This design comes from an exercise in tuning for a short achievable clock period and few clock cycles on the open sky130 flow, not from production work. The RTL was checked by simulation tests, not by an equivalence proof against the original design. Not every run is shown, and edits may drop behaviour that the tests do not exercise. Power and IR drop assume default switching activity.

Figure 1. Metal 1 (run 1).
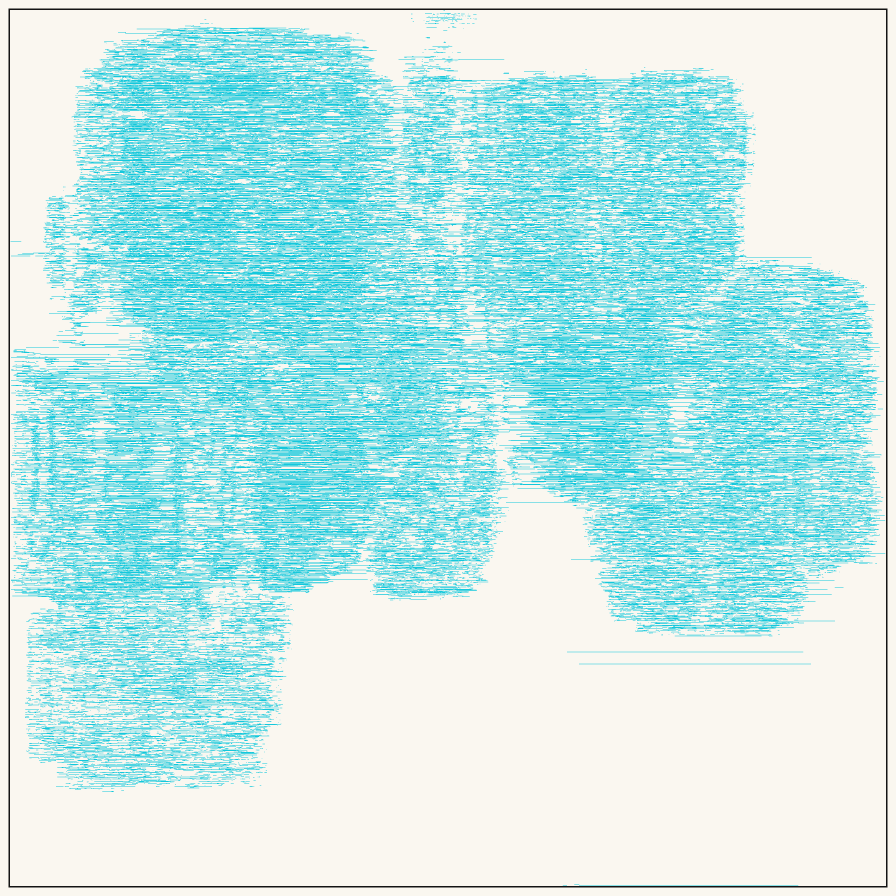
Figure 2. The metal 2 layer (run 1).
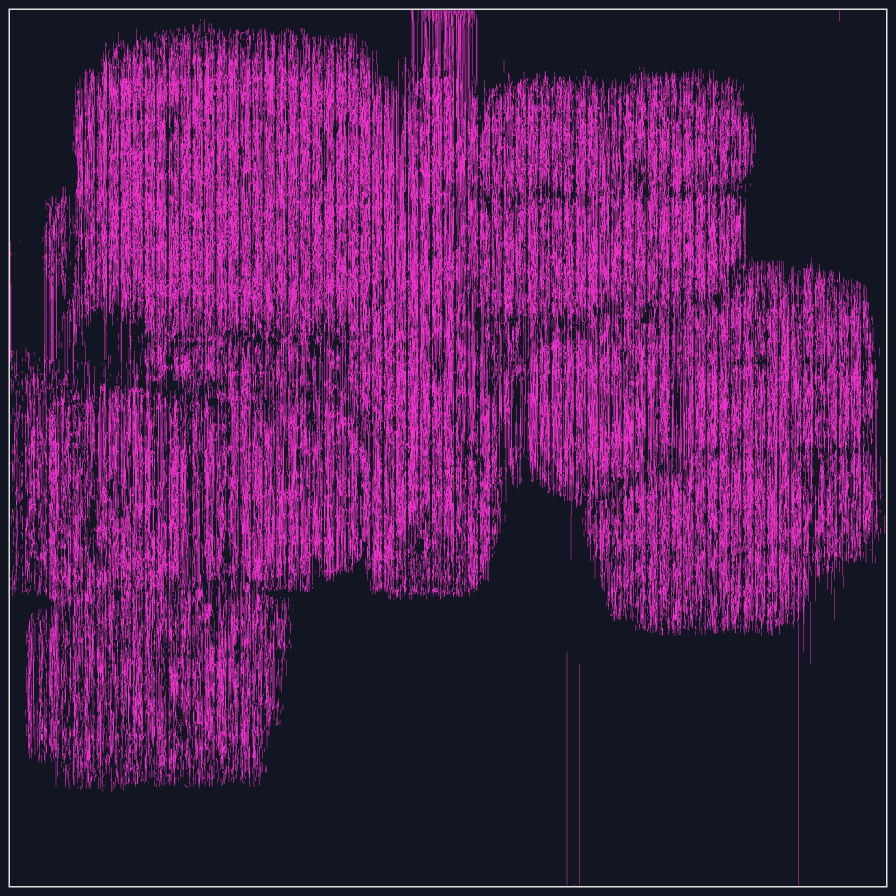
Figure 3. The metal 3 layer (run 1).
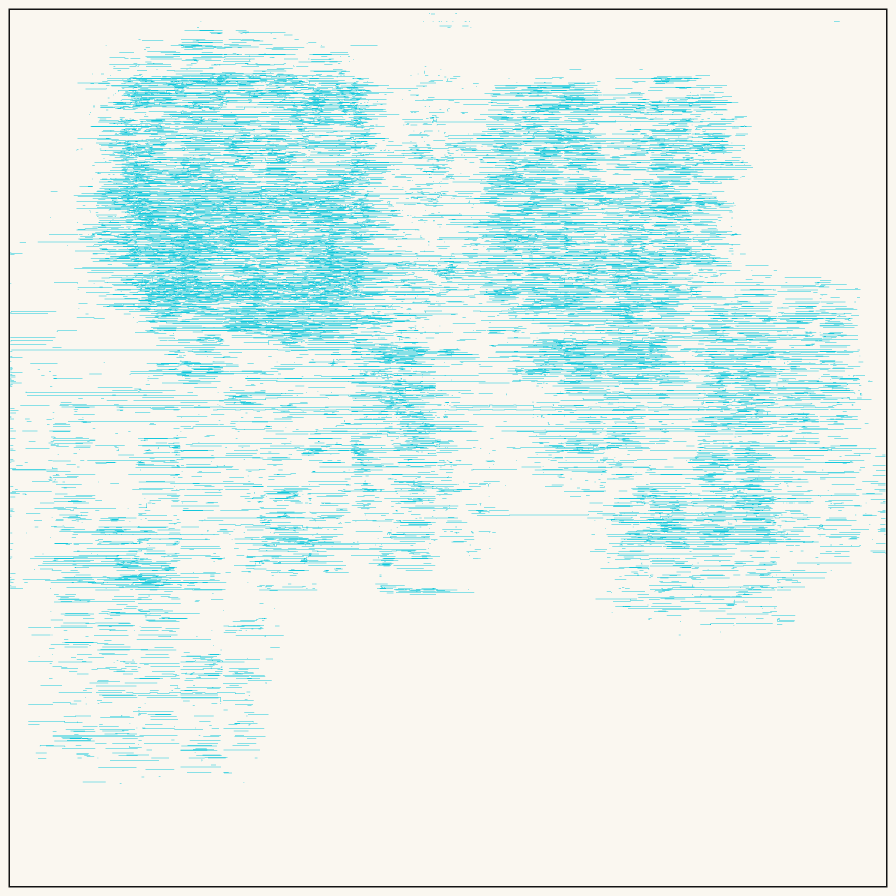
[flow/flow/run.sh]
#!/bin/bash
# Own layout flow: the standard synthesis unchanged, then ORFS from floorplan to
# finish with a tighter setup repair target (the design's SDC is unchanged; only
# repair_timing's margin is raised) and buf_4 cells as the port buffers.
set -euo pipefail
bash standard.sh synth > synth_make.log 2>&1
bash standard.sh finish SETUP_SLACK_MARGIN=14 TNS_END_PERCENT=100 \
  "BUFFER_PORTS_ARGS=-buffer_cell sky130_fd_sc_hd__buf_4" > layout_make.log 2>&1
[flow/standard.sh]
#!/bin/bash
# synth_recipe.tcl (not shown) runs the flow's synth.tcl, then flattens the netlist and writes it again
# the make line also repeats each setting of config.mk as NAME=value (left out here)
make -C /OpenROAD-flow-scripts/flow DESIGN_CONFIG=/design/flow/config.mk WORK_HOME=/design/flow/orfs CLKGATE_MAP_FILE= SYNTH_SCRIPT=/design/flow/synth_recipe.tcl "${@:-finish}"
[flow/config.mk]
export PLATFORM = sky130hd
export DESIGN_NAME = cpu
export DESIGN_NICKNAME = cpu
export VERILOG_FILES = /design/flow/design.v
export SDC_FILE = /design/flow/constraint.sdc
export NUM_CORES = 8
export LEC_CHECK = 0
export ABC_CLOCK_PERIOD_IN_PS = 5000
export CAP_MARGIN = 20
export CORE_MARGIN = 2
export CORE_UTILIZATION = 30
export SLEW_MARGIN = 20
[flow/constraint.sdc]
create_clock -name core_clock -period 20.0 [get_ports {clock}]
set_input_delay 4.0000 -clock core_clock [delete_from_list [all_inputs] [get_ports {clock}]]
set_output_delay 4.0000 -clock core_clock [all_outputs]
set_load 0.01 [all_outputs]
[flow/design.v]
module mul_csa(input [31:0] a, input [31:0] b, output [31:0] s, output [31:0] c);
wire p1 = a[0] & b[0];
wire p2 = a[0] & b[1];
wire p3 = a[1] & b[0];
wire p4 = a[0] & b[2];
wire p5 = a[1] & b[1];
wire p6 = a[2] & b[0];
wire p7 = a[0] & b[3];
wire p8 = a[1] & b[2];
wire p9 = a[2] & b[1];
wire p10 = a[3] & b[0];
wire p11 = a[0] & b[4];
wire p12 = a[1] & b[3];
wire p13 = a[2] & b[2];
wire p14 = a[3] & b[1];
wire p15 = a[4] & b[0];
wire p16 = a[0] & b[5];
wire p17 = a[1] & b[4];
wire p18 = a[2] & b[3];
wire p19 = a[3] & b[2];
wire p20 = a[4] & b[1];
wire p21 = a[5] & b[0];
wire p22 = a[0] & b[6];
wire p23 = a[1] & b[5];
wire p24 = a[2] & b[4];
wire p25 = a[3] & b[3];
wire p26 = a[4] & b[2];
wire p27 = a[5] & b[1];
wire p28 = a[6] & b[0];
wire p29 = a[0] & b[7];
wire p30 = a[1] & b[6];
wire p31 = a[2] & b[5];
wire p32 = a[3] & b[4];
wire p33 = a[4] & b[3];
wire p34 = a[5] & b[2];
wire p35 = a[6] & b[1];
wire p36 = a[7] & b[0];
wire p37 = a[0] & b[8];
wire p38 = a[1] & b[7];
wire p39 = a[2] & b[6];
wire p40 = a[3] & b[5];
wire p41 = a[4] & b[4];
wire p42 = a[5] & b[3];
wire p43 = a[6] & b[2];
wire p44 = a[7] & b[1];
wire p45 = a[8] & b[0];
wire p46 = a[0] & b[9];
wire p47 = a[1] & b[8];
wire p48 = a[2] & b[7];
wire p49 = a[3] & b[6];
wire p50 = a[4] & b[5];
wire p51 = a[5] & b[4];
wire p52 = a[6] & b[3];
wire p53 = a[7] & b[2];
wire p54 = a[8] & b[1];
wire p55 = a[9] & b[0];
wire p56 = a[0] & b[10];
wire p57 = a[1] & b[9];
wire p58 = a[2] & b[8];
wire p59 = a[3] & b[7];
wire p60 = a[4] & b[6];
wire p61 = a[5] & b[5];
wire p62 = a[6] & b[4];
wire p63 = a[7] & b[3];
wire p64 = a[8] & b[2];
wire p65 = a[9] & b[1];
wire p66 = a[10] & b[0];
wire p67 = a[0] & b[11];
wire p68 = a[1] & b[10];
wire p69 = a[2] & b[9];
wire p70 = a[3] & b[8];
wire p71 = a[4] & b[7];
wire p72 = a[5] & b[6];
wire p73 = a[6] & b[5];
wire p74 = a[7] & b[4];
wire p75 = a[8] & b[3];
wire p76 = a[9] & b[2];
wire p77 = a[10] & b[1];
wire p78 = a[11] & b[0];
wire p79 = a[0] & b[12];
wire p80 = a[1] & b[11];
wire p81 = a[2] & b[10];
wire p82 = a[3] & b[9];
wire p83 = a[4] & b[8];
wire p84 = a[5] & b[7];
wire p85 = a[6] & b[6];
wire p86 = a[7] & b[5];
wire p87 = a[8] & b[4];
wire p88 = a[9] & b[3];
wire p89 = a[10] & b[2];
wire p90 = a[11] & b[1];
wire p91 = a[12] & b[0];
wire p92 = a[0] & b[13];
wire p93 = a[1] & b[12];
wire p94 = a[2] & b[11];
wire p95 = a[3] & b[10];
wire p96 = a[4] & b[9];
wire p97 = a[5] & b[8];
wire p98 = a[6] & b[7];
wire p99 = a[7] & b[6];
wire p100 = a[8] & b[5];
wire p101 = a[9] & b[4];
wire p102 = a[10] & b[3];
wire p103 = a[11] & b[2];
wire p104 = a[12] & b[1];
wire p105 = a[13] & b[0];
wire p106 = a[0] & b[14];
wire p107 = a[1] & b[13];
wire p108 = a[2] & b[12];
wire p109 = a[3] & b[11];
wire p110 = a[4] & b[10];
wire p111 = a[5] & b[9];
wire p112 = a[6] & b[8];
wire p113 = a[7] & b[7];
wire p114 = a[8] & b[6];
wire p115 = a[9] & b[5];
wire p116 = a[10] & b[4];
wire p117 = a[11] & b[3];
wire p118 = a[12] & b[2];
wire p119 = a[13] & b[1];
wire p120 = a[14] & b[0];
wire p121 = a[0] & b[15];
wire p122 = a[1] & b[14];
wire p123 = a[2] & b[13];
wire p124 = a[3] & b[12];
wire p125 = a[4] & b[11];
wire p126 = a[5] & b[10];
wire p127 = a[6] & b[9];
wire p128 = a[7] & b[8];
wire p129 = a[8] & b[7];
wire p130 = a[9] & b[6];
wire p131 = a[10] & b[5];
wire p132 = a[11] & b[4];
wire p133 = a[12] & b[3];
wire p134 = a[13] & b[2];
wire p135 = a[14] & b[1];
wire p136 = a[15] & b[0];
wire p137 = a[0] & b[16];
wire p138 = a[1] & b[15];
wire p139 = a[2] & b[14];
wire p140 = a[3] & b[13];
wire p141 = a[4] & b[12];
wire p142 = a[5] & b[11];
wire p143 = a[6] & b[10];
wire p144 = a[7] & b[9];
wire p145 = a[8] & b[8];
wire p146 = a[9] & b[7];
wire p147 = a[10] & b[6];
wire p148 = a[11] & b[5];
wire p149 = a[12] & b[4];
wire p150 = a[13] & b[3];
wire p151 = a[14] & b[2];
wire p152 = a[15] & b[1];
wire p153 = a[16] & b[0];
wire p154 = a[0] & b[17];
wire p155 = a[1] & b[16];
wire p156 = a[2] & b[15];
wire p157 = a[3] & b[14];
wire p158 = a[4] & b[13];
wire p159 = a[5] & b[12];
wire p160 = a[6] & b[11];
wire p161 = a[7] & b[10];
wire p162 = a[8] & b[9];
wire p163 = a[9] & b[8];
wire p164 = a[10] & b[7];
wire p165 = a[11] & b[6];
wire p166 = a[12] & b[5];
wire p167 = a[13] & b[4];
wire p168 = a[14] & b[3];
wire p169 = a[15] & b[2];
wire p170 = a[16] & b[1];
wire p171 = a[17] & b[0];
wire p172 = a[0] & b[18];
wire p173 = a[1] & b[17];
wire p174 = a[2] & b[16];
wire p175 = a[3] & b[15];
wire p176 = a[4] & b[14];
wire p177 = a[5] & b[13];
wire p178 = a[6] & b[12];
wire p179 = a[7] & b[11];
wire p180 = a[8] & b[10];
wire p181 = a[9] & b[9];
wire p182 = a[10] & b[8];
wire p183 = a[11] & b[7];
wire p184 = a[12] & b[6];
wire p185 = a[13] & b[5];
wire p186 = a[14] & b[4];
wire p187 = a[15] & b[3];
wire p188 = a[16] & b[2];
wire p189 = a[17] & b[1];
wire p190 = a[18] & b[0];
wire p191 = a[0] & b[19];
wire p192 = a[1] & b[18];
wire p193 = a[2] & b[17];
wire p194 = a[3] & b[16];
wire p195 = a[4] & b[15];
wire p196 = a[5] & b[14];
wire p197 = a[6] & b[13];
wire p198 = a[7] & b[12];
wire p199 = a[8] & b[11];
wire p200 = a[9] & b[10];
wire p201 = a[10] & b[9];
wire p202 = a[11] & b[8];
wire p203 = a[12] & b[7];
wire p204 = a[13] & b[6];
wire p205 = a[14] & b[5];
wire p206 = a[15] & b[4];
wire p207 = a[16] & b[3];
wire p208 = a[17] & b[2];
wire p209 = a[18] & b[1];
wire p210 = a[19] & b[0];
wire p211 = a[0] & b[20];
wire p212 = a[1] & b[19];
wire p213 = a[2] & b[18];
wire p214 = a[3] & b[17];
wire p215 = a[4] & b[16];
wire p216 = a[5] & b[15];
wire p217 = a[6] & b[14];
wire p218 = a[7] & b[13];
wire p219 = a[8] & b[12];
wire p220 = a[9] & b[11];
wire p221 = a[10] & b[10];
wire p222 = a[11] & b[9];
wire p223 = a[12] & b[8];
wire p224 = a[13] & b[7];
wire p225 = a[14] & b[6];
wire p226 = a[15] & b[5];
wire p227 = a[16] & b[4];
wire p228 = a[17] & b[3];
wire p229 = a[18] & b[2];
wire p230 = a[19] & b[1];
wire p231 = a[20] & b[0];
wire p232 = a[0] & b[21];
wire p233 = a[1] & b[20];
wire p234 = a[2] & b[19];
wire p235 = a[3] & b[18];
wire p236 = a[4] & b[17];
wire p237 = a[5] & b[16];
wire p238 = a[6] & b[15];
wire p239 = a[7] & b[14];
wire p240 = a[8] & b[13];
wire p241 = a[9] & b[12];
wire p242 = a[10] & b[11];
wire p243 = a[11] & b[10];
wire p244 = a[12] & b[9];
wire p245 = a[13] & b[8];
wire p246 = a[14] & b[7];
wire p247 = a[15] & b[6];
wire p248 = a[16] & b[5];
wire p249 = a[17] & b[4];
wire p250 = a[18] & b[3];
wire p251 = a[19] & b[2];
wire p252 = a[20] & b[1];
wire p253 = a[21] & b[0];
wire p254 = a[0] & b[22];
wire p255 = a[1] & b[21];
wire p256 = a[2] & b[20];
wire p257 = a[3] & b[19];
wire p258 = a[4] & b[18];
wire p259 = a[5] & b[17];
wire p260 = a[6] & b[16];
wire p261 = a[7] & b[15];
wire p262 = a[8] & b[14];
wire p263 = a[9] & b[13];
wire p264 = a[10] & b[12];
wire p265 = a[11] & b[11];
wire p266 = a[12] & b[10];
wire p267 = a[13] & b[9];
wire p268 = a[14] & b[8];
wire p269 = a[15] & b[7];
wire p270 = a[16] & b[6];
wire p271 = a[17] & b[5];
wire p272 = a[18] & b[4];
wire p273 = a[19] & b[3];
wire p274 = a[20] & b[2];
wire p275 = a[21] & b[1];
wire p276 = a[22] & b[0];
wire p277 = a[0] & b[23];
wire p278 = a[1] & b[22];
wire p279 = a[2] & b[21];
wire p280 = a[3] & b[20];
wire p281 = a[4] & b[19];
wire p282 = a[5] & b[18];
wire p283 = a[6] & b[17];
wire p284 = a[7] & b[16];
wire p285 = a[8] & b[15];
wire p286 = a[9] & b[14];
wire p287 = a[10] & b[13];
wire p288 = a[11] & b[12];
wire p289 = a[12] & b[11];
wire p290 = a[13] & b[10];
wire p291 = a[14] & b[9];
wire p292 = a[15] & b[8];
wire p293 = a[16] & b[7];
wire p294 = a[17] & b[6];
wire p295 = a[18] & b[5];
wire p296 = a[19] & b[4];
wire p297 = a[20] & b[3];
wire p298 = a[21] & b[2];
wire p299 = a[22] & b[1];
wire p300 = a[23] & b[0];
wire p301 = a[0] & b[24];
wire p302 = a[1] & b[23];
wire p303 = a[2] & b[22];
wire p304 = a[3] & b[21];
wire p305 = a[4] & b[20];
wire p306 = a[5] & b[19];
wire p307 = a[6] & b[18];
wire p308 = a[7] & b[17];
wire p309 = a[8] & b[16];
wire p310 = a[9] & b[15];
wire p311 = a[10] & b[14];
wire p312 = a[11] & b[13];
wire p313 = a[12] & b[12];
wire p314 = a[13] & b[11];
wire p315 = a[14] & b[10];
wire p316 = a[15] & b[9];
wire p317 = a[16] & b[8];
wire p318 = a[17] & b[7];
wire p319 = a[18] & b[6];
wire p320 = a[19] & b[5];
wire p321 = a[20] & b[4];
wire p322 = a[21] & b[3];
wire p323 = a[22] & b[2];
wire p324 = a[23] & b[1];
wire p325 = a[24] & b[0];
wire p326 = a[0] & b[25];
wire p327 = a[1] & b[24];
wire p328 = a[2] & b[23];
wire p329 = a[3] & b[22];
wire p330 = a[4] & b[21];
wire p331 = a[5] & b[20];
wire p332 = a[6] & b[19];
wire p333 = a[7] & b[18];
wire p334 = a[8] & b[17];
wire p335 = a[9] & b[16];
wire p336 = a[10] & b[15];
wire p337 = a[11] & b[14];
wire p338 = a[12] & b[13];
wire p339 = a[13] & b[12];
wire p340 = a[14] & b[11];
wire p341 = a[15] & b[10];
wire p342 = a[16] & b[9];
wire p343 = a[17] & b[8];
wire p344 = a[18] & b[7];
wire p345 = a[19] & b[6];
wire p346 = a[20] & b[5];
wire p347 = a[21] & b[4];
wire p348 = a[22] & b[3];
wire p349 = a[23] & b[2];
wire p350 = a[24] & b[1];
wire p351 = a[25] & b[0];
wire p352 = a[0] & b[26];
wire p353 = a[1] & b[25];
wire p354 = a[2] & b[24];
wire p355 = a[3] & b[23];
wire p356 = a[4] & b[22];
wire p357 = a[5] & b[21];
wire p358 = a[6] & b[20];
wire p359 = a[7] & b[19];
wire p360 = a[8] & b[18];
wire p361 = a[9] & b[17];
wire p362 = a[10] & b[16];
wire p363 = a[11] & b[15];
wire p364 = a[12] & b[14];
wire p365 = a[13] & b[13];
wire p366 = a[14] & b[12];
wire p367 = a[15] & b[11];
wire p368 = a[16] & b[10];
wire p369 = a[17] & b[9];
wire p370 = a[18] & b[8];
wire p371 = a[19] & b[7];
wire p372 = a[20] & b[6];
wire p373 = a[21] & b[5];
wire p374 = a[22] & b[4];
wire p375 = a[23] & b[3];
wire p376 = a[24] & b[2];
wire p377 = a[25] & b[1];
wire p378 = a[26] & b[0];
wire p379 = a[0] & b[27];
wire p380 = a[1] & b[26];
wire p381 = a[2] & b[25];
wire p382 = a[3] & b[24];
wire p383 = a[4] & b[23];
wire p384 = a[5] & b[22];
wire p385 = a[6] & b[21];
wire p386 = a[7] & b[20];
wire p387 = a[8] & b[19];
wire p388 = a[9] & b[18];
wire p389 = a[10] & b[17];
wire p390 = a[11] & b[16];
wire p391 = a[12] & b[15];
wire p392 = a[13] & b[14];
wire p393 = a[14] & b[13];
wire p394 = a[15] & b[12];
wire p395 = a[16] & b[11];
wire p396 = a[17] & b[10];
wire p397 = a[18] & b[9];
wire p398 = a[19] & b[8];
wire p399 = a[20] & b[7];
wire p400 = a[21] & b[6];
wire p401 = a[22] & b[5];
wire p402 = a[23] & b[4];
wire p403 = a[24] & b[3];
wire p404 = a[25] & b[2];
wire p405 = a[26] & b[1];
wire p406 = a[27] & b[0];
wire p407 = a[0] & b[28];
wire p408 = a[1] & b[27];
wire p409 = a[2] & b[26];
wire p410 = a[3] & b[25];
wire p411 = a[4] & b[24];
wire p412 = a[5] & b[23];
wire p413 = a[6] & b[22];
wire p414 = a[7] & b[21];
wire p415 = a[8] & b[20];
wire p416 = a[9] & b[19];
wire p417 = a[10] & b[18];
wire p418 = a[11] & b[17];
wire p419 = a[12] & b[16];
wire p420 = a[13] & b[15];
wire p421 = a[14] & b[14];
wire p422 = a[15] & b[13];
wire p423 = a[16] & b[12];
wire p424 = a[17] & b[11];
wire p425 = a[18] & b[10];
wire p426 = a[19] & b[9];
wire p427 = a[20] & b[8];
wire p428 = a[21] & b[7];
wire p429 = a[22] & b[6];
wire p430 = a[23] & b[5];
wire p431 = a[24] & b[4];
wire p432 = a[25] & b[3];
wire p433 = a[26] & b[2];
wire p434 = a[27] & b[1];
wire p435 = a[28] & b[0];
wire p436 = a[0] & b[29];
wire p437 = a[1] & b[28];
wire p438 = a[2] & b[27];
wire p439 = a[3] & b[26];
wire p440 = a[4] & b[25];
wire p441 = a[5] & b[24];
wire p442 = a[6] & b[23];
wire p443 = a[7] & b[22];
wire p444 = a[8] & b[21];
wire p445 = a[9] & b[20];
wire p446 = a[10] & b[19];
wire p447 = a[11] & b[18];
wire p448 = a[12] & b[17];
wire p449 = a[13] & b[16];
wire p450 = a[14] & b[15];
wire p451 = a[15] & b[14];
wire p452 = a[16] & b[13];
wire p453 = a[17] & b[12];
wire p454 = a[18] & b[11];
wire p455 = a[19] & b[10];
wire p456 = a[20] & b[9];
wire p457 = a[21] & b[8];
wire p458 = a[22] & b[7];
wire p459 = a[23] & b[6];
wire p460 = a[24] & b[5];
wire p461 = a[25] & b[4];
wire p462 = a[26] & b[3];
wire p463 = a[27] & b[2];
wire p464 = a[28] & b[1];
wire p465 = a[29] & b[0];
wire p466 = a[0] & b[30];
wire p467 = a[1] & b[29];
wire p468 = a[2] & b[28];
wire p469 = a[3] & b[27];
wire p470 = a[4] & b[26];
wire p471 = a[5] & b[25];
wire p472 = a[6] & b[24];
wire p473 = a[7] & b[23];
wire p474 = a[8] & b[22];
wire p475 = a[9] & b[21];
wire p476 = a[10] & b[20];
wire p477 = a[11] & b[19];
wire p478 = a[12] & b[18];
wire p479 = a[13] & b[17];
wire p480 = a[14] & b[16];
wire p481 = a[15] & b[15];
wire p482 = a[16] & b[14];
wire p483 = a[17] & b[13];
wire p484 = a[18] & b[12];
wire p485 = a[19] & b[11];
wire p486 = a[20] & b[10];
wire p487 = a[21] & b[9];
wire p488 = a[22] & b[8];
wire p489 = a[23] & b[7];
wire p490 = a[24] & b[6];
wire p491 = a[25] & b[5];
wire p492 = a[26] & b[4];
wire p493 = a[27] & b[3];
wire p494 = a[28] & b[2];
wire p495 = a[29] & b[1];
wire p496 = a[30] & b[0];
wire p497 = a[0] & b[31];
wire p498 = a[1] & b[30];
wire p499 = a[2] & b[29];
wire p500 = a[3] & b[28];
wire p501 = a[4] & b[27];
wire p502 = a[5] & b[26];
wire p503 = a[6] & b[25];
wire p504 = a[7] & b[24];
wire p505 = a[8] & b[23];
wire p506 = a[9] & b[22];
wire p507 = a[10] & b[21];
wire p508 = a[11] & b[20];
wire p509 = a[12] & b[19];
wire p510 = a[13] & b[18];
wire p511 = a[14] & b[17];
wire p512 = a[15] & b[16];
wire p513 = a[16] & b[15];
wire p514 = a[17] & b[14];
wire p515 = a[18] & b[13];
wire p516 = a[19] & b[12];
wire p517 = a[20] & b[11];
wire p518 = a[21] & b[10];
wire p519 = a[22] & b[9];
wire p520 = a[23] & b[8];
wire p521 = a[24] & b[7];
wire p522 = a[25] & b[6];
wire p523 = a[26] & b[5];
wire p524 = a[27] & b[4];
wire p525 = a[28] & b[3];
wire p526 = a[29] & b[2];
wire p527 = a[30] & b[1];
wire p528 = a[31] & b[0];
wire s529 = p407 ^ p408;
wire c530 = p407 & p408;
wire s531 = p436 ^ p437 ^ p438;
wire c532 = (p436 & p437) | (p436 & p438) | (p437 & p438);
wire s533 = p439 ^ p440;
wire c534 = p439 & p440;
wire s535 = p466 ^ p467 ^ p468;
wire c536 = (p466 & p467) | (p466 & p468) | (p467 & p468);
wire s537 = p469 ^ p470 ^ p471;
wire c538 = (p469 & p470) | (p469 & p471) | (p470 & p471);
wire s539 = p472 ^ p473;
wire c540 = p472 & p473;
wire s541 = p497 ^ p498 ^ p499;
wire c542 = (p497 & p498) | (p497 & p499) | (p498 & p499);
wire s543 = p500 ^ p501 ^ p502;
wire c544 = (p500 & p501) | (p500 & p502) | (p501 & p502);
wire s545 = p503 ^ p504 ^ p505;
wire c546 = (p503 & p504) | (p503 & p505) | (p504 & p505);
wire s547 = p506 ^ p507;
wire c548 = p506 & p507;
wire s549 = p191 ^ p192;
wire c550 = p191 & p192;
wire s551 = p211 ^ p212 ^ p213;
wire c552 = (p211 & p212) | (p211 & p213) | (p212 & p213);
wire s553 = p214 ^ p215;
wire c554 = p214 & p215;
wire s555 = p232 ^ p233 ^ p234;
wire c556 = (p232 & p233) | (p232 & p234) | (p233 & p234);
wire s557 = p235 ^ p236 ^ p237;
wire c558 = (p235 & p236) | (p235 & p237) | (p236 & p237);
wire s559 = p238 ^ p239;
wire c560 = p238 & p239;
wire s561 = p254 ^ p255 ^ p256;
wire c562 = (p254 & p255) | (p254 & p256) | (p255 & p256);
wire s563 = p257 ^ p258 ^ p259;
wire c564 = (p257 & p258) | (p257 & p259) | (p258 & p259);
wire s565 = p260 ^ p261 ^ p262;
wire c566 = (p260 & p261) | (p260 & p262) | (p261 & p262);
wire s567 = p263 ^ p264;
wire c568 = p263 & p264;
wire s569 = p277 ^ p278 ^ p279;
wire c570 = (p277 & p278) | (p277 & p279) | (p278 & p279);
wire s571 = p280 ^ p281 ^ p282;
wire c572 = (p280 & p281) | (p280 & p282) | (p281 & p282);
wire s573 = p283 ^ p284 ^ p285;
wire c574 = (p283 & p284) | (p283 & p285) | (p284 & p285);
wire s575 = p286 ^ p287 ^ p288;
wire c576 = (p286 & p287) | (p286 & p288) | (p287 & p288);
wire s577 = p289 ^ p290;
wire c578 = p289 & p290;
wire s579 = p301 ^ p302 ^ p303;
wire c580 = (p301 & p302) | (p301 & p303) | (p302 & p303);
wire s581 = p304 ^ p305 ^ p306;
wire c582 = (p304 & p305) | (p304 & p306) | (p305 & p306);
wire s583 = p307 ^ p308 ^ p309;
wire c584 = (p307 & p308) | (p307 & p309) | (p308 & p309);
wire s585 = p310 ^ p311 ^ p312;
wire c586 = (p310 & p311) | (p310 & p312) | (p311 & p312);
wire s587 = p313 ^ p314 ^ p315;
wire c588 = (p313 & p314) | (p313 & p315) | (p314 & p315);
wire s589 = p316 ^ p317;
wire c590 = p316 & p317;
wire s591 = p326 ^ p327 ^ p328;
wire c592 = (p326 & p327) | (p326 & p328) | (p327 & p328);
wire s593 = p329 ^ p330 ^ p331;
wire c594 = (p329 & p330) | (p329 & p331) | (p330 & p331);
wire s595 = p332 ^ p333 ^ p334;
wire c596 = (p332 & p333) | (p332 & p334) | (p333 & p334);
wire s597 = p335 ^ p336 ^ p337;
wire c598 = (p335 & p336) | (p335 & p337) | (p336 & p337);
wire s599 = p338 ^ p339 ^ p340;
wire c600 = (p338 & p339) | (p338 & p340) | (p339 & p340);
wire s601 = p341 ^ p342 ^ p343;
wire c602 = (p341 & p342) | (p341 & p343) | (p342 & p343);
wire s603 = p344 ^ p345;
wire c604 = p344 & p345;
wire s605 = p352 ^ p353 ^ p354;
wire c606 = (p352 & p353) | (p352 & p354) | (p353 & p354);
wire s607 = p355 ^ p356 ^ p357;
wire c608 = (p355 & p356) | (p355 & p357) | (p356 & p357);
wire s609 = p358 ^ p359 ^ p360;
wire c610 = (p358 & p359) | (p358 & p360) | (p359 & p360);
wire s611 = p361 ^ p362 ^ p363;
wire c612 = (p361 & p362) | (p361 & p363) | (p362 & p363);
wire s613 = p364 ^ p365 ^ p366;
wire c614 = (p364 & p365) | (p364 & p366) | (p365 & p366);
wire s615 = p367 ^ p368 ^ p369;
wire c616 = (p367 & p368) | (p367 & p369) | (p368 & p369);
wire s617 = p370 ^ p371 ^ p372;
wire c618 = (p370 & p371) | (p370 & p372) | (p371 & p372);
wire s619 = p373 ^ p374;
wire c620 = p373 & p374;
wire s621 = p379 ^ p380 ^ p381;
wire c622 = (p379 & p380) | (p379 & p381) | (p380 & p381);
wire s623 = p382 ^ p383 ^ p384;
wire c624 = (p382 & p383) | (p382 & p384) | (p383 & p384);
wire s625 = p385 ^ p386 ^ p387;
wire c626 = (p385 & p386) | (p385 & p387) | (p386 & p387);
wire s627 = p388 ^ p389 ^ p390;
wire c628 = (p388 & p389) | (p388 & p390) | (p389 & p390);
wire s629 = p391 ^ p392 ^ p393;
wire c630 = (p391 & p392) | (p391 & p393) | (p392 & p393);
wire s631 = p394 ^ p395 ^ p396;
wire c632 = (p394 & p395) | (p394 & p396) | (p395 & p396);
wire s633 = p397 ^ p398 ^ p399;
wire c634 = (p397 & p398) | (p397 & p399) | (p398 & p399);
wire s635 = p400 ^ p401 ^ p402;
wire c636 = (p400 & p401) | (p400 & p402) | (p401 & p402);
wire s637 = p403 ^ p404;
wire c638 = p403 & p404;
wire s639 = s529 ^ p409 ^ p410;
wire c640 = (s529 & p409) | (s529 & p410) | (p409 & p410);
wire s641 = p411 ^ p412 ^ p413;
wire c642 = (p411 & p412) | (p411 & p413) | (p412 & p413);
wire s643 = p414 ^ p415 ^ p416;
wire c644 = (p414 & p415) | (p414 & p416) | (p415 & p416);
wire s645 = p417 ^ p418 ^ p419;
wire c646 = (p417 & p418) | (p417 & p419) | (p418 & p419);
wire s647 = p420 ^ p421 ^ p422;
wire c648 = (p420 & p421) | (p420 & p422) | (p421 & p422);
wire s649 = p423 ^ p424 ^ p425;
wire c650 = (p423 & p424) | (p423 & p425) | (p424 & p425);
wire s651 = p426 ^ p427 ^ p428;
wire c652 = (p426 & p427) | (p426 & p428) | (p427 & p428);
wire s653 = p429 ^ p430 ^ p431;
wire c654 = (p429 & p430) | (p429 & p431) | (p430 & p431);
wire s655 = p432 ^ p433 ^ p434;
wire c656 = (p432 & p433) | (p432 & p434) | (p433 & p434);
wire s657 = s531 ^ s533 ^ p441;
wire c658 = (s531 & s533) | (s531 & p441) | (s533 & p441);
wire s659 = p442 ^ p443 ^ p444;
wire c660 = (p442 & p443) | (p442 & p444) | (p443 & p444);
wire s661 = p445 ^ p446 ^ p447;
wire c662 = (p445 & p446) | (p445 & p447) | (p446 & p447);
wire s663 = p448 ^ p449 ^ p450;
wire c664 = (p448 & p449) | (p448 & p450) | (p449 & p450);
wire s665 = p451 ^ p452 ^ p453;
wire c666 = (p451 & p452) | (p451 & p453) | (p452 & p453);
wire s667 = p454 ^ p455 ^ p456;
wire c668 = (p454 & p455) | (p454 & p456) | (p455 & p456);
wire s669 = p457 ^ p458 ^ p459;
wire c670 = (p457 & p458) | (p457 & p459) | (p458 & p459);
wire s671 = p460 ^ p461 ^ p462;
wire c672 = (p460 & p461) | (p460 & p462) | (p461 & p462);
wire s673 = p463 ^ p464 ^ p465;
wire c674 = (p463 & p464) | (p463 & p465) | (p464 & p465);
wire s675 = s535 ^ s537 ^ s539;
wire c676 = (s535 & s537) | (s535 & s539) | (s537 & s539);
wire s677 = p474 ^ p475 ^ p476;
wire c678 = (p474 & p475) | (p474 & p476) | (p475 & p476);
wire s679 = p477 ^ p478 ^ p479;
wire c680 = (p477 & p478) | (p477 & p479) | (p478 & p479);
wire s681 = p480 ^ p481 ^ p482;
wire c682 = (p480 & p481) | (p480 & p482) | (p481 & p482);
wire s683 = p483 ^ p484 ^ p485;
wire c684 = (p483 & p484) | (p483 & p485) | (p484 & p485);
wire s685 = p486 ^ p487 ^ p488;
wire c686 = (p486 & p487) | (p486 & p488) | (p487 & p488);
wire s687 = p489 ^ p490 ^ p491;
wire c688 = (p489 & p490) | (p489 & p491) | (p490 & p491);
wire s689 = p492 ^ p493 ^ p494;
wire c690 = (p492 & p493) | (p492 & p494) | (p493 & p494);
wire s691 = p495 ^ p496 ^ c532;
wire c692 = (p495 & p496) | (p495 & c532) | (p496 & c532);
wire s693 = s541 ^ s543 ^ s545;
wire c694 = (s541 & s543) | (s541 & s545) | (s543 & s545);
wire s695 = s547 ^ p508 ^ p509;
wire c696 = (s547 & p508) | (s547 & p509) | (p508 & p509);
wire s697 = p510 ^ p511 ^ p512;
wire c698 = (p510 & p511) | (p510 & p512) | (p511 & p512);
wire s699 = p513 ^ p514 ^ p515;
wire c700 = (p513 & p514) | (p513 & p515) | (p514 & p515);
wire s701 = p516 ^ p517 ^ p518;
wire c702 = (p516 & p517) | (p516 & p518) | (p517 & p518);
wire s703 = p519 ^ p520 ^ p521;
wire c704 = (p519 & p520) | (p519 & p521) | (p520 & p521);
wire s705 = p522 ^ p523 ^ p524;
wire c706 = (p522 & p523) | (p522 & p524) | (p523 & p524);
wire s707 = p525 ^ p526 ^ p527;
wire c708 = (p525 & p526) | (p525 & p527) | (p526 & p527);
wire s709 = p528 ^ c536 ^ c538;
wire c710 = (p528 & c536) | (p528 & c538) | (c536 & c538);
wire s711 = p92 ^ p93;
wire c712 = p92 & p93;
wire s713 = p106 ^ p107 ^ p108;
wire c714 = (p106 & p107) | (p106 & p108) | (p107 & p108);
wire s715 = p109 ^ p110;
wire c716 = p109 & p110;
wire s717 = p121 ^ p122 ^ p123;
wire c718 = (p121 & p122) | (p121 & p123) | (p122 & p123);
wire s719 = p124 ^ p125 ^ p126;
wire c720 = (p124 & p125) | (p124 & p126) | (p125 & p126);
wire s721 = p127 ^ p128;
wire c722 = p127 & p128;
wire s723 = p137 ^ p138 ^ p139;
wire c724 = (p137 & p138) | (p137 & p139) | (p138 & p139);
wire s725 = p140 ^ p141 ^ p142;
wire c726 = (p140 & p141) | (p140 & p142) | (p141 & p142);
wire s727 = p143 ^ p144 ^ p145;
wire c728 = (p143 & p144) | (p143 & p145) | (p144 & p145);
wire s729 = p146 ^ p147;
wire c730 = p146 & p147;
wire s731 = p154 ^ p155 ^ p156;
wire c732 = (p154 & p155) | (p154 & p156) | (p155 & p156);
wire s733 = p157 ^ p158 ^ p159;
wire c734 = (p157 & p158) | (p157 & p159) | (p158 & p159);
wire s735 = p160 ^ p161 ^ p162;
wire c736 = (p160 & p161) | (p160 & p162) | (p161 & p162);
wire s737 = p163 ^ p164 ^ p165;
wire c738 = (p163 & p164) | (p163 & p165) | (p164 & p165);
wire s739 = p166 ^ p167;
wire c740 = p166 & p167;
wire s741 = p172 ^ p173 ^ p174;
wire c742 = (p172 & p173) | (p172 & p174) | (p173 & p174);
wire s743 = p175 ^ p176 ^ p177;
wire c744 = (p175 & p176) | (p175 & p177) | (p176 & p177);
wire s745 = p178 ^ p179 ^ p180;
wire c746 = (p178 & p179) | (p178 & p180) | (p179 & p180);
wire s747 = p181 ^ p182 ^ p183;
wire c748 = (p181 & p182) | (p181 & p183) | (p182 & p183);
wire s749 = p184 ^ p185 ^ p186;
wire c750 = (p184 & p185) | (p184 & p186) | (p185 & p186);
wire s751 = p187 ^ p188;
wire c752 = p187 & p188;
wire s753 = s549 ^ p193 ^ p194;
wire c754 = (s549 & p193) | (s549 & p194) | (p193 & p194);
wire s755 = p195 ^ p196 ^ p197;
wire c756 = (p195 & p196) | (p195 & p197) | (p196 & p197);
wire s757 = p198 ^ p199 ^ p200;
wire c758 = (p198 & p199) | (p198 & p200) | (p199 & p200);
wire s759 = p201 ^ p202 ^ p203;
wire c760 = (p201 & p202) | (p201 & p203) | (p202 & p203);
wire s761 = p204 ^ p205 ^ p206;
wire c762 = (p204 & p205) | (p204 & p206) | (p205 & p206);
wire s763 = p207 ^ p208 ^ p209;
wire c764 = (p207 & p208) | (p207 & p209) | (p208 & p209);
wire s765 = s551 ^ s553 ^ p216;
wire c766 = (s551 & s553) | (s551 & p216) | (s553 & p216);
wire s767 = p217 ^ p218 ^ p219;
wire c768 = (p217 & p218) | (p217 & p219) | (p218 & p219);
wire s769 = p220 ^ p221 ^ p222;
wire c770 = (p220 & p221) | (p220 & p222) | (p221 & p222);
wire s771 = p223 ^ p224 ^ p225;
wire c772 = (p223 & p224) | (p223 & p225) | (p224 & p225);
wire s773 = p226 ^ p227 ^ p228;
wire c774 = (p226 & p227) | (p226 & p228) | (p227 & p228);
wire s775 = p229 ^ p230 ^ p231;
wire c776 = (p229 & p230) | (p229 & p231) | (p230 & p231);
wire s777 = s555 ^ s557 ^ s559;
wire c778 = (s555 & s557) | (s555 & s559) | (s557 & s559);
wire s779 = p240 ^ p241 ^ p242;
wire c780 = (p240 & p241) | (p240 & p242) | (p241 & p242);
wire s781 = p243 ^ p244 ^ p245;
wire c782 = (p243 & p244) | (p243 & p245) | (p244 & p245);
wire s783 = p246 ^ p247 ^ p248;
wire c784 = (p246 & p247) | (p246 & p248) | (p247 & p248);
wire s785 = p249 ^ p250 ^ p251;
wire c786 = (p249 & p250) | (p249 & p251) | (p250 & p251);
wire s787 = p252 ^ p253 ^ c552;
wire c788 = (p252 & p253) | (p252 & c552) | (p253 & c552);
wire s789 = s561 ^ s563 ^ s565;
wire c790 = (s561 & s563) | (s561 & s565) | (s563 & s565);
wire s791 = s567 ^ p265 ^ p266;
wire c792 = (s567 & p265) | (s567 & p266) | (p265 & p266);
wire s793 = p267 ^ p268 ^ p269;
wire c794 = (p267 & p268) | (p267 & p269) | (p268 & p269);
wire s795 = p270 ^ p271 ^ p272;
wire c796 = (p270 & p271) | (p270 & p272) | (p271 & p272);
wire s797 = p273 ^ p274 ^ p275;
wire c798 = (p273 & p274) | (p273 & p275) | (p274 & p275);
wire s799 = p276 ^ c556 ^ c558;
wire c800 = (p276 & c556) | (p276 & c558) | (c556 & c558);
wire s801 = s569 ^ s571 ^ s573;
wire c802 = (s569 & s571) | (s569 & s573) | (s571 & s573);
wire s803 = s575 ^ s577 ^ p291;
wire c804 = (s575 & s577) | (s575 & p291) | (s577 & p291);
wire s805 = p292 ^ p293 ^ p294;
wire c806 = (p292 & p293) | (p292 & p294) | (p293 & p294);
wire s807 = p295 ^ p296 ^ p297;
wire c808 = (p295 & p296) | (p295 & p297) | (p296 & p297);
wire s809 = p298 ^ p299 ^ p300;
wire c810 = (p298 & p299) | (p298 & p300) | (p299 & p300);
wire s811 = c562 ^ c564 ^ c566;
wire c812 = (c562 & c564) | (c562 & c566) | (c564 & c566);
wire s813 = s579 ^ s581 ^ s583;
wire c814 = (s579 & s581) | (s579 & s583) | (s581 & s583);
wire s815 = s585 ^ s587 ^ s589;
wire c816 = (s585 & s587) | (s585 & s589) | (s587 & s589);
wire s817 = p318 ^ p319 ^ p320;
wire c818 = (p318 & p319) | (p318 & p320) | (p319 & p320);
wire s819 = p321 ^ p322 ^ p323;
wire c820 = (p321 & p322) | (p321 & p323) | (p322 & p323);
wire s821 = p324 ^ p325 ^ c570;
wire c822 = (p324 & p325) | (p324 & c570) | (p325 & c570);
wire s823 = c572 ^ c574 ^ c576;
wire c824 = (c572 & c574) | (c572 & c576) | (c574 & c576);
wire s825 = s591 ^ s593 ^ s595;
wire c826 = (s591 & s593) | (s591 & s595) | (s593 & s595);
wire s827 = s597 ^ s599 ^ s601;
wire c828 = (s597 & s599) | (s597 & s601) | (s599 & s601);
wire s829 = s603 ^ p346 ^ p347;
wire c830 = (s603 & p346) | (s603 & p347) | (p346 & p347);
wire s831 = p348 ^ p349 ^ p350;
wire c832 = (p348 & p349) | (p348 & p350) | (p349 & p350);
wire s833 = p351 ^ c580 ^ c582;
wire c834 = (p351 & c580) | (p351 & c582) | (c580 & c582);
wire s835 = c584 ^ c586 ^ c588;
wire c836 = (c584 & c586) | (c584 & c588) | (c586 & c588);
wire s837 = s605 ^ s607 ^ s609;
wire c838 = (s605 & s607) | (s605 & s609) | (s607 & s609);
wire s839 = s611 ^ s613 ^ s615;
wire c840 = (s611 & s613) | (s611 & s615) | (s613 & s615);
wire s841 = s617 ^ s619 ^ p375;
wire c842 = (s617 & s619) | (s617 & p375) | (s619 & p375);
wire s843 = p376 ^ p377 ^ p378;
wire c844 = (p376 & p377) | (p376 & p378) | (p377 & p378);
wire s845 = c592 ^ c594 ^ c596;
wire c846 = (c592 & c594) | (c592 & c596) | (c594 & c596);
wire s847 = c598 ^ c600 ^ c602;
wire c848 = (c598 & c600) | (c598 & c602) | (c600 & c602);
wire s849 = s621 ^ s623 ^ s625;
wire c850 = (s621 & s623) | (s621 & s625) | (s623 & s625);
wire s851 = s627 ^ s629 ^ s631;
wire c852 = (s627 & s629) | (s627 & s631) | (s629 & s631);
wire s853 = s633 ^ s635 ^ s637;
wire c854 = (s633 & s635) | (s633 & s637) | (s635 & s637);
wire s855 = p405 ^ p406 ^ c606;
wire c856 = (p405 & p406) | (p405 & c606) | (p406 & c606);
wire s857 = c608 ^ c610 ^ c612;
wire c858 = (c608 & c610) | (c608 & c612) | (c610 & c612);
wire s859 = c614 ^ c616 ^ c618;
wire c860 = (c614 & c616) | (c614 & c618) | (c616 & c618);
wire s861 = s639 ^ s641 ^ s643;
wire c862 = (s639 & s641) | (s639 & s643) | (s641 & s643);
wire s863 = s645 ^ s647 ^ s649;
wire c864 = (s645 & s647) | (s645 & s649) | (s647 & s649);
wire s865 = s651 ^ s653 ^ s655;
wire c866 = (s651 & s653) | (s651 & s655) | (s653 & s655);
wire s867 = p435 ^ c622 ^ c624;
wire c868 = (p435 & c622) | (p435 & c624) | (c622 & c624);
wire s869 = c626 ^ c628 ^ c630;
wire c870 = (c626 & c628) | (c626 & c630) | (c628 & c630);
wire s871 = c632 ^ c634 ^ c636;
wire c872 = (c632 & c634) | (c632 & c636) | (c634 & c636);
wire s873 = s657 ^ s659 ^ s661;
wire c874 = (s657 & s659) | (s657 & s661) | (s659 & s661);
wire s875 = s663 ^ s665 ^ s667;
wire c876 = (s663 & s665) | (s663 & s667) | (s665 & s667);
wire s877 = s669 ^ s671 ^ s673;
wire c878 = (s669 & s671) | (s669 & s673) | (s671 & s673);
wire s879 = c530 ^ c640 ^ c642;
wire c880 = (c530 & c640) | (c530 & c642) | (c640 & c642);
wire s881 = c644 ^ c646 ^ c648;
wire c882 = (c644 & c646) | (c644 & c648) | (c646 & c648);
wire s883 = c650 ^ c652 ^ c654;
wire c884 = (c650 & c652) | (c650 & c654) | (c652 & c654);
wire s885 = s675 ^ s677 ^ s679;
wire c886 = (s675 & s677) | (s675 & s679) | (s677 & s679);
wire s887 = s681 ^ s683 ^ s685;
wire c888 = (s681 & s683) | (s681 & s685) | (s683 & s685);
wire s889 = s687 ^ s689 ^ s691;
wire c890 = (s687 & s689) | (s687 & s691) | (s689 & s691);
wire s891 = c534 ^ c658 ^ c660;
wire c892 = (c534 & c658) | (c534 & c660) | (c658 & c660);
wire s893 = c662 ^ c664 ^ c666;
wire c894 = (c662 & c664) | (c662 & c666) | (c664 & c666);
wire s895 = c668 ^ c670 ^ c672;
wire c896 = (c668 & c670) | (c668 & c672) | (c670 & c672);
wire s897 = s693 ^ s695 ^ s697;
wire c898 = (s693 & s695) | (s693 & s697) | (s695 & s697);
wire s899 = s699 ^ s701 ^ s703;
wire c900 = (s699 & s701) | (s699 & s703) | (s701 & s703);
wire s901 = s705 ^ s707 ^ s709;
wire c902 = (s705 & s707) | (s705 & s709) | (s707 & s709);
wire s903 = c540 ^ c676 ^ c678;
wire c904 = (c540 & c676) | (c540 & c678) | (c676 & c678);
wire s905 = c680 ^ c682 ^ c684;
wire c906 = (c680 & c682) | (c680 & c684) | (c682 & c684);
wire s907 = c686 ^ c688 ^ c690;
wire c908 = (c686 & c688) | (c686 & c690) | (c688 & c690);
wire s909 = p46 ^ p47;
wire c910 = p46 & p47;
wire s911 = p56 ^ p57 ^ p58;
wire c912 = (p56 & p57) | (p56 & p58) | (p57 & p58);
wire s913 = p59 ^ p60;
wire c914 = p59 & p60;
wire s915 = p67 ^ p68 ^ p69;
wire c916 = (p67 & p68) | (p67 & p69) | (p68 & p69);
wire s917 = p70 ^ p71 ^ p72;
wire c918 = (p70 & p71) | (p70 & p72) | (p71 & p72);
wire s919 = p73 ^ p74;
wire c920 = p73 & p74;
wire s921 = p79 ^ p80 ^ p81;
wire c922 = (p79 & p80) | (p79 & p81) | (p80 & p81);
wire s923 = p82 ^ p83 ^ p84;
wire c924 = (p82 & p83) | (p82 & p84) | (p83 & p84);
wire s925 = p85 ^ p86 ^ p87;
wire c926 = (p85 & p86) | (p85 & p87) | (p86 & p87);
wire s927 = p88 ^ p89;
wire c928 = p88 & p89;
wire s929 = s711 ^ p94 ^ p95;
wire c930 = (s711 & p94) | (s711 & p95) | (p94 & p95);
wire s931 = p96 ^ p97 ^ p98;
wire c932 = (p96 & p97) | (p96 & p98) | (p97 & p98);
wire s933 = p99 ^ p100 ^ p101;
wire c934 = (p99 & p100) | (p99 & p101) | (p100 & p101);
wire s935 = p102 ^ p103 ^ p104;
wire c936 = (p102 & p103) | (p102 & p104) | (p103 & p104);
wire s937 = s713 ^ s715 ^ p111;
wire c938 = (s713 & s715) | (s713 & p111) | (s715 & p111);
wire s939 = p112 ^ p113 ^ p114;
wire c940 = (p112 & p113) | (p112 & p114) | (p113 & p114);
wire s941 = p115 ^ p116 ^ p117;
wire c942 = (p115 & p116) | (p115 & p117) | (p116 & p117);
wire s943 = p118 ^ p119 ^ p120;
wire c944 = (p118 & p119) | (p118 & p120) | (p119 & p120);
wire s945 = s717 ^ s719 ^ s721;
wire c946 = (s717 & s719) | (s717 & s721) | (s719 & s721);
wire s947 = p129 ^ p130 ^ p131;
wire c948 = (p129 & p130) | (p129 & p131) | (p130 & p131);
wire s949 = p132 ^ p133 ^ p134;
wire c950 = (p132 & p133) | (p132 & p134) | (p133 & p134);
wire s951 = p135 ^ p136 ^ c714;
wire c952 = (p135 & p136) | (p135 & c714) | (p136 & c714);
wire s953 = s723 ^ s725 ^ s727;
wire c954 = (s723 & s725) | (s723 & s727) | (s725 & s727);
wire s955 = s729 ^ p148 ^ p149;
wire c956 = (s729 & p148) | (s729 & p149) | (p148 & p149);
wire s957 = p150 ^ p151 ^ p152;
wire c958 = (p150 & p151) | (p150 & p152) | (p151 & p152);
wire s959 = p153 ^ c718 ^ c720;
wire c960 = (p153 & c718) | (p153 & c720) | (c718 & c720);
wire s961 = s731 ^ s733 ^ s735;
wire c962 = (s731 & s733) | (s731 & s735) | (s733 & s735);
wire s963 = s737 ^ s739 ^ p168;
wire c964 = (s737 & s739) | (s737 & p168) | (s739 & p168);
wire s965 = p169 ^ p170 ^ p171;
wire c966 = (p169 & p170) | (p169 & p171) | (p170 & p171);
wire s967 = c724 ^ c726 ^ c728;
wire c968 = (c724 & c726) | (c724 & c728) | (c726 & c728);
wire s969 = s741 ^ s743 ^ s745;
wire c970 = (s741 & s743) | (s741 & s745) | (s743 & s745);
wire s971 = s747 ^ s749 ^ s751;
wire c972 = (s747 & s749) | (s747 & s751) | (s749 & s751);
wire s973 = p189 ^ p190 ^ c732;
wire c974 = (p189 & p190) | (p189 & c732) | (p190 & c732);
wire s975 = c734 ^ c736 ^ c738;
wire c976 = (c734 & c736) | (c734 & c738) | (c736 & c738);
wire s977 = s753 ^ s755 ^ s757;
wire c978 = (s753 & s755) | (s753 & s757) | (s755 & s757);
wire s979 = s759 ^ s761 ^ s763;
wire c980 = (s759 & s761) | (s759 & s763) | (s761 & s763);
wire s981 = p210 ^ c742 ^ c744;
wire c982 = (p210 & c742) | (p210 & c744) | (c742 & c744);
wire s983 = c746 ^ c748 ^ c750;
wire c984 = (c746 & c748) | (c746 & c750) | (c748 & c750);
wire s985 = s765 ^ s767 ^ s769;
wire c986 = (s765 & s767) | (s765 & s769) | (s767 & s769);
wire s987 = s771 ^ s773 ^ s775;
wire c988 = (s771 & s773) | (s771 & s775) | (s773 & s775);
wire s989 = c550 ^ c754 ^ c756;
wire c990 = (c550 & c754) | (c550 & c756) | (c754 & c756);
wire s991 = c758 ^ c760 ^ c762;
wire c992 = (c758 & c760) | (c758 & c762) | (c760 & c762);
wire s993 = s777 ^ s779 ^ s781;
wire c994 = (s777 & s779) | (s777 & s781) | (s779 & s781);
wire s995 = s783 ^ s785 ^ s787;
wire c996 = (s783 & s785) | (s783 & s787) | (s785 & s787);
wire s997 = c554 ^ c766 ^ c768;
wire c998 = (c554 & c766) | (c554 & c768) | (c766 & c768);
wire s999 = c770 ^ c772 ^ c774;
wire c1000 = (c770 & c772) | (c770 & c774) | (c772 & c774);
wire s1001 = s789 ^ s791 ^ s793;
wire c1002 = (s789 & s791) | (s789 & s793) | (s791 & s793);
wire s1003 = s795 ^ s797 ^ s799;
wire c1004 = (s795 & s797) | (s795 & s799) | (s797 & s799);
wire s1005 = c560 ^ c778 ^ c780;
wire c1006 = (c560 & c778) | (c560 & c780) | (c778 & c780);
wire s1007 = c782 ^ c784 ^ c786;
wire c1008 = (c782 & c784) | (c782 & c786) | (c784 & c786);
wire s1009 = s801 ^ s803 ^ s805;
wire c1010 = (s801 & s803) | (s801 & s805) | (s803 & s805);
wire s1011 = s807 ^ s809 ^ s811;
wire c1012 = (s807 & s809) | (s807 & s811) | (s809 & s811);
wire s1013 = c568 ^ c790 ^ c792;
wire c1014 = (c568 & c790) | (c568 & c792) | (c790 & c792);
wire s1015 = c794 ^ c796 ^ c798;
wire c1016 = (c794 & c796) | (c794 & c798) | (c796 & c798);
wire s1017 = s813 ^ s815 ^ s817;
wire c1018 = (s813 & s815) | (s813 & s817) | (s815 & s817);
wire s1019 = s819 ^ s821 ^ s823;
wire c1020 = (s819 & s821) | (s819 & s823) | (s821 & s823);
wire s1021 = c578 ^ c802 ^ c804;
wire c1022 = (c578 & c802) | (c578 & c804) | (c802 & c804);
wire s1023 = c806 ^ c808 ^ c810;
wire c1024 = (c806 & c808) | (c806 & c810) | (c808 & c810);
wire s1025 = s825 ^ s827 ^ s829;
wire c1026 = (s825 & s827) | (s825 & s829) | (s827 & s829);
wire s1027 = s831 ^ s833 ^ s835;
wire c1028 = (s831 & s833) | (s831 & s835) | (s833 & s835);
wire s1029 = c590 ^ c814 ^ c816;
wire c1030 = (c590 & c814) | (c590 & c816) | (c814 & c816);
wire s1031 = c818 ^ c820 ^ c822;
wire c1032 = (c818 & c820) | (c818 & c822) | (c820 & c822);
wire s1033 = s837 ^ s839 ^ s841;
wire c1034 = (s837 & s839) | (s837 & s841) | (s839 & s841);
wire s1035 = s843 ^ s845 ^ s847;
wire c1036 = (s843 & s845) | (s843 & s847) | (s845 & s847);
wire s1037 = c604 ^ c826 ^ c828;
wire c1038 = (c604 & c826) | (c604 & c828) | (c826 & c828);
wire s1039 = c830 ^ c832 ^ c834;
wire c1040 = (c830 & c832) | (c830 & c834) | (c832 & c834);
wire s1041 = s849 ^ s851 ^ s853;
wire c1042 = (s849 & s851) | (s849 & s853) | (s851 & s853);
wire s1043 = s855 ^ s857 ^ s859;
wire c1044 = (s855 & s857) | (s855 & s859) | (s857 & s859);
wire s1045 = c620 ^ c838 ^ c840;
wire c1046 = (c620 & c838) | (c620 & c840) | (c838 & c840);
wire s1047 = c842 ^ c844 ^ c846;
wire c1048 = (c842 & c844) | (c842 & c846) | (c844 & c846);
wire s1049 = s861 ^ s863 ^ s865;
wire c1050 = (s861 & s863) | (s861 & s865) | (s863 & s865);
wire s1051 = s867 ^ s869 ^ s871;
wire c1052 = (s867 & s869) | (s867 & s871) | (s869 & s871);
wire s1053 = c638 ^ c850 ^ c852;
wire c1054 = (c638 & c850) | (c638 & c852) | (c850 & c852);
wire s1055 = c854 ^ c856 ^ c858;
wire c1056 = (c854 & c856) | (c854 & c858) | (c856 & c858);
wire s1057 = s873 ^ s875 ^ s877;
wire c1058 = (s873 & s875) | (s873 & s877) | (s875 & s877);
wire s1059 = s879 ^ s881 ^ s883;
wire c1060 = (s879 & s881) | (s879 & s883) | (s881 & s883);
wire s1061 = c656 ^ c862 ^ c864;
wire c1062 = (c656 & c862) | (c656 & c864) | (c862 & c864);
wire s1063 = c866 ^ c868 ^ c870;
wire c1064 = (c866 & c868) | (c866 & c870) | (c868 & c870);
wire s1065 = s885 ^ s887 ^ s889;
wire c1066 = (s885 & s887) | (s885 & s889) | (s887 & s889);
wire s1067 = s891 ^ s893 ^ s895;
wire c1068 = (s891 & s893) | (s891 & s895) | (s893 & s895);
wire s1069 = c674 ^ c874 ^ c876;
wire c1070 = (c674 & c874) | (c674 & c876) | (c874 & c876);
wire s1071 = c878 ^ c880 ^ c882;
wire c1072 = (c878 & c880) | (c878 & c882) | (c880 & c882);
wire s1073 = s897 ^ s899 ^ s901;
wire c1074 = (s897 & s899) | (s897 & s901) | (s899 & s901);
wire s1075 = s903 ^ s905 ^ s907;
wire c1076 = (s903 & s905) | (s903 & s907) | (s905 & s907);
wire s1077 = c692 ^ c886 ^ c888;
wire c1078 = (c692 & c886) | (c692 & c888) | (c886 & c888);
wire s1079 = c890 ^ c892 ^ c894;
wire c1080 = (c890 & c892) | (c890 & c894) | (c892 & c894);
wire s1081 = p22 ^ p23;
wire c1082 = p22 & p23;
wire s1083 = p29 ^ p30 ^ p31;
wire c1084 = (p29 & p30) | (p29 & p31) | (p30 & p31);
wire s1085 = p32 ^ p33;
wire c1086 = p32 & p33;
wire s1087 = p37 ^ p38 ^ p39;
wire c1088 = (p37 & p38) | (p37 & p39) | (p38 & p39);
wire s1089 = p40 ^ p41 ^ p42;
wire c1090 = (p40 & p41) | (p40 & p42) | (p41 & p42);
wire s1091 = p43 ^ p44;
wire c1092 = p43 & p44;
wire s1093 = s909 ^ p48 ^ p49;
wire c1094 = (s909 & p48) | (s909 & p49) | (p48 & p49);
wire s1095 = p50 ^ p51 ^ p52;
wire c1096 = (p50 & p51) | (p50 & p52) | (p51 & p52);
wire s1097 = p53 ^ p54 ^ p55;
wire c1098 = (p53 & p54) | (p53 & p55) | (p54 & p55);
wire s1099 = s911 ^ s913 ^ p61;
wire c1100 = (s911 & s913) | (s911 & p61) | (s913 & p61);
wire s1101 = p62 ^ p63 ^ p64;
wire c1102 = (p62 & p63) | (p62 & p64) | (p63 & p64);
wire s1103 = p65 ^ p66 ^ c910;
wire c1104 = (p65 & p66) | (p65 & c910) | (p66 & c910);
wire s1105 = s915 ^ s917 ^ s919;
wire c1106 = (s915 & s917) | (s915 & s919) | (s917 & s919);
wire s1107 = p75 ^ p76 ^ p77;
wire c1108 = (p75 & p76) | (p75 & p77) | (p76 & p77);
wire s1109 = p78 ^ c912 ^ c914;
wire c1110 = (p78 & c912) | (p78 & c914) | (c912 & c914);
wire s1111 = s921 ^ s923 ^ s925;
wire c1112 = (s921 & s923) | (s921 & s925) | (s923 & s925);
wire s1113 = s927 ^ p90 ^ p91;
wire c1114 = (s927 & p90) | (s927 & p91) | (p90 & p91);
wire s1115 = c916 ^ c918 ^ c920;
wire c1116 = (c916 & c918) | (c916 & c920) | (c918 & c920);
wire s1117 = s929 ^ s931 ^ s933;
wire c1118 = (s929 & s931) | (s929 & s933) | (s931 & s933);
wire s1119 = s935 ^ p105 ^ c922;
wire c1120 = (s935 & p105) | (s935 & c922) | (p105 & c922);
wire s1121 = c924 ^ c926 ^ c928;
wire c1122 = (c924 & c926) | (c924 & c928) | (c926 & c928);
wire s1123 = s937 ^ s939 ^ s941;
wire c1124 = (s937 & s939) | (s937 & s941) | (s939 & s941);
wire s1125 = s943 ^ c712 ^ c930;
wire c1126 = (s943 & c712) | (s943 & c930) | (c712 & c930);
wire s1127 = c932 ^ c934 ^ c936;
wire c1128 = (c932 & c934) | (c932 & c936) | (c934 & c936);
wire s1129 = s945 ^ s947 ^ s949;
wire c1130 = (s945 & s947) | (s945 & s949) | (s947 & s949);
wire s1131 = s951 ^ c716 ^ c938;
wire c1132 = (s951 & c716) | (s951 & c938) | (c716 & c938);
wire s1133 = c940 ^ c942 ^ c944;
wire c1134 = (c940 & c942) | (c940 & c944) | (c942 & c944);
wire s1135 = s953 ^ s955 ^ s957;
wire c1136 = (s953 & s955) | (s953 & s957) | (s955 & s957);
wire s1137 = s959 ^ c722 ^ c946;
wire c1138 = (s959 & c722) | (s959 & c946) | (c722 & c946);
wire s1139 = c948 ^ c950 ^ c952;
wire c1140 = (c948 & c950) | (c948 & c952) | (c950 & c952);
wire s1141 = s961 ^ s963 ^ s965;
wire c1142 = (s961 & s963) | (s961 & s965) | (s963 & s965);
wire s1143 = s967 ^ c730 ^ c954;
wire c1144 = (s967 & c730) | (s967 & c954) | (c730 & c954);
wire s1145 = c956 ^ c958 ^ c960;
wire c1146 = (c956 & c958) | (c956 & c960) | (c958 & c960);
wire s1147 = s969 ^ s971 ^ s973;
wire c1148 = (s969 & s971) | (s969 & s973) | (s971 & s973);
wire s1149 = s975 ^ c740 ^ c962;
wire c1150 = (s975 & c740) | (s975 & c962) | (c740 & c962);
wire s1151 = c964 ^ c966 ^ c968;
wire c1152 = (c964 & c966) | (c964 & c968) | (c966 & c968);
wire s1153 = s977 ^ s979 ^ s981;
wire c1154 = (s977 & s979) | (s977 & s981) | (s979 & s981);
wire s1155 = s983 ^ c752 ^ c970;
wire c1156 = (s983 & c752) | (s983 & c970) | (c752 & c970);
wire s1157 = c972 ^ c974 ^ c976;
wire c1158 = (c972 & c974) | (c972 & c976) | (c974 & c976);
wire s1159 = s985 ^ s987 ^ s989;
wire c1160 = (s985 & s987) | (s985 & s989) | (s987 & s989);
wire s1161 = s991 ^ c764 ^ c978;
wire c1162 = (s991 & c764) | (s991 & c978) | (c764 & c978);
wire s1163 = c980 ^ c982 ^ c984;
wire c1164 = (c980 & c982) | (c980 & c984) | (c982 & c984);
wire s1165 = s993 ^ s995 ^ s997;
wire c1166 = (s993 & s995) | (s993 & s997) | (s995 & s997);
wire s1167 = s999 ^ c776 ^ c986;
wire c1168 = (s999 & c776) | (s999 & c986) | (c776 & c986);
wire s1169 = c988 ^ c990 ^ c992;
wire c1170 = (c988 & c990) | (c988 & c992) | (c990 & c992);
wire s1171 = s1001 ^ s1003 ^ s1005;
wire c1172 = (s1001 & s1003) | (s1001 & s1005) | (s1003 & s1005);
wire s1173 = s1007 ^ c788 ^ c994;
wire c1174 = (s1007 & c788) | (s1007 & c994) | (c788 & c994);
wire s1175 = c996 ^ c998 ^ c1000;
wire c1176 = (c996 & c998) | (c996 & c1000) | (c998 & c1000);
wire s1177 = s1009 ^ s1011 ^ s1013;
wire c1178 = (s1009 & s1011) | (s1009 & s1013) | (s1011 & s1013);
wire s1179 = s1015 ^ c800 ^ c1002;
wire c1180 = (s1015 & c800) | (s1015 & c1002) | (c800 & c1002);
wire s1181 = c1004 ^ c1006 ^ c1008;
wire c1182 = (c1004 & c1006) | (c1004 & c1008) | (c1006 & c1008);
wire s1183 = s1017 ^ s1019 ^ s1021;
wire c1184 = (s1017 & s1019) | (s1017 & s1021) | (s1019 & s1021);
wire s1185 = s1023 ^ c812 ^ c1010;
wire c1186 = (s1023 & c812) | (s1023 & c1010) | (c812 & c1010);
wire s1187 = c1012 ^ c1014 ^ c1016;
wire c1188 = (c1012 & c1014) | (c1012 & c1016) | (c1014 & c1016);
wire s1189 = s1025 ^ s1027 ^ s1029;
wire c1190 = (s1025 & s1027) | (s1025 & s1029) | (s1027 & s1029);
wire s1191 = s1031 ^ c824 ^ c1018;
wire c1192 = (s1031 & c824) | (s1031 & c1018) | (c824 & c1018);
wire s1193 = c1020 ^ c1022 ^ c1024;
wire c1194 = (c1020 & c1022) | (c1020 & c1024) | (c1022 & c1024);
wire s1195 = s1033 ^ s1035 ^ s1037;
wire c1196 = (s1033 & s1035) | (s1033 & s1037) | (s1035 & s1037);
wire s1197 = s1039 ^ c836 ^ c1026;
wire c1198 = (s1039 & c836) | (s1039 & c1026) | (c836 & c1026);
wire s1199 = c1028 ^ c1030 ^ c1032;
wire c1200 = (c1028 & c1030) | (c1028 & c1032) | (c1030 & c1032);
wire s1201 = s1041 ^ s1043 ^ s1045;
wire c1202 = (s1041 & s1043) | (s1041 & s1045) | (s1043 & s1045);
wire s1203 = s1047 ^ c848 ^ c1034;
wire c1204 = (s1047 & c848) | (s1047 & c1034) | (c848 & c1034);
wire s1205 = c1036 ^ c1038 ^ c1040;
wire c1206 = (c1036 & c1038) | (c1036 & c1040) | (c1038 & c1040);
wire s1207 = s1049 ^ s1051 ^ s1053;
wire c1208 = (s1049 & s1051) | (s1049 & s1053) | (s1051 & s1053);
wire s1209 = s1055 ^ c860 ^ c1042;
wire c1210 = (s1055 & c860) | (s1055 & c1042) | (c860 & c1042);
wire s1211 = c1044 ^ c1046 ^ c1048;
wire c1212 = (c1044 & c1046) | (c1044 & c1048) | (c1046 & c1048);
wire s1213 = s1057 ^ s1059 ^ s1061;
wire c1214 = (s1057 & s1059) | (s1057 & s1061) | (s1059 & s1061);
wire s1215 = s1063 ^ c872 ^ c1050;
wire c1216 = (s1063 & c872) | (s1063 & c1050) | (c872 & c1050);
wire s1217 = c1052 ^ c1054 ^ c1056;
wire c1218 = (c1052 & c1054) | (c1052 & c1056) | (c1054 & c1056);
wire s1219 = s1065 ^ s1067 ^ s1069;
wire c1220 = (s1065 & s1067) | (s1065 & s1069) | (s1067 & s1069);
wire s1221 = s1071 ^ c884 ^ c1058;
wire c1222 = (s1071 & c884) | (s1071 & c1058) | (c884 & c1058);
wire s1223 = c1060 ^ c1062 ^ c1064;
wire c1224 = (c1060 & c1062) | (c1060 & c1064) | (c1062 & c1064);
wire s1225 = s1073 ^ s1075 ^ s1077;
wire c1226 = (s1073 & s1075) | (s1073 & s1077) | (s1075 & s1077);
wire s1227 = s1079 ^ c896 ^ c1066;
wire c1228 = (s1079 & c896) | (s1079 & c1066) | (c896 & c1066);
wire s1229 = c1068 ^ c1070 ^ c1072;
wire c1230 = (c1068 & c1070) | (c1068 & c1072) | (c1070 & c1072);
wire s1231 = p11 ^ p12;
wire c1232 = p11 & p12;
wire s1233 = p16 ^ p17 ^ p18;
wire c1234 = (p16 & p17) | (p16 & p18) | (p17 & p18);
wire s1235 = p19 ^ p20;
wire c1236 = p19 & p20;
wire s1237 = s1081 ^ p24 ^ p25;
wire c1238 = (s1081 & p24) | (s1081 & p25) | (p24 & p25);
wire s1239 = p26 ^ p27 ^ p28;
wire c1240 = (p26 & p27) | (p26 & p28) | (p27 & p28);
wire s1241 = s1083 ^ s1085 ^ p34;
wire c1242 = (s1083 & s1085) | (s1083 & p34) | (s1085 & p34);
wire s1243 = p35 ^ p36 ^ c1082;
wire c1244 = (p35 & p36) | (p35 & c1082) | (p36 & c1082);
wire s1245 = s1087 ^ s1089 ^ s1091;
wire c1246 = (s1087 & s1089) | (s1087 & s1091) | (s1089 & s1091);
wire s1247 = p45 ^ c1084 ^ c1086;
wire c1248 = (p45 & c1084) | (p45 & c1086) | (c1084 & c1086);
wire s1249 = s1093 ^ s1095 ^ s1097;
wire c1250 = (s1093 & s1095) | (s1093 & s1097) | (s1095 & s1097);
wire s1251 = c1088 ^ c1090 ^ c1092;
wire c1252 = (c1088 & c1090) | (c1088 & c1092) | (c1090 & c1092);
wire s1253 = s1099 ^ s1101 ^ s1103;
wire c1254 = (s1099 & s1101) | (s1099 & s1103) | (s1101 & s1103);
wire s1255 = c1094 ^ c1096 ^ c1098;
wire c1256 = (c1094 & c1096) | (c1094 & c1098) | (c1096 & c1098);
wire s1257 = s1105 ^ s1107 ^ s1109;
wire c1258 = (s1105 & s1107) | (s1105 & s1109) | (s1107 & s1109);
wire s1259 = c1100 ^ c1102 ^ c1104;
wire c1260 = (c1100 & c1102) | (c1100 & c1104) | (c1102 & c1104);
wire s1261 = s1111 ^ s1113 ^ s1115;
wire c1262 = (s1111 & s1113) | (s1111 & s1115) | (s1113 & s1115);
wire s1263 = c1106 ^ c1108 ^ c1110;
wire c1264 = (c1106 & c1108) | (c1106 & c1110) | (c1108 & c1110);
wire s1265 = s1117 ^ s1119 ^ s1121;
wire c1266 = (s1117 & s1119) | (s1117 & s1121) | (s1119 & s1121);
wire s1267 = c1112 ^ c1114 ^ c1116;
wire c1268 = (c1112 & c1114) | (c1112 & c1116) | (c1114 & c1116);
wire s1269 = s1123 ^ s1125 ^ s1127;
wire c1270 = (s1123 & s1125) | (s1123 & s1127) | (s1125 & s1127);
wire s1271 = c1118 ^ c1120 ^ c1122;
wire c1272 = (c1118 & c1120) | (c1118 & c1122) | (c1120 & c1122);
wire s1273 = s1129 ^ s1131 ^ s1133;
wire c1274 = (s1129 & s1131) | (s1129 & s1133) | (s1131 & s1133);
wire s1275 = c1124 ^ c1126 ^ c1128;
wire c1276 = (c1124 & c1126) | (c1124 & c1128) | (c1126 & c1128);
wire s1277 = s1135 ^ s1137 ^ s1139;
wire c1278 = (s1135 & s1137) | (s1135 & s1139) | (s1137 & s1139);
wire s1279 = c1130 ^ c1132 ^ c1134;
wire c1280 = (c1130 & c1132) | (c1130 & c1134) | (c1132 & c1134);
wire s1281 = s1141 ^ s1143 ^ s1145;
wire c1282 = (s1141 & s1143) | (s1141 & s1145) | (s1143 & s1145);
wire s1283 = c1136 ^ c1138 ^ c1140;
wire c1284 = (c1136 & c1138) | (c1136 & c1140) | (c1138 & c1140);
wire s1285 = s1147 ^ s1149 ^ s1151;
wire c1286 = (s1147 & s1149) | (s1147 & s1151) | (s1149 & s1151);
wire s1287 = c1142 ^ c1144 ^ c1146;
wire c1288 = (c1142 & c1144) | (c1142 & c1146) | (c1144 & c1146);
wire s1289 = s1153 ^ s1155 ^ s1157;
wire c1290 = (s1153 & s1155) | (s1153 & s1157) | (s1155 & s1157);
wire s1291 = c1148 ^ c1150 ^ c1152;
wire c1292 = (c1148 & c1150) | (c1148 & c1152) | (c1150 & c1152);
wire s1293 = s1159 ^ s1161 ^ s1163;
wire c1294 = (s1159 & s1161) | (s1159 & s1163) | (s1161 & s1163);
wire s1295 = c1154 ^ c1156 ^ c1158;
wire c1296 = (c1154 & c1156) | (c1154 & c1158) | (c1156 & c1158);
wire s1297 = s1165 ^ s1167 ^ s1169;
wire c1298 = (s1165 & s1167) | (s1165 & s1169) | (s1167 & s1169);
wire s1299 = c1160 ^ c1162 ^ c1164;
wire c1300 = (c1160 & c1162) | (c1160 & c1164) | (c1162 & c1164);
wire s1301 = s1171 ^ s1173 ^ s1175;
wire c1302 = (s1171 & s1173) | (s1171 & s1175) | (s1173 & s1175);
wire s1303 = c1166 ^ c1168 ^ c1170;
wire c1304 = (c1166 & c1168) | (c1166 & c1170) | (c1168 & c1170);
wire s1305 = s1177 ^ s1179 ^ s1181;
wire c1306 = (s1177 & s1179) | (s1177 & s1181) | (s1179 & s1181);
wire s1307 = c1172 ^ c1174 ^ c1176;
wire c1308 = (c1172 & c1174) | (c1172 & c1176) | (c1174 & c1176);
wire s1309 = s1183 ^ s1185 ^ s1187;
wire c1310 = (s1183 & s1185) | (s1183 & s1187) | (s1185 & s1187);
wire s1311 = c1178 ^ c1180 ^ c1182;
wire c1312 = (c1178 & c1180) | (c1178 & c1182) | (c1180 & c1182);
wire s1313 = s1189 ^ s1191 ^ s1193;
wire c1314 = (s1189 & s1191) | (s1189 & s1193) | (s1191 & s1193);
wire s1315 = c1184 ^ c1186 ^ c1188;
wire c1316 = (c1184 & c1186) | (c1184 & c1188) | (c1186 & c1188);
wire s1317 = s1195 ^ s1197 ^ s1199;
wire c1318 = (s1195 & s1197) | (s1195 & s1199) | (s1197 & s1199);
wire s1319 = c1190 ^ c1192 ^ c1194;
wire c1320 = (c1190 & c1192) | (c1190 & c1194) | (c1192 & c1194);
wire s1321 = s1201 ^ s1203 ^ s1205;
wire c1322 = (s1201 & s1203) | (s1201 & s1205) | (s1203 & s1205);
wire s1323 = c1196 ^ c1198 ^ c1200;
wire c1324 = (c1196 & c1198) | (c1196 & c1200) | (c1198 & c1200);
wire s1325 = s1207 ^ s1209 ^ s1211;
wire c1326 = (s1207 & s1209) | (s1207 & s1211) | (s1209 & s1211);
wire s1327 = c1202 ^ c1204 ^ c1206;
wire c1328 = (c1202 & c1204) | (c1202 & c1206) | (c1204 & c1206);
wire s1329 = s1213 ^ s1215 ^ s1217;
wire c1330 = (s1213 & s1215) | (s1213 & s1217) | (s1215 & s1217);
wire s1331 = c1208 ^ c1210 ^ c1212;
wire c1332 = (c1208 & c1210) | (c1208 & c1212) | (c1210 & c1212);
wire s1333 = s1219 ^ s1221 ^ s1223;
wire c1334 = (s1219 & s1221) | (s1219 & s1223) | (s1221 & s1223);
wire s1335 = c1214 ^ c1216 ^ c1218;
wire c1336 = (c1214 & c1216) | (c1214 & c1218) | (c1216 & c1218);
wire s1337 = s1225 ^ s1227 ^ s1229;
wire c1338 = (s1225 & s1227) | (s1225 & s1229) | (s1227 & s1229);
wire s1339 = c1220 ^ c1222 ^ c1224;
wire c1340 = (c1220 & c1222) | (c1220 & c1224) | (c1222 & c1224);
wire s1341 = p7 ^ p8;
wire c1342 = p7 & p8;
wire s1343 = s1231 ^ p13 ^ p14;
wire c1344 = (s1231 & p13) | (s1231 & p14) | (p13 & p14);
wire s1345 = s1233 ^ s1235 ^ p21;
wire c1346 = (s1233 & s1235) | (s1233 & p21) | (s1235 & p21);
wire s1347 = s1237 ^ s1239 ^ c1234;
wire c1348 = (s1237 & s1239) | (s1237 & c1234) | (s1239 & c1234);
wire s1349 = s1241 ^ s1243 ^ c1238;
wire c1350 = (s1241 & s1243) | (s1241 & c1238) | (s1243 & c1238);
wire s1351 = s1245 ^ s1247 ^ c1242;
wire c1352 = (s1245 & s1247) | (s1245 & c1242) | (s1247 & c1242);
wire s1353 = s1249 ^ s1251 ^ c1246;
wire c1354 = (s1249 & s1251) | (s1249 & c1246) | (s1251 & c1246);
wire s1355 = s1253 ^ s1255 ^ c1250;
wire c1356 = (s1253 & s1255) | (s1253 & c1250) | (s1255 & c1250);
wire s1357 = s1257 ^ s1259 ^ c1254;
wire c1358 = (s1257 & s1259) | (s1257 & c1254) | (s1259 & c1254);
wire s1359 = s1261 ^ s1263 ^ c1258;
wire c1360 = (s1261 & s1263) | (s1261 & c1258) | (s1263 & c1258);
wire s1361 = s1265 ^ s1267 ^ c1262;
wire c1362 = (s1265 & s1267) | (s1265 & c1262) | (s1267 & c1262);
wire s1363 = s1269 ^ s1271 ^ c1266;
wire c1364 = (s1269 & s1271) | (s1269 & c1266) | (s1271 & c1266);
wire s1365 = s1273 ^ s1275 ^ c1270;
wire c1366 = (s1273 & s1275) | (s1273 & c1270) | (s1275 & c1270);
wire s1367 = s1277 ^ s1279 ^ c1274;
wire c1368 = (s1277 & s1279) | (s1277 & c1274) | (s1279 & c1274);
wire s1369 = s1281 ^ s1283 ^ c1278;
wire c1370 = (s1281 & s1283) | (s1281 & c1278) | (s1283 & c1278);
wire s1371 = s1285 ^ s1287 ^ c1282;
wire c1372 = (s1285 & s1287) | (s1285 & c1282) | (s1287 & c1282);
wire s1373 = s1289 ^ s1291 ^ c1286;
wire c1374 = (s1289 & s1291) | (s1289 & c1286) | (s1291 & c1286);
wire s1375 = s1293 ^ s1295 ^ c1290;
wire c1376 = (s1293 & s1295) | (s1293 & c1290) | (s1295 & c1290);
wire s1377 = s1297 ^ s1299 ^ c1294;
wire c1378 = (s1297 & s1299) | (s1297 & c1294) | (s1299 & c1294);
wire s1379 = s1301 ^ s1303 ^ c1298;
wire c1380 = (s1301 & s1303) | (s1301 & c1298) | (s1303 & c1298);
wire s1381 = s1305 ^ s1307 ^ c1302;
wire c1382 = (s1305 & s1307) | (s1305 & c1302) | (s1307 & c1302);
wire s1383 = s1309 ^ s1311 ^ c1306;
wire c1384 = (s1309 & s1311) | (s1309 & c1306) | (s1311 & c1306);
wire s1385 = s1313 ^ s1315 ^ c1310;
wire c1386 = (s1313 & s1315) | (s1313 & c1310) | (s1315 & c1310);
wire s1387 = s1317 ^ s1319 ^ c1314;
wire c1388 = (s1317 & s1319) | (s1317 & c1314) | (s1319 & c1314);
wire s1389 = s1321 ^ s1323 ^ c1318;
wire c1390 = (s1321 & s1323) | (s1321 & c1318) | (s1323 & c1318);
wire s1391 = s1325 ^ s1327 ^ c1322;
wire c1392 = (s1325 & s1327) | (s1325 & c1322) | (s1327 & c1322);
wire s1393 = s1329 ^ s1331 ^ c1326;
wire c1394 = (s1329 & s1331) | (s1329 & c1326) | (s1331 & c1326);
wire s1395 = s1333 ^ s1335 ^ c1330;
wire c1396 = (s1333 & s1335) | (s1333 & c1330) | (s1335 & c1330);
wire s1397 = s1337 ^ s1339 ^ c1334;
wire c1398 = (s1337 & s1339) | (s1337 & c1334) | (s1339 & c1334);
wire s1399 = p4 ^ p5;
wire c1400 = p4 & p5;
wire s1401 = s1341 ^ p9 ^ p10;
wire c1402 = (s1341 & p9) | (s1341 & p10) | (p9 & p10);
wire s1403 = s1343 ^ p15 ^ c1342;
wire c1404 = (s1343 & p15) | (s1343 & c1342) | (p15 & c1342);
wire s1405 = s1345 ^ c1232 ^ c1344;
wire c1406 = (s1345 & c1232) | (s1345 & c1344) | (c1232 & c1344);
wire s1407 = s1347 ^ c1236 ^ c1346;
wire c1408 = (s1347 & c1236) | (s1347 & c1346) | (c1236 & c1346);
wire s1409 = s1349 ^ c1240 ^ c1348;
wire c1410 = (s1349 & c1240) | (s1349 & c1348) | (c1240 & c1348);
wire s1411 = s1351 ^ c1244 ^ c1350;
wire c1412 = (s1351 & c1244) | (s1351 & c1350) | (c1244 & c1350);
wire s1413 = s1353 ^ c1248 ^ c1352;
wire c1414 = (s1353 & c1248) | (s1353 & c1352) | (c1248 & c1352);
wire s1415 = s1355 ^ c1252 ^ c1354;
wire c1416 = (s1355 & c1252) | (s1355 & c1354) | (c1252 & c1354);
wire s1417 = s1357 ^ c1256 ^ c1356;
wire c1418 = (s1357 & c1256) | (s1357 & c1356) | (c1256 & c1356);
wire s1419 = s1359 ^ c1260 ^ c1358;
wire c1420 = (s1359 & c1260) | (s1359 & c1358) | (c1260 & c1358);
wire s1421 = s1361 ^ c1264 ^ c1360;
wire c1422 = (s1361 & c1264) | (s1361 & c1360) | (c1264 & c1360);
wire s1423 = s1363 ^ c1268 ^ c1362;
wire c1424 = (s1363 & c1268) | (s1363 & c1362) | (c1268 & c1362);
wire s1425 = s1365 ^ c1272 ^ c1364;
wire c1426 = (s1365 & c1272) | (s1365 & c1364) | (c1272 & c1364);
wire s1427 = s1367 ^ c1276 ^ c1366;
wire c1428 = (s1367 & c1276) | (s1367 & c1366) | (c1276 & c1366);
wire s1429 = s1369 ^ c1280 ^ c1368;
wire c1430 = (s1369 & c1280) | (s1369 & c1368) | (c1280 & c1368);
wire s1431 = s1371 ^ c1284 ^ c1370;
wire c1432 = (s1371 & c1284) | (s1371 & c1370) | (c1284 & c1370);
wire s1433 = s1373 ^ c1288 ^ c1372;
wire c1434 = (s1373 & c1288) | (s1373 & c1372) | (c1288 & c1372);
wire s1435 = s1375 ^ c1292 ^ c1374;
wire c1436 = (s1375 & c1292) | (s1375 & c1374) | (c1292 & c1374);
wire s1437 = s1377 ^ c1296 ^ c1376;
wire c1438 = (s1377 & c1296) | (s1377 & c1376) | (c1296 & c1376);
wire s1439 = s1379 ^ c1300 ^ c1378;
wire c1440 = (s1379 & c1300) | (s1379 & c1378) | (c1300 & c1378);
wire s1441 = s1381 ^ c1304 ^ c1380;
wire c1442 = (s1381 & c1304) | (s1381 & c1380) | (c1304 & c1380);
wire s1443 = s1383 ^ c1308 ^ c1382;
wire c1444 = (s1383 & c1308) | (s1383 & c1382) | (c1308 & c1382);
wire s1445 = s1385 ^ c1312 ^ c1384;
wire c1446 = (s1385 & c1312) | (s1385 & c1384) | (c1312 & c1384);
wire s1447 = s1387 ^ c1316 ^ c1386;
wire c1448 = (s1387 & c1316) | (s1387 & c1386) | (c1316 & c1386);
wire s1449 = s1389 ^ c1320 ^ c1388;
wire c1450 = (s1389 & c1320) | (s1389 & c1388) | (c1320 & c1388);
wire s1451 = s1391 ^ c1324 ^ c1390;
wire c1452 = (s1391 & c1324) | (s1391 & c1390) | (c1324 & c1390);
wire s1453 = s1393 ^ c1328 ^ c1392;
wire c1454 = (s1393 & c1328) | (s1393 & c1392) | (c1328 & c1392);
wire s1455 = s1395 ^ c1332 ^ c1394;
wire c1456 = (s1395 & c1332) | (s1395 & c1394) | (c1332 & c1394);
wire s1457 = s1397 ^ c1336 ^ c1396;
wire c1458 = (s1397 & c1336) | (s1397 & c1396) | (c1336 & c1396);
assign s = {s1457, s1455, s1453, s1451, s1449, s1447, s1445, s1443, s1441, s1439, s1437, s1435, s1433, s1431, s1429, s1427, s1425, s1423, s1421, s1419, s1417, s1415, s1413, s1411, s1409, s1407, s1405, s1403, s1401, s1399, p2, p1};
assign c = {c1456, c1454, c1452, c1450, c1448, c1446, c1444, c1442, c1440, c1438, c1436, c1434, c1432, c1430, c1428, c1426, c1424, c1422, c1420, c1418, c1416, c1414, c1412, c1410, c1408, c1406, c1404, c1402, c1400, p6, p3, 1'b0};
endmodule
module pfx_add #(parameter W = 32, parameter L = 5) (
	input  [W-1:0] a,
	input  [W-1:0] b,
	input          cin,
	output [W-1:0] s,
	output         co
);
wire [W*(L+1)-1:0] g, p;
wire [W-1:0] x = a ^ b;
assign g[W-1:0] = (a & b) | {{(W-1){1'b0}}, x[0] & cin};
assign p[W-1:0] = x;
genvar l, i;
generate
	for (l = 1; l <= L; l = l + 1) begin : lvl
		for (i = 0; i < W; i = i + 1) begin : bt
			if (i >= (1 << (l - 1))) begin : cmb
				assign g[l*W+i] = g[(l-1)*W+i] | (p[(l-1)*W+i] & g[(l-1)*W+i-(1<<(l-1))]);
				assign p[l*W+i] = p[(l-1)*W+i] & p[(l-1)*W+i-(1<<(l-1))];
			end else begin : cpy
				assign g[l*W+i] = g[(l-1)*W+i];
				assign p[l*W+i] = p[(l-1)*W+i];
			end
		end
	end
endgenerate
wire [W-1:0] c = {g[L*W+W-2:L*W], cin};
assign s  = x ^ c;
assign co = g[L*W+W-1];
endmodule
module cpu(	input clock,
			input reset,
			output 	[31:0] PC_out,
			input  	[31:0] instr_in,
			output 	[31:0] data_addr,
			output ren,
			output wen,
			output 	[31:0] data_out,
			input 	[31:0] data_in,
			output 	[3:0]  byte_select,
			input memReady
			);
localparam BTB_N = 32;
reg [31:0] pc_f1;
reg [15:2] pc_bt;    
reg        f2_v;
reg [31:0] f2_pc, f2_pnpc;
reg        f2_bhit;
reg [1:0]  f2_bctr;
reg        f2_ptk;      
reg        s_v;
reg [31:0] s_ir, s_pc, s_pnpc;
reg [31:1] s_s1oh, s_s2oh;
reg        s_bhit;
reg [1:0]  s_bctr;
reg        d_v;
reg [31:0] d_ir, d_pc, d_pnpc;
reg [31:1] d_s1oh, d_s2oh;   
reg        d_w1, d_w2;       
reg        d_l1, d_l2;       
reg        d_bhit;
reg [1:0]  d_bctr;
reg        x_v;
reg [31:0] x_pc, x_a, x_b, x_imm, x_link, x_btgt, x_pnpc;
reg [4:0]  x_rs1, x_rs2, x_rd;
reg        x_use1, x_use2, x_wr;
reg        x_selpc, x_selimm, x_zeroa;
reg [2:0]  x_f3;
reg        x_sub, x_sra;
reg        x_isadd;          
reg        x_br, x_jal, x_jalr, x_mul, x_mulph;
reg        x_ptaken, x_tgtok, x_bhit, x_ret;
reg [1:0]  x_bctr;
reg [31:0] x_ms, x_mc;
reg        x_l1, x_l2;       
reg [31:0] rf [1:31];
reg [31:1] rf_ok;            
reg        w_v;
reg [4:0]  w_rd;
reg [31:0] w_res;
reg [31:0] ld_pend;
reg        q0_v, q0_ld, q0_st, q0_dp;
reg [31:0] q0_addr, q0_data;
reg [3:0]  q0_bsel;
reg [4:0]  q0_rd;
reg [2:0]  q0_f3;
reg        q1_v, q1_ld, q1_st, q1_dp;
reg [31:0] q1_addr, q1_data;
reg [3:0]  q1_bsel;
reg [4:0]  q1_rd;
reg [2:0]  q1_f3;
reg        o_v;
reg [4:0]  o_rd;
reg [2:0]  o_f3;
reg [1:0]  o_a;
reg [24:0] dc_tag  [0:31];
reg [3:0]  dc_bv   [0:31];
reg [31:0] dc_data [0:31];
reg        x_ld, x_st;
reg [31:0] x_addr;
reg [3:0]  x_bsel;
reg [2:0]  x_lf3;
reg [4:0]  x_idx;            
reg [31:0] x_ioh;            
reg        q0_fill, q1_fill, o_fill, ld_fill;    
reg [29:0] o_w, ld_w;
reg        pf_v;             
reg [29:0] pf_w;
reg [31:0] ld_raw;
reg        ld_v;
reg [4:0]  ld_rd;
reg [31:0] ldr;
reg        btb_v   [0:BTB_N-1];
reg [7:0]  btb_tag [0:BTB_N-1];
reg [13:0] btb_tgt [0:BTB_N-1];    
reg [1:0]  btb_ctr [0:BTB_N-1];
reg        btb_ret [0:BTB_N-1];
reg [15:2] ras   [0:7];     
reg        ras_v [0:7];
reg [2:0]  ras_sp;
assign PC_out      = pc_f1;
assign data_addr   = q0_addr;
reg ren_q, wen_q;    
assign ren         = ren_q;
assign wen         = wen_q;
assign data_out    = q0_data;
assign byte_select = q0_bsel;
wire [31:0] ras_top  = {d_pc[31:16], ras[ras_sp], 2'b00};
wire        ras_topv = ras_v[ras_sp];
wire [4:0]  f1_idx  = pc_bt[6:2];
wire        f1_bhit = btb_v[f1_idx] & (btb_tag[f1_idx] == pc_bt[14:7]);
wire [1:0]  f1_bctr = btb_ctr[f1_idx];
wire        f1_take = f1_bhit & f1_bctr[1];
wire [31:0] f1_seq;
wire        f1_seq_co;
pfx_add add_f1seq(.a(pc_f1), .b(32'd4), .cin(1'b0), .s(f1_seq), .co(f1_seq_co));
wire        f1_useras = btb_ret[f1_idx] & ras_topv;
wire [31:0] f1_pnpc = f1_take ? (f1_useras ? ras_top : {pc_f1[31:16], btb_tgt[f1_idx], 2'b00}) : f1_seq;
wire [6:0] d_op  = d_ir[6:0];
wire [2:0] d_f3  = d_ir[14:12];
wire [4:0] d_rd  = d_ir[11:7];
wire [4:0] d_rs1 = d_ir[19:15];
wire [4:0] d_rs2 = d_ir[24:20];
wire d_lui   = (d_op == 7'b0110111);
wire d_auipc = (d_op == 7'b0010111);
wire d_jal   = (d_op == 7'b1101111);
wire d_jalr  = (d_op == 7'b1100111);
wire d_br    = (d_op == 7'b1100011);
wire d_ld    = (d_op == 7'b0000011);
wire d_st    = (d_op == 7'b0100011);
wire d_opi   = (d_op == 7'b0010011);
wire d_opr   = (d_op == 7'b0110011);
wire d_mul   = d_opr & (d_ir[31:25] == 7'b0000001);
wire d_mem   = d_ld | d_st;
wire d_use1  = d_jalr | d_br | d_ld | d_st | d_opi | d_opr;
wire d_use2  = d_br | d_st | d_opr;
wire d_wr    = (d_lui | d_auipc | d_jal | d_jalr | d_ld | d_opi | d_opr) & (d_rd != 5'd0);
wire [31:0] imm_i = {{20{d_ir[31]}}, d_ir[31:20]};
wire [31:0] imm_s = {{20{d_ir[31]}}, d_ir[31:25], d_ir[11:7]};
wire [31:0] imm_b = {{19{d_ir[31]}}, d_ir[31], d_ir[7], d_ir[30:25], d_ir[11:8], 1'b0};
wire [31:0] imm_u = {d_ir[31:12], 12'b0};
wire [31:0] imm_j = {{11{d_ir[31]}}, d_ir[31], d_ir[19:12], d_ir[20], d_ir[30:21], 1'b0};
wire [31:0] d_imm  = (d_lui | d_auipc) ? imm_u : imm_i;
wire [31:0] d_aimm = d_st ? imm_s : imm_i;
wire [31:0] d_link, d_btgt, d_jtgt;
wire        d_link_co, d_btgt_co, d_jtgt_co;
pfx_add add_dlink(.a(d_pc), .b(32'd4), .cin(1'b0), .s(d_link), .co(d_link_co));
pfx_add add_dbtgt(.a(d_pc), .b(imm_b), .cin(1'b0), .s(d_btgt), .co(d_btgt_co));
pfx_add add_djtgt(.a(d_pc), .b(imm_j), .cin(1'b0), .s(d_jtgt), .co(d_jtgt_co));
reg [31:0] rf1, rf2;
integer ki;
always @(*) begin
	rf1 = 32'd0;
	rf2 = 32'd0;
	for (ki = 1; ki < 32; ki = ki + 1) begin
		rf1 = rf1 | ({32{d_s1oh[ki] & rf_ok[ki]}} & rf[ki]);
		rf2 = rf2 | ({32{d_s2oh[ki] & rf_ok[ki]}} & rf[ki]);
	end
	rf1[8] = rf1[8] | (d_s1oh[2] & ~rf_ok[2]);
	rf2[8] = rf2[8] | (d_s2oh[2] & ~rf_ok[2]);
end
wire        ld_wr = ld_v & (ld_rd != 5'd0);
wire        ldm1  = ld_v & d_l1;
wire        ldm2  = ld_v & d_l2;
wire        x_done;         
wire        x_wen;          
wire [31:0] x_res;
wire        xm1 = x_wen & (x_rd == d_rs1);
wire        xm2 = x_wen & (x_rd == d_rs2);
wire        wm1   = w_v & d_w1;
wire        wm2   = w_v & d_w2;
wire [31:0] rs1_nox = wm1 ? w_res : (ldm1 ? ldr : rf1);
wire [31:0] rs2_nox = wm2 ? w_res : (ldm2 ? ldr : rf2);
wire [31:0] d_a = xm1 ? x_res : rs1_nox;
wire [31:0] d_b = xm2 ? x_res : rs2_nox;
wire [31:0] inA, inB;
wire [31:0] d_addr_r, d_addr_x;
wire        d_addr_co, d_addrx_co;
pfx_add add_agu(.a(rs1_nox), .b(d_aimm), .cin(1'b0), .s(d_addr_r), .co(d_addr_co));
wire [31:0] csa_s = inA ^ inB ^ d_aimm;
wire [31:0] csa_c = {(inA[30:0] & inB[30:0]) | (inA[30:0] & d_aimm[30:0]) | (inB[30:0] & d_aimm[30:0]), 1'b0};
pfx_add add_agux(.a(csa_s), .b(csa_c), .cin(1'b0), .s(d_addr_x), .co(d_addrx_co));
wire        d_xadd = x_v & x_isadd & (x_rd == d_rs1);
wire [31:0] d_addr = d_xadd ? d_addr_x : d_addr_r;
wire [4:0]  d_idx  = d_addr[6:2] ^ d_addr[11:7] ^ d_addr[16:12];
wire [31:0] d_ioh  = 32'd1 << d_idx;
reg  [3:0]  d_bsel;
always @(*) begin
	case (d_f3[1:0])
		2'b00:   d_bsel = 4'b0001 << d_addr[1:0];
		2'b01:   d_bsel = d_addr[1] ? 4'b1100 : 4'b0011;
		default: d_bsel = 4'b1111;
	endcase
end
wire x_wrpend = x_v & x_wr;    
wire pend1 = ld_pend[d_rs1] & ~ldm1;
wire pend2 = ld_pend[d_rs2] & ~ldm2;
wire pendd = ld_pend[d_rd] & ~(ld_wr & (ld_rd == d_rd));
wire haz_base = d_mem & (pend1 | (x_wrpend & (x_rd == d_rs1) & (d_rs1 != 5'd0) & ~x_isadd));
wire d_rdsrc  = (d_use1 & (d_rs1 == d_rd)) | (d_use2 & (d_rs2 == d_rd));
wire haz_waw  = d_wr & (pendd | (x_v & x_ld & (x_rd == d_rd))) & ~(d_rdsrc & ~d_mem);
wire x_stall;
wire x_redirect;
wire [31:0] x_target;
wire d_stall = x_stall | haz_base | haz_waw;
wire d_adv   = d_v & ~d_stall & ~x_redirect;
wire d_ctl      = d_br | d_jal | d_jalr;
wire d_link_rd  = (d_rd == 5'd1) | (d_rd == 5'd5);
wire d_link_rs  = (d_rs1 == 5'd1) | (d_rs1 == 5'd5);
wire d_call     = (d_jal | d_jalr) & d_link_rd;
wire d_ret      = d_jalr & d_link_rs & ~d_link_rd;
wire d_bad_seq  = ~d_ctl & (d_pnpc != d_link);
wire d_bad_jal  = d_jal & (d_pnpc != d_jtgt);
wire d_bad_ret  = d_ret & ras_topv & (d_pnpc != ras_top);
wire d_redirect = d_v & ~x_redirect & (d_bad_seq | d_bad_jal | d_bad_ret);
wire [31:0] d_target = d_jal ? d_jtgt : (d_ret ? ras_top : d_link);
wire xl1 = ld_v & x_l1;
wire xl2 = ld_v & x_l2;
wire x_wait = (x_use1 & ld_pend[x_rs1] & ~xl1) | (x_use2 & ld_pend[x_rs2] & ~xl2);
wire [31:0] xa = x_a;
wire [31:0] xb = x_b;
assign x_stall = x_v & (x_wait | (x_mul & ~x_mulph) | ((x_ld | x_st) & q1_v));
assign x_done  = x_v & ~x_stall;
wire [29:0] x_w      = x_addr[31:2];
reg  [31:0] dc_tagm;
integer ti;
always @(*)
	for (ti = 0; ti < 32; ti = ti + 1)
		dc_tagm[ti] = (dc_tag[ti] == x_w[29:5]);
reg  [31:0] dcw;
reg  [3:0]  x_bvr;
integer ri2;
always @(*) begin
	dcw   = 32'd0;
	x_bvr = 4'd0;
	for (ri2 = 0; ri2 < 32; ri2 = ri2 + 1) begin
		dcw   = dcw   | ({32{x_ioh[ri2]}} & dc_data[ri2]);
		x_bvr = x_bvr | ({4{x_ioh[ri2]}} & dc_bv[ri2]);
	end
end
wire        x_tagok  = |(x_ioh & dc_tagm);
wire        x_hit    = x_tagok & ((x_bvr & x_bsel) == x_bsel);
reg  [31:0] dc_al;
always @(*) begin
	case (x_lf3)
		3'd0: case (x_addr[1:0])
				2'd0: dc_al = {{24{dcw[7]}},  dcw[7:0]};
				2'd1: dc_al = {{24{dcw[15]}}, dcw[15:8]};
				2'd2: dc_al = {{24{dcw[23]}}, dcw[23:16]};
				default: dc_al = {{24{dcw[31]}}, dcw[31:24]};
			endcase
		3'd4: case (x_addr[1:0])
				2'd0: dc_al = {24'd0, dcw[7:0]};
				2'd1: dc_al = {24'd0, dcw[15:8]};
				2'd2: dc_al = {24'd0, dcw[23:16]};
				default: dc_al = {24'd0, dcw[31:24]};
			endcase
		3'd1: dc_al = x_addr[1] ? {{16{dcw[31]}}, dcw[31:16]} : {{16{dcw[15]}}, dcw[15:0]};
		3'd5: dc_al = x_addr[1] ? {16'd0, dcw[31:16]} : {16'd0, dcw[15:0]};
		default: dc_al = dcw;
	endcase
end
assign x_wen   = x_done & x_wr;
wire   x_push  = x_done & (x_st | (x_ld & ~x_hit));
wire   st_upd  = x_done & x_st;
wire [29:0] x_pw;                       
wire        x_pw_co;
pfx_add #(30, 5) add_pw(.a(x_w), .b(30'd0), .cin(1'b1), .s(x_pw), .co(x_pw_co));
reg         pfc_v;
reg  [29:0] pfc_w;
wire [4:0]  pfc_idx = pfc_w[4:0] ^ pfc_w[9:5] ^ pfc_w[14:10];
wire        pfc_in  = (dc_tag[pfc_idx] == pfc_w[29:5]) & (dc_bv[pfc_idx] == 4'hf);
wire        pf_req  = pfc_v & ~pfc_in;
always @(posedge clock or negedge reset) begin
	if (reset == 1'b0)
		pfc_v <= 1'b0;
	else
		pfc_v <= x_done & x_ld;
end
always @(posedge clock)
	pfc_w <= x_pw;
assign inA = x_selpc ? x_pc : (x_zeroa ? 32'd0 : xa);
assign inB = x_selimm ? x_imm : xb;
wire [31:0] sum, cmp_d;
wire        sum_co, cmp_co;
pfx_add add_alu(.a(inA), .b(x_sub ? ~inB : inB), .cin(x_sub), .s(sum), .co(sum_co));
pfx_add add_cmp(.a(inA), .b(~inB), .cin(1'b1), .s(cmp_d), .co(cmp_co));
wire        ltu  = ~cmp_co;
wire        lt   = (inA[31] ^ inB[31]) ? inA[31] : ltu;
wire [31:0] sll  = inA << inB[4:0];
wire [31:0] srx  = (inA >> inB[4:0]) | ((x_sra & inA[31]) ? ~(32'hffffffff >> inB[4:0]) : 32'd0);
reg [31:0] alu;
always @(*) begin
	case (x_f3)
		3'd0: alu = sum;
		3'd1: alu = sll;
		3'd2: alu = {31'd0, lt};
		3'd3: alu = {31'd0, ltu};
		3'd4: alu = inA ^ inB;
		3'd5: alu = srx;
		3'd6: alu = inA | inB;
		default: alu = inA & inB;
	endcase
end
wire [31:0] ms, mc;
mul_csa mul_tree(.a(xa), .b(xb), .s(ms), .c(mc));
wire [31:0] mul_res;
wire        mul_co;
pfx_add add_mul(.a(x_ms), .b(x_mc), .cin(1'b0), .s(mul_res), .co(mul_co));
assign x_res = x_ld ? dc_al : (x_mul ? mul_res : ((x_jal | x_jalr) ? x_link : alu));
wire beq  = (xa == xb);
wire [31:0] bcmp_d;
wire        bcmp_co;
pfx_add add_bcmp(.a(xa), .b(~xb), .cin(1'b1), .s(bcmp_d), .co(bcmp_co));
wire bltu = ~bcmp_co;
wire blt  = (xa[31] ^ xb[31]) ? xa[31] : bltu;
reg  btaken;
always @(*) begin
	case (x_f3)
		3'd0: btaken = beq;
		3'd1: btaken = ~beq;
		3'd4: btaken = blt;
		3'd5: btaken = ~blt;
		3'd6: btaken = bltu;
		3'd7: btaken = ~bltu;
		default: btaken = 1'b0;
	endcase
end
wire [31:0] jalr_s;
wire        jalr_co;
pfx_add add_jalr(.a(xa), .b(x_imm), .cin(1'b0), .s(jalr_s), .co(jalr_co));
wire [31:0] jalr_t = jalr_s & 32'hfffffffe;
wire br_mis   = x_br & (btaken ? ~(x_ptaken & x_tgtok) : x_ptaken);
wire jalr_mis = x_jalr & (jalr_t != x_pnpc);
assign x_redirect = x_done & (br_mis | jalr_mis);
assign x_target   = x_jalr ? jalr_t : (btaken ? x_btgt : x_link);
wire        bt_upd   = x_done & (x_br | x_jal | x_jalr);
wire        bt_taken = x_jal | x_jalr | btaken;
wire [31:0] bt_tgt   = x_jalr ? jalr_t : x_btgt;
wire [4:0]  bt_idx   = x_pc[6:2];
reg  [1:0]  bt_ctr;
always @(*) begin
	if (x_jal | x_jalr)      bt_ctr = 2'd3;
	else if (btaken)         bt_ctr = x_bhit ? ((x_bctr == 2'd3) ? 2'd3 : x_bctr + 2'd1) : 2'd2;
	else                     bt_ctr = (x_bctr == 2'd0) ? 2'd0 : x_bctr - 2'd1;
end
wire q_acc   = q0_v & ~q0_dp & memReady;
wire arrive  = o_v & memReady;
reg [31:0] ld_al;
always @(*) begin
	case (o_f3)
		3'd0: case (o_a)
				2'd0: ld_al = {{24{data_in[7]}},  data_in[7:0]};
				2'd1: ld_al = {{24{data_in[15]}}, data_in[15:8]};
				2'd2: ld_al = {{24{data_in[23]}}, data_in[23:16]};
				default: ld_al = {{24{data_in[31]}}, data_in[31:24]};
			endcase
		3'd4: case (o_a)
				2'd0: ld_al = {24'd0, data_in[7:0]};
				2'd1: ld_al = {24'd0, data_in[15:8]};
				2'd2: ld_al = {24'd0, data_in[23:16]};
				default: ld_al = {24'd0, data_in[31:24]};
			endcase
		3'd1: ld_al = o_a[1] ? {{16{data_in[31]}}, data_in[31:16]} : {{16{data_in[15]}}, data_in[15:0]};
		3'd5: ld_al = o_a[1] ? {16'd0, data_in[31:16]} : {16'd0, data_in[15:0]};
		default: ld_al = data_in;
	endcase
end
reg  [31:0] x_sd;
always @(*) begin
	case (x_lf3[1:0])
		2'b00:   x_sd = {4{x_b[7:0]}};
		2'b01:   x_sd = {2{x_b[15:0]}};
		default: x_sd = x_b;
	endcase
end
wire        n_dp  = x_st & ld_pend[x_rs2] & ~xl2;
wire [4:0]  n_rd  = x_st ? x_rs2 : x_rd;
wire        q0_cap = q0_dp & ld_v & (ld_rd == q0_rd);
wire        q1_cap = q1_dp & ld_v & (ld_rd == q1_rd);
reg  [31:0] q0_dnew, q1_dnew;
always @(*) begin
	case (q0_f3[1:0])
		2'b00:   q0_dnew = {4{ldr[7:0]}};
		2'b01:   q0_dnew = {2{ldr[15:0]}};
		default: q0_dnew = ldr;
	endcase
	case (q1_f3[1:0])
		2'b00:   q1_dnew = {4{ldr[7:0]}};
		2'b01:   q1_dnew = {2{ldr[15:0]}};
		default: q1_dnew = ldr;
	endcase
end
wire [31:0] q0_dc  = q0_cap ? q0_dnew : q0_data;
wire [31:0] q1_dc  = q1_cap ? q1_dnew : q1_data;
wire        q0_dpc = q0_dp & ~q0_cap;
wire        q1_dpc = q1_dp & ~q1_cap;
wire        q_shift = ~q0_v | q_acc;    
wire d_take   = ~d_v | d_adv;
wire        f2_isjal = (instr_in[6:0] == 7'b1101111);
wire [11:0] f2_jlo   = {instr_in[20], instr_in[30:21], 1'b0};
wire        f2_jsgn  = instr_in[31];
wire        f2_small = (instr_in[19:12] == {8{f2_jsgn}}) & (instr_in[20] == f2_jsgn);
wire [12:0] f2_lo    = {1'b0, f2_pc[11:0]} + {1'b0, f2_jlo};
wire [19:0] f2_hi0   = f2_pc[31:12];
wire [19:0] f2_hip, f2_him;
wire        f2_hip_co, f2_him_co;
pfx_add #(20, 5) add_f2hip(.a(f2_pc[31:12]), .b(20'd0), .cin(1'b1), .s(f2_hip), .co(f2_hip_co));
pfx_add #(20, 5) add_f2him(.a(f2_pc[31:12]), .b(20'hfffff), .cin(1'b0), .s(f2_him), .co(f2_him_co));
wire [19:0] f2_hi    = f2_jsgn ? (f2_lo[12] ? f2_hi0 : f2_him) : (f2_lo[12] ? f2_hip : f2_hi0);
wire [31:0] f2_jt    = {f2_hi, f2_lo[11:0]};
wire        f2_redir = f2_v & f2_isjal & f2_small & ~f2_ptk;
wire [31:0] f2_pn    = f2_redir ? f2_jt : f2_pnpc;
wire d_take_p = ~d_v | ~d_stall;
wire [31:0] in_d1   = 32'd1 << instr_in[19:15];
wire [31:0] in_d2   = 32'd1 << instr_in[24:20];
wire [31:1] in_s1oh = in_d1[31:1];
wire [31:1] in_s2oh = in_d2[31:1];
wire [4:0]  n_rs1   = d_take_p ? (s_v ? s_ir[19:15] : instr_in[19:15]) : d_rs1;
wire [4:0]  n_rs2   = d_take_p ? (s_v ? s_ir[24:20] : instr_in[24:20]) : d_rs2;
always @(posedge clock) begin
	d_w1 <= (n_rs1 == x_rd);
	d_w2 <= (n_rs2 == x_rd);
	d_l1 <= (n_rs1 == o_rd) & (o_rd != 5'd0);
	d_l2 <= (n_rs2 == o_rd) & (o_rd != 5'd0);
end      
wire s_v_nx_p = (s_v & ~d_take_p) | (f2_v & (s_v | ~d_take_p));
wire s_v_next = (s_v & ~d_take) | (f2_v & (s_v | ~d_take));
wire issue    = ~s_v_next;
wire d_from_s = d_take & s_v;
always @(posedge clock or negedge reset) begin
	if (reset == 1'b0) begin
		pc_f1 <= 32'd0;
		pc_bt <= 14'h3fff;
		f2_v  <= 1'b0;
		s_v   <= 1'b0;
		d_v   <= 1'b0;
	end else if (x_redirect) begin
		pc_f1 <= x_target;
		pc_bt <= x_target[15:2];
		f2_v  <= 1'b0;
		s_v   <= 1'b0;
		d_v   <= 1'b0;
	end else if (d_redirect) begin
		pc_f1 <= d_target;
		pc_bt <= d_target[15:2];
		f2_v  <= 1'b0;
		s_v   <= 1'b0;
		if (d_adv)
			d_v <= 1'b0;
	end else if (f2_redir) begin
		pc_f1 <= f2_jt;
		pc_bt <= f2_jt[15:2];
		f2_v  <= 1'b0;
		if (d_take)
			d_v <= s_v | f2_v;
		s_v  <= s_v_next;
	end else begin
		if (d_take)
			d_v <= s_v | f2_v;
		s_v  <= s_v_next;
		f2_v <= issue;
		if (issue) begin
			pc_f1 <= f1_pnpc;
			pc_bt <= f1_pnpc[15:2];
		end
	end
end
always @(posedge clock) begin
	if (d_take_p) begin
		if (s_v) begin
			d_ir   <= s_ir;
			d_s1oh <= s_s1oh;
			d_s2oh <= s_s2oh;
			d_pc   <= s_pc;
			d_pnpc <= s_pnpc;
			d_bhit <= s_bhit;
			d_bctr <= s_bctr;
		end else begin
			d_ir   <= instr_in;
			d_s1oh <= in_s1oh;
			d_s2oh <= in_s2oh;
			d_pc   <= f2_pc;
			d_pnpc <= f2_pn;
			d_bhit <= f2_bhit;
			d_bctr <= f2_bctr;
		end
	end else if (d_redirect) begin
		d_pnpc <= d_target;
	end
	if (f2_v & ((d_take_p & s_v) | ~d_take_p)) begin
		s_ir   <= instr_in;
		s_s1oh <= in_s1oh;
		s_s2oh <= in_s2oh;
		s_pc   <= f2_pc;
		s_pnpc <= f2_pn;
		s_bhit <= f2_bhit;
		s_bctr <= f2_bctr;
	end
	if (~s_v_nx_p) begin
		f2_pc   <= pc_f1;
		f2_pnpc <= f1_pnpc;
		f2_bhit <= f1_bhit;
		f2_bctr <= f1_bctr;
		f2_ptk  <= f1_take;
	end
end
always @(posedge clock or negedge reset) begin
	if (reset == 1'b0) begin
		x_v     <= 1'b0;
		x_mulph <= 1'b0;
	end else if (x_stall) begin
		if (x_mul & ~x_wait)
			x_mulph <= 1'b1;
	end else begin
		x_v     <= d_adv;
		x_mulph <= 1'b0;
	end
end
wire [4:0] x_rs1_n = x_stall ? x_rs1 : d_rs1;
wire [4:0] x_rs2_n = x_stall ? x_rs2 : d_rs2;
wire       ca1 = (o_rd == x_rs1_n) & (o_rd != 5'd0);
wire       ca2 = (o_rd == x_rs2_n) & (o_rd != 5'd0);
always @(posedge clock) begin
	x_l1 <= ca1;
	x_l2 <= ca2;
	if (arrive & ca1)
		x_a <= ld_al;
	else if (~x_stall)
		x_a <= d_a;
	if (arrive & ca2)
		x_b <= ld_al;
	else if (~x_stall)
		x_b <= d_b;
	if (x_stall) begin
		if (x_mul & ~x_wait) begin
			x_ms <= ms;
			x_mc <= mc;
		end
	end else begin
		x_pc    <= d_pc;
		x_imm   <= d_imm;
		x_link  <= d_link;
		x_btgt  <= d_jal ? d_jtgt : d_btgt;
		x_pnpc  <= d_pnpc;
		x_rs1   <= d_rs1;
		x_rs2   <= d_rs2;
		x_rd    <= d_rd;
		x_use1  <= d_use1 & ~d_mem;
		x_use2  <= d_use2 & ~d_mem;
		x_wr    <= d_wr;
		x_ld    <= d_ld;
		x_st    <= d_st;
		x_addr  <= d_addr;
		x_idx   <= d_idx;
		x_ioh   <= d_ioh;
		x_bsel  <= d_bsel;
		x_lf3   <= d_f3;
		x_selpc <= d_auipc;
		x_zeroa <= d_lui;
		x_selimm <= ~(d_opr | d_br);
		x_f3    <= (d_opi | d_opr | d_br) ? d_f3 : 3'd0;
		x_sub   <= d_opr & d_ir[30];
		x_isadd <= d_wr & ((d_opi & (d_f3 == 3'd0)) | (d_opr & (d_f3 == 3'd0) & ~d_ir[30] & ~d_mul) | d_lui | d_auipc);
		x_sra   <= d_ir[30];
		x_br    <= d_br;
		x_jal   <= d_jal;
		x_jalr  <= d_jalr;
		x_mul   <= d_mul;
		x_ptaken <= (d_pnpc != d_link);
		x_tgtok  <= (d_pnpc == d_btgt);
		x_bhit  <= d_bhit;
		x_bctr  <= d_bctr;
		x_ret   <= d_ret;
	end
end
always @(posedge clock or negedge reset) begin
	if (reset == 1'b0)
		w_v <= 1'b0;
	else
		w_v <= x_wen;
end
always @(posedge clock) begin
	w_rd  <= x_rd;
	w_res <= x_res;
end
integer ri;
always @(posedge clock) begin
	for (ri = 1; ri < 32; ri = ri + 1) begin
		if (w_v & (w_rd == ri))
			rf[ri] <= w_res;
		else if (ld_v & (ld_rd == ri))
			rf[ri] <= ldr;
	end
end
integer vi;
always @(posedge clock or negedge reset) begin
	if (reset == 1'b0) begin
		rf_ok <= 31'd0;
	end else begin
		for (vi = 1; vi < 32; vi = vi + 1)
			if ((w_v & (w_rd == vi)) | (ld_v & (ld_rd == vi)))
				rf_ok[vi] <= 1'b1;
	end
end
integer pi;
always @(posedge clock or negedge reset) begin
	if (reset == 1'b0) begin
		ld_pend <= 32'd0;
	end else begin
		for (pi = 1; pi < 32; pi = pi + 1) begin
			if (x_push & x_ld & (x_rd == pi))
				ld_pend[pi] <= 1'b1;
			else if (ld_v & (ld_rd == pi))
				ld_pend[pi] <= 1'b0;
		end
		ld_pend[0] <= 1'b0;
	end
end
always @(posedge clock or negedge reset) begin
	if (reset == 1'b0) begin
		q0_v <= 1'b0;
		q1_v <= 1'b0;
	end else if (q_shift) begin
		q0_v <= q1_v | x_push | pf_v;
		q1_v <= (q1_v | pf_v) & x_push;
	end else if (x_push) begin
		q1_v <= 1'b1;
	end
end
wire q0_v_n  = q_shift ? (q1_v | x_push | pf_v) : q0_v;
wire q0_ld_n = q_shift ? (q1_v ? q1_ld : (~pf_v ? x_ld : 1'b1)) : q0_ld;
wire q0_st_n = q_shift ? (q1_v ? q1_st : (~pf_v ? x_st : 1'b0)) : q0_st;
wire q0_dp_n = q_shift ? (q1_v ? q1_dpc : (~pf_v ? n_dp : 1'b0)) : q0_dpc;
always @(posedge clock or negedge reset) begin
	if (reset == 1'b0) begin
		ren_q <= 1'b0;
		wen_q <= 1'b0;
	end else begin
		ren_q <= q0_v_n & q0_ld_n;
		wen_q <= q0_v_n & q0_st_n & ~q0_dp_n;
	end
end
wire q0_fill_c = q0_fill & ~(st_upd & (q0_addr[31:2] == x_w));
wire q1_fill_c = q1_fill & ~(st_upd & (q1_addr[31:2] == x_w));
wire o_fill_c  = o_fill  & ~(st_upd & (o_w == x_w));
wire pf_take = q_shift & ~q1_v & pf_v;
always @(posedge clock or negedge reset) begin
	if (reset == 1'b0)
		pf_v <= 1'b0;
	else if (pf_req)
		pf_v <= 1'b1;
	else if (pf_take | (st_upd & (x_w == pf_w)))
		pf_v <= 1'b0;
end
always @(posedge clock)
	if (pf_req)
		pf_w <= pfc_w;
always @(posedge clock) begin
	if (q_shift) begin
		q0_fill <= q1_v ? q1_fill_c : ~(pf_v & st_upd & (pf_w == x_w));
		q1_fill <= 1'b1;
	end else begin
		q0_fill <= q0_fill_c;
		q1_fill <= q1_v ? q1_fill_c : 1'b1;
	end
	if (q_shift) begin
		if (q1_v) begin
			q0_ld <= q1_ld; q0_st <= q1_st; q0_addr <= q1_addr; q0_data <= q1_dc;
			q0_bsel <= q1_bsel; q0_rd <= q1_rd; q0_f3 <= q1_f3; q0_dp <= q1_dpc;
			q1_ld <= x_ld; q1_st <= x_st; q1_addr <= x_addr; q1_data <= x_sd;
			q1_bsel <= x_bsel; q1_rd <= n_rd; q1_f3 <= x_lf3; q1_dp <= n_dp;
		end else if (~pf_v) begin
			q0_ld <= x_ld; q0_st <= x_st; q0_addr <= x_addr; q0_data <= x_sd;
			q0_bsel <= x_bsel; q0_rd <= n_rd; q0_f3 <= x_lf3; q0_dp <= n_dp;
		end else begin
			q0_ld <= 1'b1; q0_st <= 1'b0; q0_addr <= {pf_w, 2'b00};
			q0_rd <= 5'd0; q0_f3 <= 3'd2; q0_dp <= 1'b0;
			q1_ld <= x_ld; q1_st <= x_st; q1_addr <= x_addr; q1_data <= x_sd;
			q1_bsel <= x_bsel; q1_rd <= n_rd; q1_f3 <= x_lf3; q1_dp <= n_dp;
		end
	end else begin
		q0_data <= q0_dc;
		q0_dp   <= q0_dpc;
		if (~q1_v) begin
			q1_ld <= x_ld; q1_st <= x_st; q1_addr <= x_addr; q1_data <= x_sd;
			q1_bsel <= x_bsel; q1_rd <= n_rd; q1_f3 <= x_lf3; q1_dp <= n_dp;
		end else begin
			q1_data <= q1_dc;
			q1_dp   <= q1_dpc;
		end
	end
end
always @(posedge clock or negedge reset) begin
	if (reset == 1'b0) begin
		o_v  <= 1'b0;
		ld_v <= 1'b0;
	end else begin
		if (q_acc & q0_ld)
			o_v <= 1'b1;
		else if (arrive)
			o_v <= 1'b0;
		ld_v <= arrive;
	end
end
always @(posedge clock) begin
	if (q_acc & q0_ld) begin
		o_w  <= q0_addr[31:2];
		o_fill <= q0_fill_c;
		o_rd <= q0_rd;
		o_f3 <= q0_f3;
		o_a  <= q0_addr[1:0];
	end else begin
		o_fill <= o_fill_c;
	end
	ld_rd <= o_rd;
	ldr   <= ld_al;
	ld_raw <= data_in;
	ld_w   <= o_w;
	ld_fill <= o_fill_c;
end
wire [4:0] fill_idx = ld_w[4:0] ^ ld_w[9:5] ^ ld_w[14:10];
wire       fill_ok  = ld_v & ld_fill & ~(st_upd & (x_idx == fill_idx));
integer ci;
always @(posedge clock or negedge reset) begin
	if (reset == 1'b0) begin
		for (ci = 0; ci < 32; ci = ci + 1)
			dc_bv[ci] <= 4'd0;
	end else begin
		if (fill_ok)
			dc_bv[fill_idx] <= 4'hf;
		if (st_upd) begin
			if (n_dp)
				dc_bv[x_idx] <= x_tagok ? (dc_bv[x_idx] & ~x_bsel) : dc_bv[x_idx];
			else
				dc_bv[x_idx] <= x_tagok ? (dc_bv[x_idx] | x_bsel) : x_bsel;
		end
	end
end
always @(posedge clock) begin
	if (fill_ok) begin
		dc_tag[fill_idx]  <= ld_w[29:5];
		dc_data[fill_idx] <= ld_raw;
	end
	if (st_upd & ~n_dp) begin
		dc_tag[x_idx] <= x_w[29:5];
		if (x_bsel[0]) dc_data[x_idx][7:0]   <= x_sd[7:0];
		if (x_bsel[1]) dc_data[x_idx][15:8]  <= x_sd[15:8];
		if (x_bsel[2]) dc_data[x_idx][23:16] <= x_sd[23:16];
		if (x_bsel[3]) dc_data[x_idx][31:24] <= x_sd[31:24];
	end
end
wire ras_upd = d_adv;
integer ai;
always @(posedge clock or negedge reset) begin
	if (reset == 1'b0) begin
		ras_sp <= 3'd0;
		for (ai = 0; ai < 8; ai = ai + 1)
			ras_v[ai] <= 1'b0;
	end else if (ras_upd) begin
		if (d_call) begin
			ras_v[ras_sp + 3'd1] <= 1'b1;
			ras_sp <= ras_sp + 3'd1;
		end else if (d_ret) begin
			ras_sp <= ras_sp - 3'd1;
		end
	end
end
always @(posedge clock) begin
	if (ras_upd & d_call)
		ras[ras_sp + 3'd1] <= d_link[15:2];
end
integer bi;
always @(posedge clock or negedge reset) begin
	if (reset == 1'b0) begin
		for (bi = 0; bi < BTB_N; bi = bi + 1)
			btb_v[bi] <= 1'b0;
	end else if (bt_upd & bt_taken) begin
		btb_v[bt_idx] <= 1'b1;
	end
end
always @(posedge clock) begin
	if (bt_upd) begin
		if (bt_taken) begin
			btb_tag[bt_idx] <= x_pc[14:7];
			btb_tgt[bt_idx] <= bt_tgt[15:2];
			btb_ctr[bt_idx] <= bt_ctr;
			btb_ret[bt_idx] <= x_ret;
		end else if (x_bhit) begin
			btb_ctr[bt_idx] <= bt_ctr;
		end
	end
end
endmodule
==> qor.yml, run 1 <==
outcome:
  status: "no timing/DRC/antenna violations"
detailed_routing:
  wl_per_cell_um: 37.18
  drtPass1Iterations: 9
  drt-met1-wl_mm: 515.1
  drt-initial-drc-count: 41948
  drcViolationCount: 0
logic_synthesis:
  synthSimpleGateAreaFrac_pct: 9.600
  synth_compound_area_share_pct: 11.70
  syn-num-nets: 25591
  ys.flop_type: "edfxtp_1"
  synth_edf_count: 4732
  ys_top_cells_by_area: "edfxtp_1 (48%), mux2_2 (7.6%), mux4_2 (4.2%), nand2_1 (3.5%), fa_1 (3.0%)"
  yosysWarnings: 5
  syn_area_um2: 293400
  synth_mux_area_share_pct: 13.18
timing:
  finalSetupTns_ps: 0
  final.setup.worst_slack_ps: 13640
  fmax_mhz: 157.3
  slew_headroom_pct: 4.094
  final_max_slew_viol_count: 0
finish:
  finalNetCount: 25143
  multi_input_gates: 16526
  post-route-util_pct: 34.25
  multi_input_area_share_pct: 39.72
  drive_above_1_share_pct: 21.81
critical_path:
  critPathCaptureType: "output pin"
  path_class: "register to output pin"
  crit_required_ps: 16000
  arrival_ps: 2360
  critPathMaxStageDelay_ps: 1030
  worst_setup_path_start_kind: "register"
  critPathMaxFanout: 1
clock_network:
  cts_sinks: 5213
  cts_buffers: 613
  clkLatencyLatePin_ps: 1160
floorplanning:
  pin_count: 169
  die_h_um: 993.0
global_routing:
  grt-ovfl-total: 0
  grt_max_degree: 146
  busiest_layer: "met2"
  met3_usage_pct: 9.871
Testbench counts for the RTL of run 1, summed over its fixed seeds: cycles 94,842.
About Figure 1:
nets with wire on the layer: 24076
main direction: horizontal
wire length on this layer: 515 mm

About Figure 2:
main direction: vertical
share of all routed wire: 41%
wire length on this layer: 581 mm
nets with wire on the layer: 21161
via count: 232470
final WL: 1403 mm

About Figure 3:
wire length on this layer: 196 mm
main direction: horizontal

run 1: cell usage after synthesis (all sizes together), types with 189 or more instances:
cell type,number
o21ai,1746
dfrtp,279
edfxtp,4732
buf,478
fa,445
xnor2,758
nor2,1004
nand4,392
dfxtp,189
a22o,546
a22oi,662
and2,529
nand3,393
inv,698
ha,392
a221oi,516
clkbuf,1764
mux2,2000
nor4,226
nand2,2737
nor3,205
a21oi,597
mux2i,369
mux4,551
xor2,822
run 1: cell usage in the layout (no fill, tap or decap), drive strengths merged, types with 105 or more instances in the layout:
master  count
edfxtp   4732
nand2    2737
mux2     2000
o21ai    1746
buf      1173
nor2     1004
xor2      822
clkbuf    774
xnor2     758
inv       714
a22oi     662
a21oi     597
mux4      551
a22o      546
and2      529
a221oi    516
fa        445
nand3     394
nand4     392
ha        392
mux2i     369
dfrtp     279
nor4      226
clkinv    224
nor3      205
dfxtp     189
o211ai    131
a21o      129
nor2b     105
run 1: cell families after synthesis:
group,after synthesis
flip-flops,5213
adder cells (fa/ha/maj),837
multiplexers,2920
AO/OA/AOI/OAI,5113
AND/OR/NAND/NOR,6068
buffers and inverters,2950
XOR/XNOR,1586
run 1: registers in the layout (all words and copies together), names as in the netlist, 64 cells and up:
signal,cells
dc_data,1024
rf,992
dc_tag,800
btb_tgt,448
btb_tag,256
dc_bv,128
ras,112
btb_ctr,64
run 1: where the power goes:
group / internal (mW) / switching [mW] / leakage, nW / total (mW)
registers: 12.8 / 1.00 / 49.6 / 13.8
logic: 3.82 / 8.22 / 59.9 / 12.0
clock network: 6.35 / 4.81 / 9.32 / 11.2
total: 22.9 / 14.0 / 119 / 37.0
run 1: path summary, 6_finish.rpt:
path                                   startpoint               endpoint  slack [ps]  cells past startpoint
min                             o_w[21]$_DFFE_PP_       ld_w[21]$_DFF_P_         380                      0
max                          q0_data[2]$_DFFE_PP_            data_out[2]       13640                      1
max reg2reg                x_ioh[6]$_SDFFCE_PP0N_      x_b[22]$_DFFE_PP_       13650                     14
min reg2reg                     o_w[21]$_DFFE_PP_       ld_w[21]$_DFF_P_         380                      0
max in group asynchronous                   reset       pf_v$_DFFE_PN0P_       14310                      4
min in group asynchronous                   reset  rf_ok[10]$_DFFE_PN0P_        2840                      1
run 1: what timing repair did:
item / CTS / global route
resized for setup: 199 / 284
buffers inserted: 47 / 56
gates cloned: 2 / 2
endpoints found under the setup margin: 4010 / 1754
pin swaps: 22 / 63
Figure 4. Routing congestion (run 1).
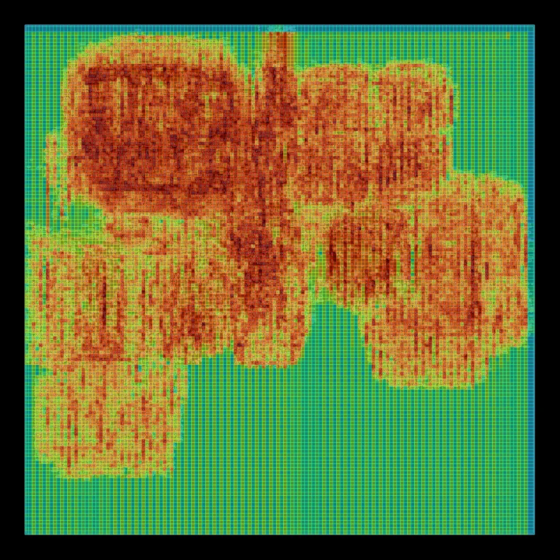

==> run 1 -> run 2 <==
--- a/flow/flow/run.sh
+++ b/flow/flow/run.sh
@@ -4,5 +4,5 @@
 # repair_timing's margin is raised) and buf_4 cells as the port buffers.
 set -euo pipefail
 bash standard.sh synth > synth_make.log 2>&1
-bash standard.sh finish SETUP_SLACK_MARGIN=14 TNS_END_PERCENT=100 \
+bash standard.sh finish SETUP_SLACK_MARGIN=14.6 TNS_END_PERCENT=100 \
   "BUFFER_PORTS_ARGS=-buffer_cell sky130_fd_sc_hd__buf_4" > layout_make.log 2>&1
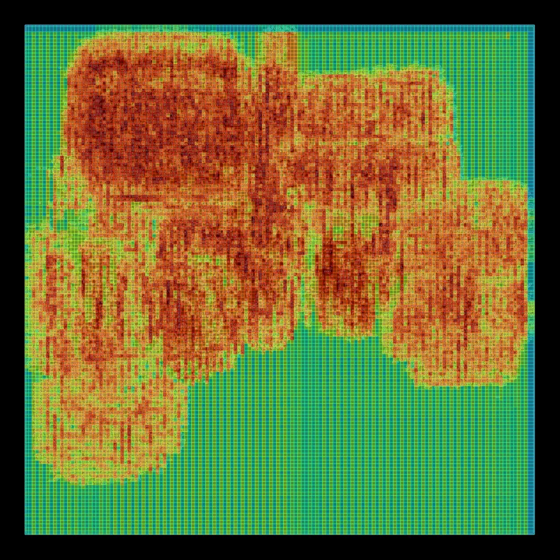
Figure 5: run 2, routing congestion.
GR Util met3: 10.00%
met1 Resource Use GR: 35.37%
post-layout utilization of the core: 35.16%

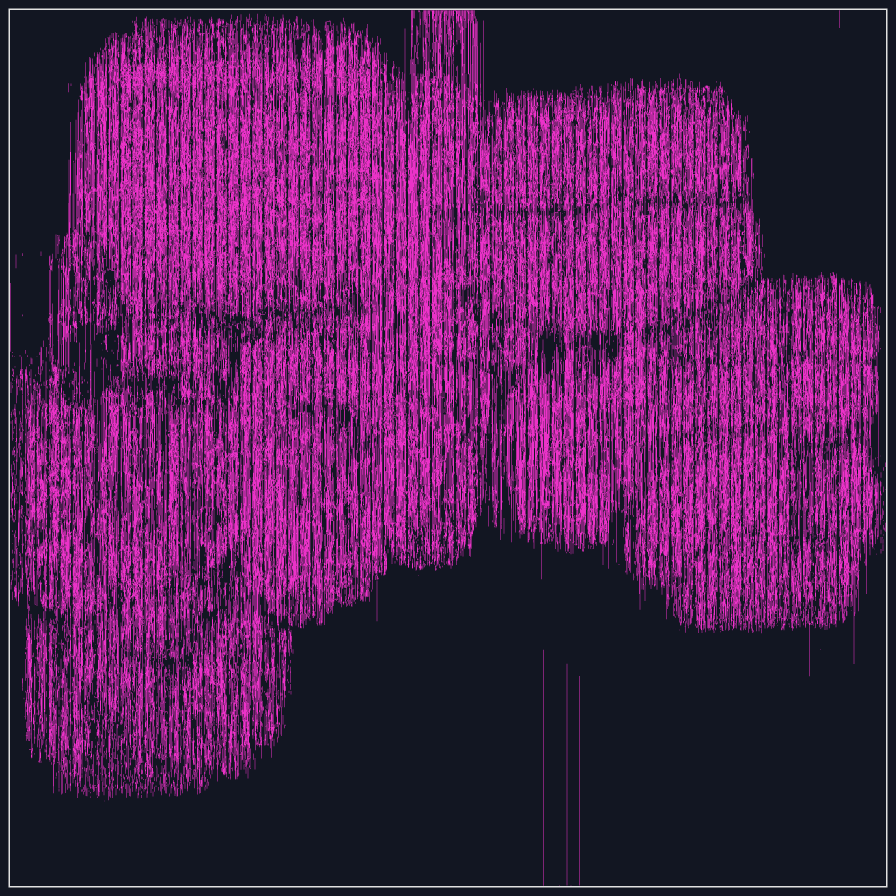
Figure 6: run 2, the metal 2 layer.
share of all routed wire: 42%
wire length on this layer: 598 mm
nets with wire on the layer: 21686

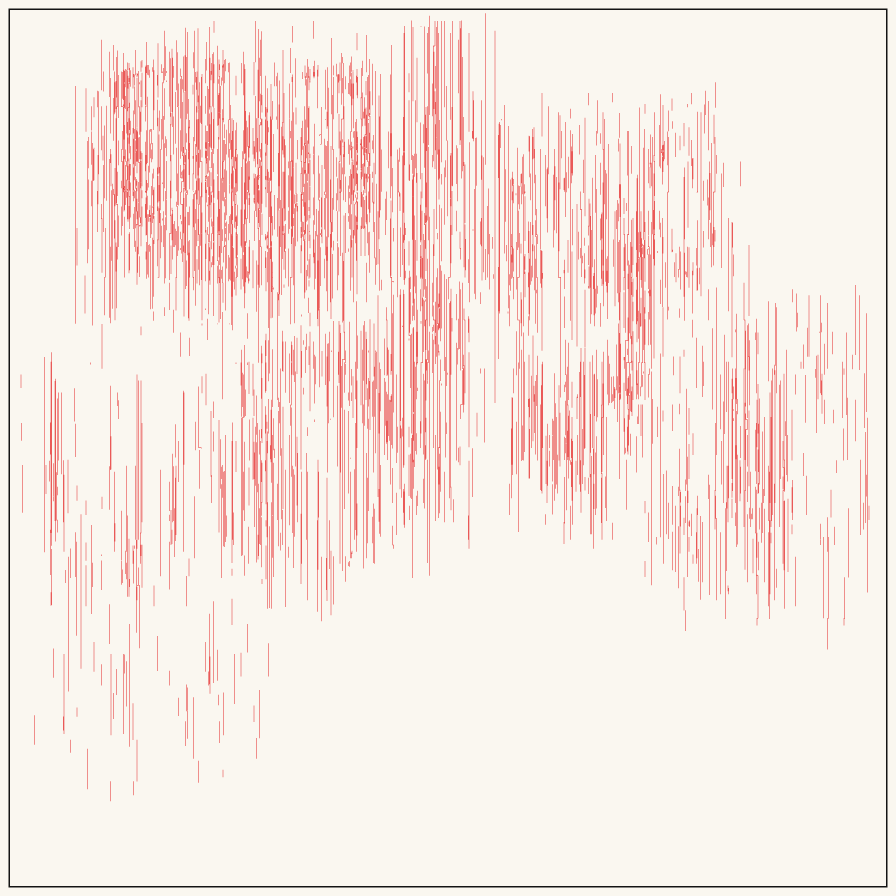
Figure 7: run 2, metal 4.
wire length on this layer: 117 mm
main direction: vertical
longest straight run: 422 µm
share of all routed wire: 8.2%
nets with wire on the layer: 1301

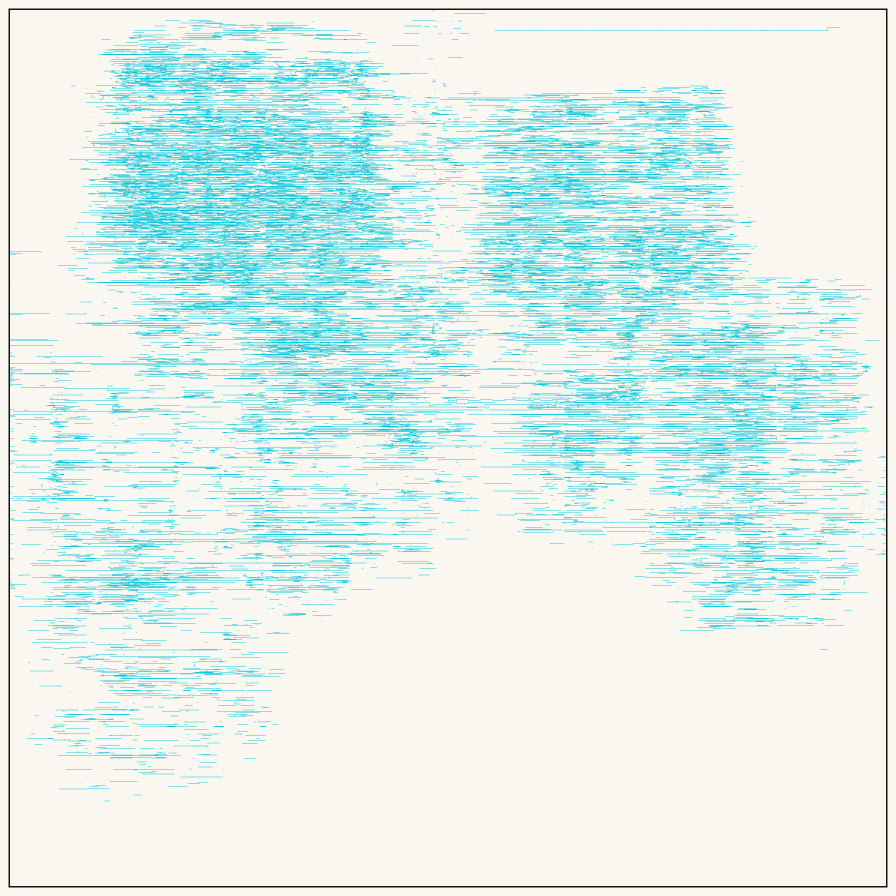
Figure 8: run 2, the metal 3 layer.
nets with wire on the layer: 4201
share of all routed wire: 14%
longest straight run: 335 µm

==> run 2 against run 1 <==
Effect of this change: synthesized cell count did not move; largest power group unchanged; largest cell class unchanged; critical path depth rose by 15; clock skew increased by 14 ps; register-to-register slack improved by 420 ps; routed wire length increased by 2.7%; clock power about the same; still clean on timing, DRC and antenna.
==> qor.yml, run 2 <==
finish:
  finalNetCount: 25584  # +1.8%
  max_flop_register: "dc_data"
  drive_above_1_share_pct: 25.08  # +3.3 points
  final_common_cell: "edfxtp_1"
  mostFrequentLayoutCells: "edfxtp_1 (4732), nand2_1 (2479), mux2_2 (1975), o21ai_0 (1552), buf_4 (1136)"
  largest_reg_flops: 1024  # unchanged
pwr:
  switching_share_pct: 37.98  # about the same
  p_seq_share_pct: 35.9  # -1.3 points
  p_int_mw: 23.52  # +2.6%
logic_synthesis:
  syn_area_um2: 293400  # unchanged
  ys.flop_type: "edfxtp_1"
timing:
  slew_headroom_pct: 9.710  # +5.6 points
  fmax_mhz: 166.2  # +5.7%
  finalSetupTns_ps: 0  # unchanged
  final_max_slew_viol_count: 0  # unchanged
detailed_routing:
  wl_per_cell_um: 37.73  # +1.5%
  drt-initial-drc-count: 42939  # +2.4%
  drcViolationCount: 0  # unchanged
  num_vias: 236406  # +1.7%
  drtPass1Iterations: 9  # unchanged
  totalWireLength_mm: 1440  # +2.7%
  drt-met1-wl_mm: 520.1  # +0.97%
critical_path:
  arrival_ps: 6860  # +4500 ps
  reg2reg_to: "x_ioh[27]$_SDFFCE_PN0N_"
  crit_required_ps: 20840  # +4840 ps
  timing.rr.start: "rf_ok[15]$_DFFE_PN0P_"
  r2r_cells: 25  # +11
  worstSetupStartpoint: "instr_in[24]"
  reg2reg_slack_ps: 14070  # +420 ps
  path_class: "input pin to register"
outcome:
  status: "no timing/DRC/antenna violations"
worst_hold_path:
  worst_hold_startpoint: "o_w[28]$_DFFE_PP_"
  hold_depth: 0  # unchanged
clock_network:
  cts_buffers: 613  # unchanged
  cts_sinks: 5213  # unchanged
  clkLatencyLatePin_ps: 1130  # -30 ps
floorplanning:
  die_h_um: 993.0  # unchanged
  pin_count: 169  # unchanged
global_routing:
  busiest_layer: "met2"
  grt_max_degree: 162  # +11%
  grt-ovfl-total: 0  # unchanged
## run 2: final cells by class
| type | count | area [µm²] |
|---|---|---|
| clock inverters | 279 | 2688 |
| multi-input cells | 16531 | 135400 |
| inverters | 708 | 2715 |
| diodes | 85 | 212.7 |
| fillers | 94575 | 632900 |
| clock buffers | 782 | 16630 |
| well taps | 12957 | 16210 |
| repair inverters | 2 | 32.53 |
| repair buffers | 1611 | 15940 |
| flip-flops and latches | 5213 | 153300 |
## run 2: stage by stage
step	setup WS [ps]	area, µm²	hold WS (ps)
finish	13980	343200	391.1
global route	13900	343000	396.5
CTS	14050	339900	389.5
detailed placement	12150	312100	376.5
global placement	11790	311900	373.4
floorplan	10390	294200	346.2
## run 2: cell families (layout without fill, tap and decap cells)
kind of cell    after synthesis  after routing  synth area share [%]
simple gates               6068           6074                 9.600
compound gates             5113           5114                 11.70
fa+ha+maj                   837            837                 4.708
flops                      5213           5213                 52.21
xor+xnor                   1586           1586                 4.763
buf+inv                    2950           3382                 3.839
mux                        2920           2920                 13.18
other cells                   0             85                     0
## run 2: worst max-delay path: stages
cell	delay (ps)
buf_12	130
ha_4	270
o21ai_2	50
o21a_1	220
nor3_4	180
a2111oi_4	60
or2_4	260
nand4b_1	310
or3_4	520
nand2_4	100
o21ai_2	50
xor2_1	210
nand2_1	110
o21a_1	140
mux2i_1	130
mux2i_1	100
## run 2: how the worst max path moves through the flow
| stage | to | cells after the start |
|---|---|---|
| 2_1_floorplan | f2_bctr[0]$_DFFE_PN_ | 14 |
| 3_3_place_gp | x_ioh[13]$_SDFFCE_PP0N_ | 24 |
| 3_5_place_dp | x_ioh[1]$_SDFFCE_PP0N_ | 21 |
| 4_1_cts | data_addr[25] | 1 |
| 5_1_grt | pc_f1[30]$_DFFE_PN0P_ | 17 |
| 6_report | d_pnpc[29]$_DFFE_PP_ | 16 |
## run 2: power groups by stage
stage,logic (mW),clock network [mW],registers (mW)
2_1_floorplan,6.65,0,13.3
3_3_place_gp,11.4,0,13.9
3_5_place_dp,11.4,0,13.9
4_1_cts,12.2,11.3,13.6
5_1_grt,13.3,11.7,13.6
6_report,13.0,11.3,13.6
## run 2: timing repair
action	4_1_cts	5_1_grt
pin swaps	234	223
setup endpoints to repair	5536	2778
gates resized for setup	1065	404
setup buffers	370	124
cloned	35	8
Figure 9. Metal 1 (run 2).
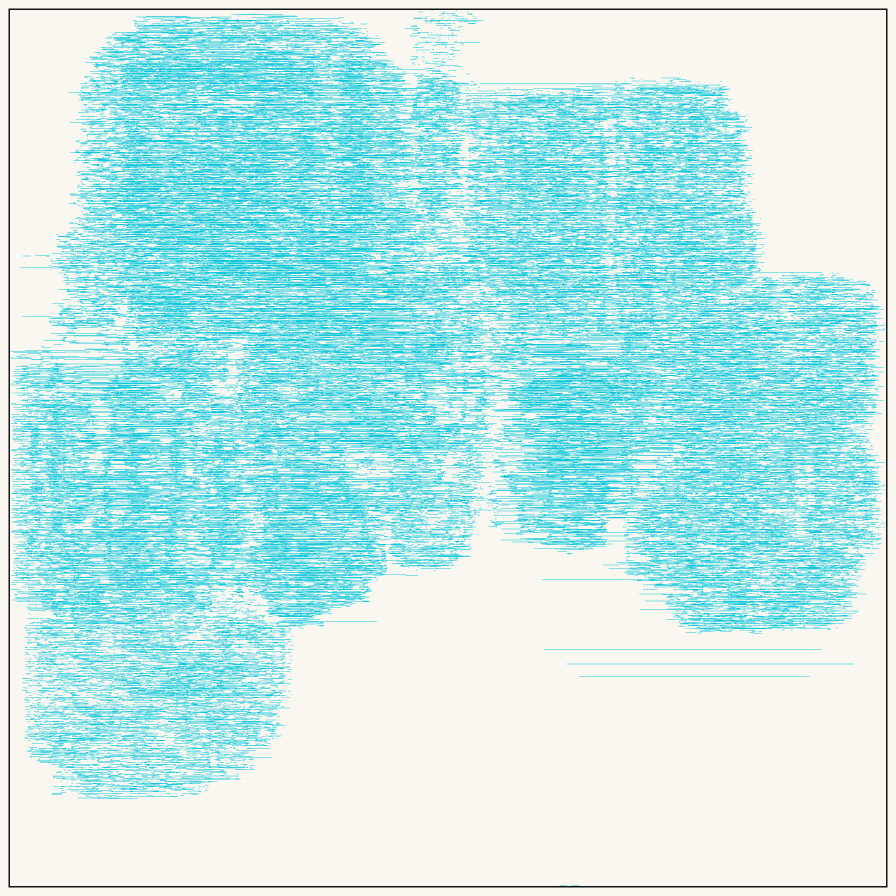

==> run 2 -> run 3 <==
--- a/flow/flow/run.sh
+++ b/flow/flow/run.sh
@@ -4,5 +4,5 @@
 # repair_timing's margin is raised) and buf_4 cells as the port buffers.
 set -euo pipefail
 bash standard.sh synth > synth_make.log 2>&1
-bash standard.sh finish SETUP_SLACK_MARGIN=14.6 TNS_END_PERCENT=100 \
+bash standard.sh finish SETUP_SLACK_MARGIN=14.8 TNS_END_PERCENT=100 \
   "BUFFER_PORTS_ARGS=-buffer_cell sky130_fd_sc_hd__buf_4" > layout_make.log 2>&1
--- a/flow/config.mk
+++ b/flow/config.mk
@@ -8,5 +8,5 @@
 export ABC_CLOCK_PERIOD_IN_PS = 5000
 export CAP_MARGIN = 20
 export CORE_MARGIN = 2
-export CORE_UTILIZATION = 30
+export CORE_UTILIZATION = 40
 export SLEW_MARGIN = 20
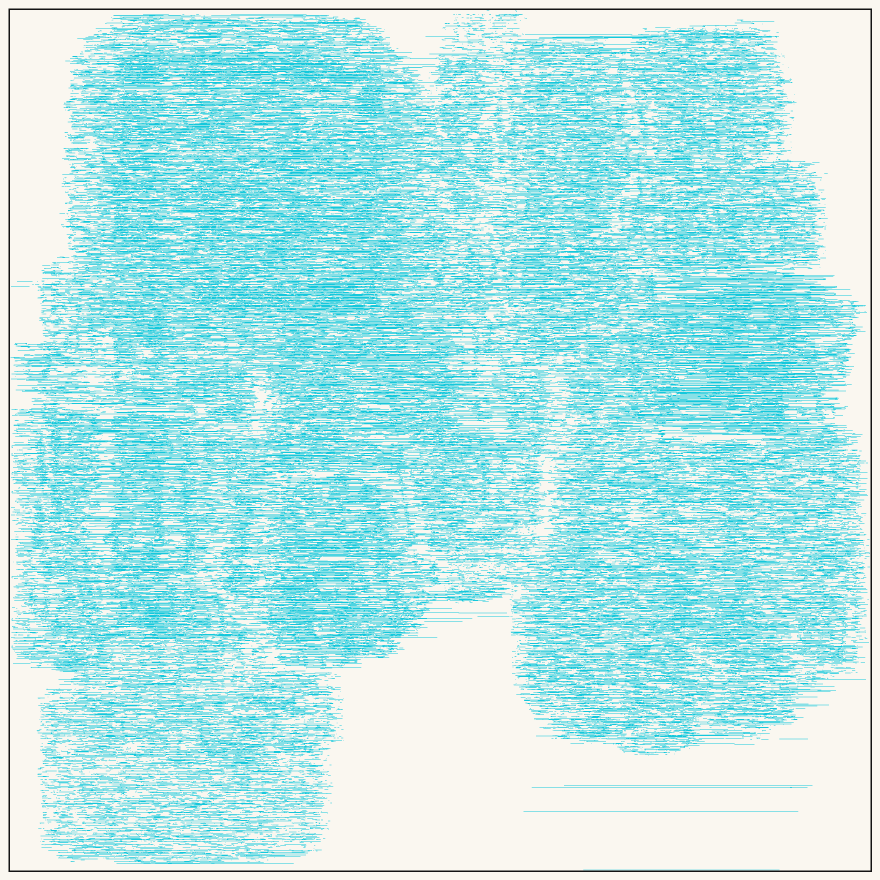
Figure 10: run 3, metal 1.
Scale: 1 px per µm.
share of all routed wire: 36%
main direction: horizontal
longest straight run: 275 µm
nets with wire on the layer: 24530
via count: 236703
final WL: 1421 mm
met1 Resource Use GR: 47.32%

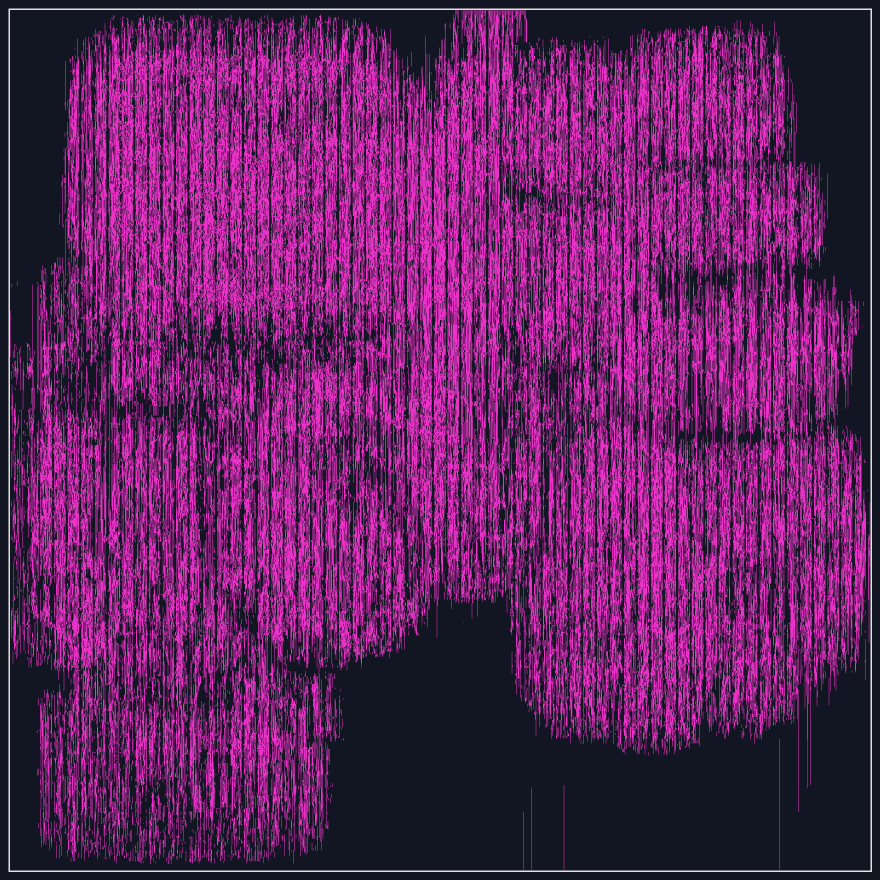
Figure 11: run 3, the metal 2 layer.
Scale: 1 px per µm.
wire length on this layer: 583 mm
longest straight run: 187 µm
main direction: vertical
share of all routed wire: 41%
nets with wire on the layer: 21872
GR met2 Demand/Resource: 52.02%

==> run 3 against run 2 <==
Effect of this change: routed wire length decreased by 1.3%; final cell count decreased by 8.1%; synthesized cell count unchanged; setup slack better by 41 ps; core utilization is 12 points higher; area after synthesis did not move; global-route usage grew 8.8 points; via count is 0.13% higher; flip-flop and latch count unchanged; highest routed layer unchanged; die area fell by 25%; combinational power about the same; non-clock buffer count grew 50.
==> qor.yml, run 3 <==
outcome:
  status: "no timing/DRC/antenna violations"
finish:
  post-route-util_pct: 46.67  # +12 points
  fin_area_um2: 341200  # -0.56%
  largest_reg_flops: 1024  # unchanged
  mostFrequentLayoutCells: "edfxtp_1 (4732), nand2_1 (2408), mux2_2 (1973), o21ai_0 (1528), buf_4 (1130)"
  final_common_cell: "edfxtp_1"
  max_flop_register: "dc_data"
clock_network:
  clkLatencyLatePin_ps: 1180  # +50 ps
  cts_buffers: 588  # -4.1%
  cts_sinks: 5213  # unchanged
floorplanning:
  die_h_um: 860.5  # -13%
  pin_count: 169  # unchanged
pwr:
  maxPowerGroup: "sequential cells"
  pg_clk_mw: 10.9  # -4%
  seq_power_mw: 13.6  # about the same
  p_seq_share_pct: 35.9  # about the same
  powerComb_mw: 13.3  # about the same
  p_int_mw: 23.24  # -1.2%
critical_path:
  cp_slowest_cell: "or3_4"
  path_class: "input pin to register"
  crit_chain: "buf_4 > ha_1 > nand3_2 > nor3_4 > a2111oi_4 > or2_4 > nand4b_1 > or3_4 > buf_6 > nor2_1 > a21oi_1 > xnor2_1 > nand2_1 > nand2_2 > mux2i_1 > a21oi_1"
  critPathMaxFanout: 4
  path_common_cell: "a21oi_1"
  arrival_ps: 6850  # about the same
  critPathMaxStageDelay_ps: 430  # -90 ps
  crit_required_ps: 20870  # +30 ps
detailed_routing:
  drtPass1Iterations: 14  # +5
  wl_per_cell_um: 40.52  # +7.4%
  drt-initial-drc-count: 42386  # -1.3%
  drcViolationCount: 0  # unchanged
  drt-met1-wl_mm: 511.6  # -1.6%
logic_synthesis:
  syn_area_um2: 293400  # unchanged
  syn_inst: 24687
  ys.flop_type: "edfxtp_1"
  async_flop_share_pct: 5.601
timing:
  slew_headroom_pct: 9.006  # -0.70 points
  fmax_mhz: 167.4  # +0.69%
  final_max_slew_viol_count: 0  # unchanged
  finalSetupTns_ps: 0  # unchanged
  rsz0062_at_grt: "yes"
global_routing:
  grt-ovfl-total: 0  # unchanged
  grt_max_degree: 139  # -14%
flow_run:
  timing.max_cap.violations: 0
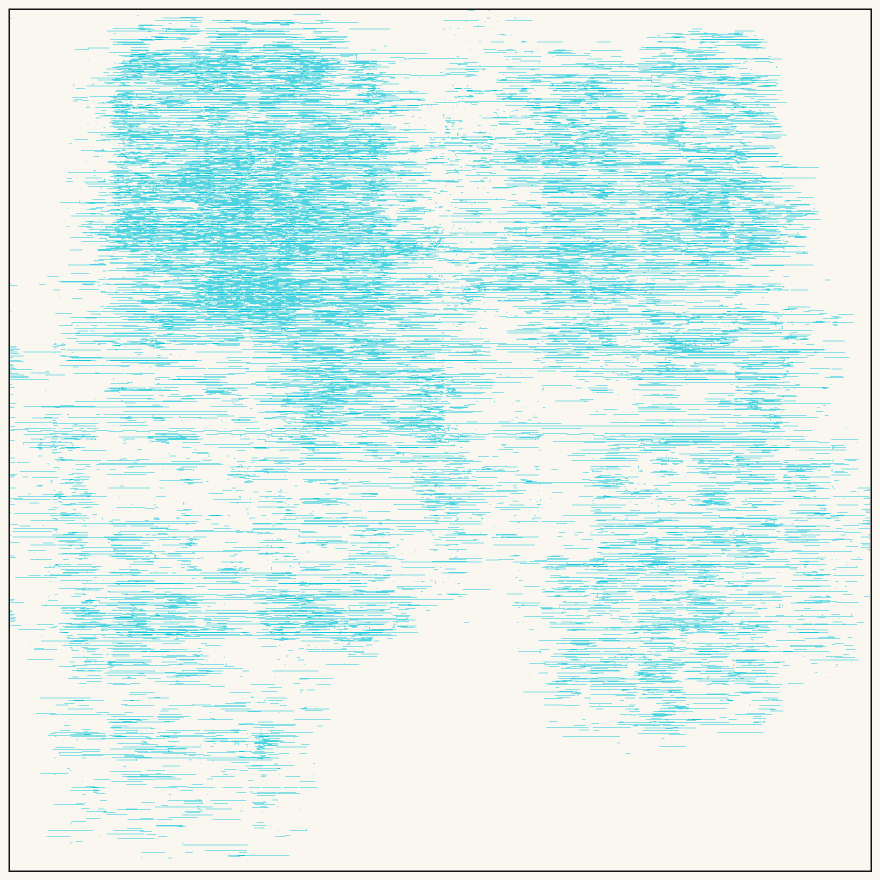
Figure 12: run 3, the metal 3 layer.
Scale: 1 px per µm.
main direction: horizontal
share of all routed wire: 14%
GR Util met3: 12.86%

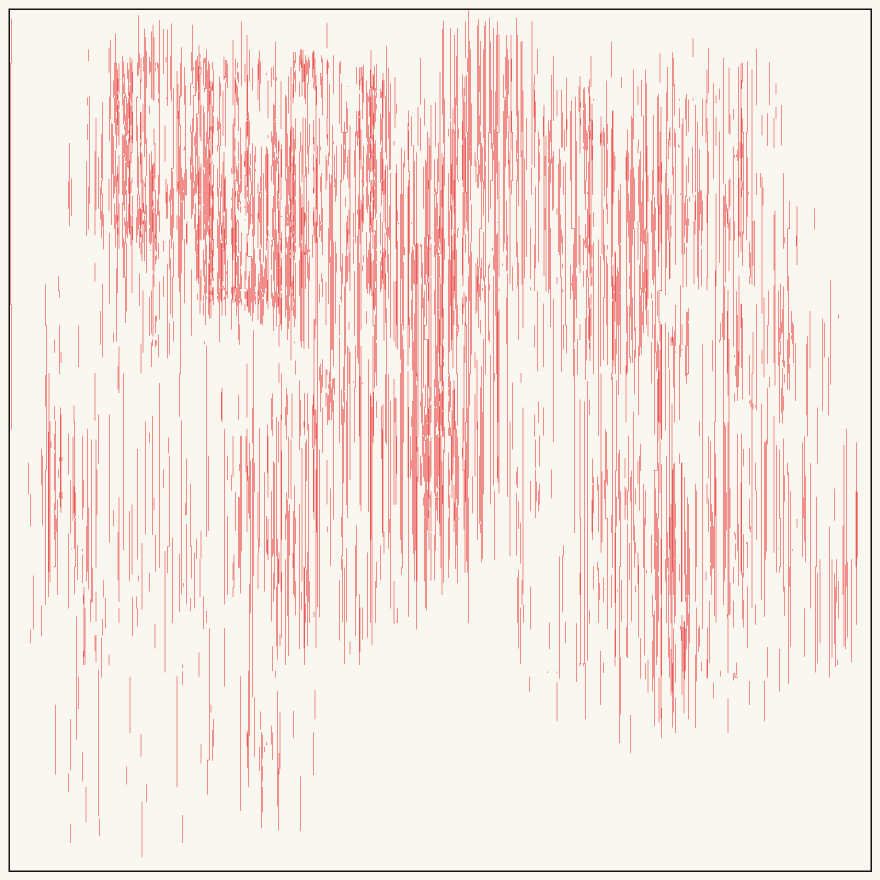
Figure 13: run 3, metal 4.
Scale: 1 px per µm.
main direction: vertical
nets with wire on the layer: 1333
longest straight run: 409 µm
wire length on this layer: 123 mm

[run 3: repair_timing]
action                      CTS  global route
buffers inserted            400           192
hold buffers                  0             0
pin swaps                   241           216
resized for setup          1315           584
setup endpoints to repair  5574          3356
gates cloned                 46            17
[run 3: path summary, 6_finish.rpt]
path,from,endpoint,slack [ps],cells after the start
max,instr_in[28],d_pnpc[27]$_DFFE_PP_,14030,16
min,o_w[26]$_DFFE_PP_,ld_w[26]$_DFF_P_,390,0
max reg2reg,x_a[3]$_DFFE_PP_,x_ms[31]$_DFFE_PP_,14250,19
min reg2reg,o_w[26]$_DFFE_PP_,ld_w[26]$_DFF_P_,390,0
max in group asynchronous,reset,pc_bt[12]$_DFFE_PN1P_,15070,5
min in group asynchronous,reset,pf_v$_DFFE_PN0P_,2750,1
[run 3: through the flow]
step	total power, mW	hold WS [ps]	worst slack [ps]	instances
final	37.85	387.8	14030	35079
after global routing	38.46	400.3	13860	35001
after CTS	36.88	394.6	14050	34775
after detailed placement	25.30	376.4	12430	33264
after global placement	25.29	371.7	12470	33261
after floorplan	19.98	346.2	10390	24687
[run 3: cell families after synthesis]
kind of cell | count (synthesis) | share of synthesized area [%]
AO/OA/AOI/OAI | 5113 | 11.70
XOR/XNOR | 1586 | 4.763
adder cells (fa/ha/maj) | 837 | 4.708
buffers and inverters | 2950 | 3.839
flip-flops | 5213 | 52.21
multiplexers | 2920 | 13.18
AND/OR/NAND/NOR | 6068 | 9.600
[run 3: layout make-up]
type | instances | area, µm² | share of cell area, %
Sequential cell | 5213 | 153300 | 44.93
Clock buffer | 763 | 15900 | 4.658
Multi-Input combinational cell | 16542 | 136800 | 40.09
Antenna cell | 92 | 230.2 | 0.06747
Timing Repair Buffer | 1661 | 17080 | 5.005
Tap cell | 9796 | 12260 | 3.592
Timing Repair inverter | 2 | 22.52 | 0.006600
Clock inverter | 302 | 2912 | 0.8532
Inverter | 708 | 2701 | 0.7916
[run 3: routing by layer]
layer,global-route usage [%],vias to the layer above
met5,0.1280,-
met4,24.87,92
met3,12.86,5251
met2,52.02,20480
met1,47.32,118454
li1,-,92426
[run 3: worst max-delay path: cells and delay by family]
kind            cells  cell delay, ps
compound gates      3             220
fa+ha+maj           1             360
xor+xnor            1             180
simple gates        8            1670
buf+inv             2             260
mux                 1             150
Figure 14. Routing congestion (run 3).
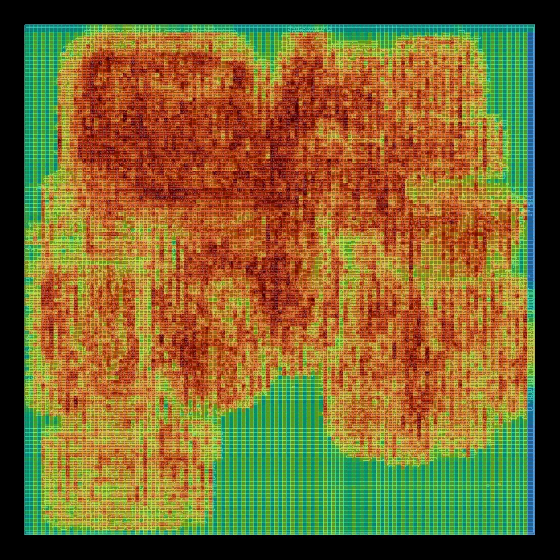

==> run 3 -> run 4 <==
--- a/flow/config.mk
+++ b/flow/config.mk
@@ -8,5 +8,5 @@
 export ABC_CLOCK_PERIOD_IN_PS = 5000
 export CAP_MARGIN = 20
 export CORE_MARGIN = 2
-export CORE_UTILIZATION = 40
+export CORE_UTILIZATION = 50
 export SLEW_MARGIN = 20
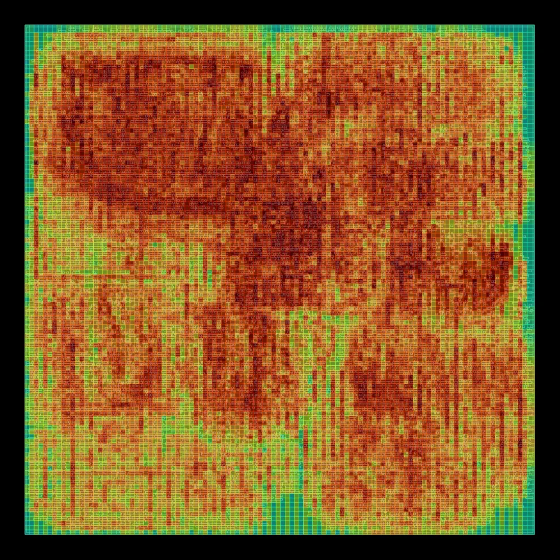
Figure 15: run 4, routing congestion.
GR met2 Demand/Resource: 64.95%
routed wire length per instance: 43.07 µm

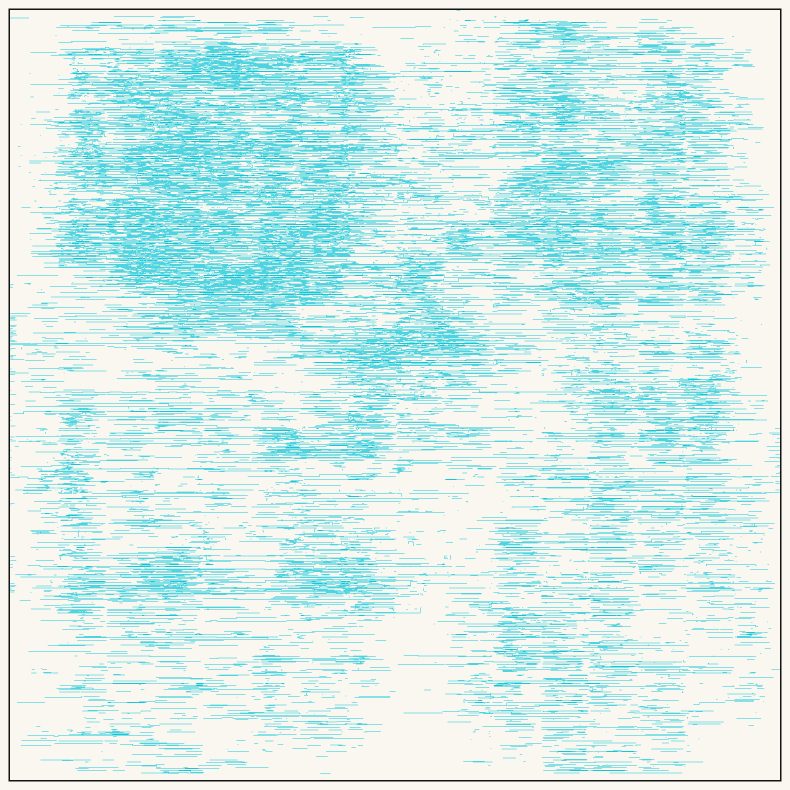
Figure 16: run 4, the metal 3 layer.
Scale: 1 px per µm.
main direction: horizontal
share of all routed wire: 14%
wire length on this layer: 205 mm
nets with wire on the layer: 4361

==> run 4 against run 3 <==
Effect of this change: power is essentially flat; register-to-register slack gained 30 ps; area after synthesis is the same; maximum frequency grew 0.68%; sequential share of layout area grew 0.28 points; flip-flop and latch count is the same; combinational power is essentially flat; hold slack lost 11 ps; clock power is essentially flat; routed wire length grew 0.28%; via count grew 1.1%; critical path type is now register to output pin; largest power group unchanged.
==> qor.yml, run 4 <==
outcome:
  status: "no timing/DRC/antenna violations"
placement:
  port_buffers: 168
  pre_cts_slack_ps: 12520  # +91.10 ps
  place_inst: 31219  # -6.1%
floorplanning:
  pin_count: 169  # unchanged
  die_h_um: 770.1  # -11%
critical_path:
  reg2reg_slack_ps: 14280  # +30 ps
  critPathMaxFanout: 2  # -2
  path_class: "register to output pin"
  crit_chain: "buf_6"
  cp_slowest_cell: "edfxtp_1"
  critPathMaxStageDelay_ps: 550  # +120 ps
  worst-path-buf-inv: 1  # -1
  crit_required_ps: 16000  # -4870 ps
  critPathTopFamily: "flip-flops"
  arrival_ps: 1930  # -4920 ps
detailed_routing:
  drcViolationCount: 0  # unchanged
  drtPass1Iterations: 13  # -1
  drt-initial-drc-count: 45015  # +6.2%
  ant_nets: 0
clock_network:
  clk_transition_reported_paths_ps: 60
  cts_buffers: 588  # unchanged
  cts_setup_buffers: 407  # +1.8%
  holdBufCountCts: 0  # unchanged
  clkLatencyLatePin_ps: 1210  # +30 ps
  cts_sinks: 5213  # unchanged
  ctsResizeCount: 1145  # -13%
finish:
  largest_reg_flops: 1024  # unchanged
  mostFrequentLayoutCells: "edfxtp_1 (4732), nand2_1 (2452), mux2_2 (1975), o21ai_0 (1540), buf_4 (1148)"
  final_common_cell: "edfxtp_1"
  max_flop_register: "dc_data"
  fin_cells: 33088  # -5.7%
  syn_to_final_growth_pct: 15.56
  fin_area_um2: 339100  # -0.63%
global_routing:
  grt-ovfl-total: 0  # unchanged
  grt_max_degree: 114  # -18%
timing:
  final_max_slew_viol_count: 0  # unchanged
  fmax_mhz: 168.5  # +0.68%
  slew_headroom_pct: 4.061  # -4.9 points
  finalSetupTns_ps: 0  # unchanged
  rsz0062_at_grt: "yes"
  final.setup.worst_slack_ps: 14070  # +40.20 ps
logic_synthesis:
  syn_inst: 24687  # unchanged
  ys.flop_type: "edfxtp_1"
  syn_area_um2: 293400  # unchanged
  async_flop_share_pct: 5.601  # unchanged
flow_run:
  timing.max_cap.violations: 0  # unchanged
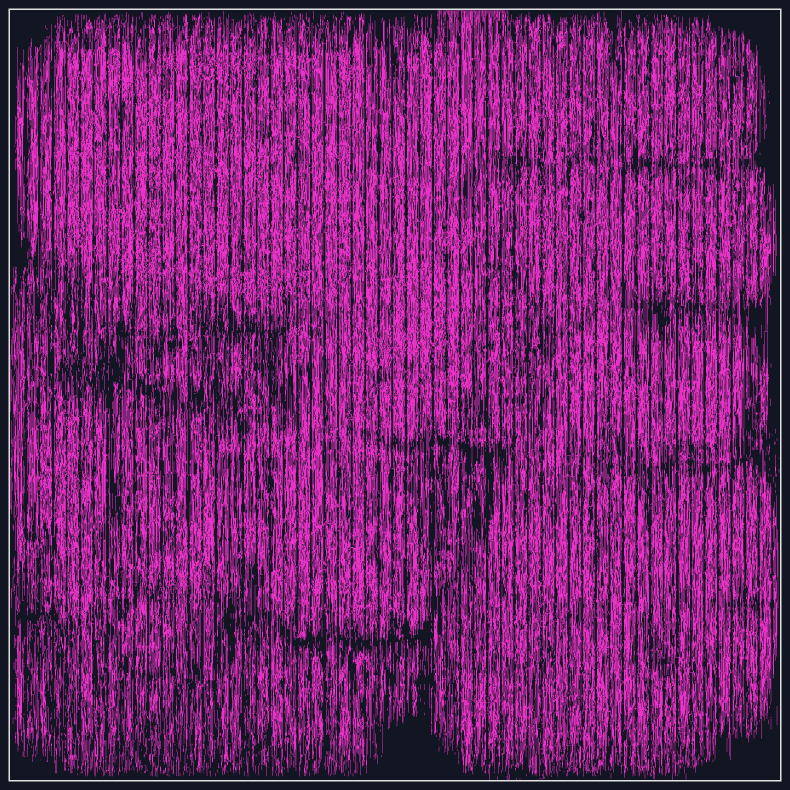
Figure 17: run 4, the metal 2 layer.
Scale: 1 px per µm.
main direction: vertical
wire length on this layer: 583 mm
share of all routed wire: 41%

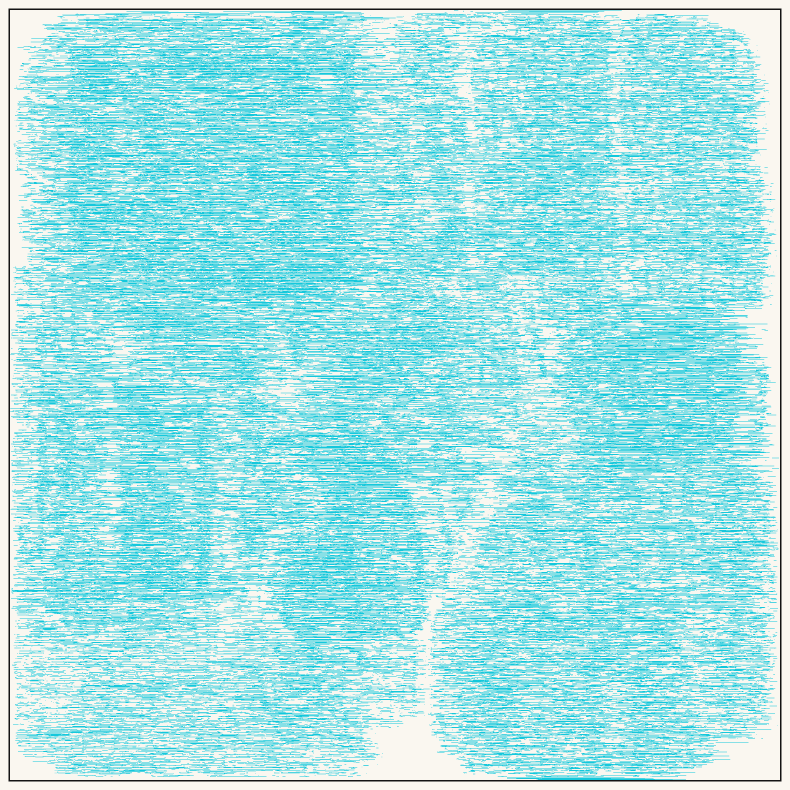
Figure 18: run 4, metal 1.
Scale: 1 px per µm.
main direction: horizontal
share of all routed wire: 35%
via count: 239214
final WL: 1425 mm

run 4: cell counts after synthesis:
No cell type changed its count.
run 4: path summary, 6_finish.rpt:
path | start | cells after the start | end
max in group asynchronous | reset | 4 | pc_f1[18]$_DFFE_PN0P_
max reg2reg | x_a[1]$_DFFE_PP_ | 19 | x_ms[31]$_DFFE_PP_
min reg2reg | o_w[2]$_DFFE_PP_ | 0 | ld_w[2]$_DFF_P_
min | o_w[2]$_DFFE_PP_ | 0 | ld_w[2]$_DFF_P_
min in group asynchronous | reset | 1 | dc_bv[22][3]$_DFF_PN0_
max | q0_addr[1]$_DFFE_PN_ | 1 | data_addr[1]
run 4: final cells by class:
cell class	instances	area [µm²]
multi-input combinational	16536	136500
sequential	5213	153300
clock inverter	300	2764
timing repair buffer	1676	17700
inverter	708	2721
clock buffer	756	16020
antenna	115	287.8
tap	7782	9737
timing repair inverter	2	31.28
fill	47891	246000
run 4: worst reg2reg max path, cell delays in order (launching register included):
cell and delay (ps):
edfxtp_1 430, buf_12 170, buf_16 130, and2_4 150, fa_1 510, inv_1 50
fa_1 490, fa_1 450, fa_2 610, fa_1 460, fa_1 520, inv_1 50
fa_2 390, xnor2_2 160, xnor2_1 130, xnor2_1 190, xnor2_1 160, xnor2_1 160
xnor2_1 160, xnor2_1 100
run 4: where the power goes:
| part | switching, mW | internal, mW |
|---|---|---|
| sequential | 0.956 | 12.8 |
| clock | 4.79 | 6.10 |
| combinational | 8.83 | 4.42 |
run 4: metal layers:
layer | track usage [%] | vias up | part of all wire [%]
li1 | - | 92480 | -
met1 | 59.33 | 119513 | 35
met2 | 64.95 | 21302 | 41
met3 | 17.07 | 5828 | 14
met4 | 32.17 | 91 | 9.2
met5 | 0.4708 | - | 0.078
run 4: logic make-up after synthesis:
| kind of cell | Yosys count | synth area share, % |
|---|---|---|
| compound gates | 5113 | 11.70 |
| xor+xnor | 1586 | 4.763 |
| fa+ha+maj | 837 | 4.708 |
| buf+inv | 2950 | 3.839 |
| flops | 5213 | 52.21 |
| mux | 2920 | 13.18 |
| simple gates | 6068 | 9.600 |
run 4: stage by stage:
stage               utilization (%)  hold WS, ps  power [mW]
floorplan                         -        346.2       19.98
global placement              52.12        370.1       25.22
detailed placement            52.15        376.2       25.23
CTS                           57.03        361.2       36.67
global route                  57.92        389.6       38.38
finish                        57.96        376.6       37.85
Figure 19. Metal 4 (run 4).
Scale: 1 px per µm.
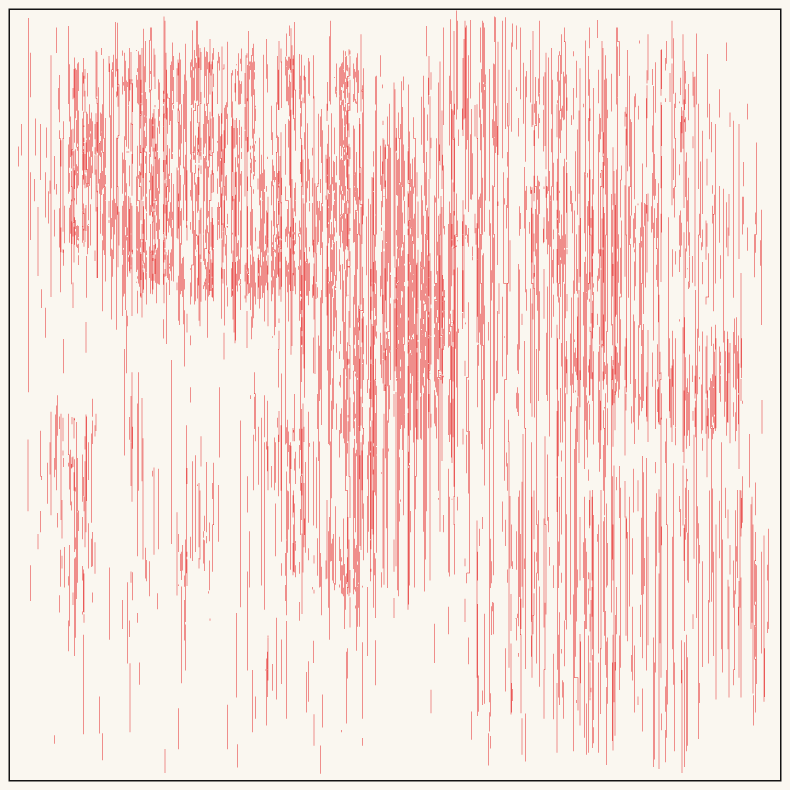

==> run 4 -> run 5 <==
--- a/flow/design.v
+++ b/flow/design.v
@@ -1,4 +1,4 @@
-module mul_csa(input [31:0] a, input [31:0] b, output [31:0] s, output [31:0] c);
+module mul_csa4(input [31:0] a, input [31:0] b, output [31:0] r0, output [31:0] r1, output [31:0] r2, output [31:0] r3);
 wire p1 = a[0] & b[0];
 wire p2 = a[0] & b[1];
 wire p3 = a[1] & b[0];
@@ -1339,126 +1339,16 @@
 wire c1338 = (s1225 & s1227) | (s1225 & s1229) | (s1227 & s1229);
 wire s1339 = c1220 ^ c1222 ^ c1224;
 wire c1340 = (c1220 & c1222) | (c1220 & c1224) | (c1222 & c1224);
-wire s1341 = p7 ^ p8;
-wire c1342 = p7 & p8;
-wire s1343 = s1231 ^ p13 ^ p14;
-wire c1344 = (s1231 & p13) | (s1231 & p14) | (p13 & p14);
-wire s1345 = s1233 ^ s1235 ^ p21;
-wire c1346 = (s1233 & s1235) | (s1233 & p21) | (s1235 & p21);
-wire s1347 = s1237 ^ s1239 ^ c1234;
-wire c1348 = (s1237 & s1239) | (s1237 & c1234) | (s1239 & c1234);
-wire s1349 = s1241 ^ s1243 ^ c1238;
-wire c1350 = (s1241 & s1243) | (s1241 & c1238) | (s1243 & c1238);
-wire s1351 = s1245 ^ s1247 ^ c1242;
-wire c1352 = (s1245 & s1247) | (s1245 & c1242) | (s1247 & c1242);
-wire s1353 = s1249 ^ s1251 ^ c1246;
-wire c1354 = (s1249 & s1251) | (s1249 & c1246) | (s1251 & c1246);
-wire s1355 = s1253 ^ s1255 ^ c1250;
-wire c1356 = (s1253 & s1255) | (s1253 & c1250) | (s1255 & c1250);
-wire s1357 = s1257 ^ s1259 ^ c1254;
-wire c1358 = (s1257 & s1259) | (s1257 & c1254) | (s1259 & c1254);
-wire s1359 = s1261 ^ s1263 ^ c1258;
-wire c1360 = (s1261 & s1263) | (s1261 & c1258) | (s1263 & c1258);
-wire s1361 = s1265 ^ s1267 ^ c1262;
-wire c1362 = (s1265 & s1267) | (s1265 & c1262) | (s1267 & c1262);
-wire s1363 = s1269 ^ s1271 ^ c1266;
-wire c1364 = (s1269 & s1271) | (s1269 & c1266) | (s1271 & c1266);
-wire s1365 = s1273 ^ s1275 ^ c1270;
-wire c1366 = (s1273 & s1275) | (s1273 & c1270) | (s1275 & c1270);
-wire s1367 = s1277 ^ s1279 ^ c1274;
-wire c1368 = (s1277 & s1279) | (s1277 & c1274) | (s1279 & c1274);
-wire s1369 = s1281 ^ s1283 ^ c1278;
-wire c1370 = (s1281 & s1283) | (s1281 & c1278) | (s1283 & c1278);
-wire s1371 = s1285 ^ s1287 ^ c1282;
-wire c1372 = (s1285 & s1287) | (s1285 & c1282) | (s1287 & c1282);
-wire s1373 = s1289 ^ s1291 ^ c1286;
-wire c1374 = (s1289 & s1291) | (s1289 & c1286) | (s1291 & c1286);
-wire s1375 = s1293 ^ s1295 ^ c1290;
-wire c1376 = (s1293 & s1295) | (s1293 & c1290) | (s1295 & c1290);
-wire s1377 = s1297 ^ s1299 ^ c1294;
-wire c1378 = (s1297 & s1299) | (s1297 & c1294) | (s1299 & c1294);
-wire s1379 = s1301 ^ s1303 ^ c1298;
-wire c1380 = (s1301 & s1303) | (s1301 & c1298) | (s1303 & c1298);
-wire s1381 = s1305 ^ s1307 ^ c1302;
-wire c1382 = (s1305 & s1307) | (s1305 & c1302) | (s1307 & c1302);
-wire s1383 = s1309 ^ s1311 ^ c1306;
-wire c1384 = (s1309 & s1311) | (s1309 & c1306) | (s1311 & c1306);
-wire s1385 = s1313 ^ s1315 ^ c1310;
-wire c1386 = (s1313 & s1315) | (s1313 & c1310) | (s1315 & c1310);
-wire s1387 = s1317 ^ s1319 ^ c1314;
-wire c1388 = (s1317 & s1319) | (s1317 & c1314) | (s1319 & c1314);
-wire s1389 = s1321 ^ s1323 ^ c1318;
-wire c1390 = (s1321 & s1323) | (s1321 & c1318) | (s1323 & c1318);
-wire s1391 = s1325 ^ s1327 ^ c1322;
-wire c1392 = (s1325 & s1327) | (s1325 & c1322) | (s1327 & c1322);
-wire s1393 = s1329 ^ s1331 ^ c1326;
-wire c1394 = (s1329 & s1331) | (s1329 & c1326) | (s1331 & c1326);
-wire s1395 = s1333 ^ s1335 ^ c1330;
-wire c1396 = (s1333 & s1335) | (s1333 & c1330) | (s1335 & c1330);
-wire s1397 = s1337 ^ s1339 ^ c1334;
-wire c1398 = (s1337 & s1339) | (s1337 & c1334) | (s1339 & c1334);
-wire s1399 = p4 ^ p5;
-wire c1400 = p4 & p5;
-wire s1401 = s1341 ^ p9 ^ p10;
-wire c1402 = (s1341 & p9) | (s1341 & p10) | (p9 & p10);
-wire s1403 = s1343 ^ p15 ^ c1342;
-wire c1404 = (s1343 & p15) | (s1343 & c1342) | (p15 & c1342);
-wire s1405 = s1345 ^ c1232 ^ c1344;
-wire c1406 = (s1345 & c1232) | (s1345 & c1344) | (c1232 & c1344);
-wire s1407 = s1347 ^ c1236 ^ c1346;
-wire c1408 = (s1347 & c1236) | (s1347 & c1346) | (c1236 & c1346);
-wire s1409 = s1349 ^ c1240 ^ c1348;
-wire c1410 = (s1349 & c1240) | (s1349 & c1348) | (c1240 & c1348);
-wire s1411 = s1351 ^ c1244 ^ c1350;
-wire c1412 = (s1351 & c1244) | (s1351 & c1350) | (c1244 & c1350);
-wire s1413 = s1353 ^ c1248 ^ c1352;
-wire c1414 = (s1353 & c1248) | (s1353 & c1352) | (c1248 & c1352);
-wire s1415 = s1355 ^ c1252 ^ c1354;
-wire c1416 = (s1355 & c1252) | (s1355 & c1354) | (c1252 & c1354);
-wire s1417 = s1357 ^ c1256 ^ c1356;
-wire c1418 = (s1357 & c1256) | (s1357 & c1356) | (c1256 & c1356);
-wire s1419 = s1359 ^ c1260 ^ c1358;
-wire c1420 = (s1359 & c1260) | (s1359 & c1358) | (c1260 & c1358);
-wire s1421 = s1361 ^ c1264 ^ c1360;
-wire c1422 = (s1361 & c1264) | (s1361 & c1360) | (c1264 & c1360);
-wire s1423 = s1363 ^ c1268 ^ c1362;
-wire c1424 = (s1363 & c1268) | (s1363 & c1362) | (c1268 & c1362);
-wire s1425 = s1365 ^ c1272 ^ c1364;
-wire c1426 = (s1365 & c1272) | (s1365 & c1364) | (c1272 & c1364);
-wire s1427 = s1367 ^ c1276 ^ c1366;
-wire c1428 = (s1367 & c1276) | (s1367 & c1366) | (c1276 & c1366);
-wire s1429 = s1369 ^ c1280 ^ c1368;
-wire c1430 = (s1369 & c1280) | (s1369 & c1368) | (c1280 & c1368);
-wire s1431 = s1371 ^ c1284 ^ c1370;
-wire c1432 = (s1371 & c1284) | (s1371 & c1370) | (c1284 & c1370);
-wire s1433 = s1373 ^ c1288 ^ c1372;
-wire c1434 = (s1373 & c1288) | (s1373 & c1372) | (c1288 & c1372);
-wire s1435 = s1375 ^ c1292 ^ c1374;
-wire c1436 = (s1375 & c1292) | (s1375 & c1374) | (c1292 & c1374);
-wire s1437 = s1377 ^ c1296 ^ c1376;
-wire c1438 = (s1377 & c1296) | (s1377 & c1376) | (c1296 & c1376);
-wire s1439 = s1379 ^ c1300 ^ c1378;
-wire c1440 = (s1379 & c1300) | (s1379 & c1378) | (c1300 & c1378);
-wire s1441 = s1381 ^ c1304 ^ c1380;
-wire c1442 = (s1381 & c1304) | (s1381 & c1380) | (c1304 & c1380);
-wire s1443 = s1383 ^ c1308 ^ c1382;
-wire c1444 = (s1383 & c1308) | (s1383 & c1382) | (c1308 & c1382);
-wire s1445 = s1385 ^ c1312 ^ c1384;
-wire c1446 = (s1385 & c1312) | (s1385 & c1384) | (c1312 & c1384);
-wire s1447 = s1387 ^ c1316 ^ c1386;
-wire c1448 = (s1387 & c1316) | (s1387 & c1386) | (c1316 & c1386);
-wire s1449 = s1389 ^ c1320 ^ c1388;
-wire c1450 = (s1389 & c1320) | (s1389 & c1388) | (c1320 & c1388);
-wire s1451 = s1391 ^ c1324 ^ c1390;
-wire c1452 = (s1391 & c1324) | (s1391 & c1390) | (c1324 & c1390);
-wire s1453 = s1393 ^ c1328 ^ c1392;
-wire c1454 = (s1393 & c1328) | (s1393 & c1392) | (c1328 & c1392);
-wire s1455 = s1395 ^ c1332 ^ c1394;
-wire c1456 = (s1395 & c1332) | (s1395 & c1394) | (c1332 & c1394);
-wire s1457 = s1397 ^ c1336 ^ c1396;
-wire c1458 = (s1397 & c1336) | (s1397 & c1396) | (c1336 & c1396);
-assign s = {s1457, s1455, s1453, s1451, s1449, s1447, s1445, s1443, s1441, s1439, s1437, s1435, s1433, s1431, s1429, s1427, s1425, s1423, s1421, s1419, s1417, s1415, s1413, s1411, s1409, s1407, s1405, s1403, s1401, s1399, p2, p1};
-assign c = {c1456, c1454, c1452, c1450, c1448, c1446, c1444, c1442, c1440, c1438, c1436, c1434, c1432, c1430, c1428, c1426, c1424, c1422, c1420, c1418, c1416, c1414, c1412, c1410, c1408, c1406, c1404, c1402, c1400, p6, p3, 1'b0};
+assign r0 = {s1337, s1333, s1329, s1325, s1321, s1317, s1313, s1309, s1305, s1301, s1297, s1293, s1289, s1285, s1281, s1277, s1273, s1269, s1265, s1261, s1257, s1253, s1249, s1245, s1241, s1237, s1233, s1231, p7, p4, p2, p1};
+assign r1 = {s1339, s1335, s1331, s1327, s1323, s1319, s1315, s1311, s1307, s1303, s1299, s1295, s1291, s1287, s1283, s1279, s1275, s1271, s1267, s1263, s1259, s1255, s1251, s1247, s1243, s1239, s1235, p13, p8, p5, p3, 1'b0};
+assign r2 = {c1334, c1330, c1326, c1322, c1318, c1314, c1310, c1306, c1302, c1298, c1294, c1290, c1286, c1282, c1278, c1274, c1270, c1266, c1262, c1258, c1254, c1250, c1246, c1242, c1238, c1234, p21, p14, p9, p6, 1'b0, 1'b0};
+assign r3 = {c1336, c1332, c1328, c1324, c1320, c1316, c1312, c1308, c1304, c1300, c1296, c1292, c1288, c1284, c1280, c1276, c1272, c1268, c1264, c1260, c1256, c1252, c1248, c1244, c1240, c1236, c1232, p15, p10, 1'b0, 1'b0, 1'b0};
+endmodule
+module csa_4to2(input [31:0] r0, input [31:0] r1, input [31:0] r2, input [31:0] r3, output [31:0] s, output [31:0] c);
+wire [31:0] s1 = r0 ^ r1 ^ r2;
+wire [31:0] c1 = {(r0[30:0] & r1[30:0]) | (r0[30:0] & r2[30:0]) | (r1[30:0] & r2[30:0]), 1'b0};
+assign s = s1 ^ c1 ^ r3;
+assign c = {(s1[30:0] & c1[30:0]) | (s1[30:0] & r3[30:0]) | (c1[30:0] & r3[30:0]), 1'b0};
 endmodule
 module pfx_add #(parameter W = 32, parameter L = 5) (
 	input  [W-1:0] a,
@@ -1511,11 +1401,13 @@
 reg        f2_ptk;      
 reg        s_v;
 reg [31:0] s_ir, s_pc, s_pnpc;
+reg        s_jfix;           
 reg [31:1] s_s1oh, s_s2oh;
 reg        s_bhit;
 reg [1:0]  s_bctr;
 reg        d_v;
 reg [31:0] d_ir, d_pc, d_pnpc;
+reg        d_jfix;
 reg [31:1] d_s1oh, d_s2oh;   
 reg        d_w1, d_w2;       
 reg        d_l1, d_l2;       
@@ -1529,10 +1421,16 @@
 reg [2:0]  x_f3;
 reg        x_sub, x_sra;
 reg        x_isadd;          
-reg        x_br, x_jal, x_jalr, x_mul, x_mulph;
+reg        x_br, x_jal, x_jalr, x_mul;
 reg        x_ptaken, x_tgtok, x_bhit, x_ret;
 reg [1:0]  x_bctr;
-reg [31:0] x_ms, x_mc;
+reg [31:0] x_m0, x_m1, x_m2, x_m3;    
+reg        m_v;              
+reg [4:0]  m_rd;
+reg        w2_v;             
+reg [4:0]  w2_rd;
+reg [31:0] w2_res;
+reg        d_v1, d_v2;       
 reg        x_l1, x_l2;       
 reg [31:0] rf [1:31];
 reg [31:1] rf_ok;            
@@ -1579,13 +1477,15 @@
 reg [15:2] ras   [0:7];     
 reg        ras_v [0:7];
 reg [2:0]  ras_sp;
+reg [31:0] addr_out_q, data_out_q;
+reg [3:0]  bsel_out_q;
 assign PC_out      = pc_f1;
-assign data_addr   = q0_addr;
+assign data_addr   = addr_out_q;
 reg ren_q, wen_q;    
 assign ren         = ren_q;
 assign wen         = wen_q;
-assign data_out    = q0_data;
-assign byte_select = q0_bsel;
+assign data_out    = data_out_q;
+assign byte_select = bsel_out_q;
 wire [31:0] ras_top  = {d_pc[31:16], ras[ras_sp], 2'b00};
 wire        ras_topv = ras_v[ras_sp];
 wire [4:0]  f1_idx  = pc_bt[6:2];
@@ -1650,10 +1550,15 @@
 wire        xm2 = x_wen & (x_rd == d_rs2);
 wire        wm1   = w_v & d_w1;
 wire        wm2   = w_v & d_w2;
+wire        w2m1  = w2_v & d_v1;
+wire        w2m2  = w2_v & d_v2;
 wire [31:0] rs1_nox = wm1 ? w_res : (ldm1 ? ldr : rf1);
 wire [31:0] rs2_nox = wm2 ? w_res : (ldm2 ? ldr : rf2);
-wire [31:0] d_a = xm1 ? x_res : rs1_nox;
-wire [31:0] d_b = xm2 ? x_res : rs2_nox;
+wire [31:0] m_res;
+wire        mm1   = m_v & d_w1;
+wire        mm2   = m_v & d_w2;
+wire [31:0] d_a = xm1 ? x_res : (mm1 ? m_res : ((w2m1 & ~wm1) ? w2_res : rs1_nox));
+wire [31:0] d_b = xm2 ? x_res : (mm2 ? m_res : ((w2m2 & ~wm2) ? w2_res : rs2_nox));
 wire [31:0] inA, inB;
 wire [31:0] d_addr_r, d_addr_x;
 wire        d_addr_co, d_addrx_co;
@@ -1683,7 +1588,9 @@
 wire x_stall;
 wire x_redirect;
 wire [31:0] x_target;
-wire d_stall = x_stall | haz_base | haz_waw;
+wire haz_mul  = (x_v & x_mul & x_wr & ((d_use1 & (x_rd == d_rs1)) | (d_use2 & (x_rd == d_rs2)))) |
+                (d_mem & ((m_v & (m_rd == d_rs1)) | (w2_v & (w2_rd == d_rs1))));
+wire d_stall = x_stall | haz_base | haz_waw | haz_mul;
 wire d_adv   = d_v & ~d_stall & ~x_redirect;
 wire d_ctl      = d_br | d_jal | d_jalr;
 wire d_link_rd  = (d_rd == 5'd1) | (d_rd == 5'd5);
@@ -1691,7 +1598,7 @@
 wire d_call     = (d_jal | d_jalr) & d_link_rd;
 wire d_ret      = d_jalr & d_link_rs & ~d_link_rd;
 wire d_bad_seq  = ~d_ctl & (d_pnpc != d_link);
-wire d_bad_jal  = d_jal & (d_pnpc != d_jtgt);
+wire d_bad_jal  = d_jal & ~d_jfix & (d_pnpc != d_jtgt);
 wire d_bad_ret  = d_ret & ras_topv & (d_pnpc != ras_top);
 wire d_redirect = d_v & ~x_redirect & (d_bad_seq | d_bad_jal | d_bad_ret);
 wire [31:0] d_target = d_jal ? d_jtgt : (d_ret ? ras_top : d_link);
@@ -1700,7 +1607,7 @@
 wire x_wait = (x_use1 & ld_pend[x_rs1] & ~xl1) | (x_use2 & ld_pend[x_rs2] & ~xl2);
 wire [31:0] xa = x_a;
 wire [31:0] xb = x_b;
-assign x_stall = x_v & (x_wait | (x_mul & ~x_mulph) | ((x_ld | x_st) & q1_v));
+assign x_stall = x_v & (x_wait | ((x_ld | x_st) & q1_v));
 assign x_done  = x_v & ~x_stall;
 wire [29:0] x_w      = x_addr[31:2];
 reg  [31:0] dc_tagm;
@@ -1741,7 +1648,7 @@
 		default: dc_al = dcw;
 	endcase
 end
-assign x_wen   = x_done & x_wr;
+assign x_wen   = x_done & x_wr & ~x_mul;
 wire   x_push  = x_done & (x_st | (x_ld & ~x_hit));
 wire   st_upd  = x_done & x_st;
 wire [29:0] x_pw;                       
@@ -1783,12 +1690,14 @@
 		default: alu = inA & inB;
 	endcase
 end
-wire [31:0] ms, mc;
-mul_csa mul_tree(.a(xa), .b(xb), .s(ms), .c(mc));
+wire [31:0] mr0, mr1, mr2, mr3, ms, mc;
+mul_csa4 mul_tree(.a(xa), .b(xb), .r0(mr0), .r1(mr1), .r2(mr2), .r3(mr3));
+csa_4to2 mul_last(.r0(x_m0), .r1(x_m1), .r2(x_m2), .r3(x_m3), .s(ms), .c(mc));
 wire [31:0] mul_res;
+assign m_res = mul_res;
 wire        mul_co;
-pfx_add add_mul(.a(x_ms), .b(x_mc), .cin(1'b0), .s(mul_res), .co(mul_co));
-assign x_res = x_ld ? dc_al : (x_mul ? mul_res : ((x_jal | x_jalr) ? x_link : alu));
+pfx_add add_mul(.a(ms), .b(mc), .cin(1'b0), .s(mul_res), .co(mul_co));
+assign x_res = x_ld ? dc_al : ((x_jal | x_jalr) ? x_link : alu);
 wire beq  = (xa == xb);
 wire [31:0] bcmp_d;
 wire        bcmp_co;
@@ -1882,7 +1791,8 @@
 wire [11:0] f2_jlo   = {instr_in[20], instr_in[30:21], 1'b0};
 wire        f2_jsgn  = instr_in[31];
 wire        f2_small = (instr_in[19:12] == {8{f2_jsgn}}) & (instr_in[20] == f2_jsgn);
-wire [12:0] f2_lo    = {1'b0, f2_pc[11:0]} + {1'b0, f2_jlo};
+wire [12:0] f2_lo;
+pfx_add #(12, 4) add_f2lo(.a(f2_pc[11:0]), .b(f2_jlo), .cin(1'b0), .s(f2_lo[11:0]), .co(f2_lo[12]));
 wire [19:0] f2_hi0   = f2_pc[31:12];
 wire [19:0] f2_hip, f2_him;
 wire        f2_hip_co, f2_him_co;
@@ -1891,7 +1801,6 @@
 wire [19:0] f2_hi    = f2_jsgn ? (f2_lo[12] ? f2_hi0 : f2_him) : (f2_lo[12] ? f2_hip : f2_hi0);
 wire [31:0] f2_jt    = {f2_hi, f2_lo[11:0]};
 wire        f2_redir = f2_v & f2_isjal & f2_small & ~f2_ptk;
-wire [31:0] f2_pn    = f2_redir ? f2_jt : f2_pnpc;
 wire d_take_p = ~d_v | ~d_stall;
 wire [31:0] in_d1   = 32'd1 << instr_in[19:15];
 wire [31:0] in_d2   = 32'd1 << instr_in[24:20];
@@ -1902,6 +1811,8 @@
 always @(posedge clock) begin
 	d_w1 <= (n_rs1 == x_rd);
 	d_w2 <= (n_rs2 == x_rd);
+	d_v1 <= (n_rs1 == m_rd);
+	d_v2 <= (n_rs2 == m_rd);
 	d_l1 <= (n_rs1 == o_rd) & (o_rd != 5'd0);
 	d_l2 <= (n_rs2 == o_rd) & (o_rd != 5'd0);
 end      
@@ -1911,27 +1822,19 @@
 wire d_from_s = d_take & s_v;
 always @(posedge clock or negedge reset) begin
 	if (reset == 1'b0) begin
-		pc_f1 <= 32'd0;
-		pc_bt <= 14'h3fff;
 		f2_v  <= 1'b0;
 		s_v   <= 1'b0;
 		d_v   <= 1'b0;
 	end else if (x_redirect) begin
-		pc_f1 <= x_target;
-		pc_bt <= x_target[15:2];
 		f2_v  <= 1'b0;
 		s_v   <= 1'b0;
 		d_v   <= 1'b0;
 	end else if (d_redirect) begin
-		pc_f1 <= d_target;
-		pc_bt <= d_target[15:2];
 		f2_v  <= 1'b0;
 		s_v   <= 1'b0;
 		if (d_adv)
 			d_v <= 1'b0;
 	end else if (f2_redir) begin
-		pc_f1 <= f2_jt;
-		pc_bt <= f2_jt[15:2];
 		f2_v  <= 1'b0;
 		if (d_take)
 			d_v <= s_v | f2_v;
@@ -1941,10 +1844,18 @@
 			d_v <= s_v | f2_v;
 		s_v  <= s_v_next;
 		f2_v <= issue;
-		if (issue) begin
-			pc_f1 <= f1_pnpc;
-			pc_bt <= f1_pnpc[15:2];
-		end
+	end
+end
+wire [31:0] pc_e = x_redirect ? x_target : (d_redirect ? d_target : (issue ? f1_pnpc : pc_f1));
+wire        pc_f2 = f2_redir & ~x_redirect & ~d_redirect;
+wire [31:0] pc_n = pc_f2 ? f2_jt : pc_e;
+always @(posedge clock or negedge reset) begin
+	if (reset == 1'b0) begin
+		pc_f1 <= 32'd0;
+		pc_bt <= 14'h3fff;
+	end else begin
+		pc_f1 <= pc_n;
+		pc_bt <= pc_n[15:2];
 	end
 end
 always @(posedge clock) begin
@@ -1955,6 +1866,7 @@
 			d_s2oh <= s_s2oh;
 			d_pc   <= s_pc;
 			d_pnpc <= s_pnpc;
+			d_jfix <= s_jfix;
 			d_bhit <= s_bhit;
 			d_bctr <= s_bctr;
 		end else begin
@@ -1962,7 +1874,8 @@
 			d_s1oh <= in_s1oh;
 			d_s2oh <= in_s2oh;
 			d_pc   <= f2_pc;
-			d_pnpc <= f2_pn;
+			d_pnpc <= f2_pnpc;
+			d_jfix <= f2_redir;
 			d_bhit <= f2_bhit;
 			d_bctr <= f2_bctr;
 		end
@@ -1974,7 +1887,8 @@
 		s_s1oh <= in_s1oh;
 		s_s2oh <= in_s2oh;
 		s_pc   <= f2_pc;
-		s_pnpc <= f2_pn;
+		s_pnpc <= f2_pnpc;
+		s_jfix <= f2_redir;
 		s_bhit <= f2_bhit;
 		s_bctr <= f2_bctr;
 	end
@@ -1987,16 +1901,10 @@
 	end
 end
 always @(posedge clock or negedge reset) begin
-	if (reset == 1'b0) begin
-		x_v     <= 1'b0;
-		x_mulph <= 1'b0;
-	end else if (x_stall) begin
-		if (x_mul & ~x_wait)
-			x_mulph <= 1'b1;
-	end else begin
-		x_v     <= d_adv;
-		x_mulph <= 1'b0;
-	end
+	if (reset == 1'b0)
+		x_v <= 1'b0;
+	else if (~x_stall)
+		x_v <= d_adv;
 end
 wire [4:0] x_rs1_n = x_stall ? x_rs1 : d_rs1;
 wire [4:0] x_rs2_n = x_stall ? x_rs2 : d_rs2;
@@ -2013,12 +1921,14 @@
 		x_b <= ld_al;
 	else if (~x_stall)
 		x_b <= d_b;
-	if (x_stall) begin
-		if (x_mul & ~x_wait) begin
-			x_ms <= ms;
-			x_mc <= mc;
-		end
-	end else begin
+	x_m0 <= mr0;
+	x_m1 <= mr1;
+	x_m2 <= mr2;
+	x_m3 <= mr3;
+	m_rd <= x_rd;
+	w2_rd  <= m_rd;
+	w2_res <= m_res;
+	if (~x_stall) begin
 		x_pc    <= d_pc;
 		x_imm   <= d_imm;
 		x_link  <= d_link;
@@ -2061,6 +1971,15 @@
 	else
 		w_v <= x_wen;
 end
+always @(posedge clock or negedge reset) begin
+	if (reset == 1'b0) begin
+		m_v  <= 1'b0;
+		w2_v <= 1'b0;
+	end else begin
+		m_v  <= x_done & x_mul & x_wr;
+		w2_v <= m_v;
+	end
+end
 always @(posedge clock) begin
 	w_rd  <= x_rd;
 	w_res <= x_res;
@@ -2070,6 +1989,8 @@
 	for (ri = 1; ri < 32; ri = ri + 1) begin
 		if (w_v & (w_rd == ri))
 			rf[ri] <= w_res;
+		else if (w2_v & (w2_rd == ri))
+			rf[ri] <= w2_res;
 		else if (ld_v & (ld_rd == ri))
 			rf[ri] <= ldr;
 	end
@@ -2080,7 +2001,7 @@
 		rf_ok <= 31'd0;
 	end else begin
 		for (vi = 1; vi < 32; vi = vi + 1)
-			if ((w_v & (w_rd == vi)) | (ld_v & (ld_rd == vi)))
+			if ((w_v & (w_rd == vi)) | (w2_v & (w2_rd == vi)) | (ld_v & (ld_rd == vi)))
 				rf_ok[vi] <= 1'b1;
 	end
 end
@@ -2137,6 +2058,14 @@
 always @(posedge clock)
 	if (pf_req)
 		pf_w <= pfc_w;
+wire [31:0] q0_addr_n = q_shift ? (q1_v ? q1_addr : (~pf_v ? x_addr : {pf_w, 2'b00})) : q0_addr;
+wire [31:0] q0_data_n = q_shift ? (q1_v ? q1_dc : x_sd) : q0_dc;
+wire [3:0]  q0_bsel_n = q_shift ? (q1_v ? q1_bsel : x_bsel) : q0_bsel;
+always @(posedge clock) begin
+	addr_out_q <= q0_v_n ? q0_addr_n : 32'd0;
+	data_out_q <= (q0_v_n & q0_st_n) ? q0_data_n : 32'd0;
+	bsel_out_q <= (q0_v_n & q0_st_n) ? q0_bsel_n : 4'd0;
+end
 always @(posedge clock) begin
 	if (q_shift) begin
 		q0_fill <= q1_v ? q1_fill_c : ~(pf_v & st_upd & (pf_w == x_w));
--- a/flow/config.mk
+++ b/flow/config.mk
@@ -6,7 +6,7 @@
 export NUM_CORES = 8
 export LEC_CHECK = 0
 export ABC_CLOCK_PERIOD_IN_PS = 5000
-export CAP_MARGIN = 20
+export CAP_MARGIN = 30
 export CORE_MARGIN = 2
-export CORE_UTILIZATION = 50
-export SLEW_MARGIN = 20
+export CORE_UTILIZATION = 40
+export SLEW_MARGIN = 30
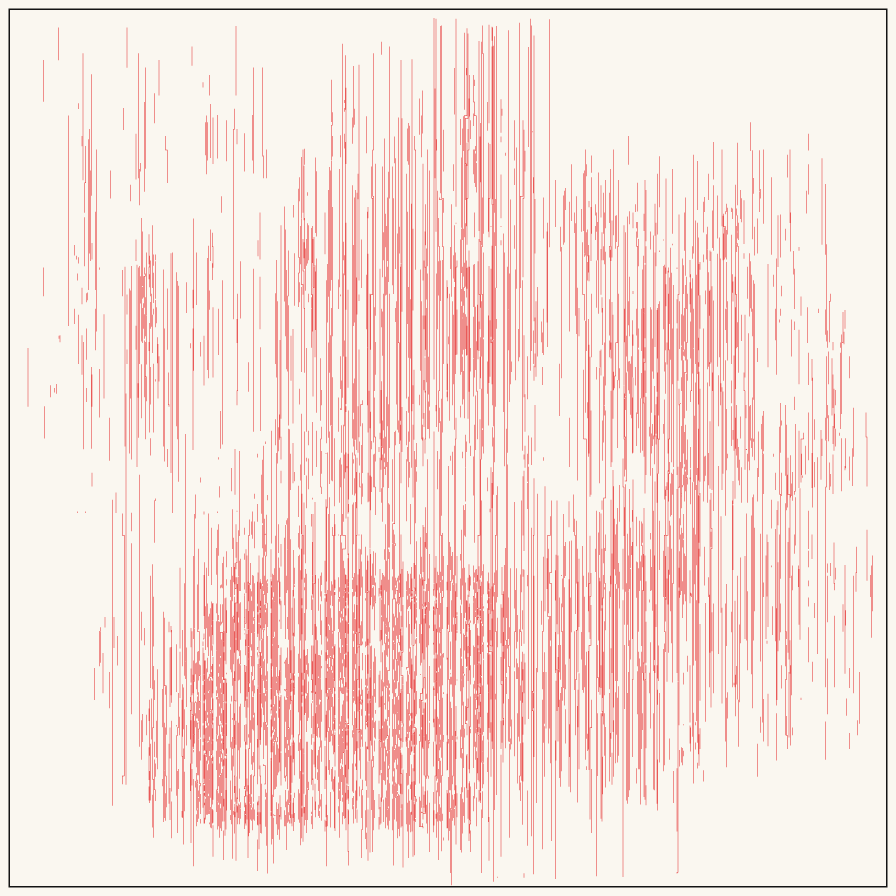
Figure 20: run 5, metal 4.
wire length on this layer: 162 mm
main direction: vertical
longest straight run: 392 µm
share of all routed wire: 10%
nets with wire on the layer: 1631

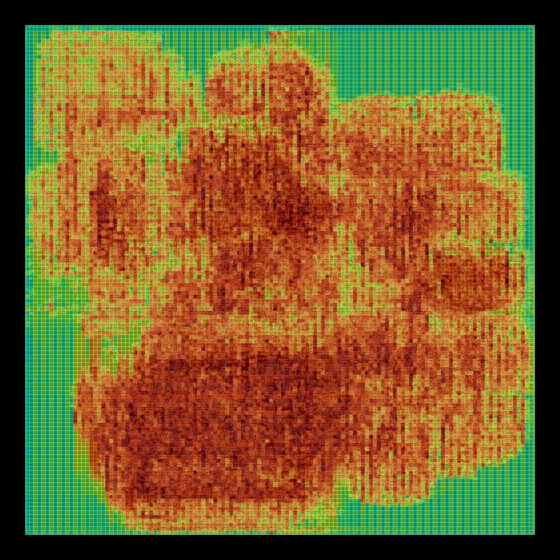
Figure 21: run 5, routing congestion.
routed wire length per instance: 40.52 µm
GR met2 Demand/Resource: 55.42%
met1 Resource Use GR: 48.66%
GR Util met3: 15.84%

==> run 5 against run 4 <==
Effect of this change: non-clock buffer count rose by 73; highest routed layer unchanged; global-route usage fell by 6.7 points; critical endpoint is now data_out[10]; synthesized cell count increased by 17%; via count up 12%; count of clock-buffer cells in the layout up 78; first-iteration DRC count grew 14%.
==> qor.yml, run 5 <==
outcome:
  status: "no timing/DRC/antenna violations"
critical_path:
  r2r_cells: 22  # +3
  critPathTopFamily: "flip-flops"
  worst-path-buf-inv: 1  # unchanged
  cp_num_cells: 1  # unchanged
timing:
  final_max_slew_viol_count: 0  # unchanged
  finalSetupTns_ps: 0  # unchanged
  final.setup.worst_slack_ps: 14010  # -59.80 ps
  slew_headroom_pct: 11.05  # +7.0 points
finish:
  fin_cells: 39434  # +19%
  fin_area_um2: 355300  # +4.8%
  post-route-util_pct: 46.54  # -11 points
  max_flop_register: "dc_data"
placement:
  port_buffers: 168  # unchanged
  place_inst: 37548  # +20%
logic_synthesis:
  syn_area_um2: 306200  # +4.3%
  synth_mux_area_share_pct: 9.019  # -4.2 points
  synth_compound_area_share_pct: 13.46  # +1.8 points
  synthSimpleGateAreaFrac_pct: 13.37  # +3.8 points
floorplanning:
  die_h_um: 878.9  # +14%
clock_network:
  holdBufCountCts: 0  # unchanged
  clk_transition_reported_paths_ps: 60  # about the same
pwr:
  p_int_mw: 22.92  # -1.5%
  switching_share_pct: 35.81  # -2.7 points
detailed_routing:
  ant_nets: 0  # unchanged
worst_hold_path:
  hold_depth: 0  # unchanged
global_routing:
  grt-ovfl-total: 0  # unchanged
Testbench counts for the RTL of run 5, summed over its fixed seeds: cycles 94,323.
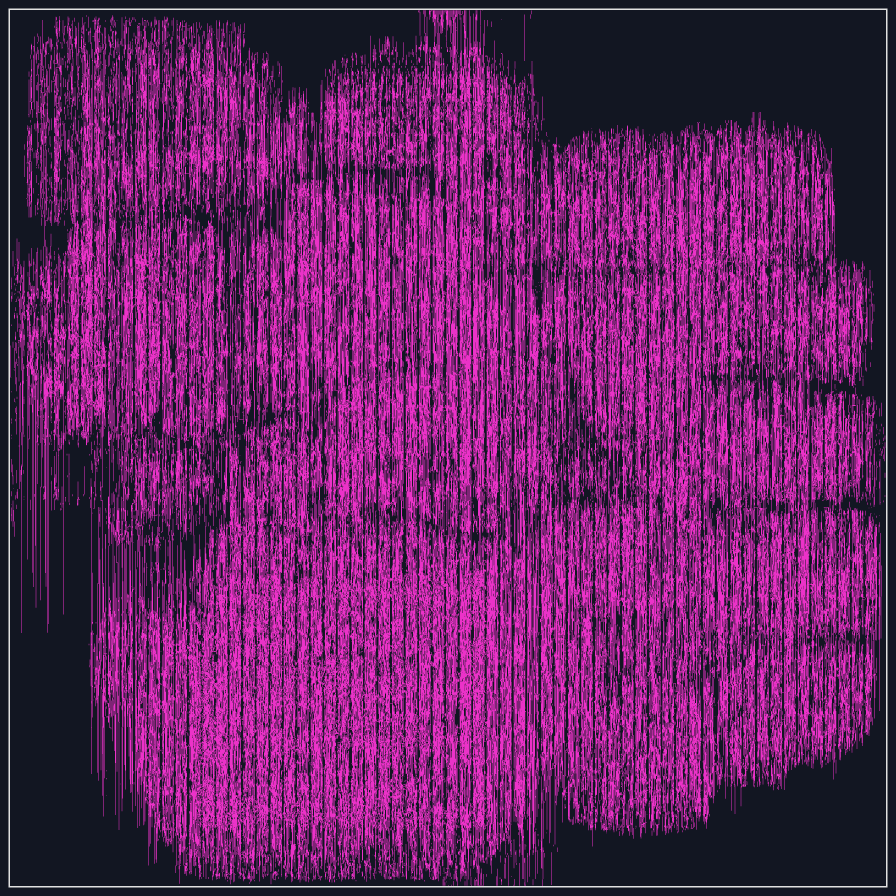
Figure 22: run 5, the metal 2 layer.
longest straight run: 301 µm
wire length on this layer: 645 mm
final WL: 1598 mm
via count: 267766

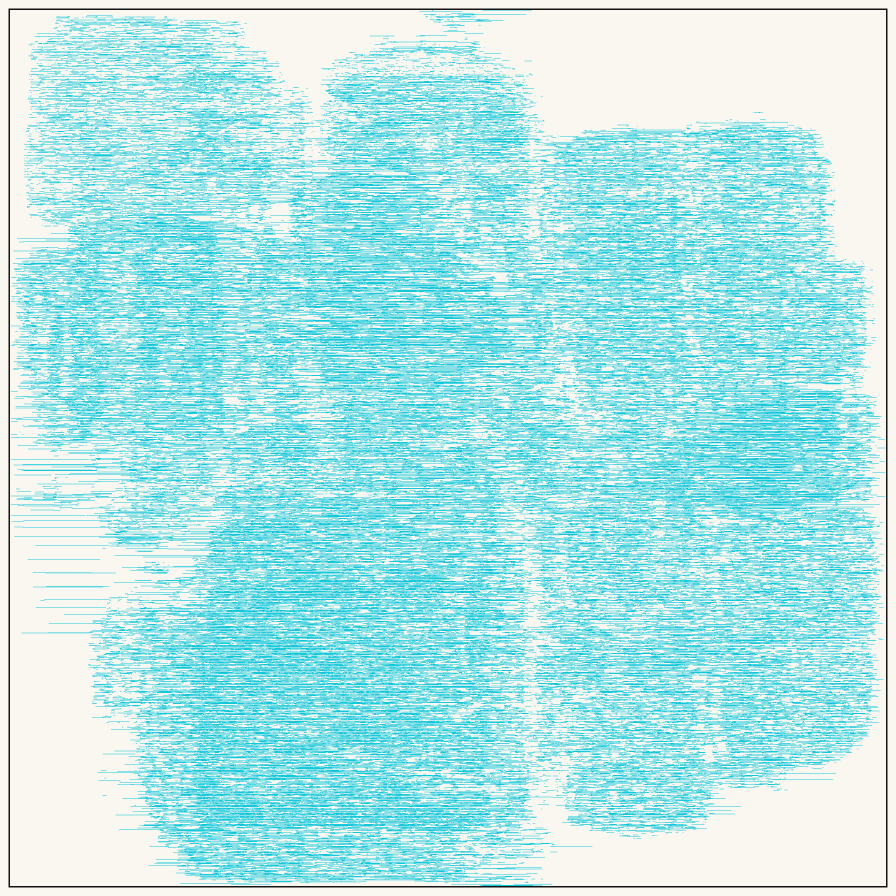
Figure 23: run 5, metal 1.
wire length on this layer: 551 mm
share of all routed wire: 35%
longest straight run: 158 µm

## run 5: logic make-up (layout without fill, tap and decap cells)
| group | Yosys count | in the layout |
|---|---|---|
| buf+inv | 3327 | 3506 |
| other cells | 0 | 126 |
| fa+ha+maj | 838 | 838 |
| flops | 5382 | 5382 |
| xor+xnor | 1615 | 1616 |
| mux | 2100 | 2100 |
| compound gates | 6401 | 6401 |
| simple gates | 9260 | 9291 |
## run 5: what timing repair did
action,4_1_cts,5_1_grt
resized for setup,1208,539
pin swaps,213,243
setup endpoints to repair,5020,3145
gates cloned,50,23
endpoints found under the hold margin,0,0
setup buffers,332,206
## run 5: metal layers
layer | global-route usage (%) | routed length, µm | up-vias
li1 | - | - | 104668
met2 | 55.42 | 645400 | 24445
met1 | 48.66 | 551400 | 131564
met5 | 1.169 | 1959 | -
met3 | 15.84 | 236800 | 6983
met4 | 30.13 | 162400 | 106
## run 5: power by group through the flow
stage | Clock, mW | Sequential, mW | Combinational, mW
global route | 12.0 | 13.8 | 10.5
detailed placement | 0 | 14.0 | 9.01
floorplan | 0 | 13.5 | 5.36
global placement | 0 | 14.0 | 8.98
CTS | 11.6 | 13.7 | 9.62
finish | 11.6 | 13.8 | 10.3
## run 5: path summary, 6_finish.rpt
check | from | endpoint | slack, ps
worst max-delay path | data_out_q[10]$_SDFF_PN0_ | data_out[10] | 14010
max in group asynchronous | reset | dc_bv[26][1]$_DFF_PN0_ | 15070
worst min register to register | x_m0[0]$_DFF_P_ | w2_res[0]$_DFF_P_ | 380
worst max register to register | d_s1oh[13]$_DFFE_PN_ | x_addr[31]$_DFFE_PN_ | 14270
min in group asynchronous | reset | pc_f1[15]$_DFFE_PN0P_ | 2670
worst min-delay path | x_m0[0]$_DFF_P_ | w2_res[0]$_DFF_P_ | 380
## run 5: cell type report
| cell class | count | area (µm²) |
|---|---|---|
| multi-input cells | 20246 | 145600 |
| repair buffers | 1749 | 18000 |
| inverters | 621 | 2424 |
| fillers | 69314 | 408200 |
| well taps | 10174 | 12730 |
| clock inverters | 301 | 2999 |
| clock buffers | 834 | 17140 |
| flip-flops and latches | 5382 | 156100 |
| repair inverters | 1 | 8.758 |
| diodes | 126 | 315.3 |
Figure 24. The metal 3 layer (run 5).
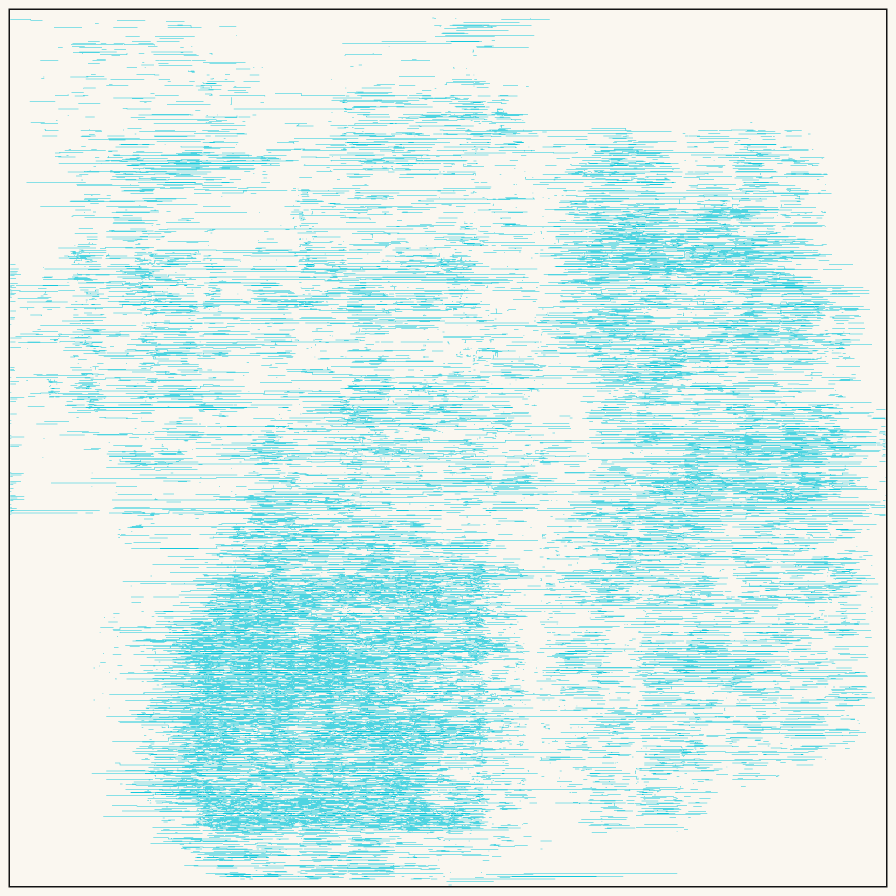

==> run 5 -> run 6 <==
--- a/flow/flow/run.sh
+++ b/flow/flow/run.sh
@@ -4,5 +4,5 @@
 # repair_timing's margin is raised) and buf_4 cells as the port buffers.
 set -euo pipefail
 bash standard.sh synth > synth_make.log 2>&1
-bash standard.sh finish SETUP_SLACK_MARGIN=14.8 TNS_END_PERCENT=100 \
+bash standard.sh finish SETUP_SLACK_MARGIN=15.2 TNS_END_PERCENT=100 \
   "BUFFER_PORTS_ARGS=-buffer_cell sky130_fd_sc_hd__buf_4" > layout_make.log 2>&1
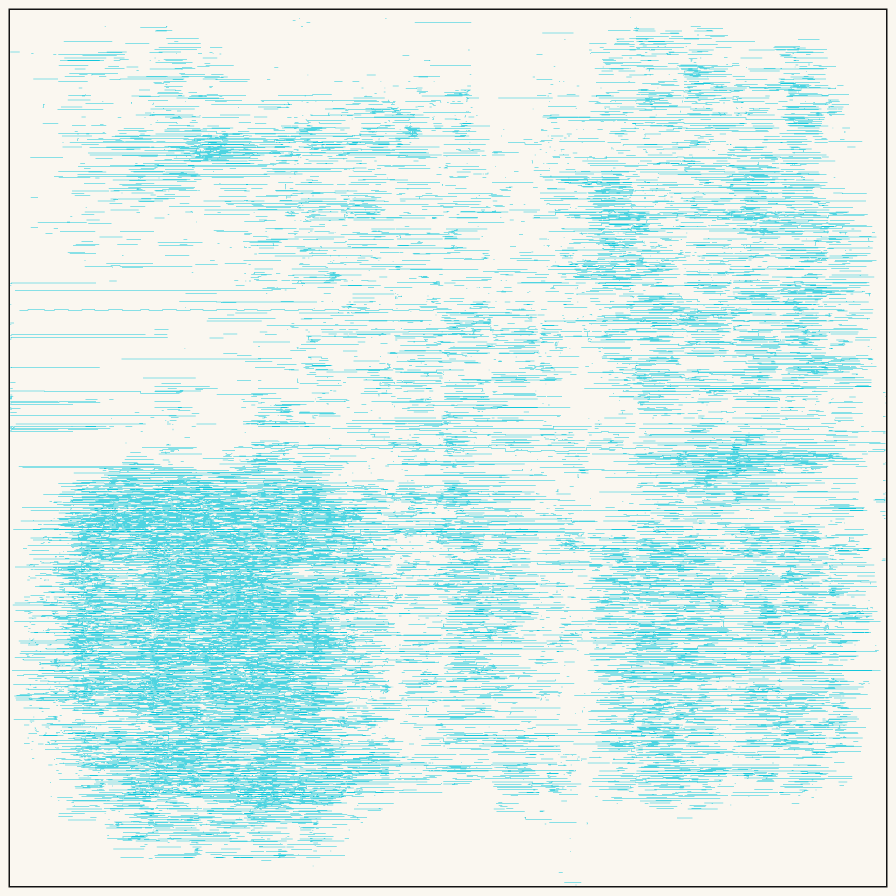
Figure 25: run 6, the metal 3 layer.
nets with wire on the layer: 4737
wire length on this layer: 237 mm

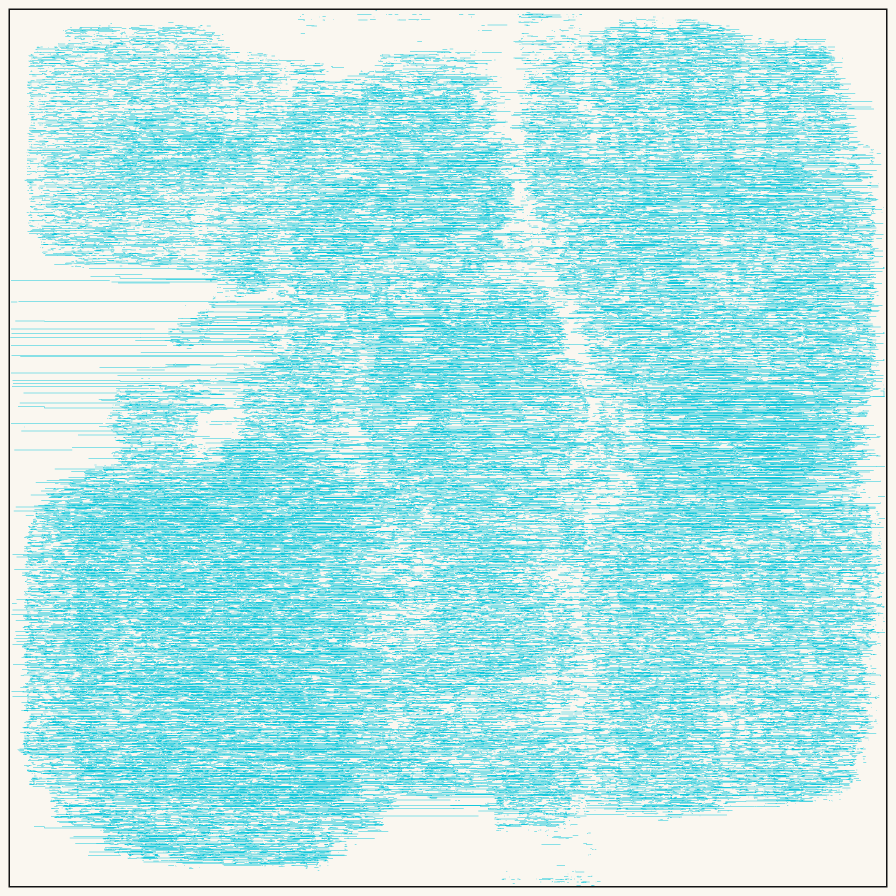
Figure 26: run 6, metal 1.
longest straight run: 234 µm
share of all routed wire: 35%

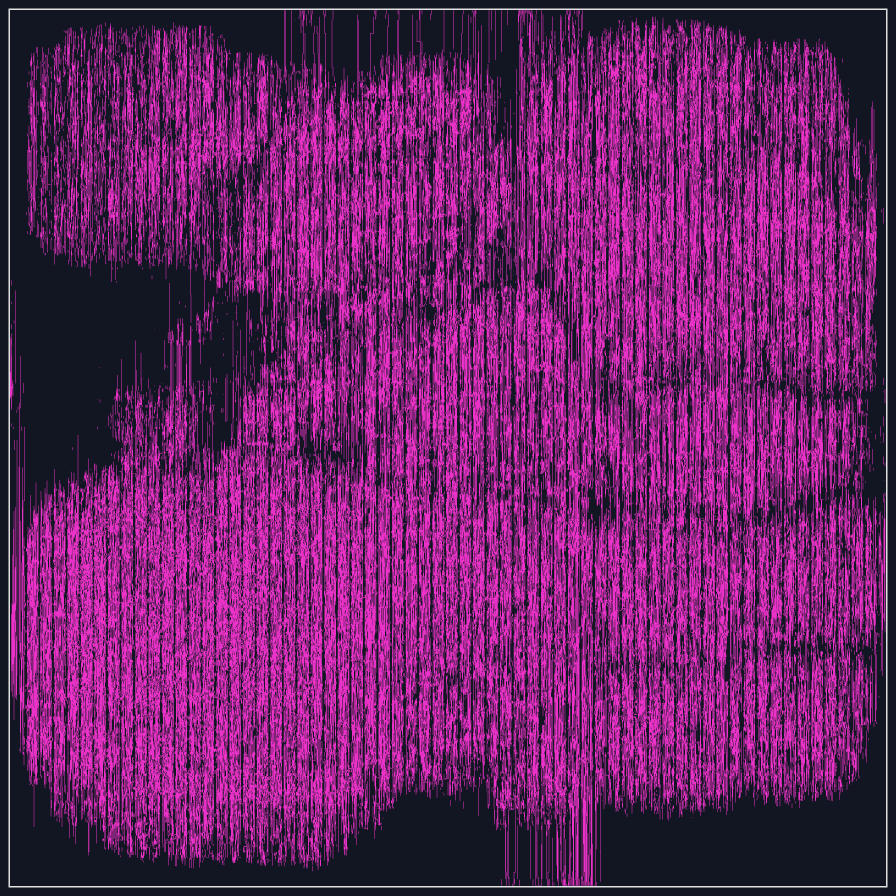
Figure 27: run 6, the metal 2 layer.
share of all routed wire: 41%
main direction: vertical
longest straight run: 252 µm
nets with wire on the layer: 24042

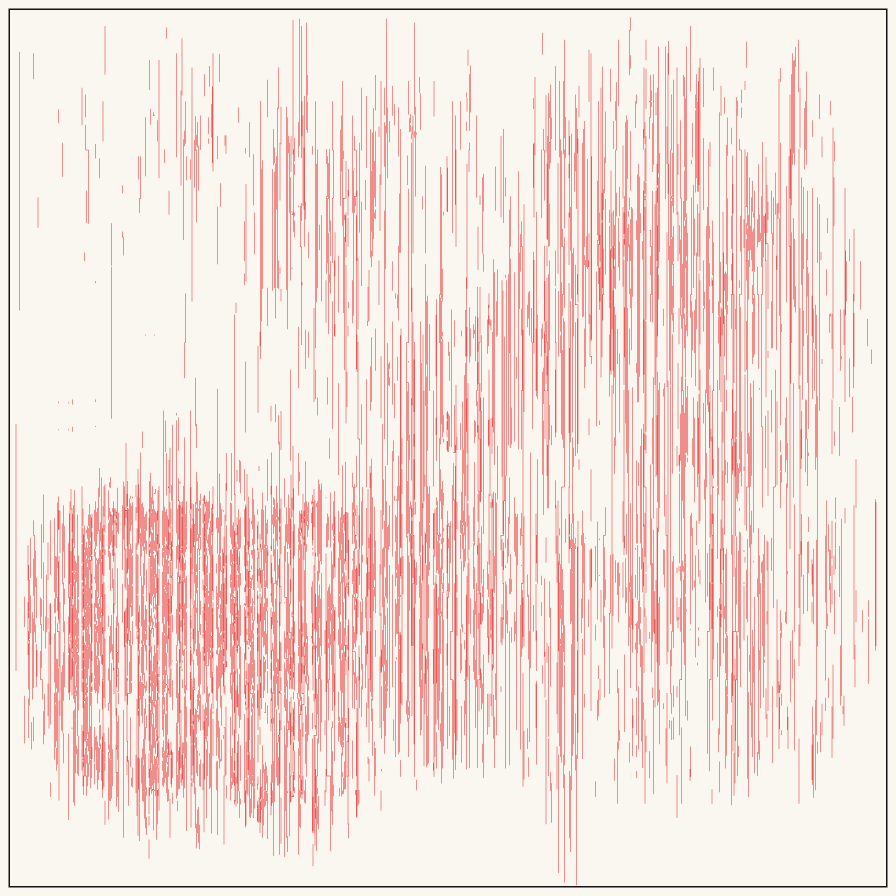
Figure 28: run 6, metal 4.
longest straight run: 371 µm
share of all routed wire: 10%
main direction: vertical
wire length on this layer: 166 mm
via count: 270383
final WL: 1649 mm

==> run 6 against run 5 <==
Effect of this change: still clean; flip-flop and latch count stayed put; area after synthesis stayed put; clock power hardly changed; setup slack worse by 63 ps; register-to-register slack worse by 80 ps; sequential share of layout area is 0.95 points lower; count of clock-buffer cells in the layout is 2 higher; die area stayed put; non-clock buffer count is 289 higher; combinational power is 7% higher; hold slack worse by 5.2 ps; global-route usage is 1.2 points higher; critical path type is now input pin to register; critical endpoint is now pc_f1[15]$_DFFE_PN0P_.
==> qor.yml, run 6 <==
logic_synthesis:
  synth_compound_area_share_pct: 13.46  # unchanged
  yosys-top-cells-count: "nand2_1 (5292), edfxtp_1 (4639), o21ai_0 (2285), clkbuf_1 (2180), nor2_1 (1472)"
  synth_mux_area_share_pct: 9.019  # unchanged
  syn-num-nets: 29827
  synth_top_area_cell: "edfxtp_1"
  syn_area_um2: 306200  # unchanged
  yosysWarnings: 5
  synthSimpleGateAreaFrac_pct: 13.37  # unchanged
timing:
  fmax_mhz: 165.1
  final_max_slew_viol_count: 0  # unchanged
  layout_min_cycle_time_ps: 6056
  finalSetupTns_ps: 0  # unchanged
  slew_headroom_pct: 17.81  # +6.8 points
clock_network:
  h-tree-depth: 6
  clk_transition_reported_paths_ps: 60  # about the same
  holdBufCountCts: 0  # unchanged
  cts_tree: "built"
critical_path:
  critPathTopFamily: "compound AO/OA/AOI/OAI gates"
  worstSetupStartpoint: "instr_in[22]"
  timing.rr.start: "rf_ok[24]$_DFFE_PN0P_"
  worst-path-buf-inv: 5  # +4
  path_common_cell: "a21oi_2"
  r2r_cells: 22  # unchanged
  endpoint: "pc_f1[15]$_DFFE_PN0P_"
  reg2reg_slack_ps: 14190  # -80 ps
  critPathMaxFanout: 4
  reg2reg_to: "x_addr[31]$_DFFE_PN_"
  cp_num_cells: 20  # +19
detailed_routing:
  drt-initial-drc-count: 49312
  drtPass1Iterations: 15
  drcViolationCount: 0
  wl_per_cell_um: 41.48  # +2.4%
  ant_nets: 0  # unchanged
global_routing:
  met3_usage_pct: 15.53  # -0.31 points
  grt_util_met2_pct: 57.69  # +2.3 points
  busiest_layer: "met2"
  grt-ovfl-total: 0  # unchanged
  grt_pass1_vias: 246784
  met1_usage_pct: 50.32  # +1.7 points
finish:
  largestRegisters: "dc_data x1024, rf x992, dc_tag x800"
  max_flop_register: "dc_data"
  fin_area_um2: 362900  # +2.1%
  syn_to_final_growth_pct: 18.54
  fin_cells: 39758  # +0.82%
placement:
  port_buffers: 168  # unchanged
  place_inst: 37547  # -0.0027%
pwr:
  p_int_mw: 23.32  # +1.7%
  p_leak_nw: 138.4
  switching_share_pct: 36.31  # +0.50 points
  power_frac_comb_pct: 30.1
outcome:
  status: "no timing/DRC/antenna violations"
floorplanning:
  die_x_um: 878.9
  die_h_um: 878.9  # unchanged
  die-area_um2: 772400
worst_hold_path:
  worst_hold_startpoint: "o_w[9]$_DFFE_PP_"
  holdPathEnd: "ld_w[9]$_DFF_P_"
  hold_depth: 0  # unchanged
-- run 6: through the flow --
step | util [%] | worst slack (ps)
floorplan | - | 7010
global placement | 41.95 | 12110
detailed placement | 42.06 | 12270
CTS | 46.69 | 14010
global route | 47.49 | 13830
finish | 47.53 | 13940
-- run 6: logic make-up after synthesis --
kind of cell	count (synthesis)
flip-flops	5382
AO/OA/AOI/OAI	6401
XOR/XNOR	1615
buffers and inverters	3327
AND/OR/NAND/NOR	9260
adder cells (fa/ha/maj)	838
multiplexers	2100
-- run 6: area by class of cell --
class / count / area [µm²]
clock buffer: 836 / 17120
tap: 10174 / 12730
inverter: 621 / 2442
antenna: 153 / 382.9
timing repair inverter: 3 / 38.79
fill: 68669 / 400600
multi-input combinational: 20251 / 148600
timing repair buffer: 2038 / 22190
sequential: 5382 / 156000
clock inverter: 300 / 3433
-- run 6: power groups by stage --
stage	Clock [mW]	Sequential (mW)	Combinational [mW]
floorplan	0	13.5	5.39
global placement	0	14.1	9.19
detailed placement	0	14.1	9.21
CTS	11.8	13.7	10.2
global route	12.2	13.7	11.2
finish	11.8	13.7	11.0
-- run 6: what timing repair did --
action	4_1_cts	5_1_grt
setup buffers	561	237
pin swaps	364	298
gates resized for setup	1837	730
gates cloned	90	19
setup endpoints to repair	6169	3428
-- run 6: worst register-to-register path: stages (launching register included) --
cell and delay, ps:
dfrtp_1 370, and2_4 400, buf_6 410, buf_4 450
a221oi_1 190, nand4_1 170, o32ai_2 120, o21ai_4 510
ha_4 250, o21ai_0 90, nand2b_1 110, a21oi_4 80
o31ai_4 310, nand2_2 140, o311ai_4 230, o211ai_1 210
o311a_1 390, o31a_1 370, a21oi_2 180, nand3_1 110
nand2_2 90, xnor2_2 130, mux2i_2 140
-- run 6: metal layers --
| layer | up-vias | part of all wire, % |
|---|---|---|
| met5 | - | 0.10 |
| met1 | 133064 | 35 |
| met3 | 7169 | 14 |
| met2 | 24733 | 41 |
| met4 | 88 | 10 |
| li1 | 105329 | - |

-- re-timing with driven ports --
No port has a modelled driver above. Below, the same layouts with a new extraction and two added sets of constraints.
Step 1 sets driving cells, clkbuf_16 on the clock port and buf_2 on the other inputs (assumed; they add their load-dependent delay and slew).
Step 2 also shifts input and output timing later by t, the mid clock arrival at the registers, as if the neighbouring blocks saw the same clock.
a / b / c = ideal ports / drivers / drivers and shift; a / b = the first two.
run	t (ns)	setup slack, ns	worst slew at a driven data input, ns
run 1	1.263	13.643 / 13.479 / 12.732	0.45
run 2	1.225	13.984 / 13.967 / 12.854	0.45
run 3	1.292	14.026 / 13.989 / 12.794	0.31
run 4	1.308	14.066 / 13.909 / 12.882	0.20
run 5	1.347	14.006 / 13.887 / 12.982	0.34
run 6	1.323	13.944 / 13.996 / 12.673	0.45
After both steps setup and hold are still met in every run listed. The setup slack of run 6, which loses most, moves by +0.052 ns with the drivers and by -1.271 ns with both steps.
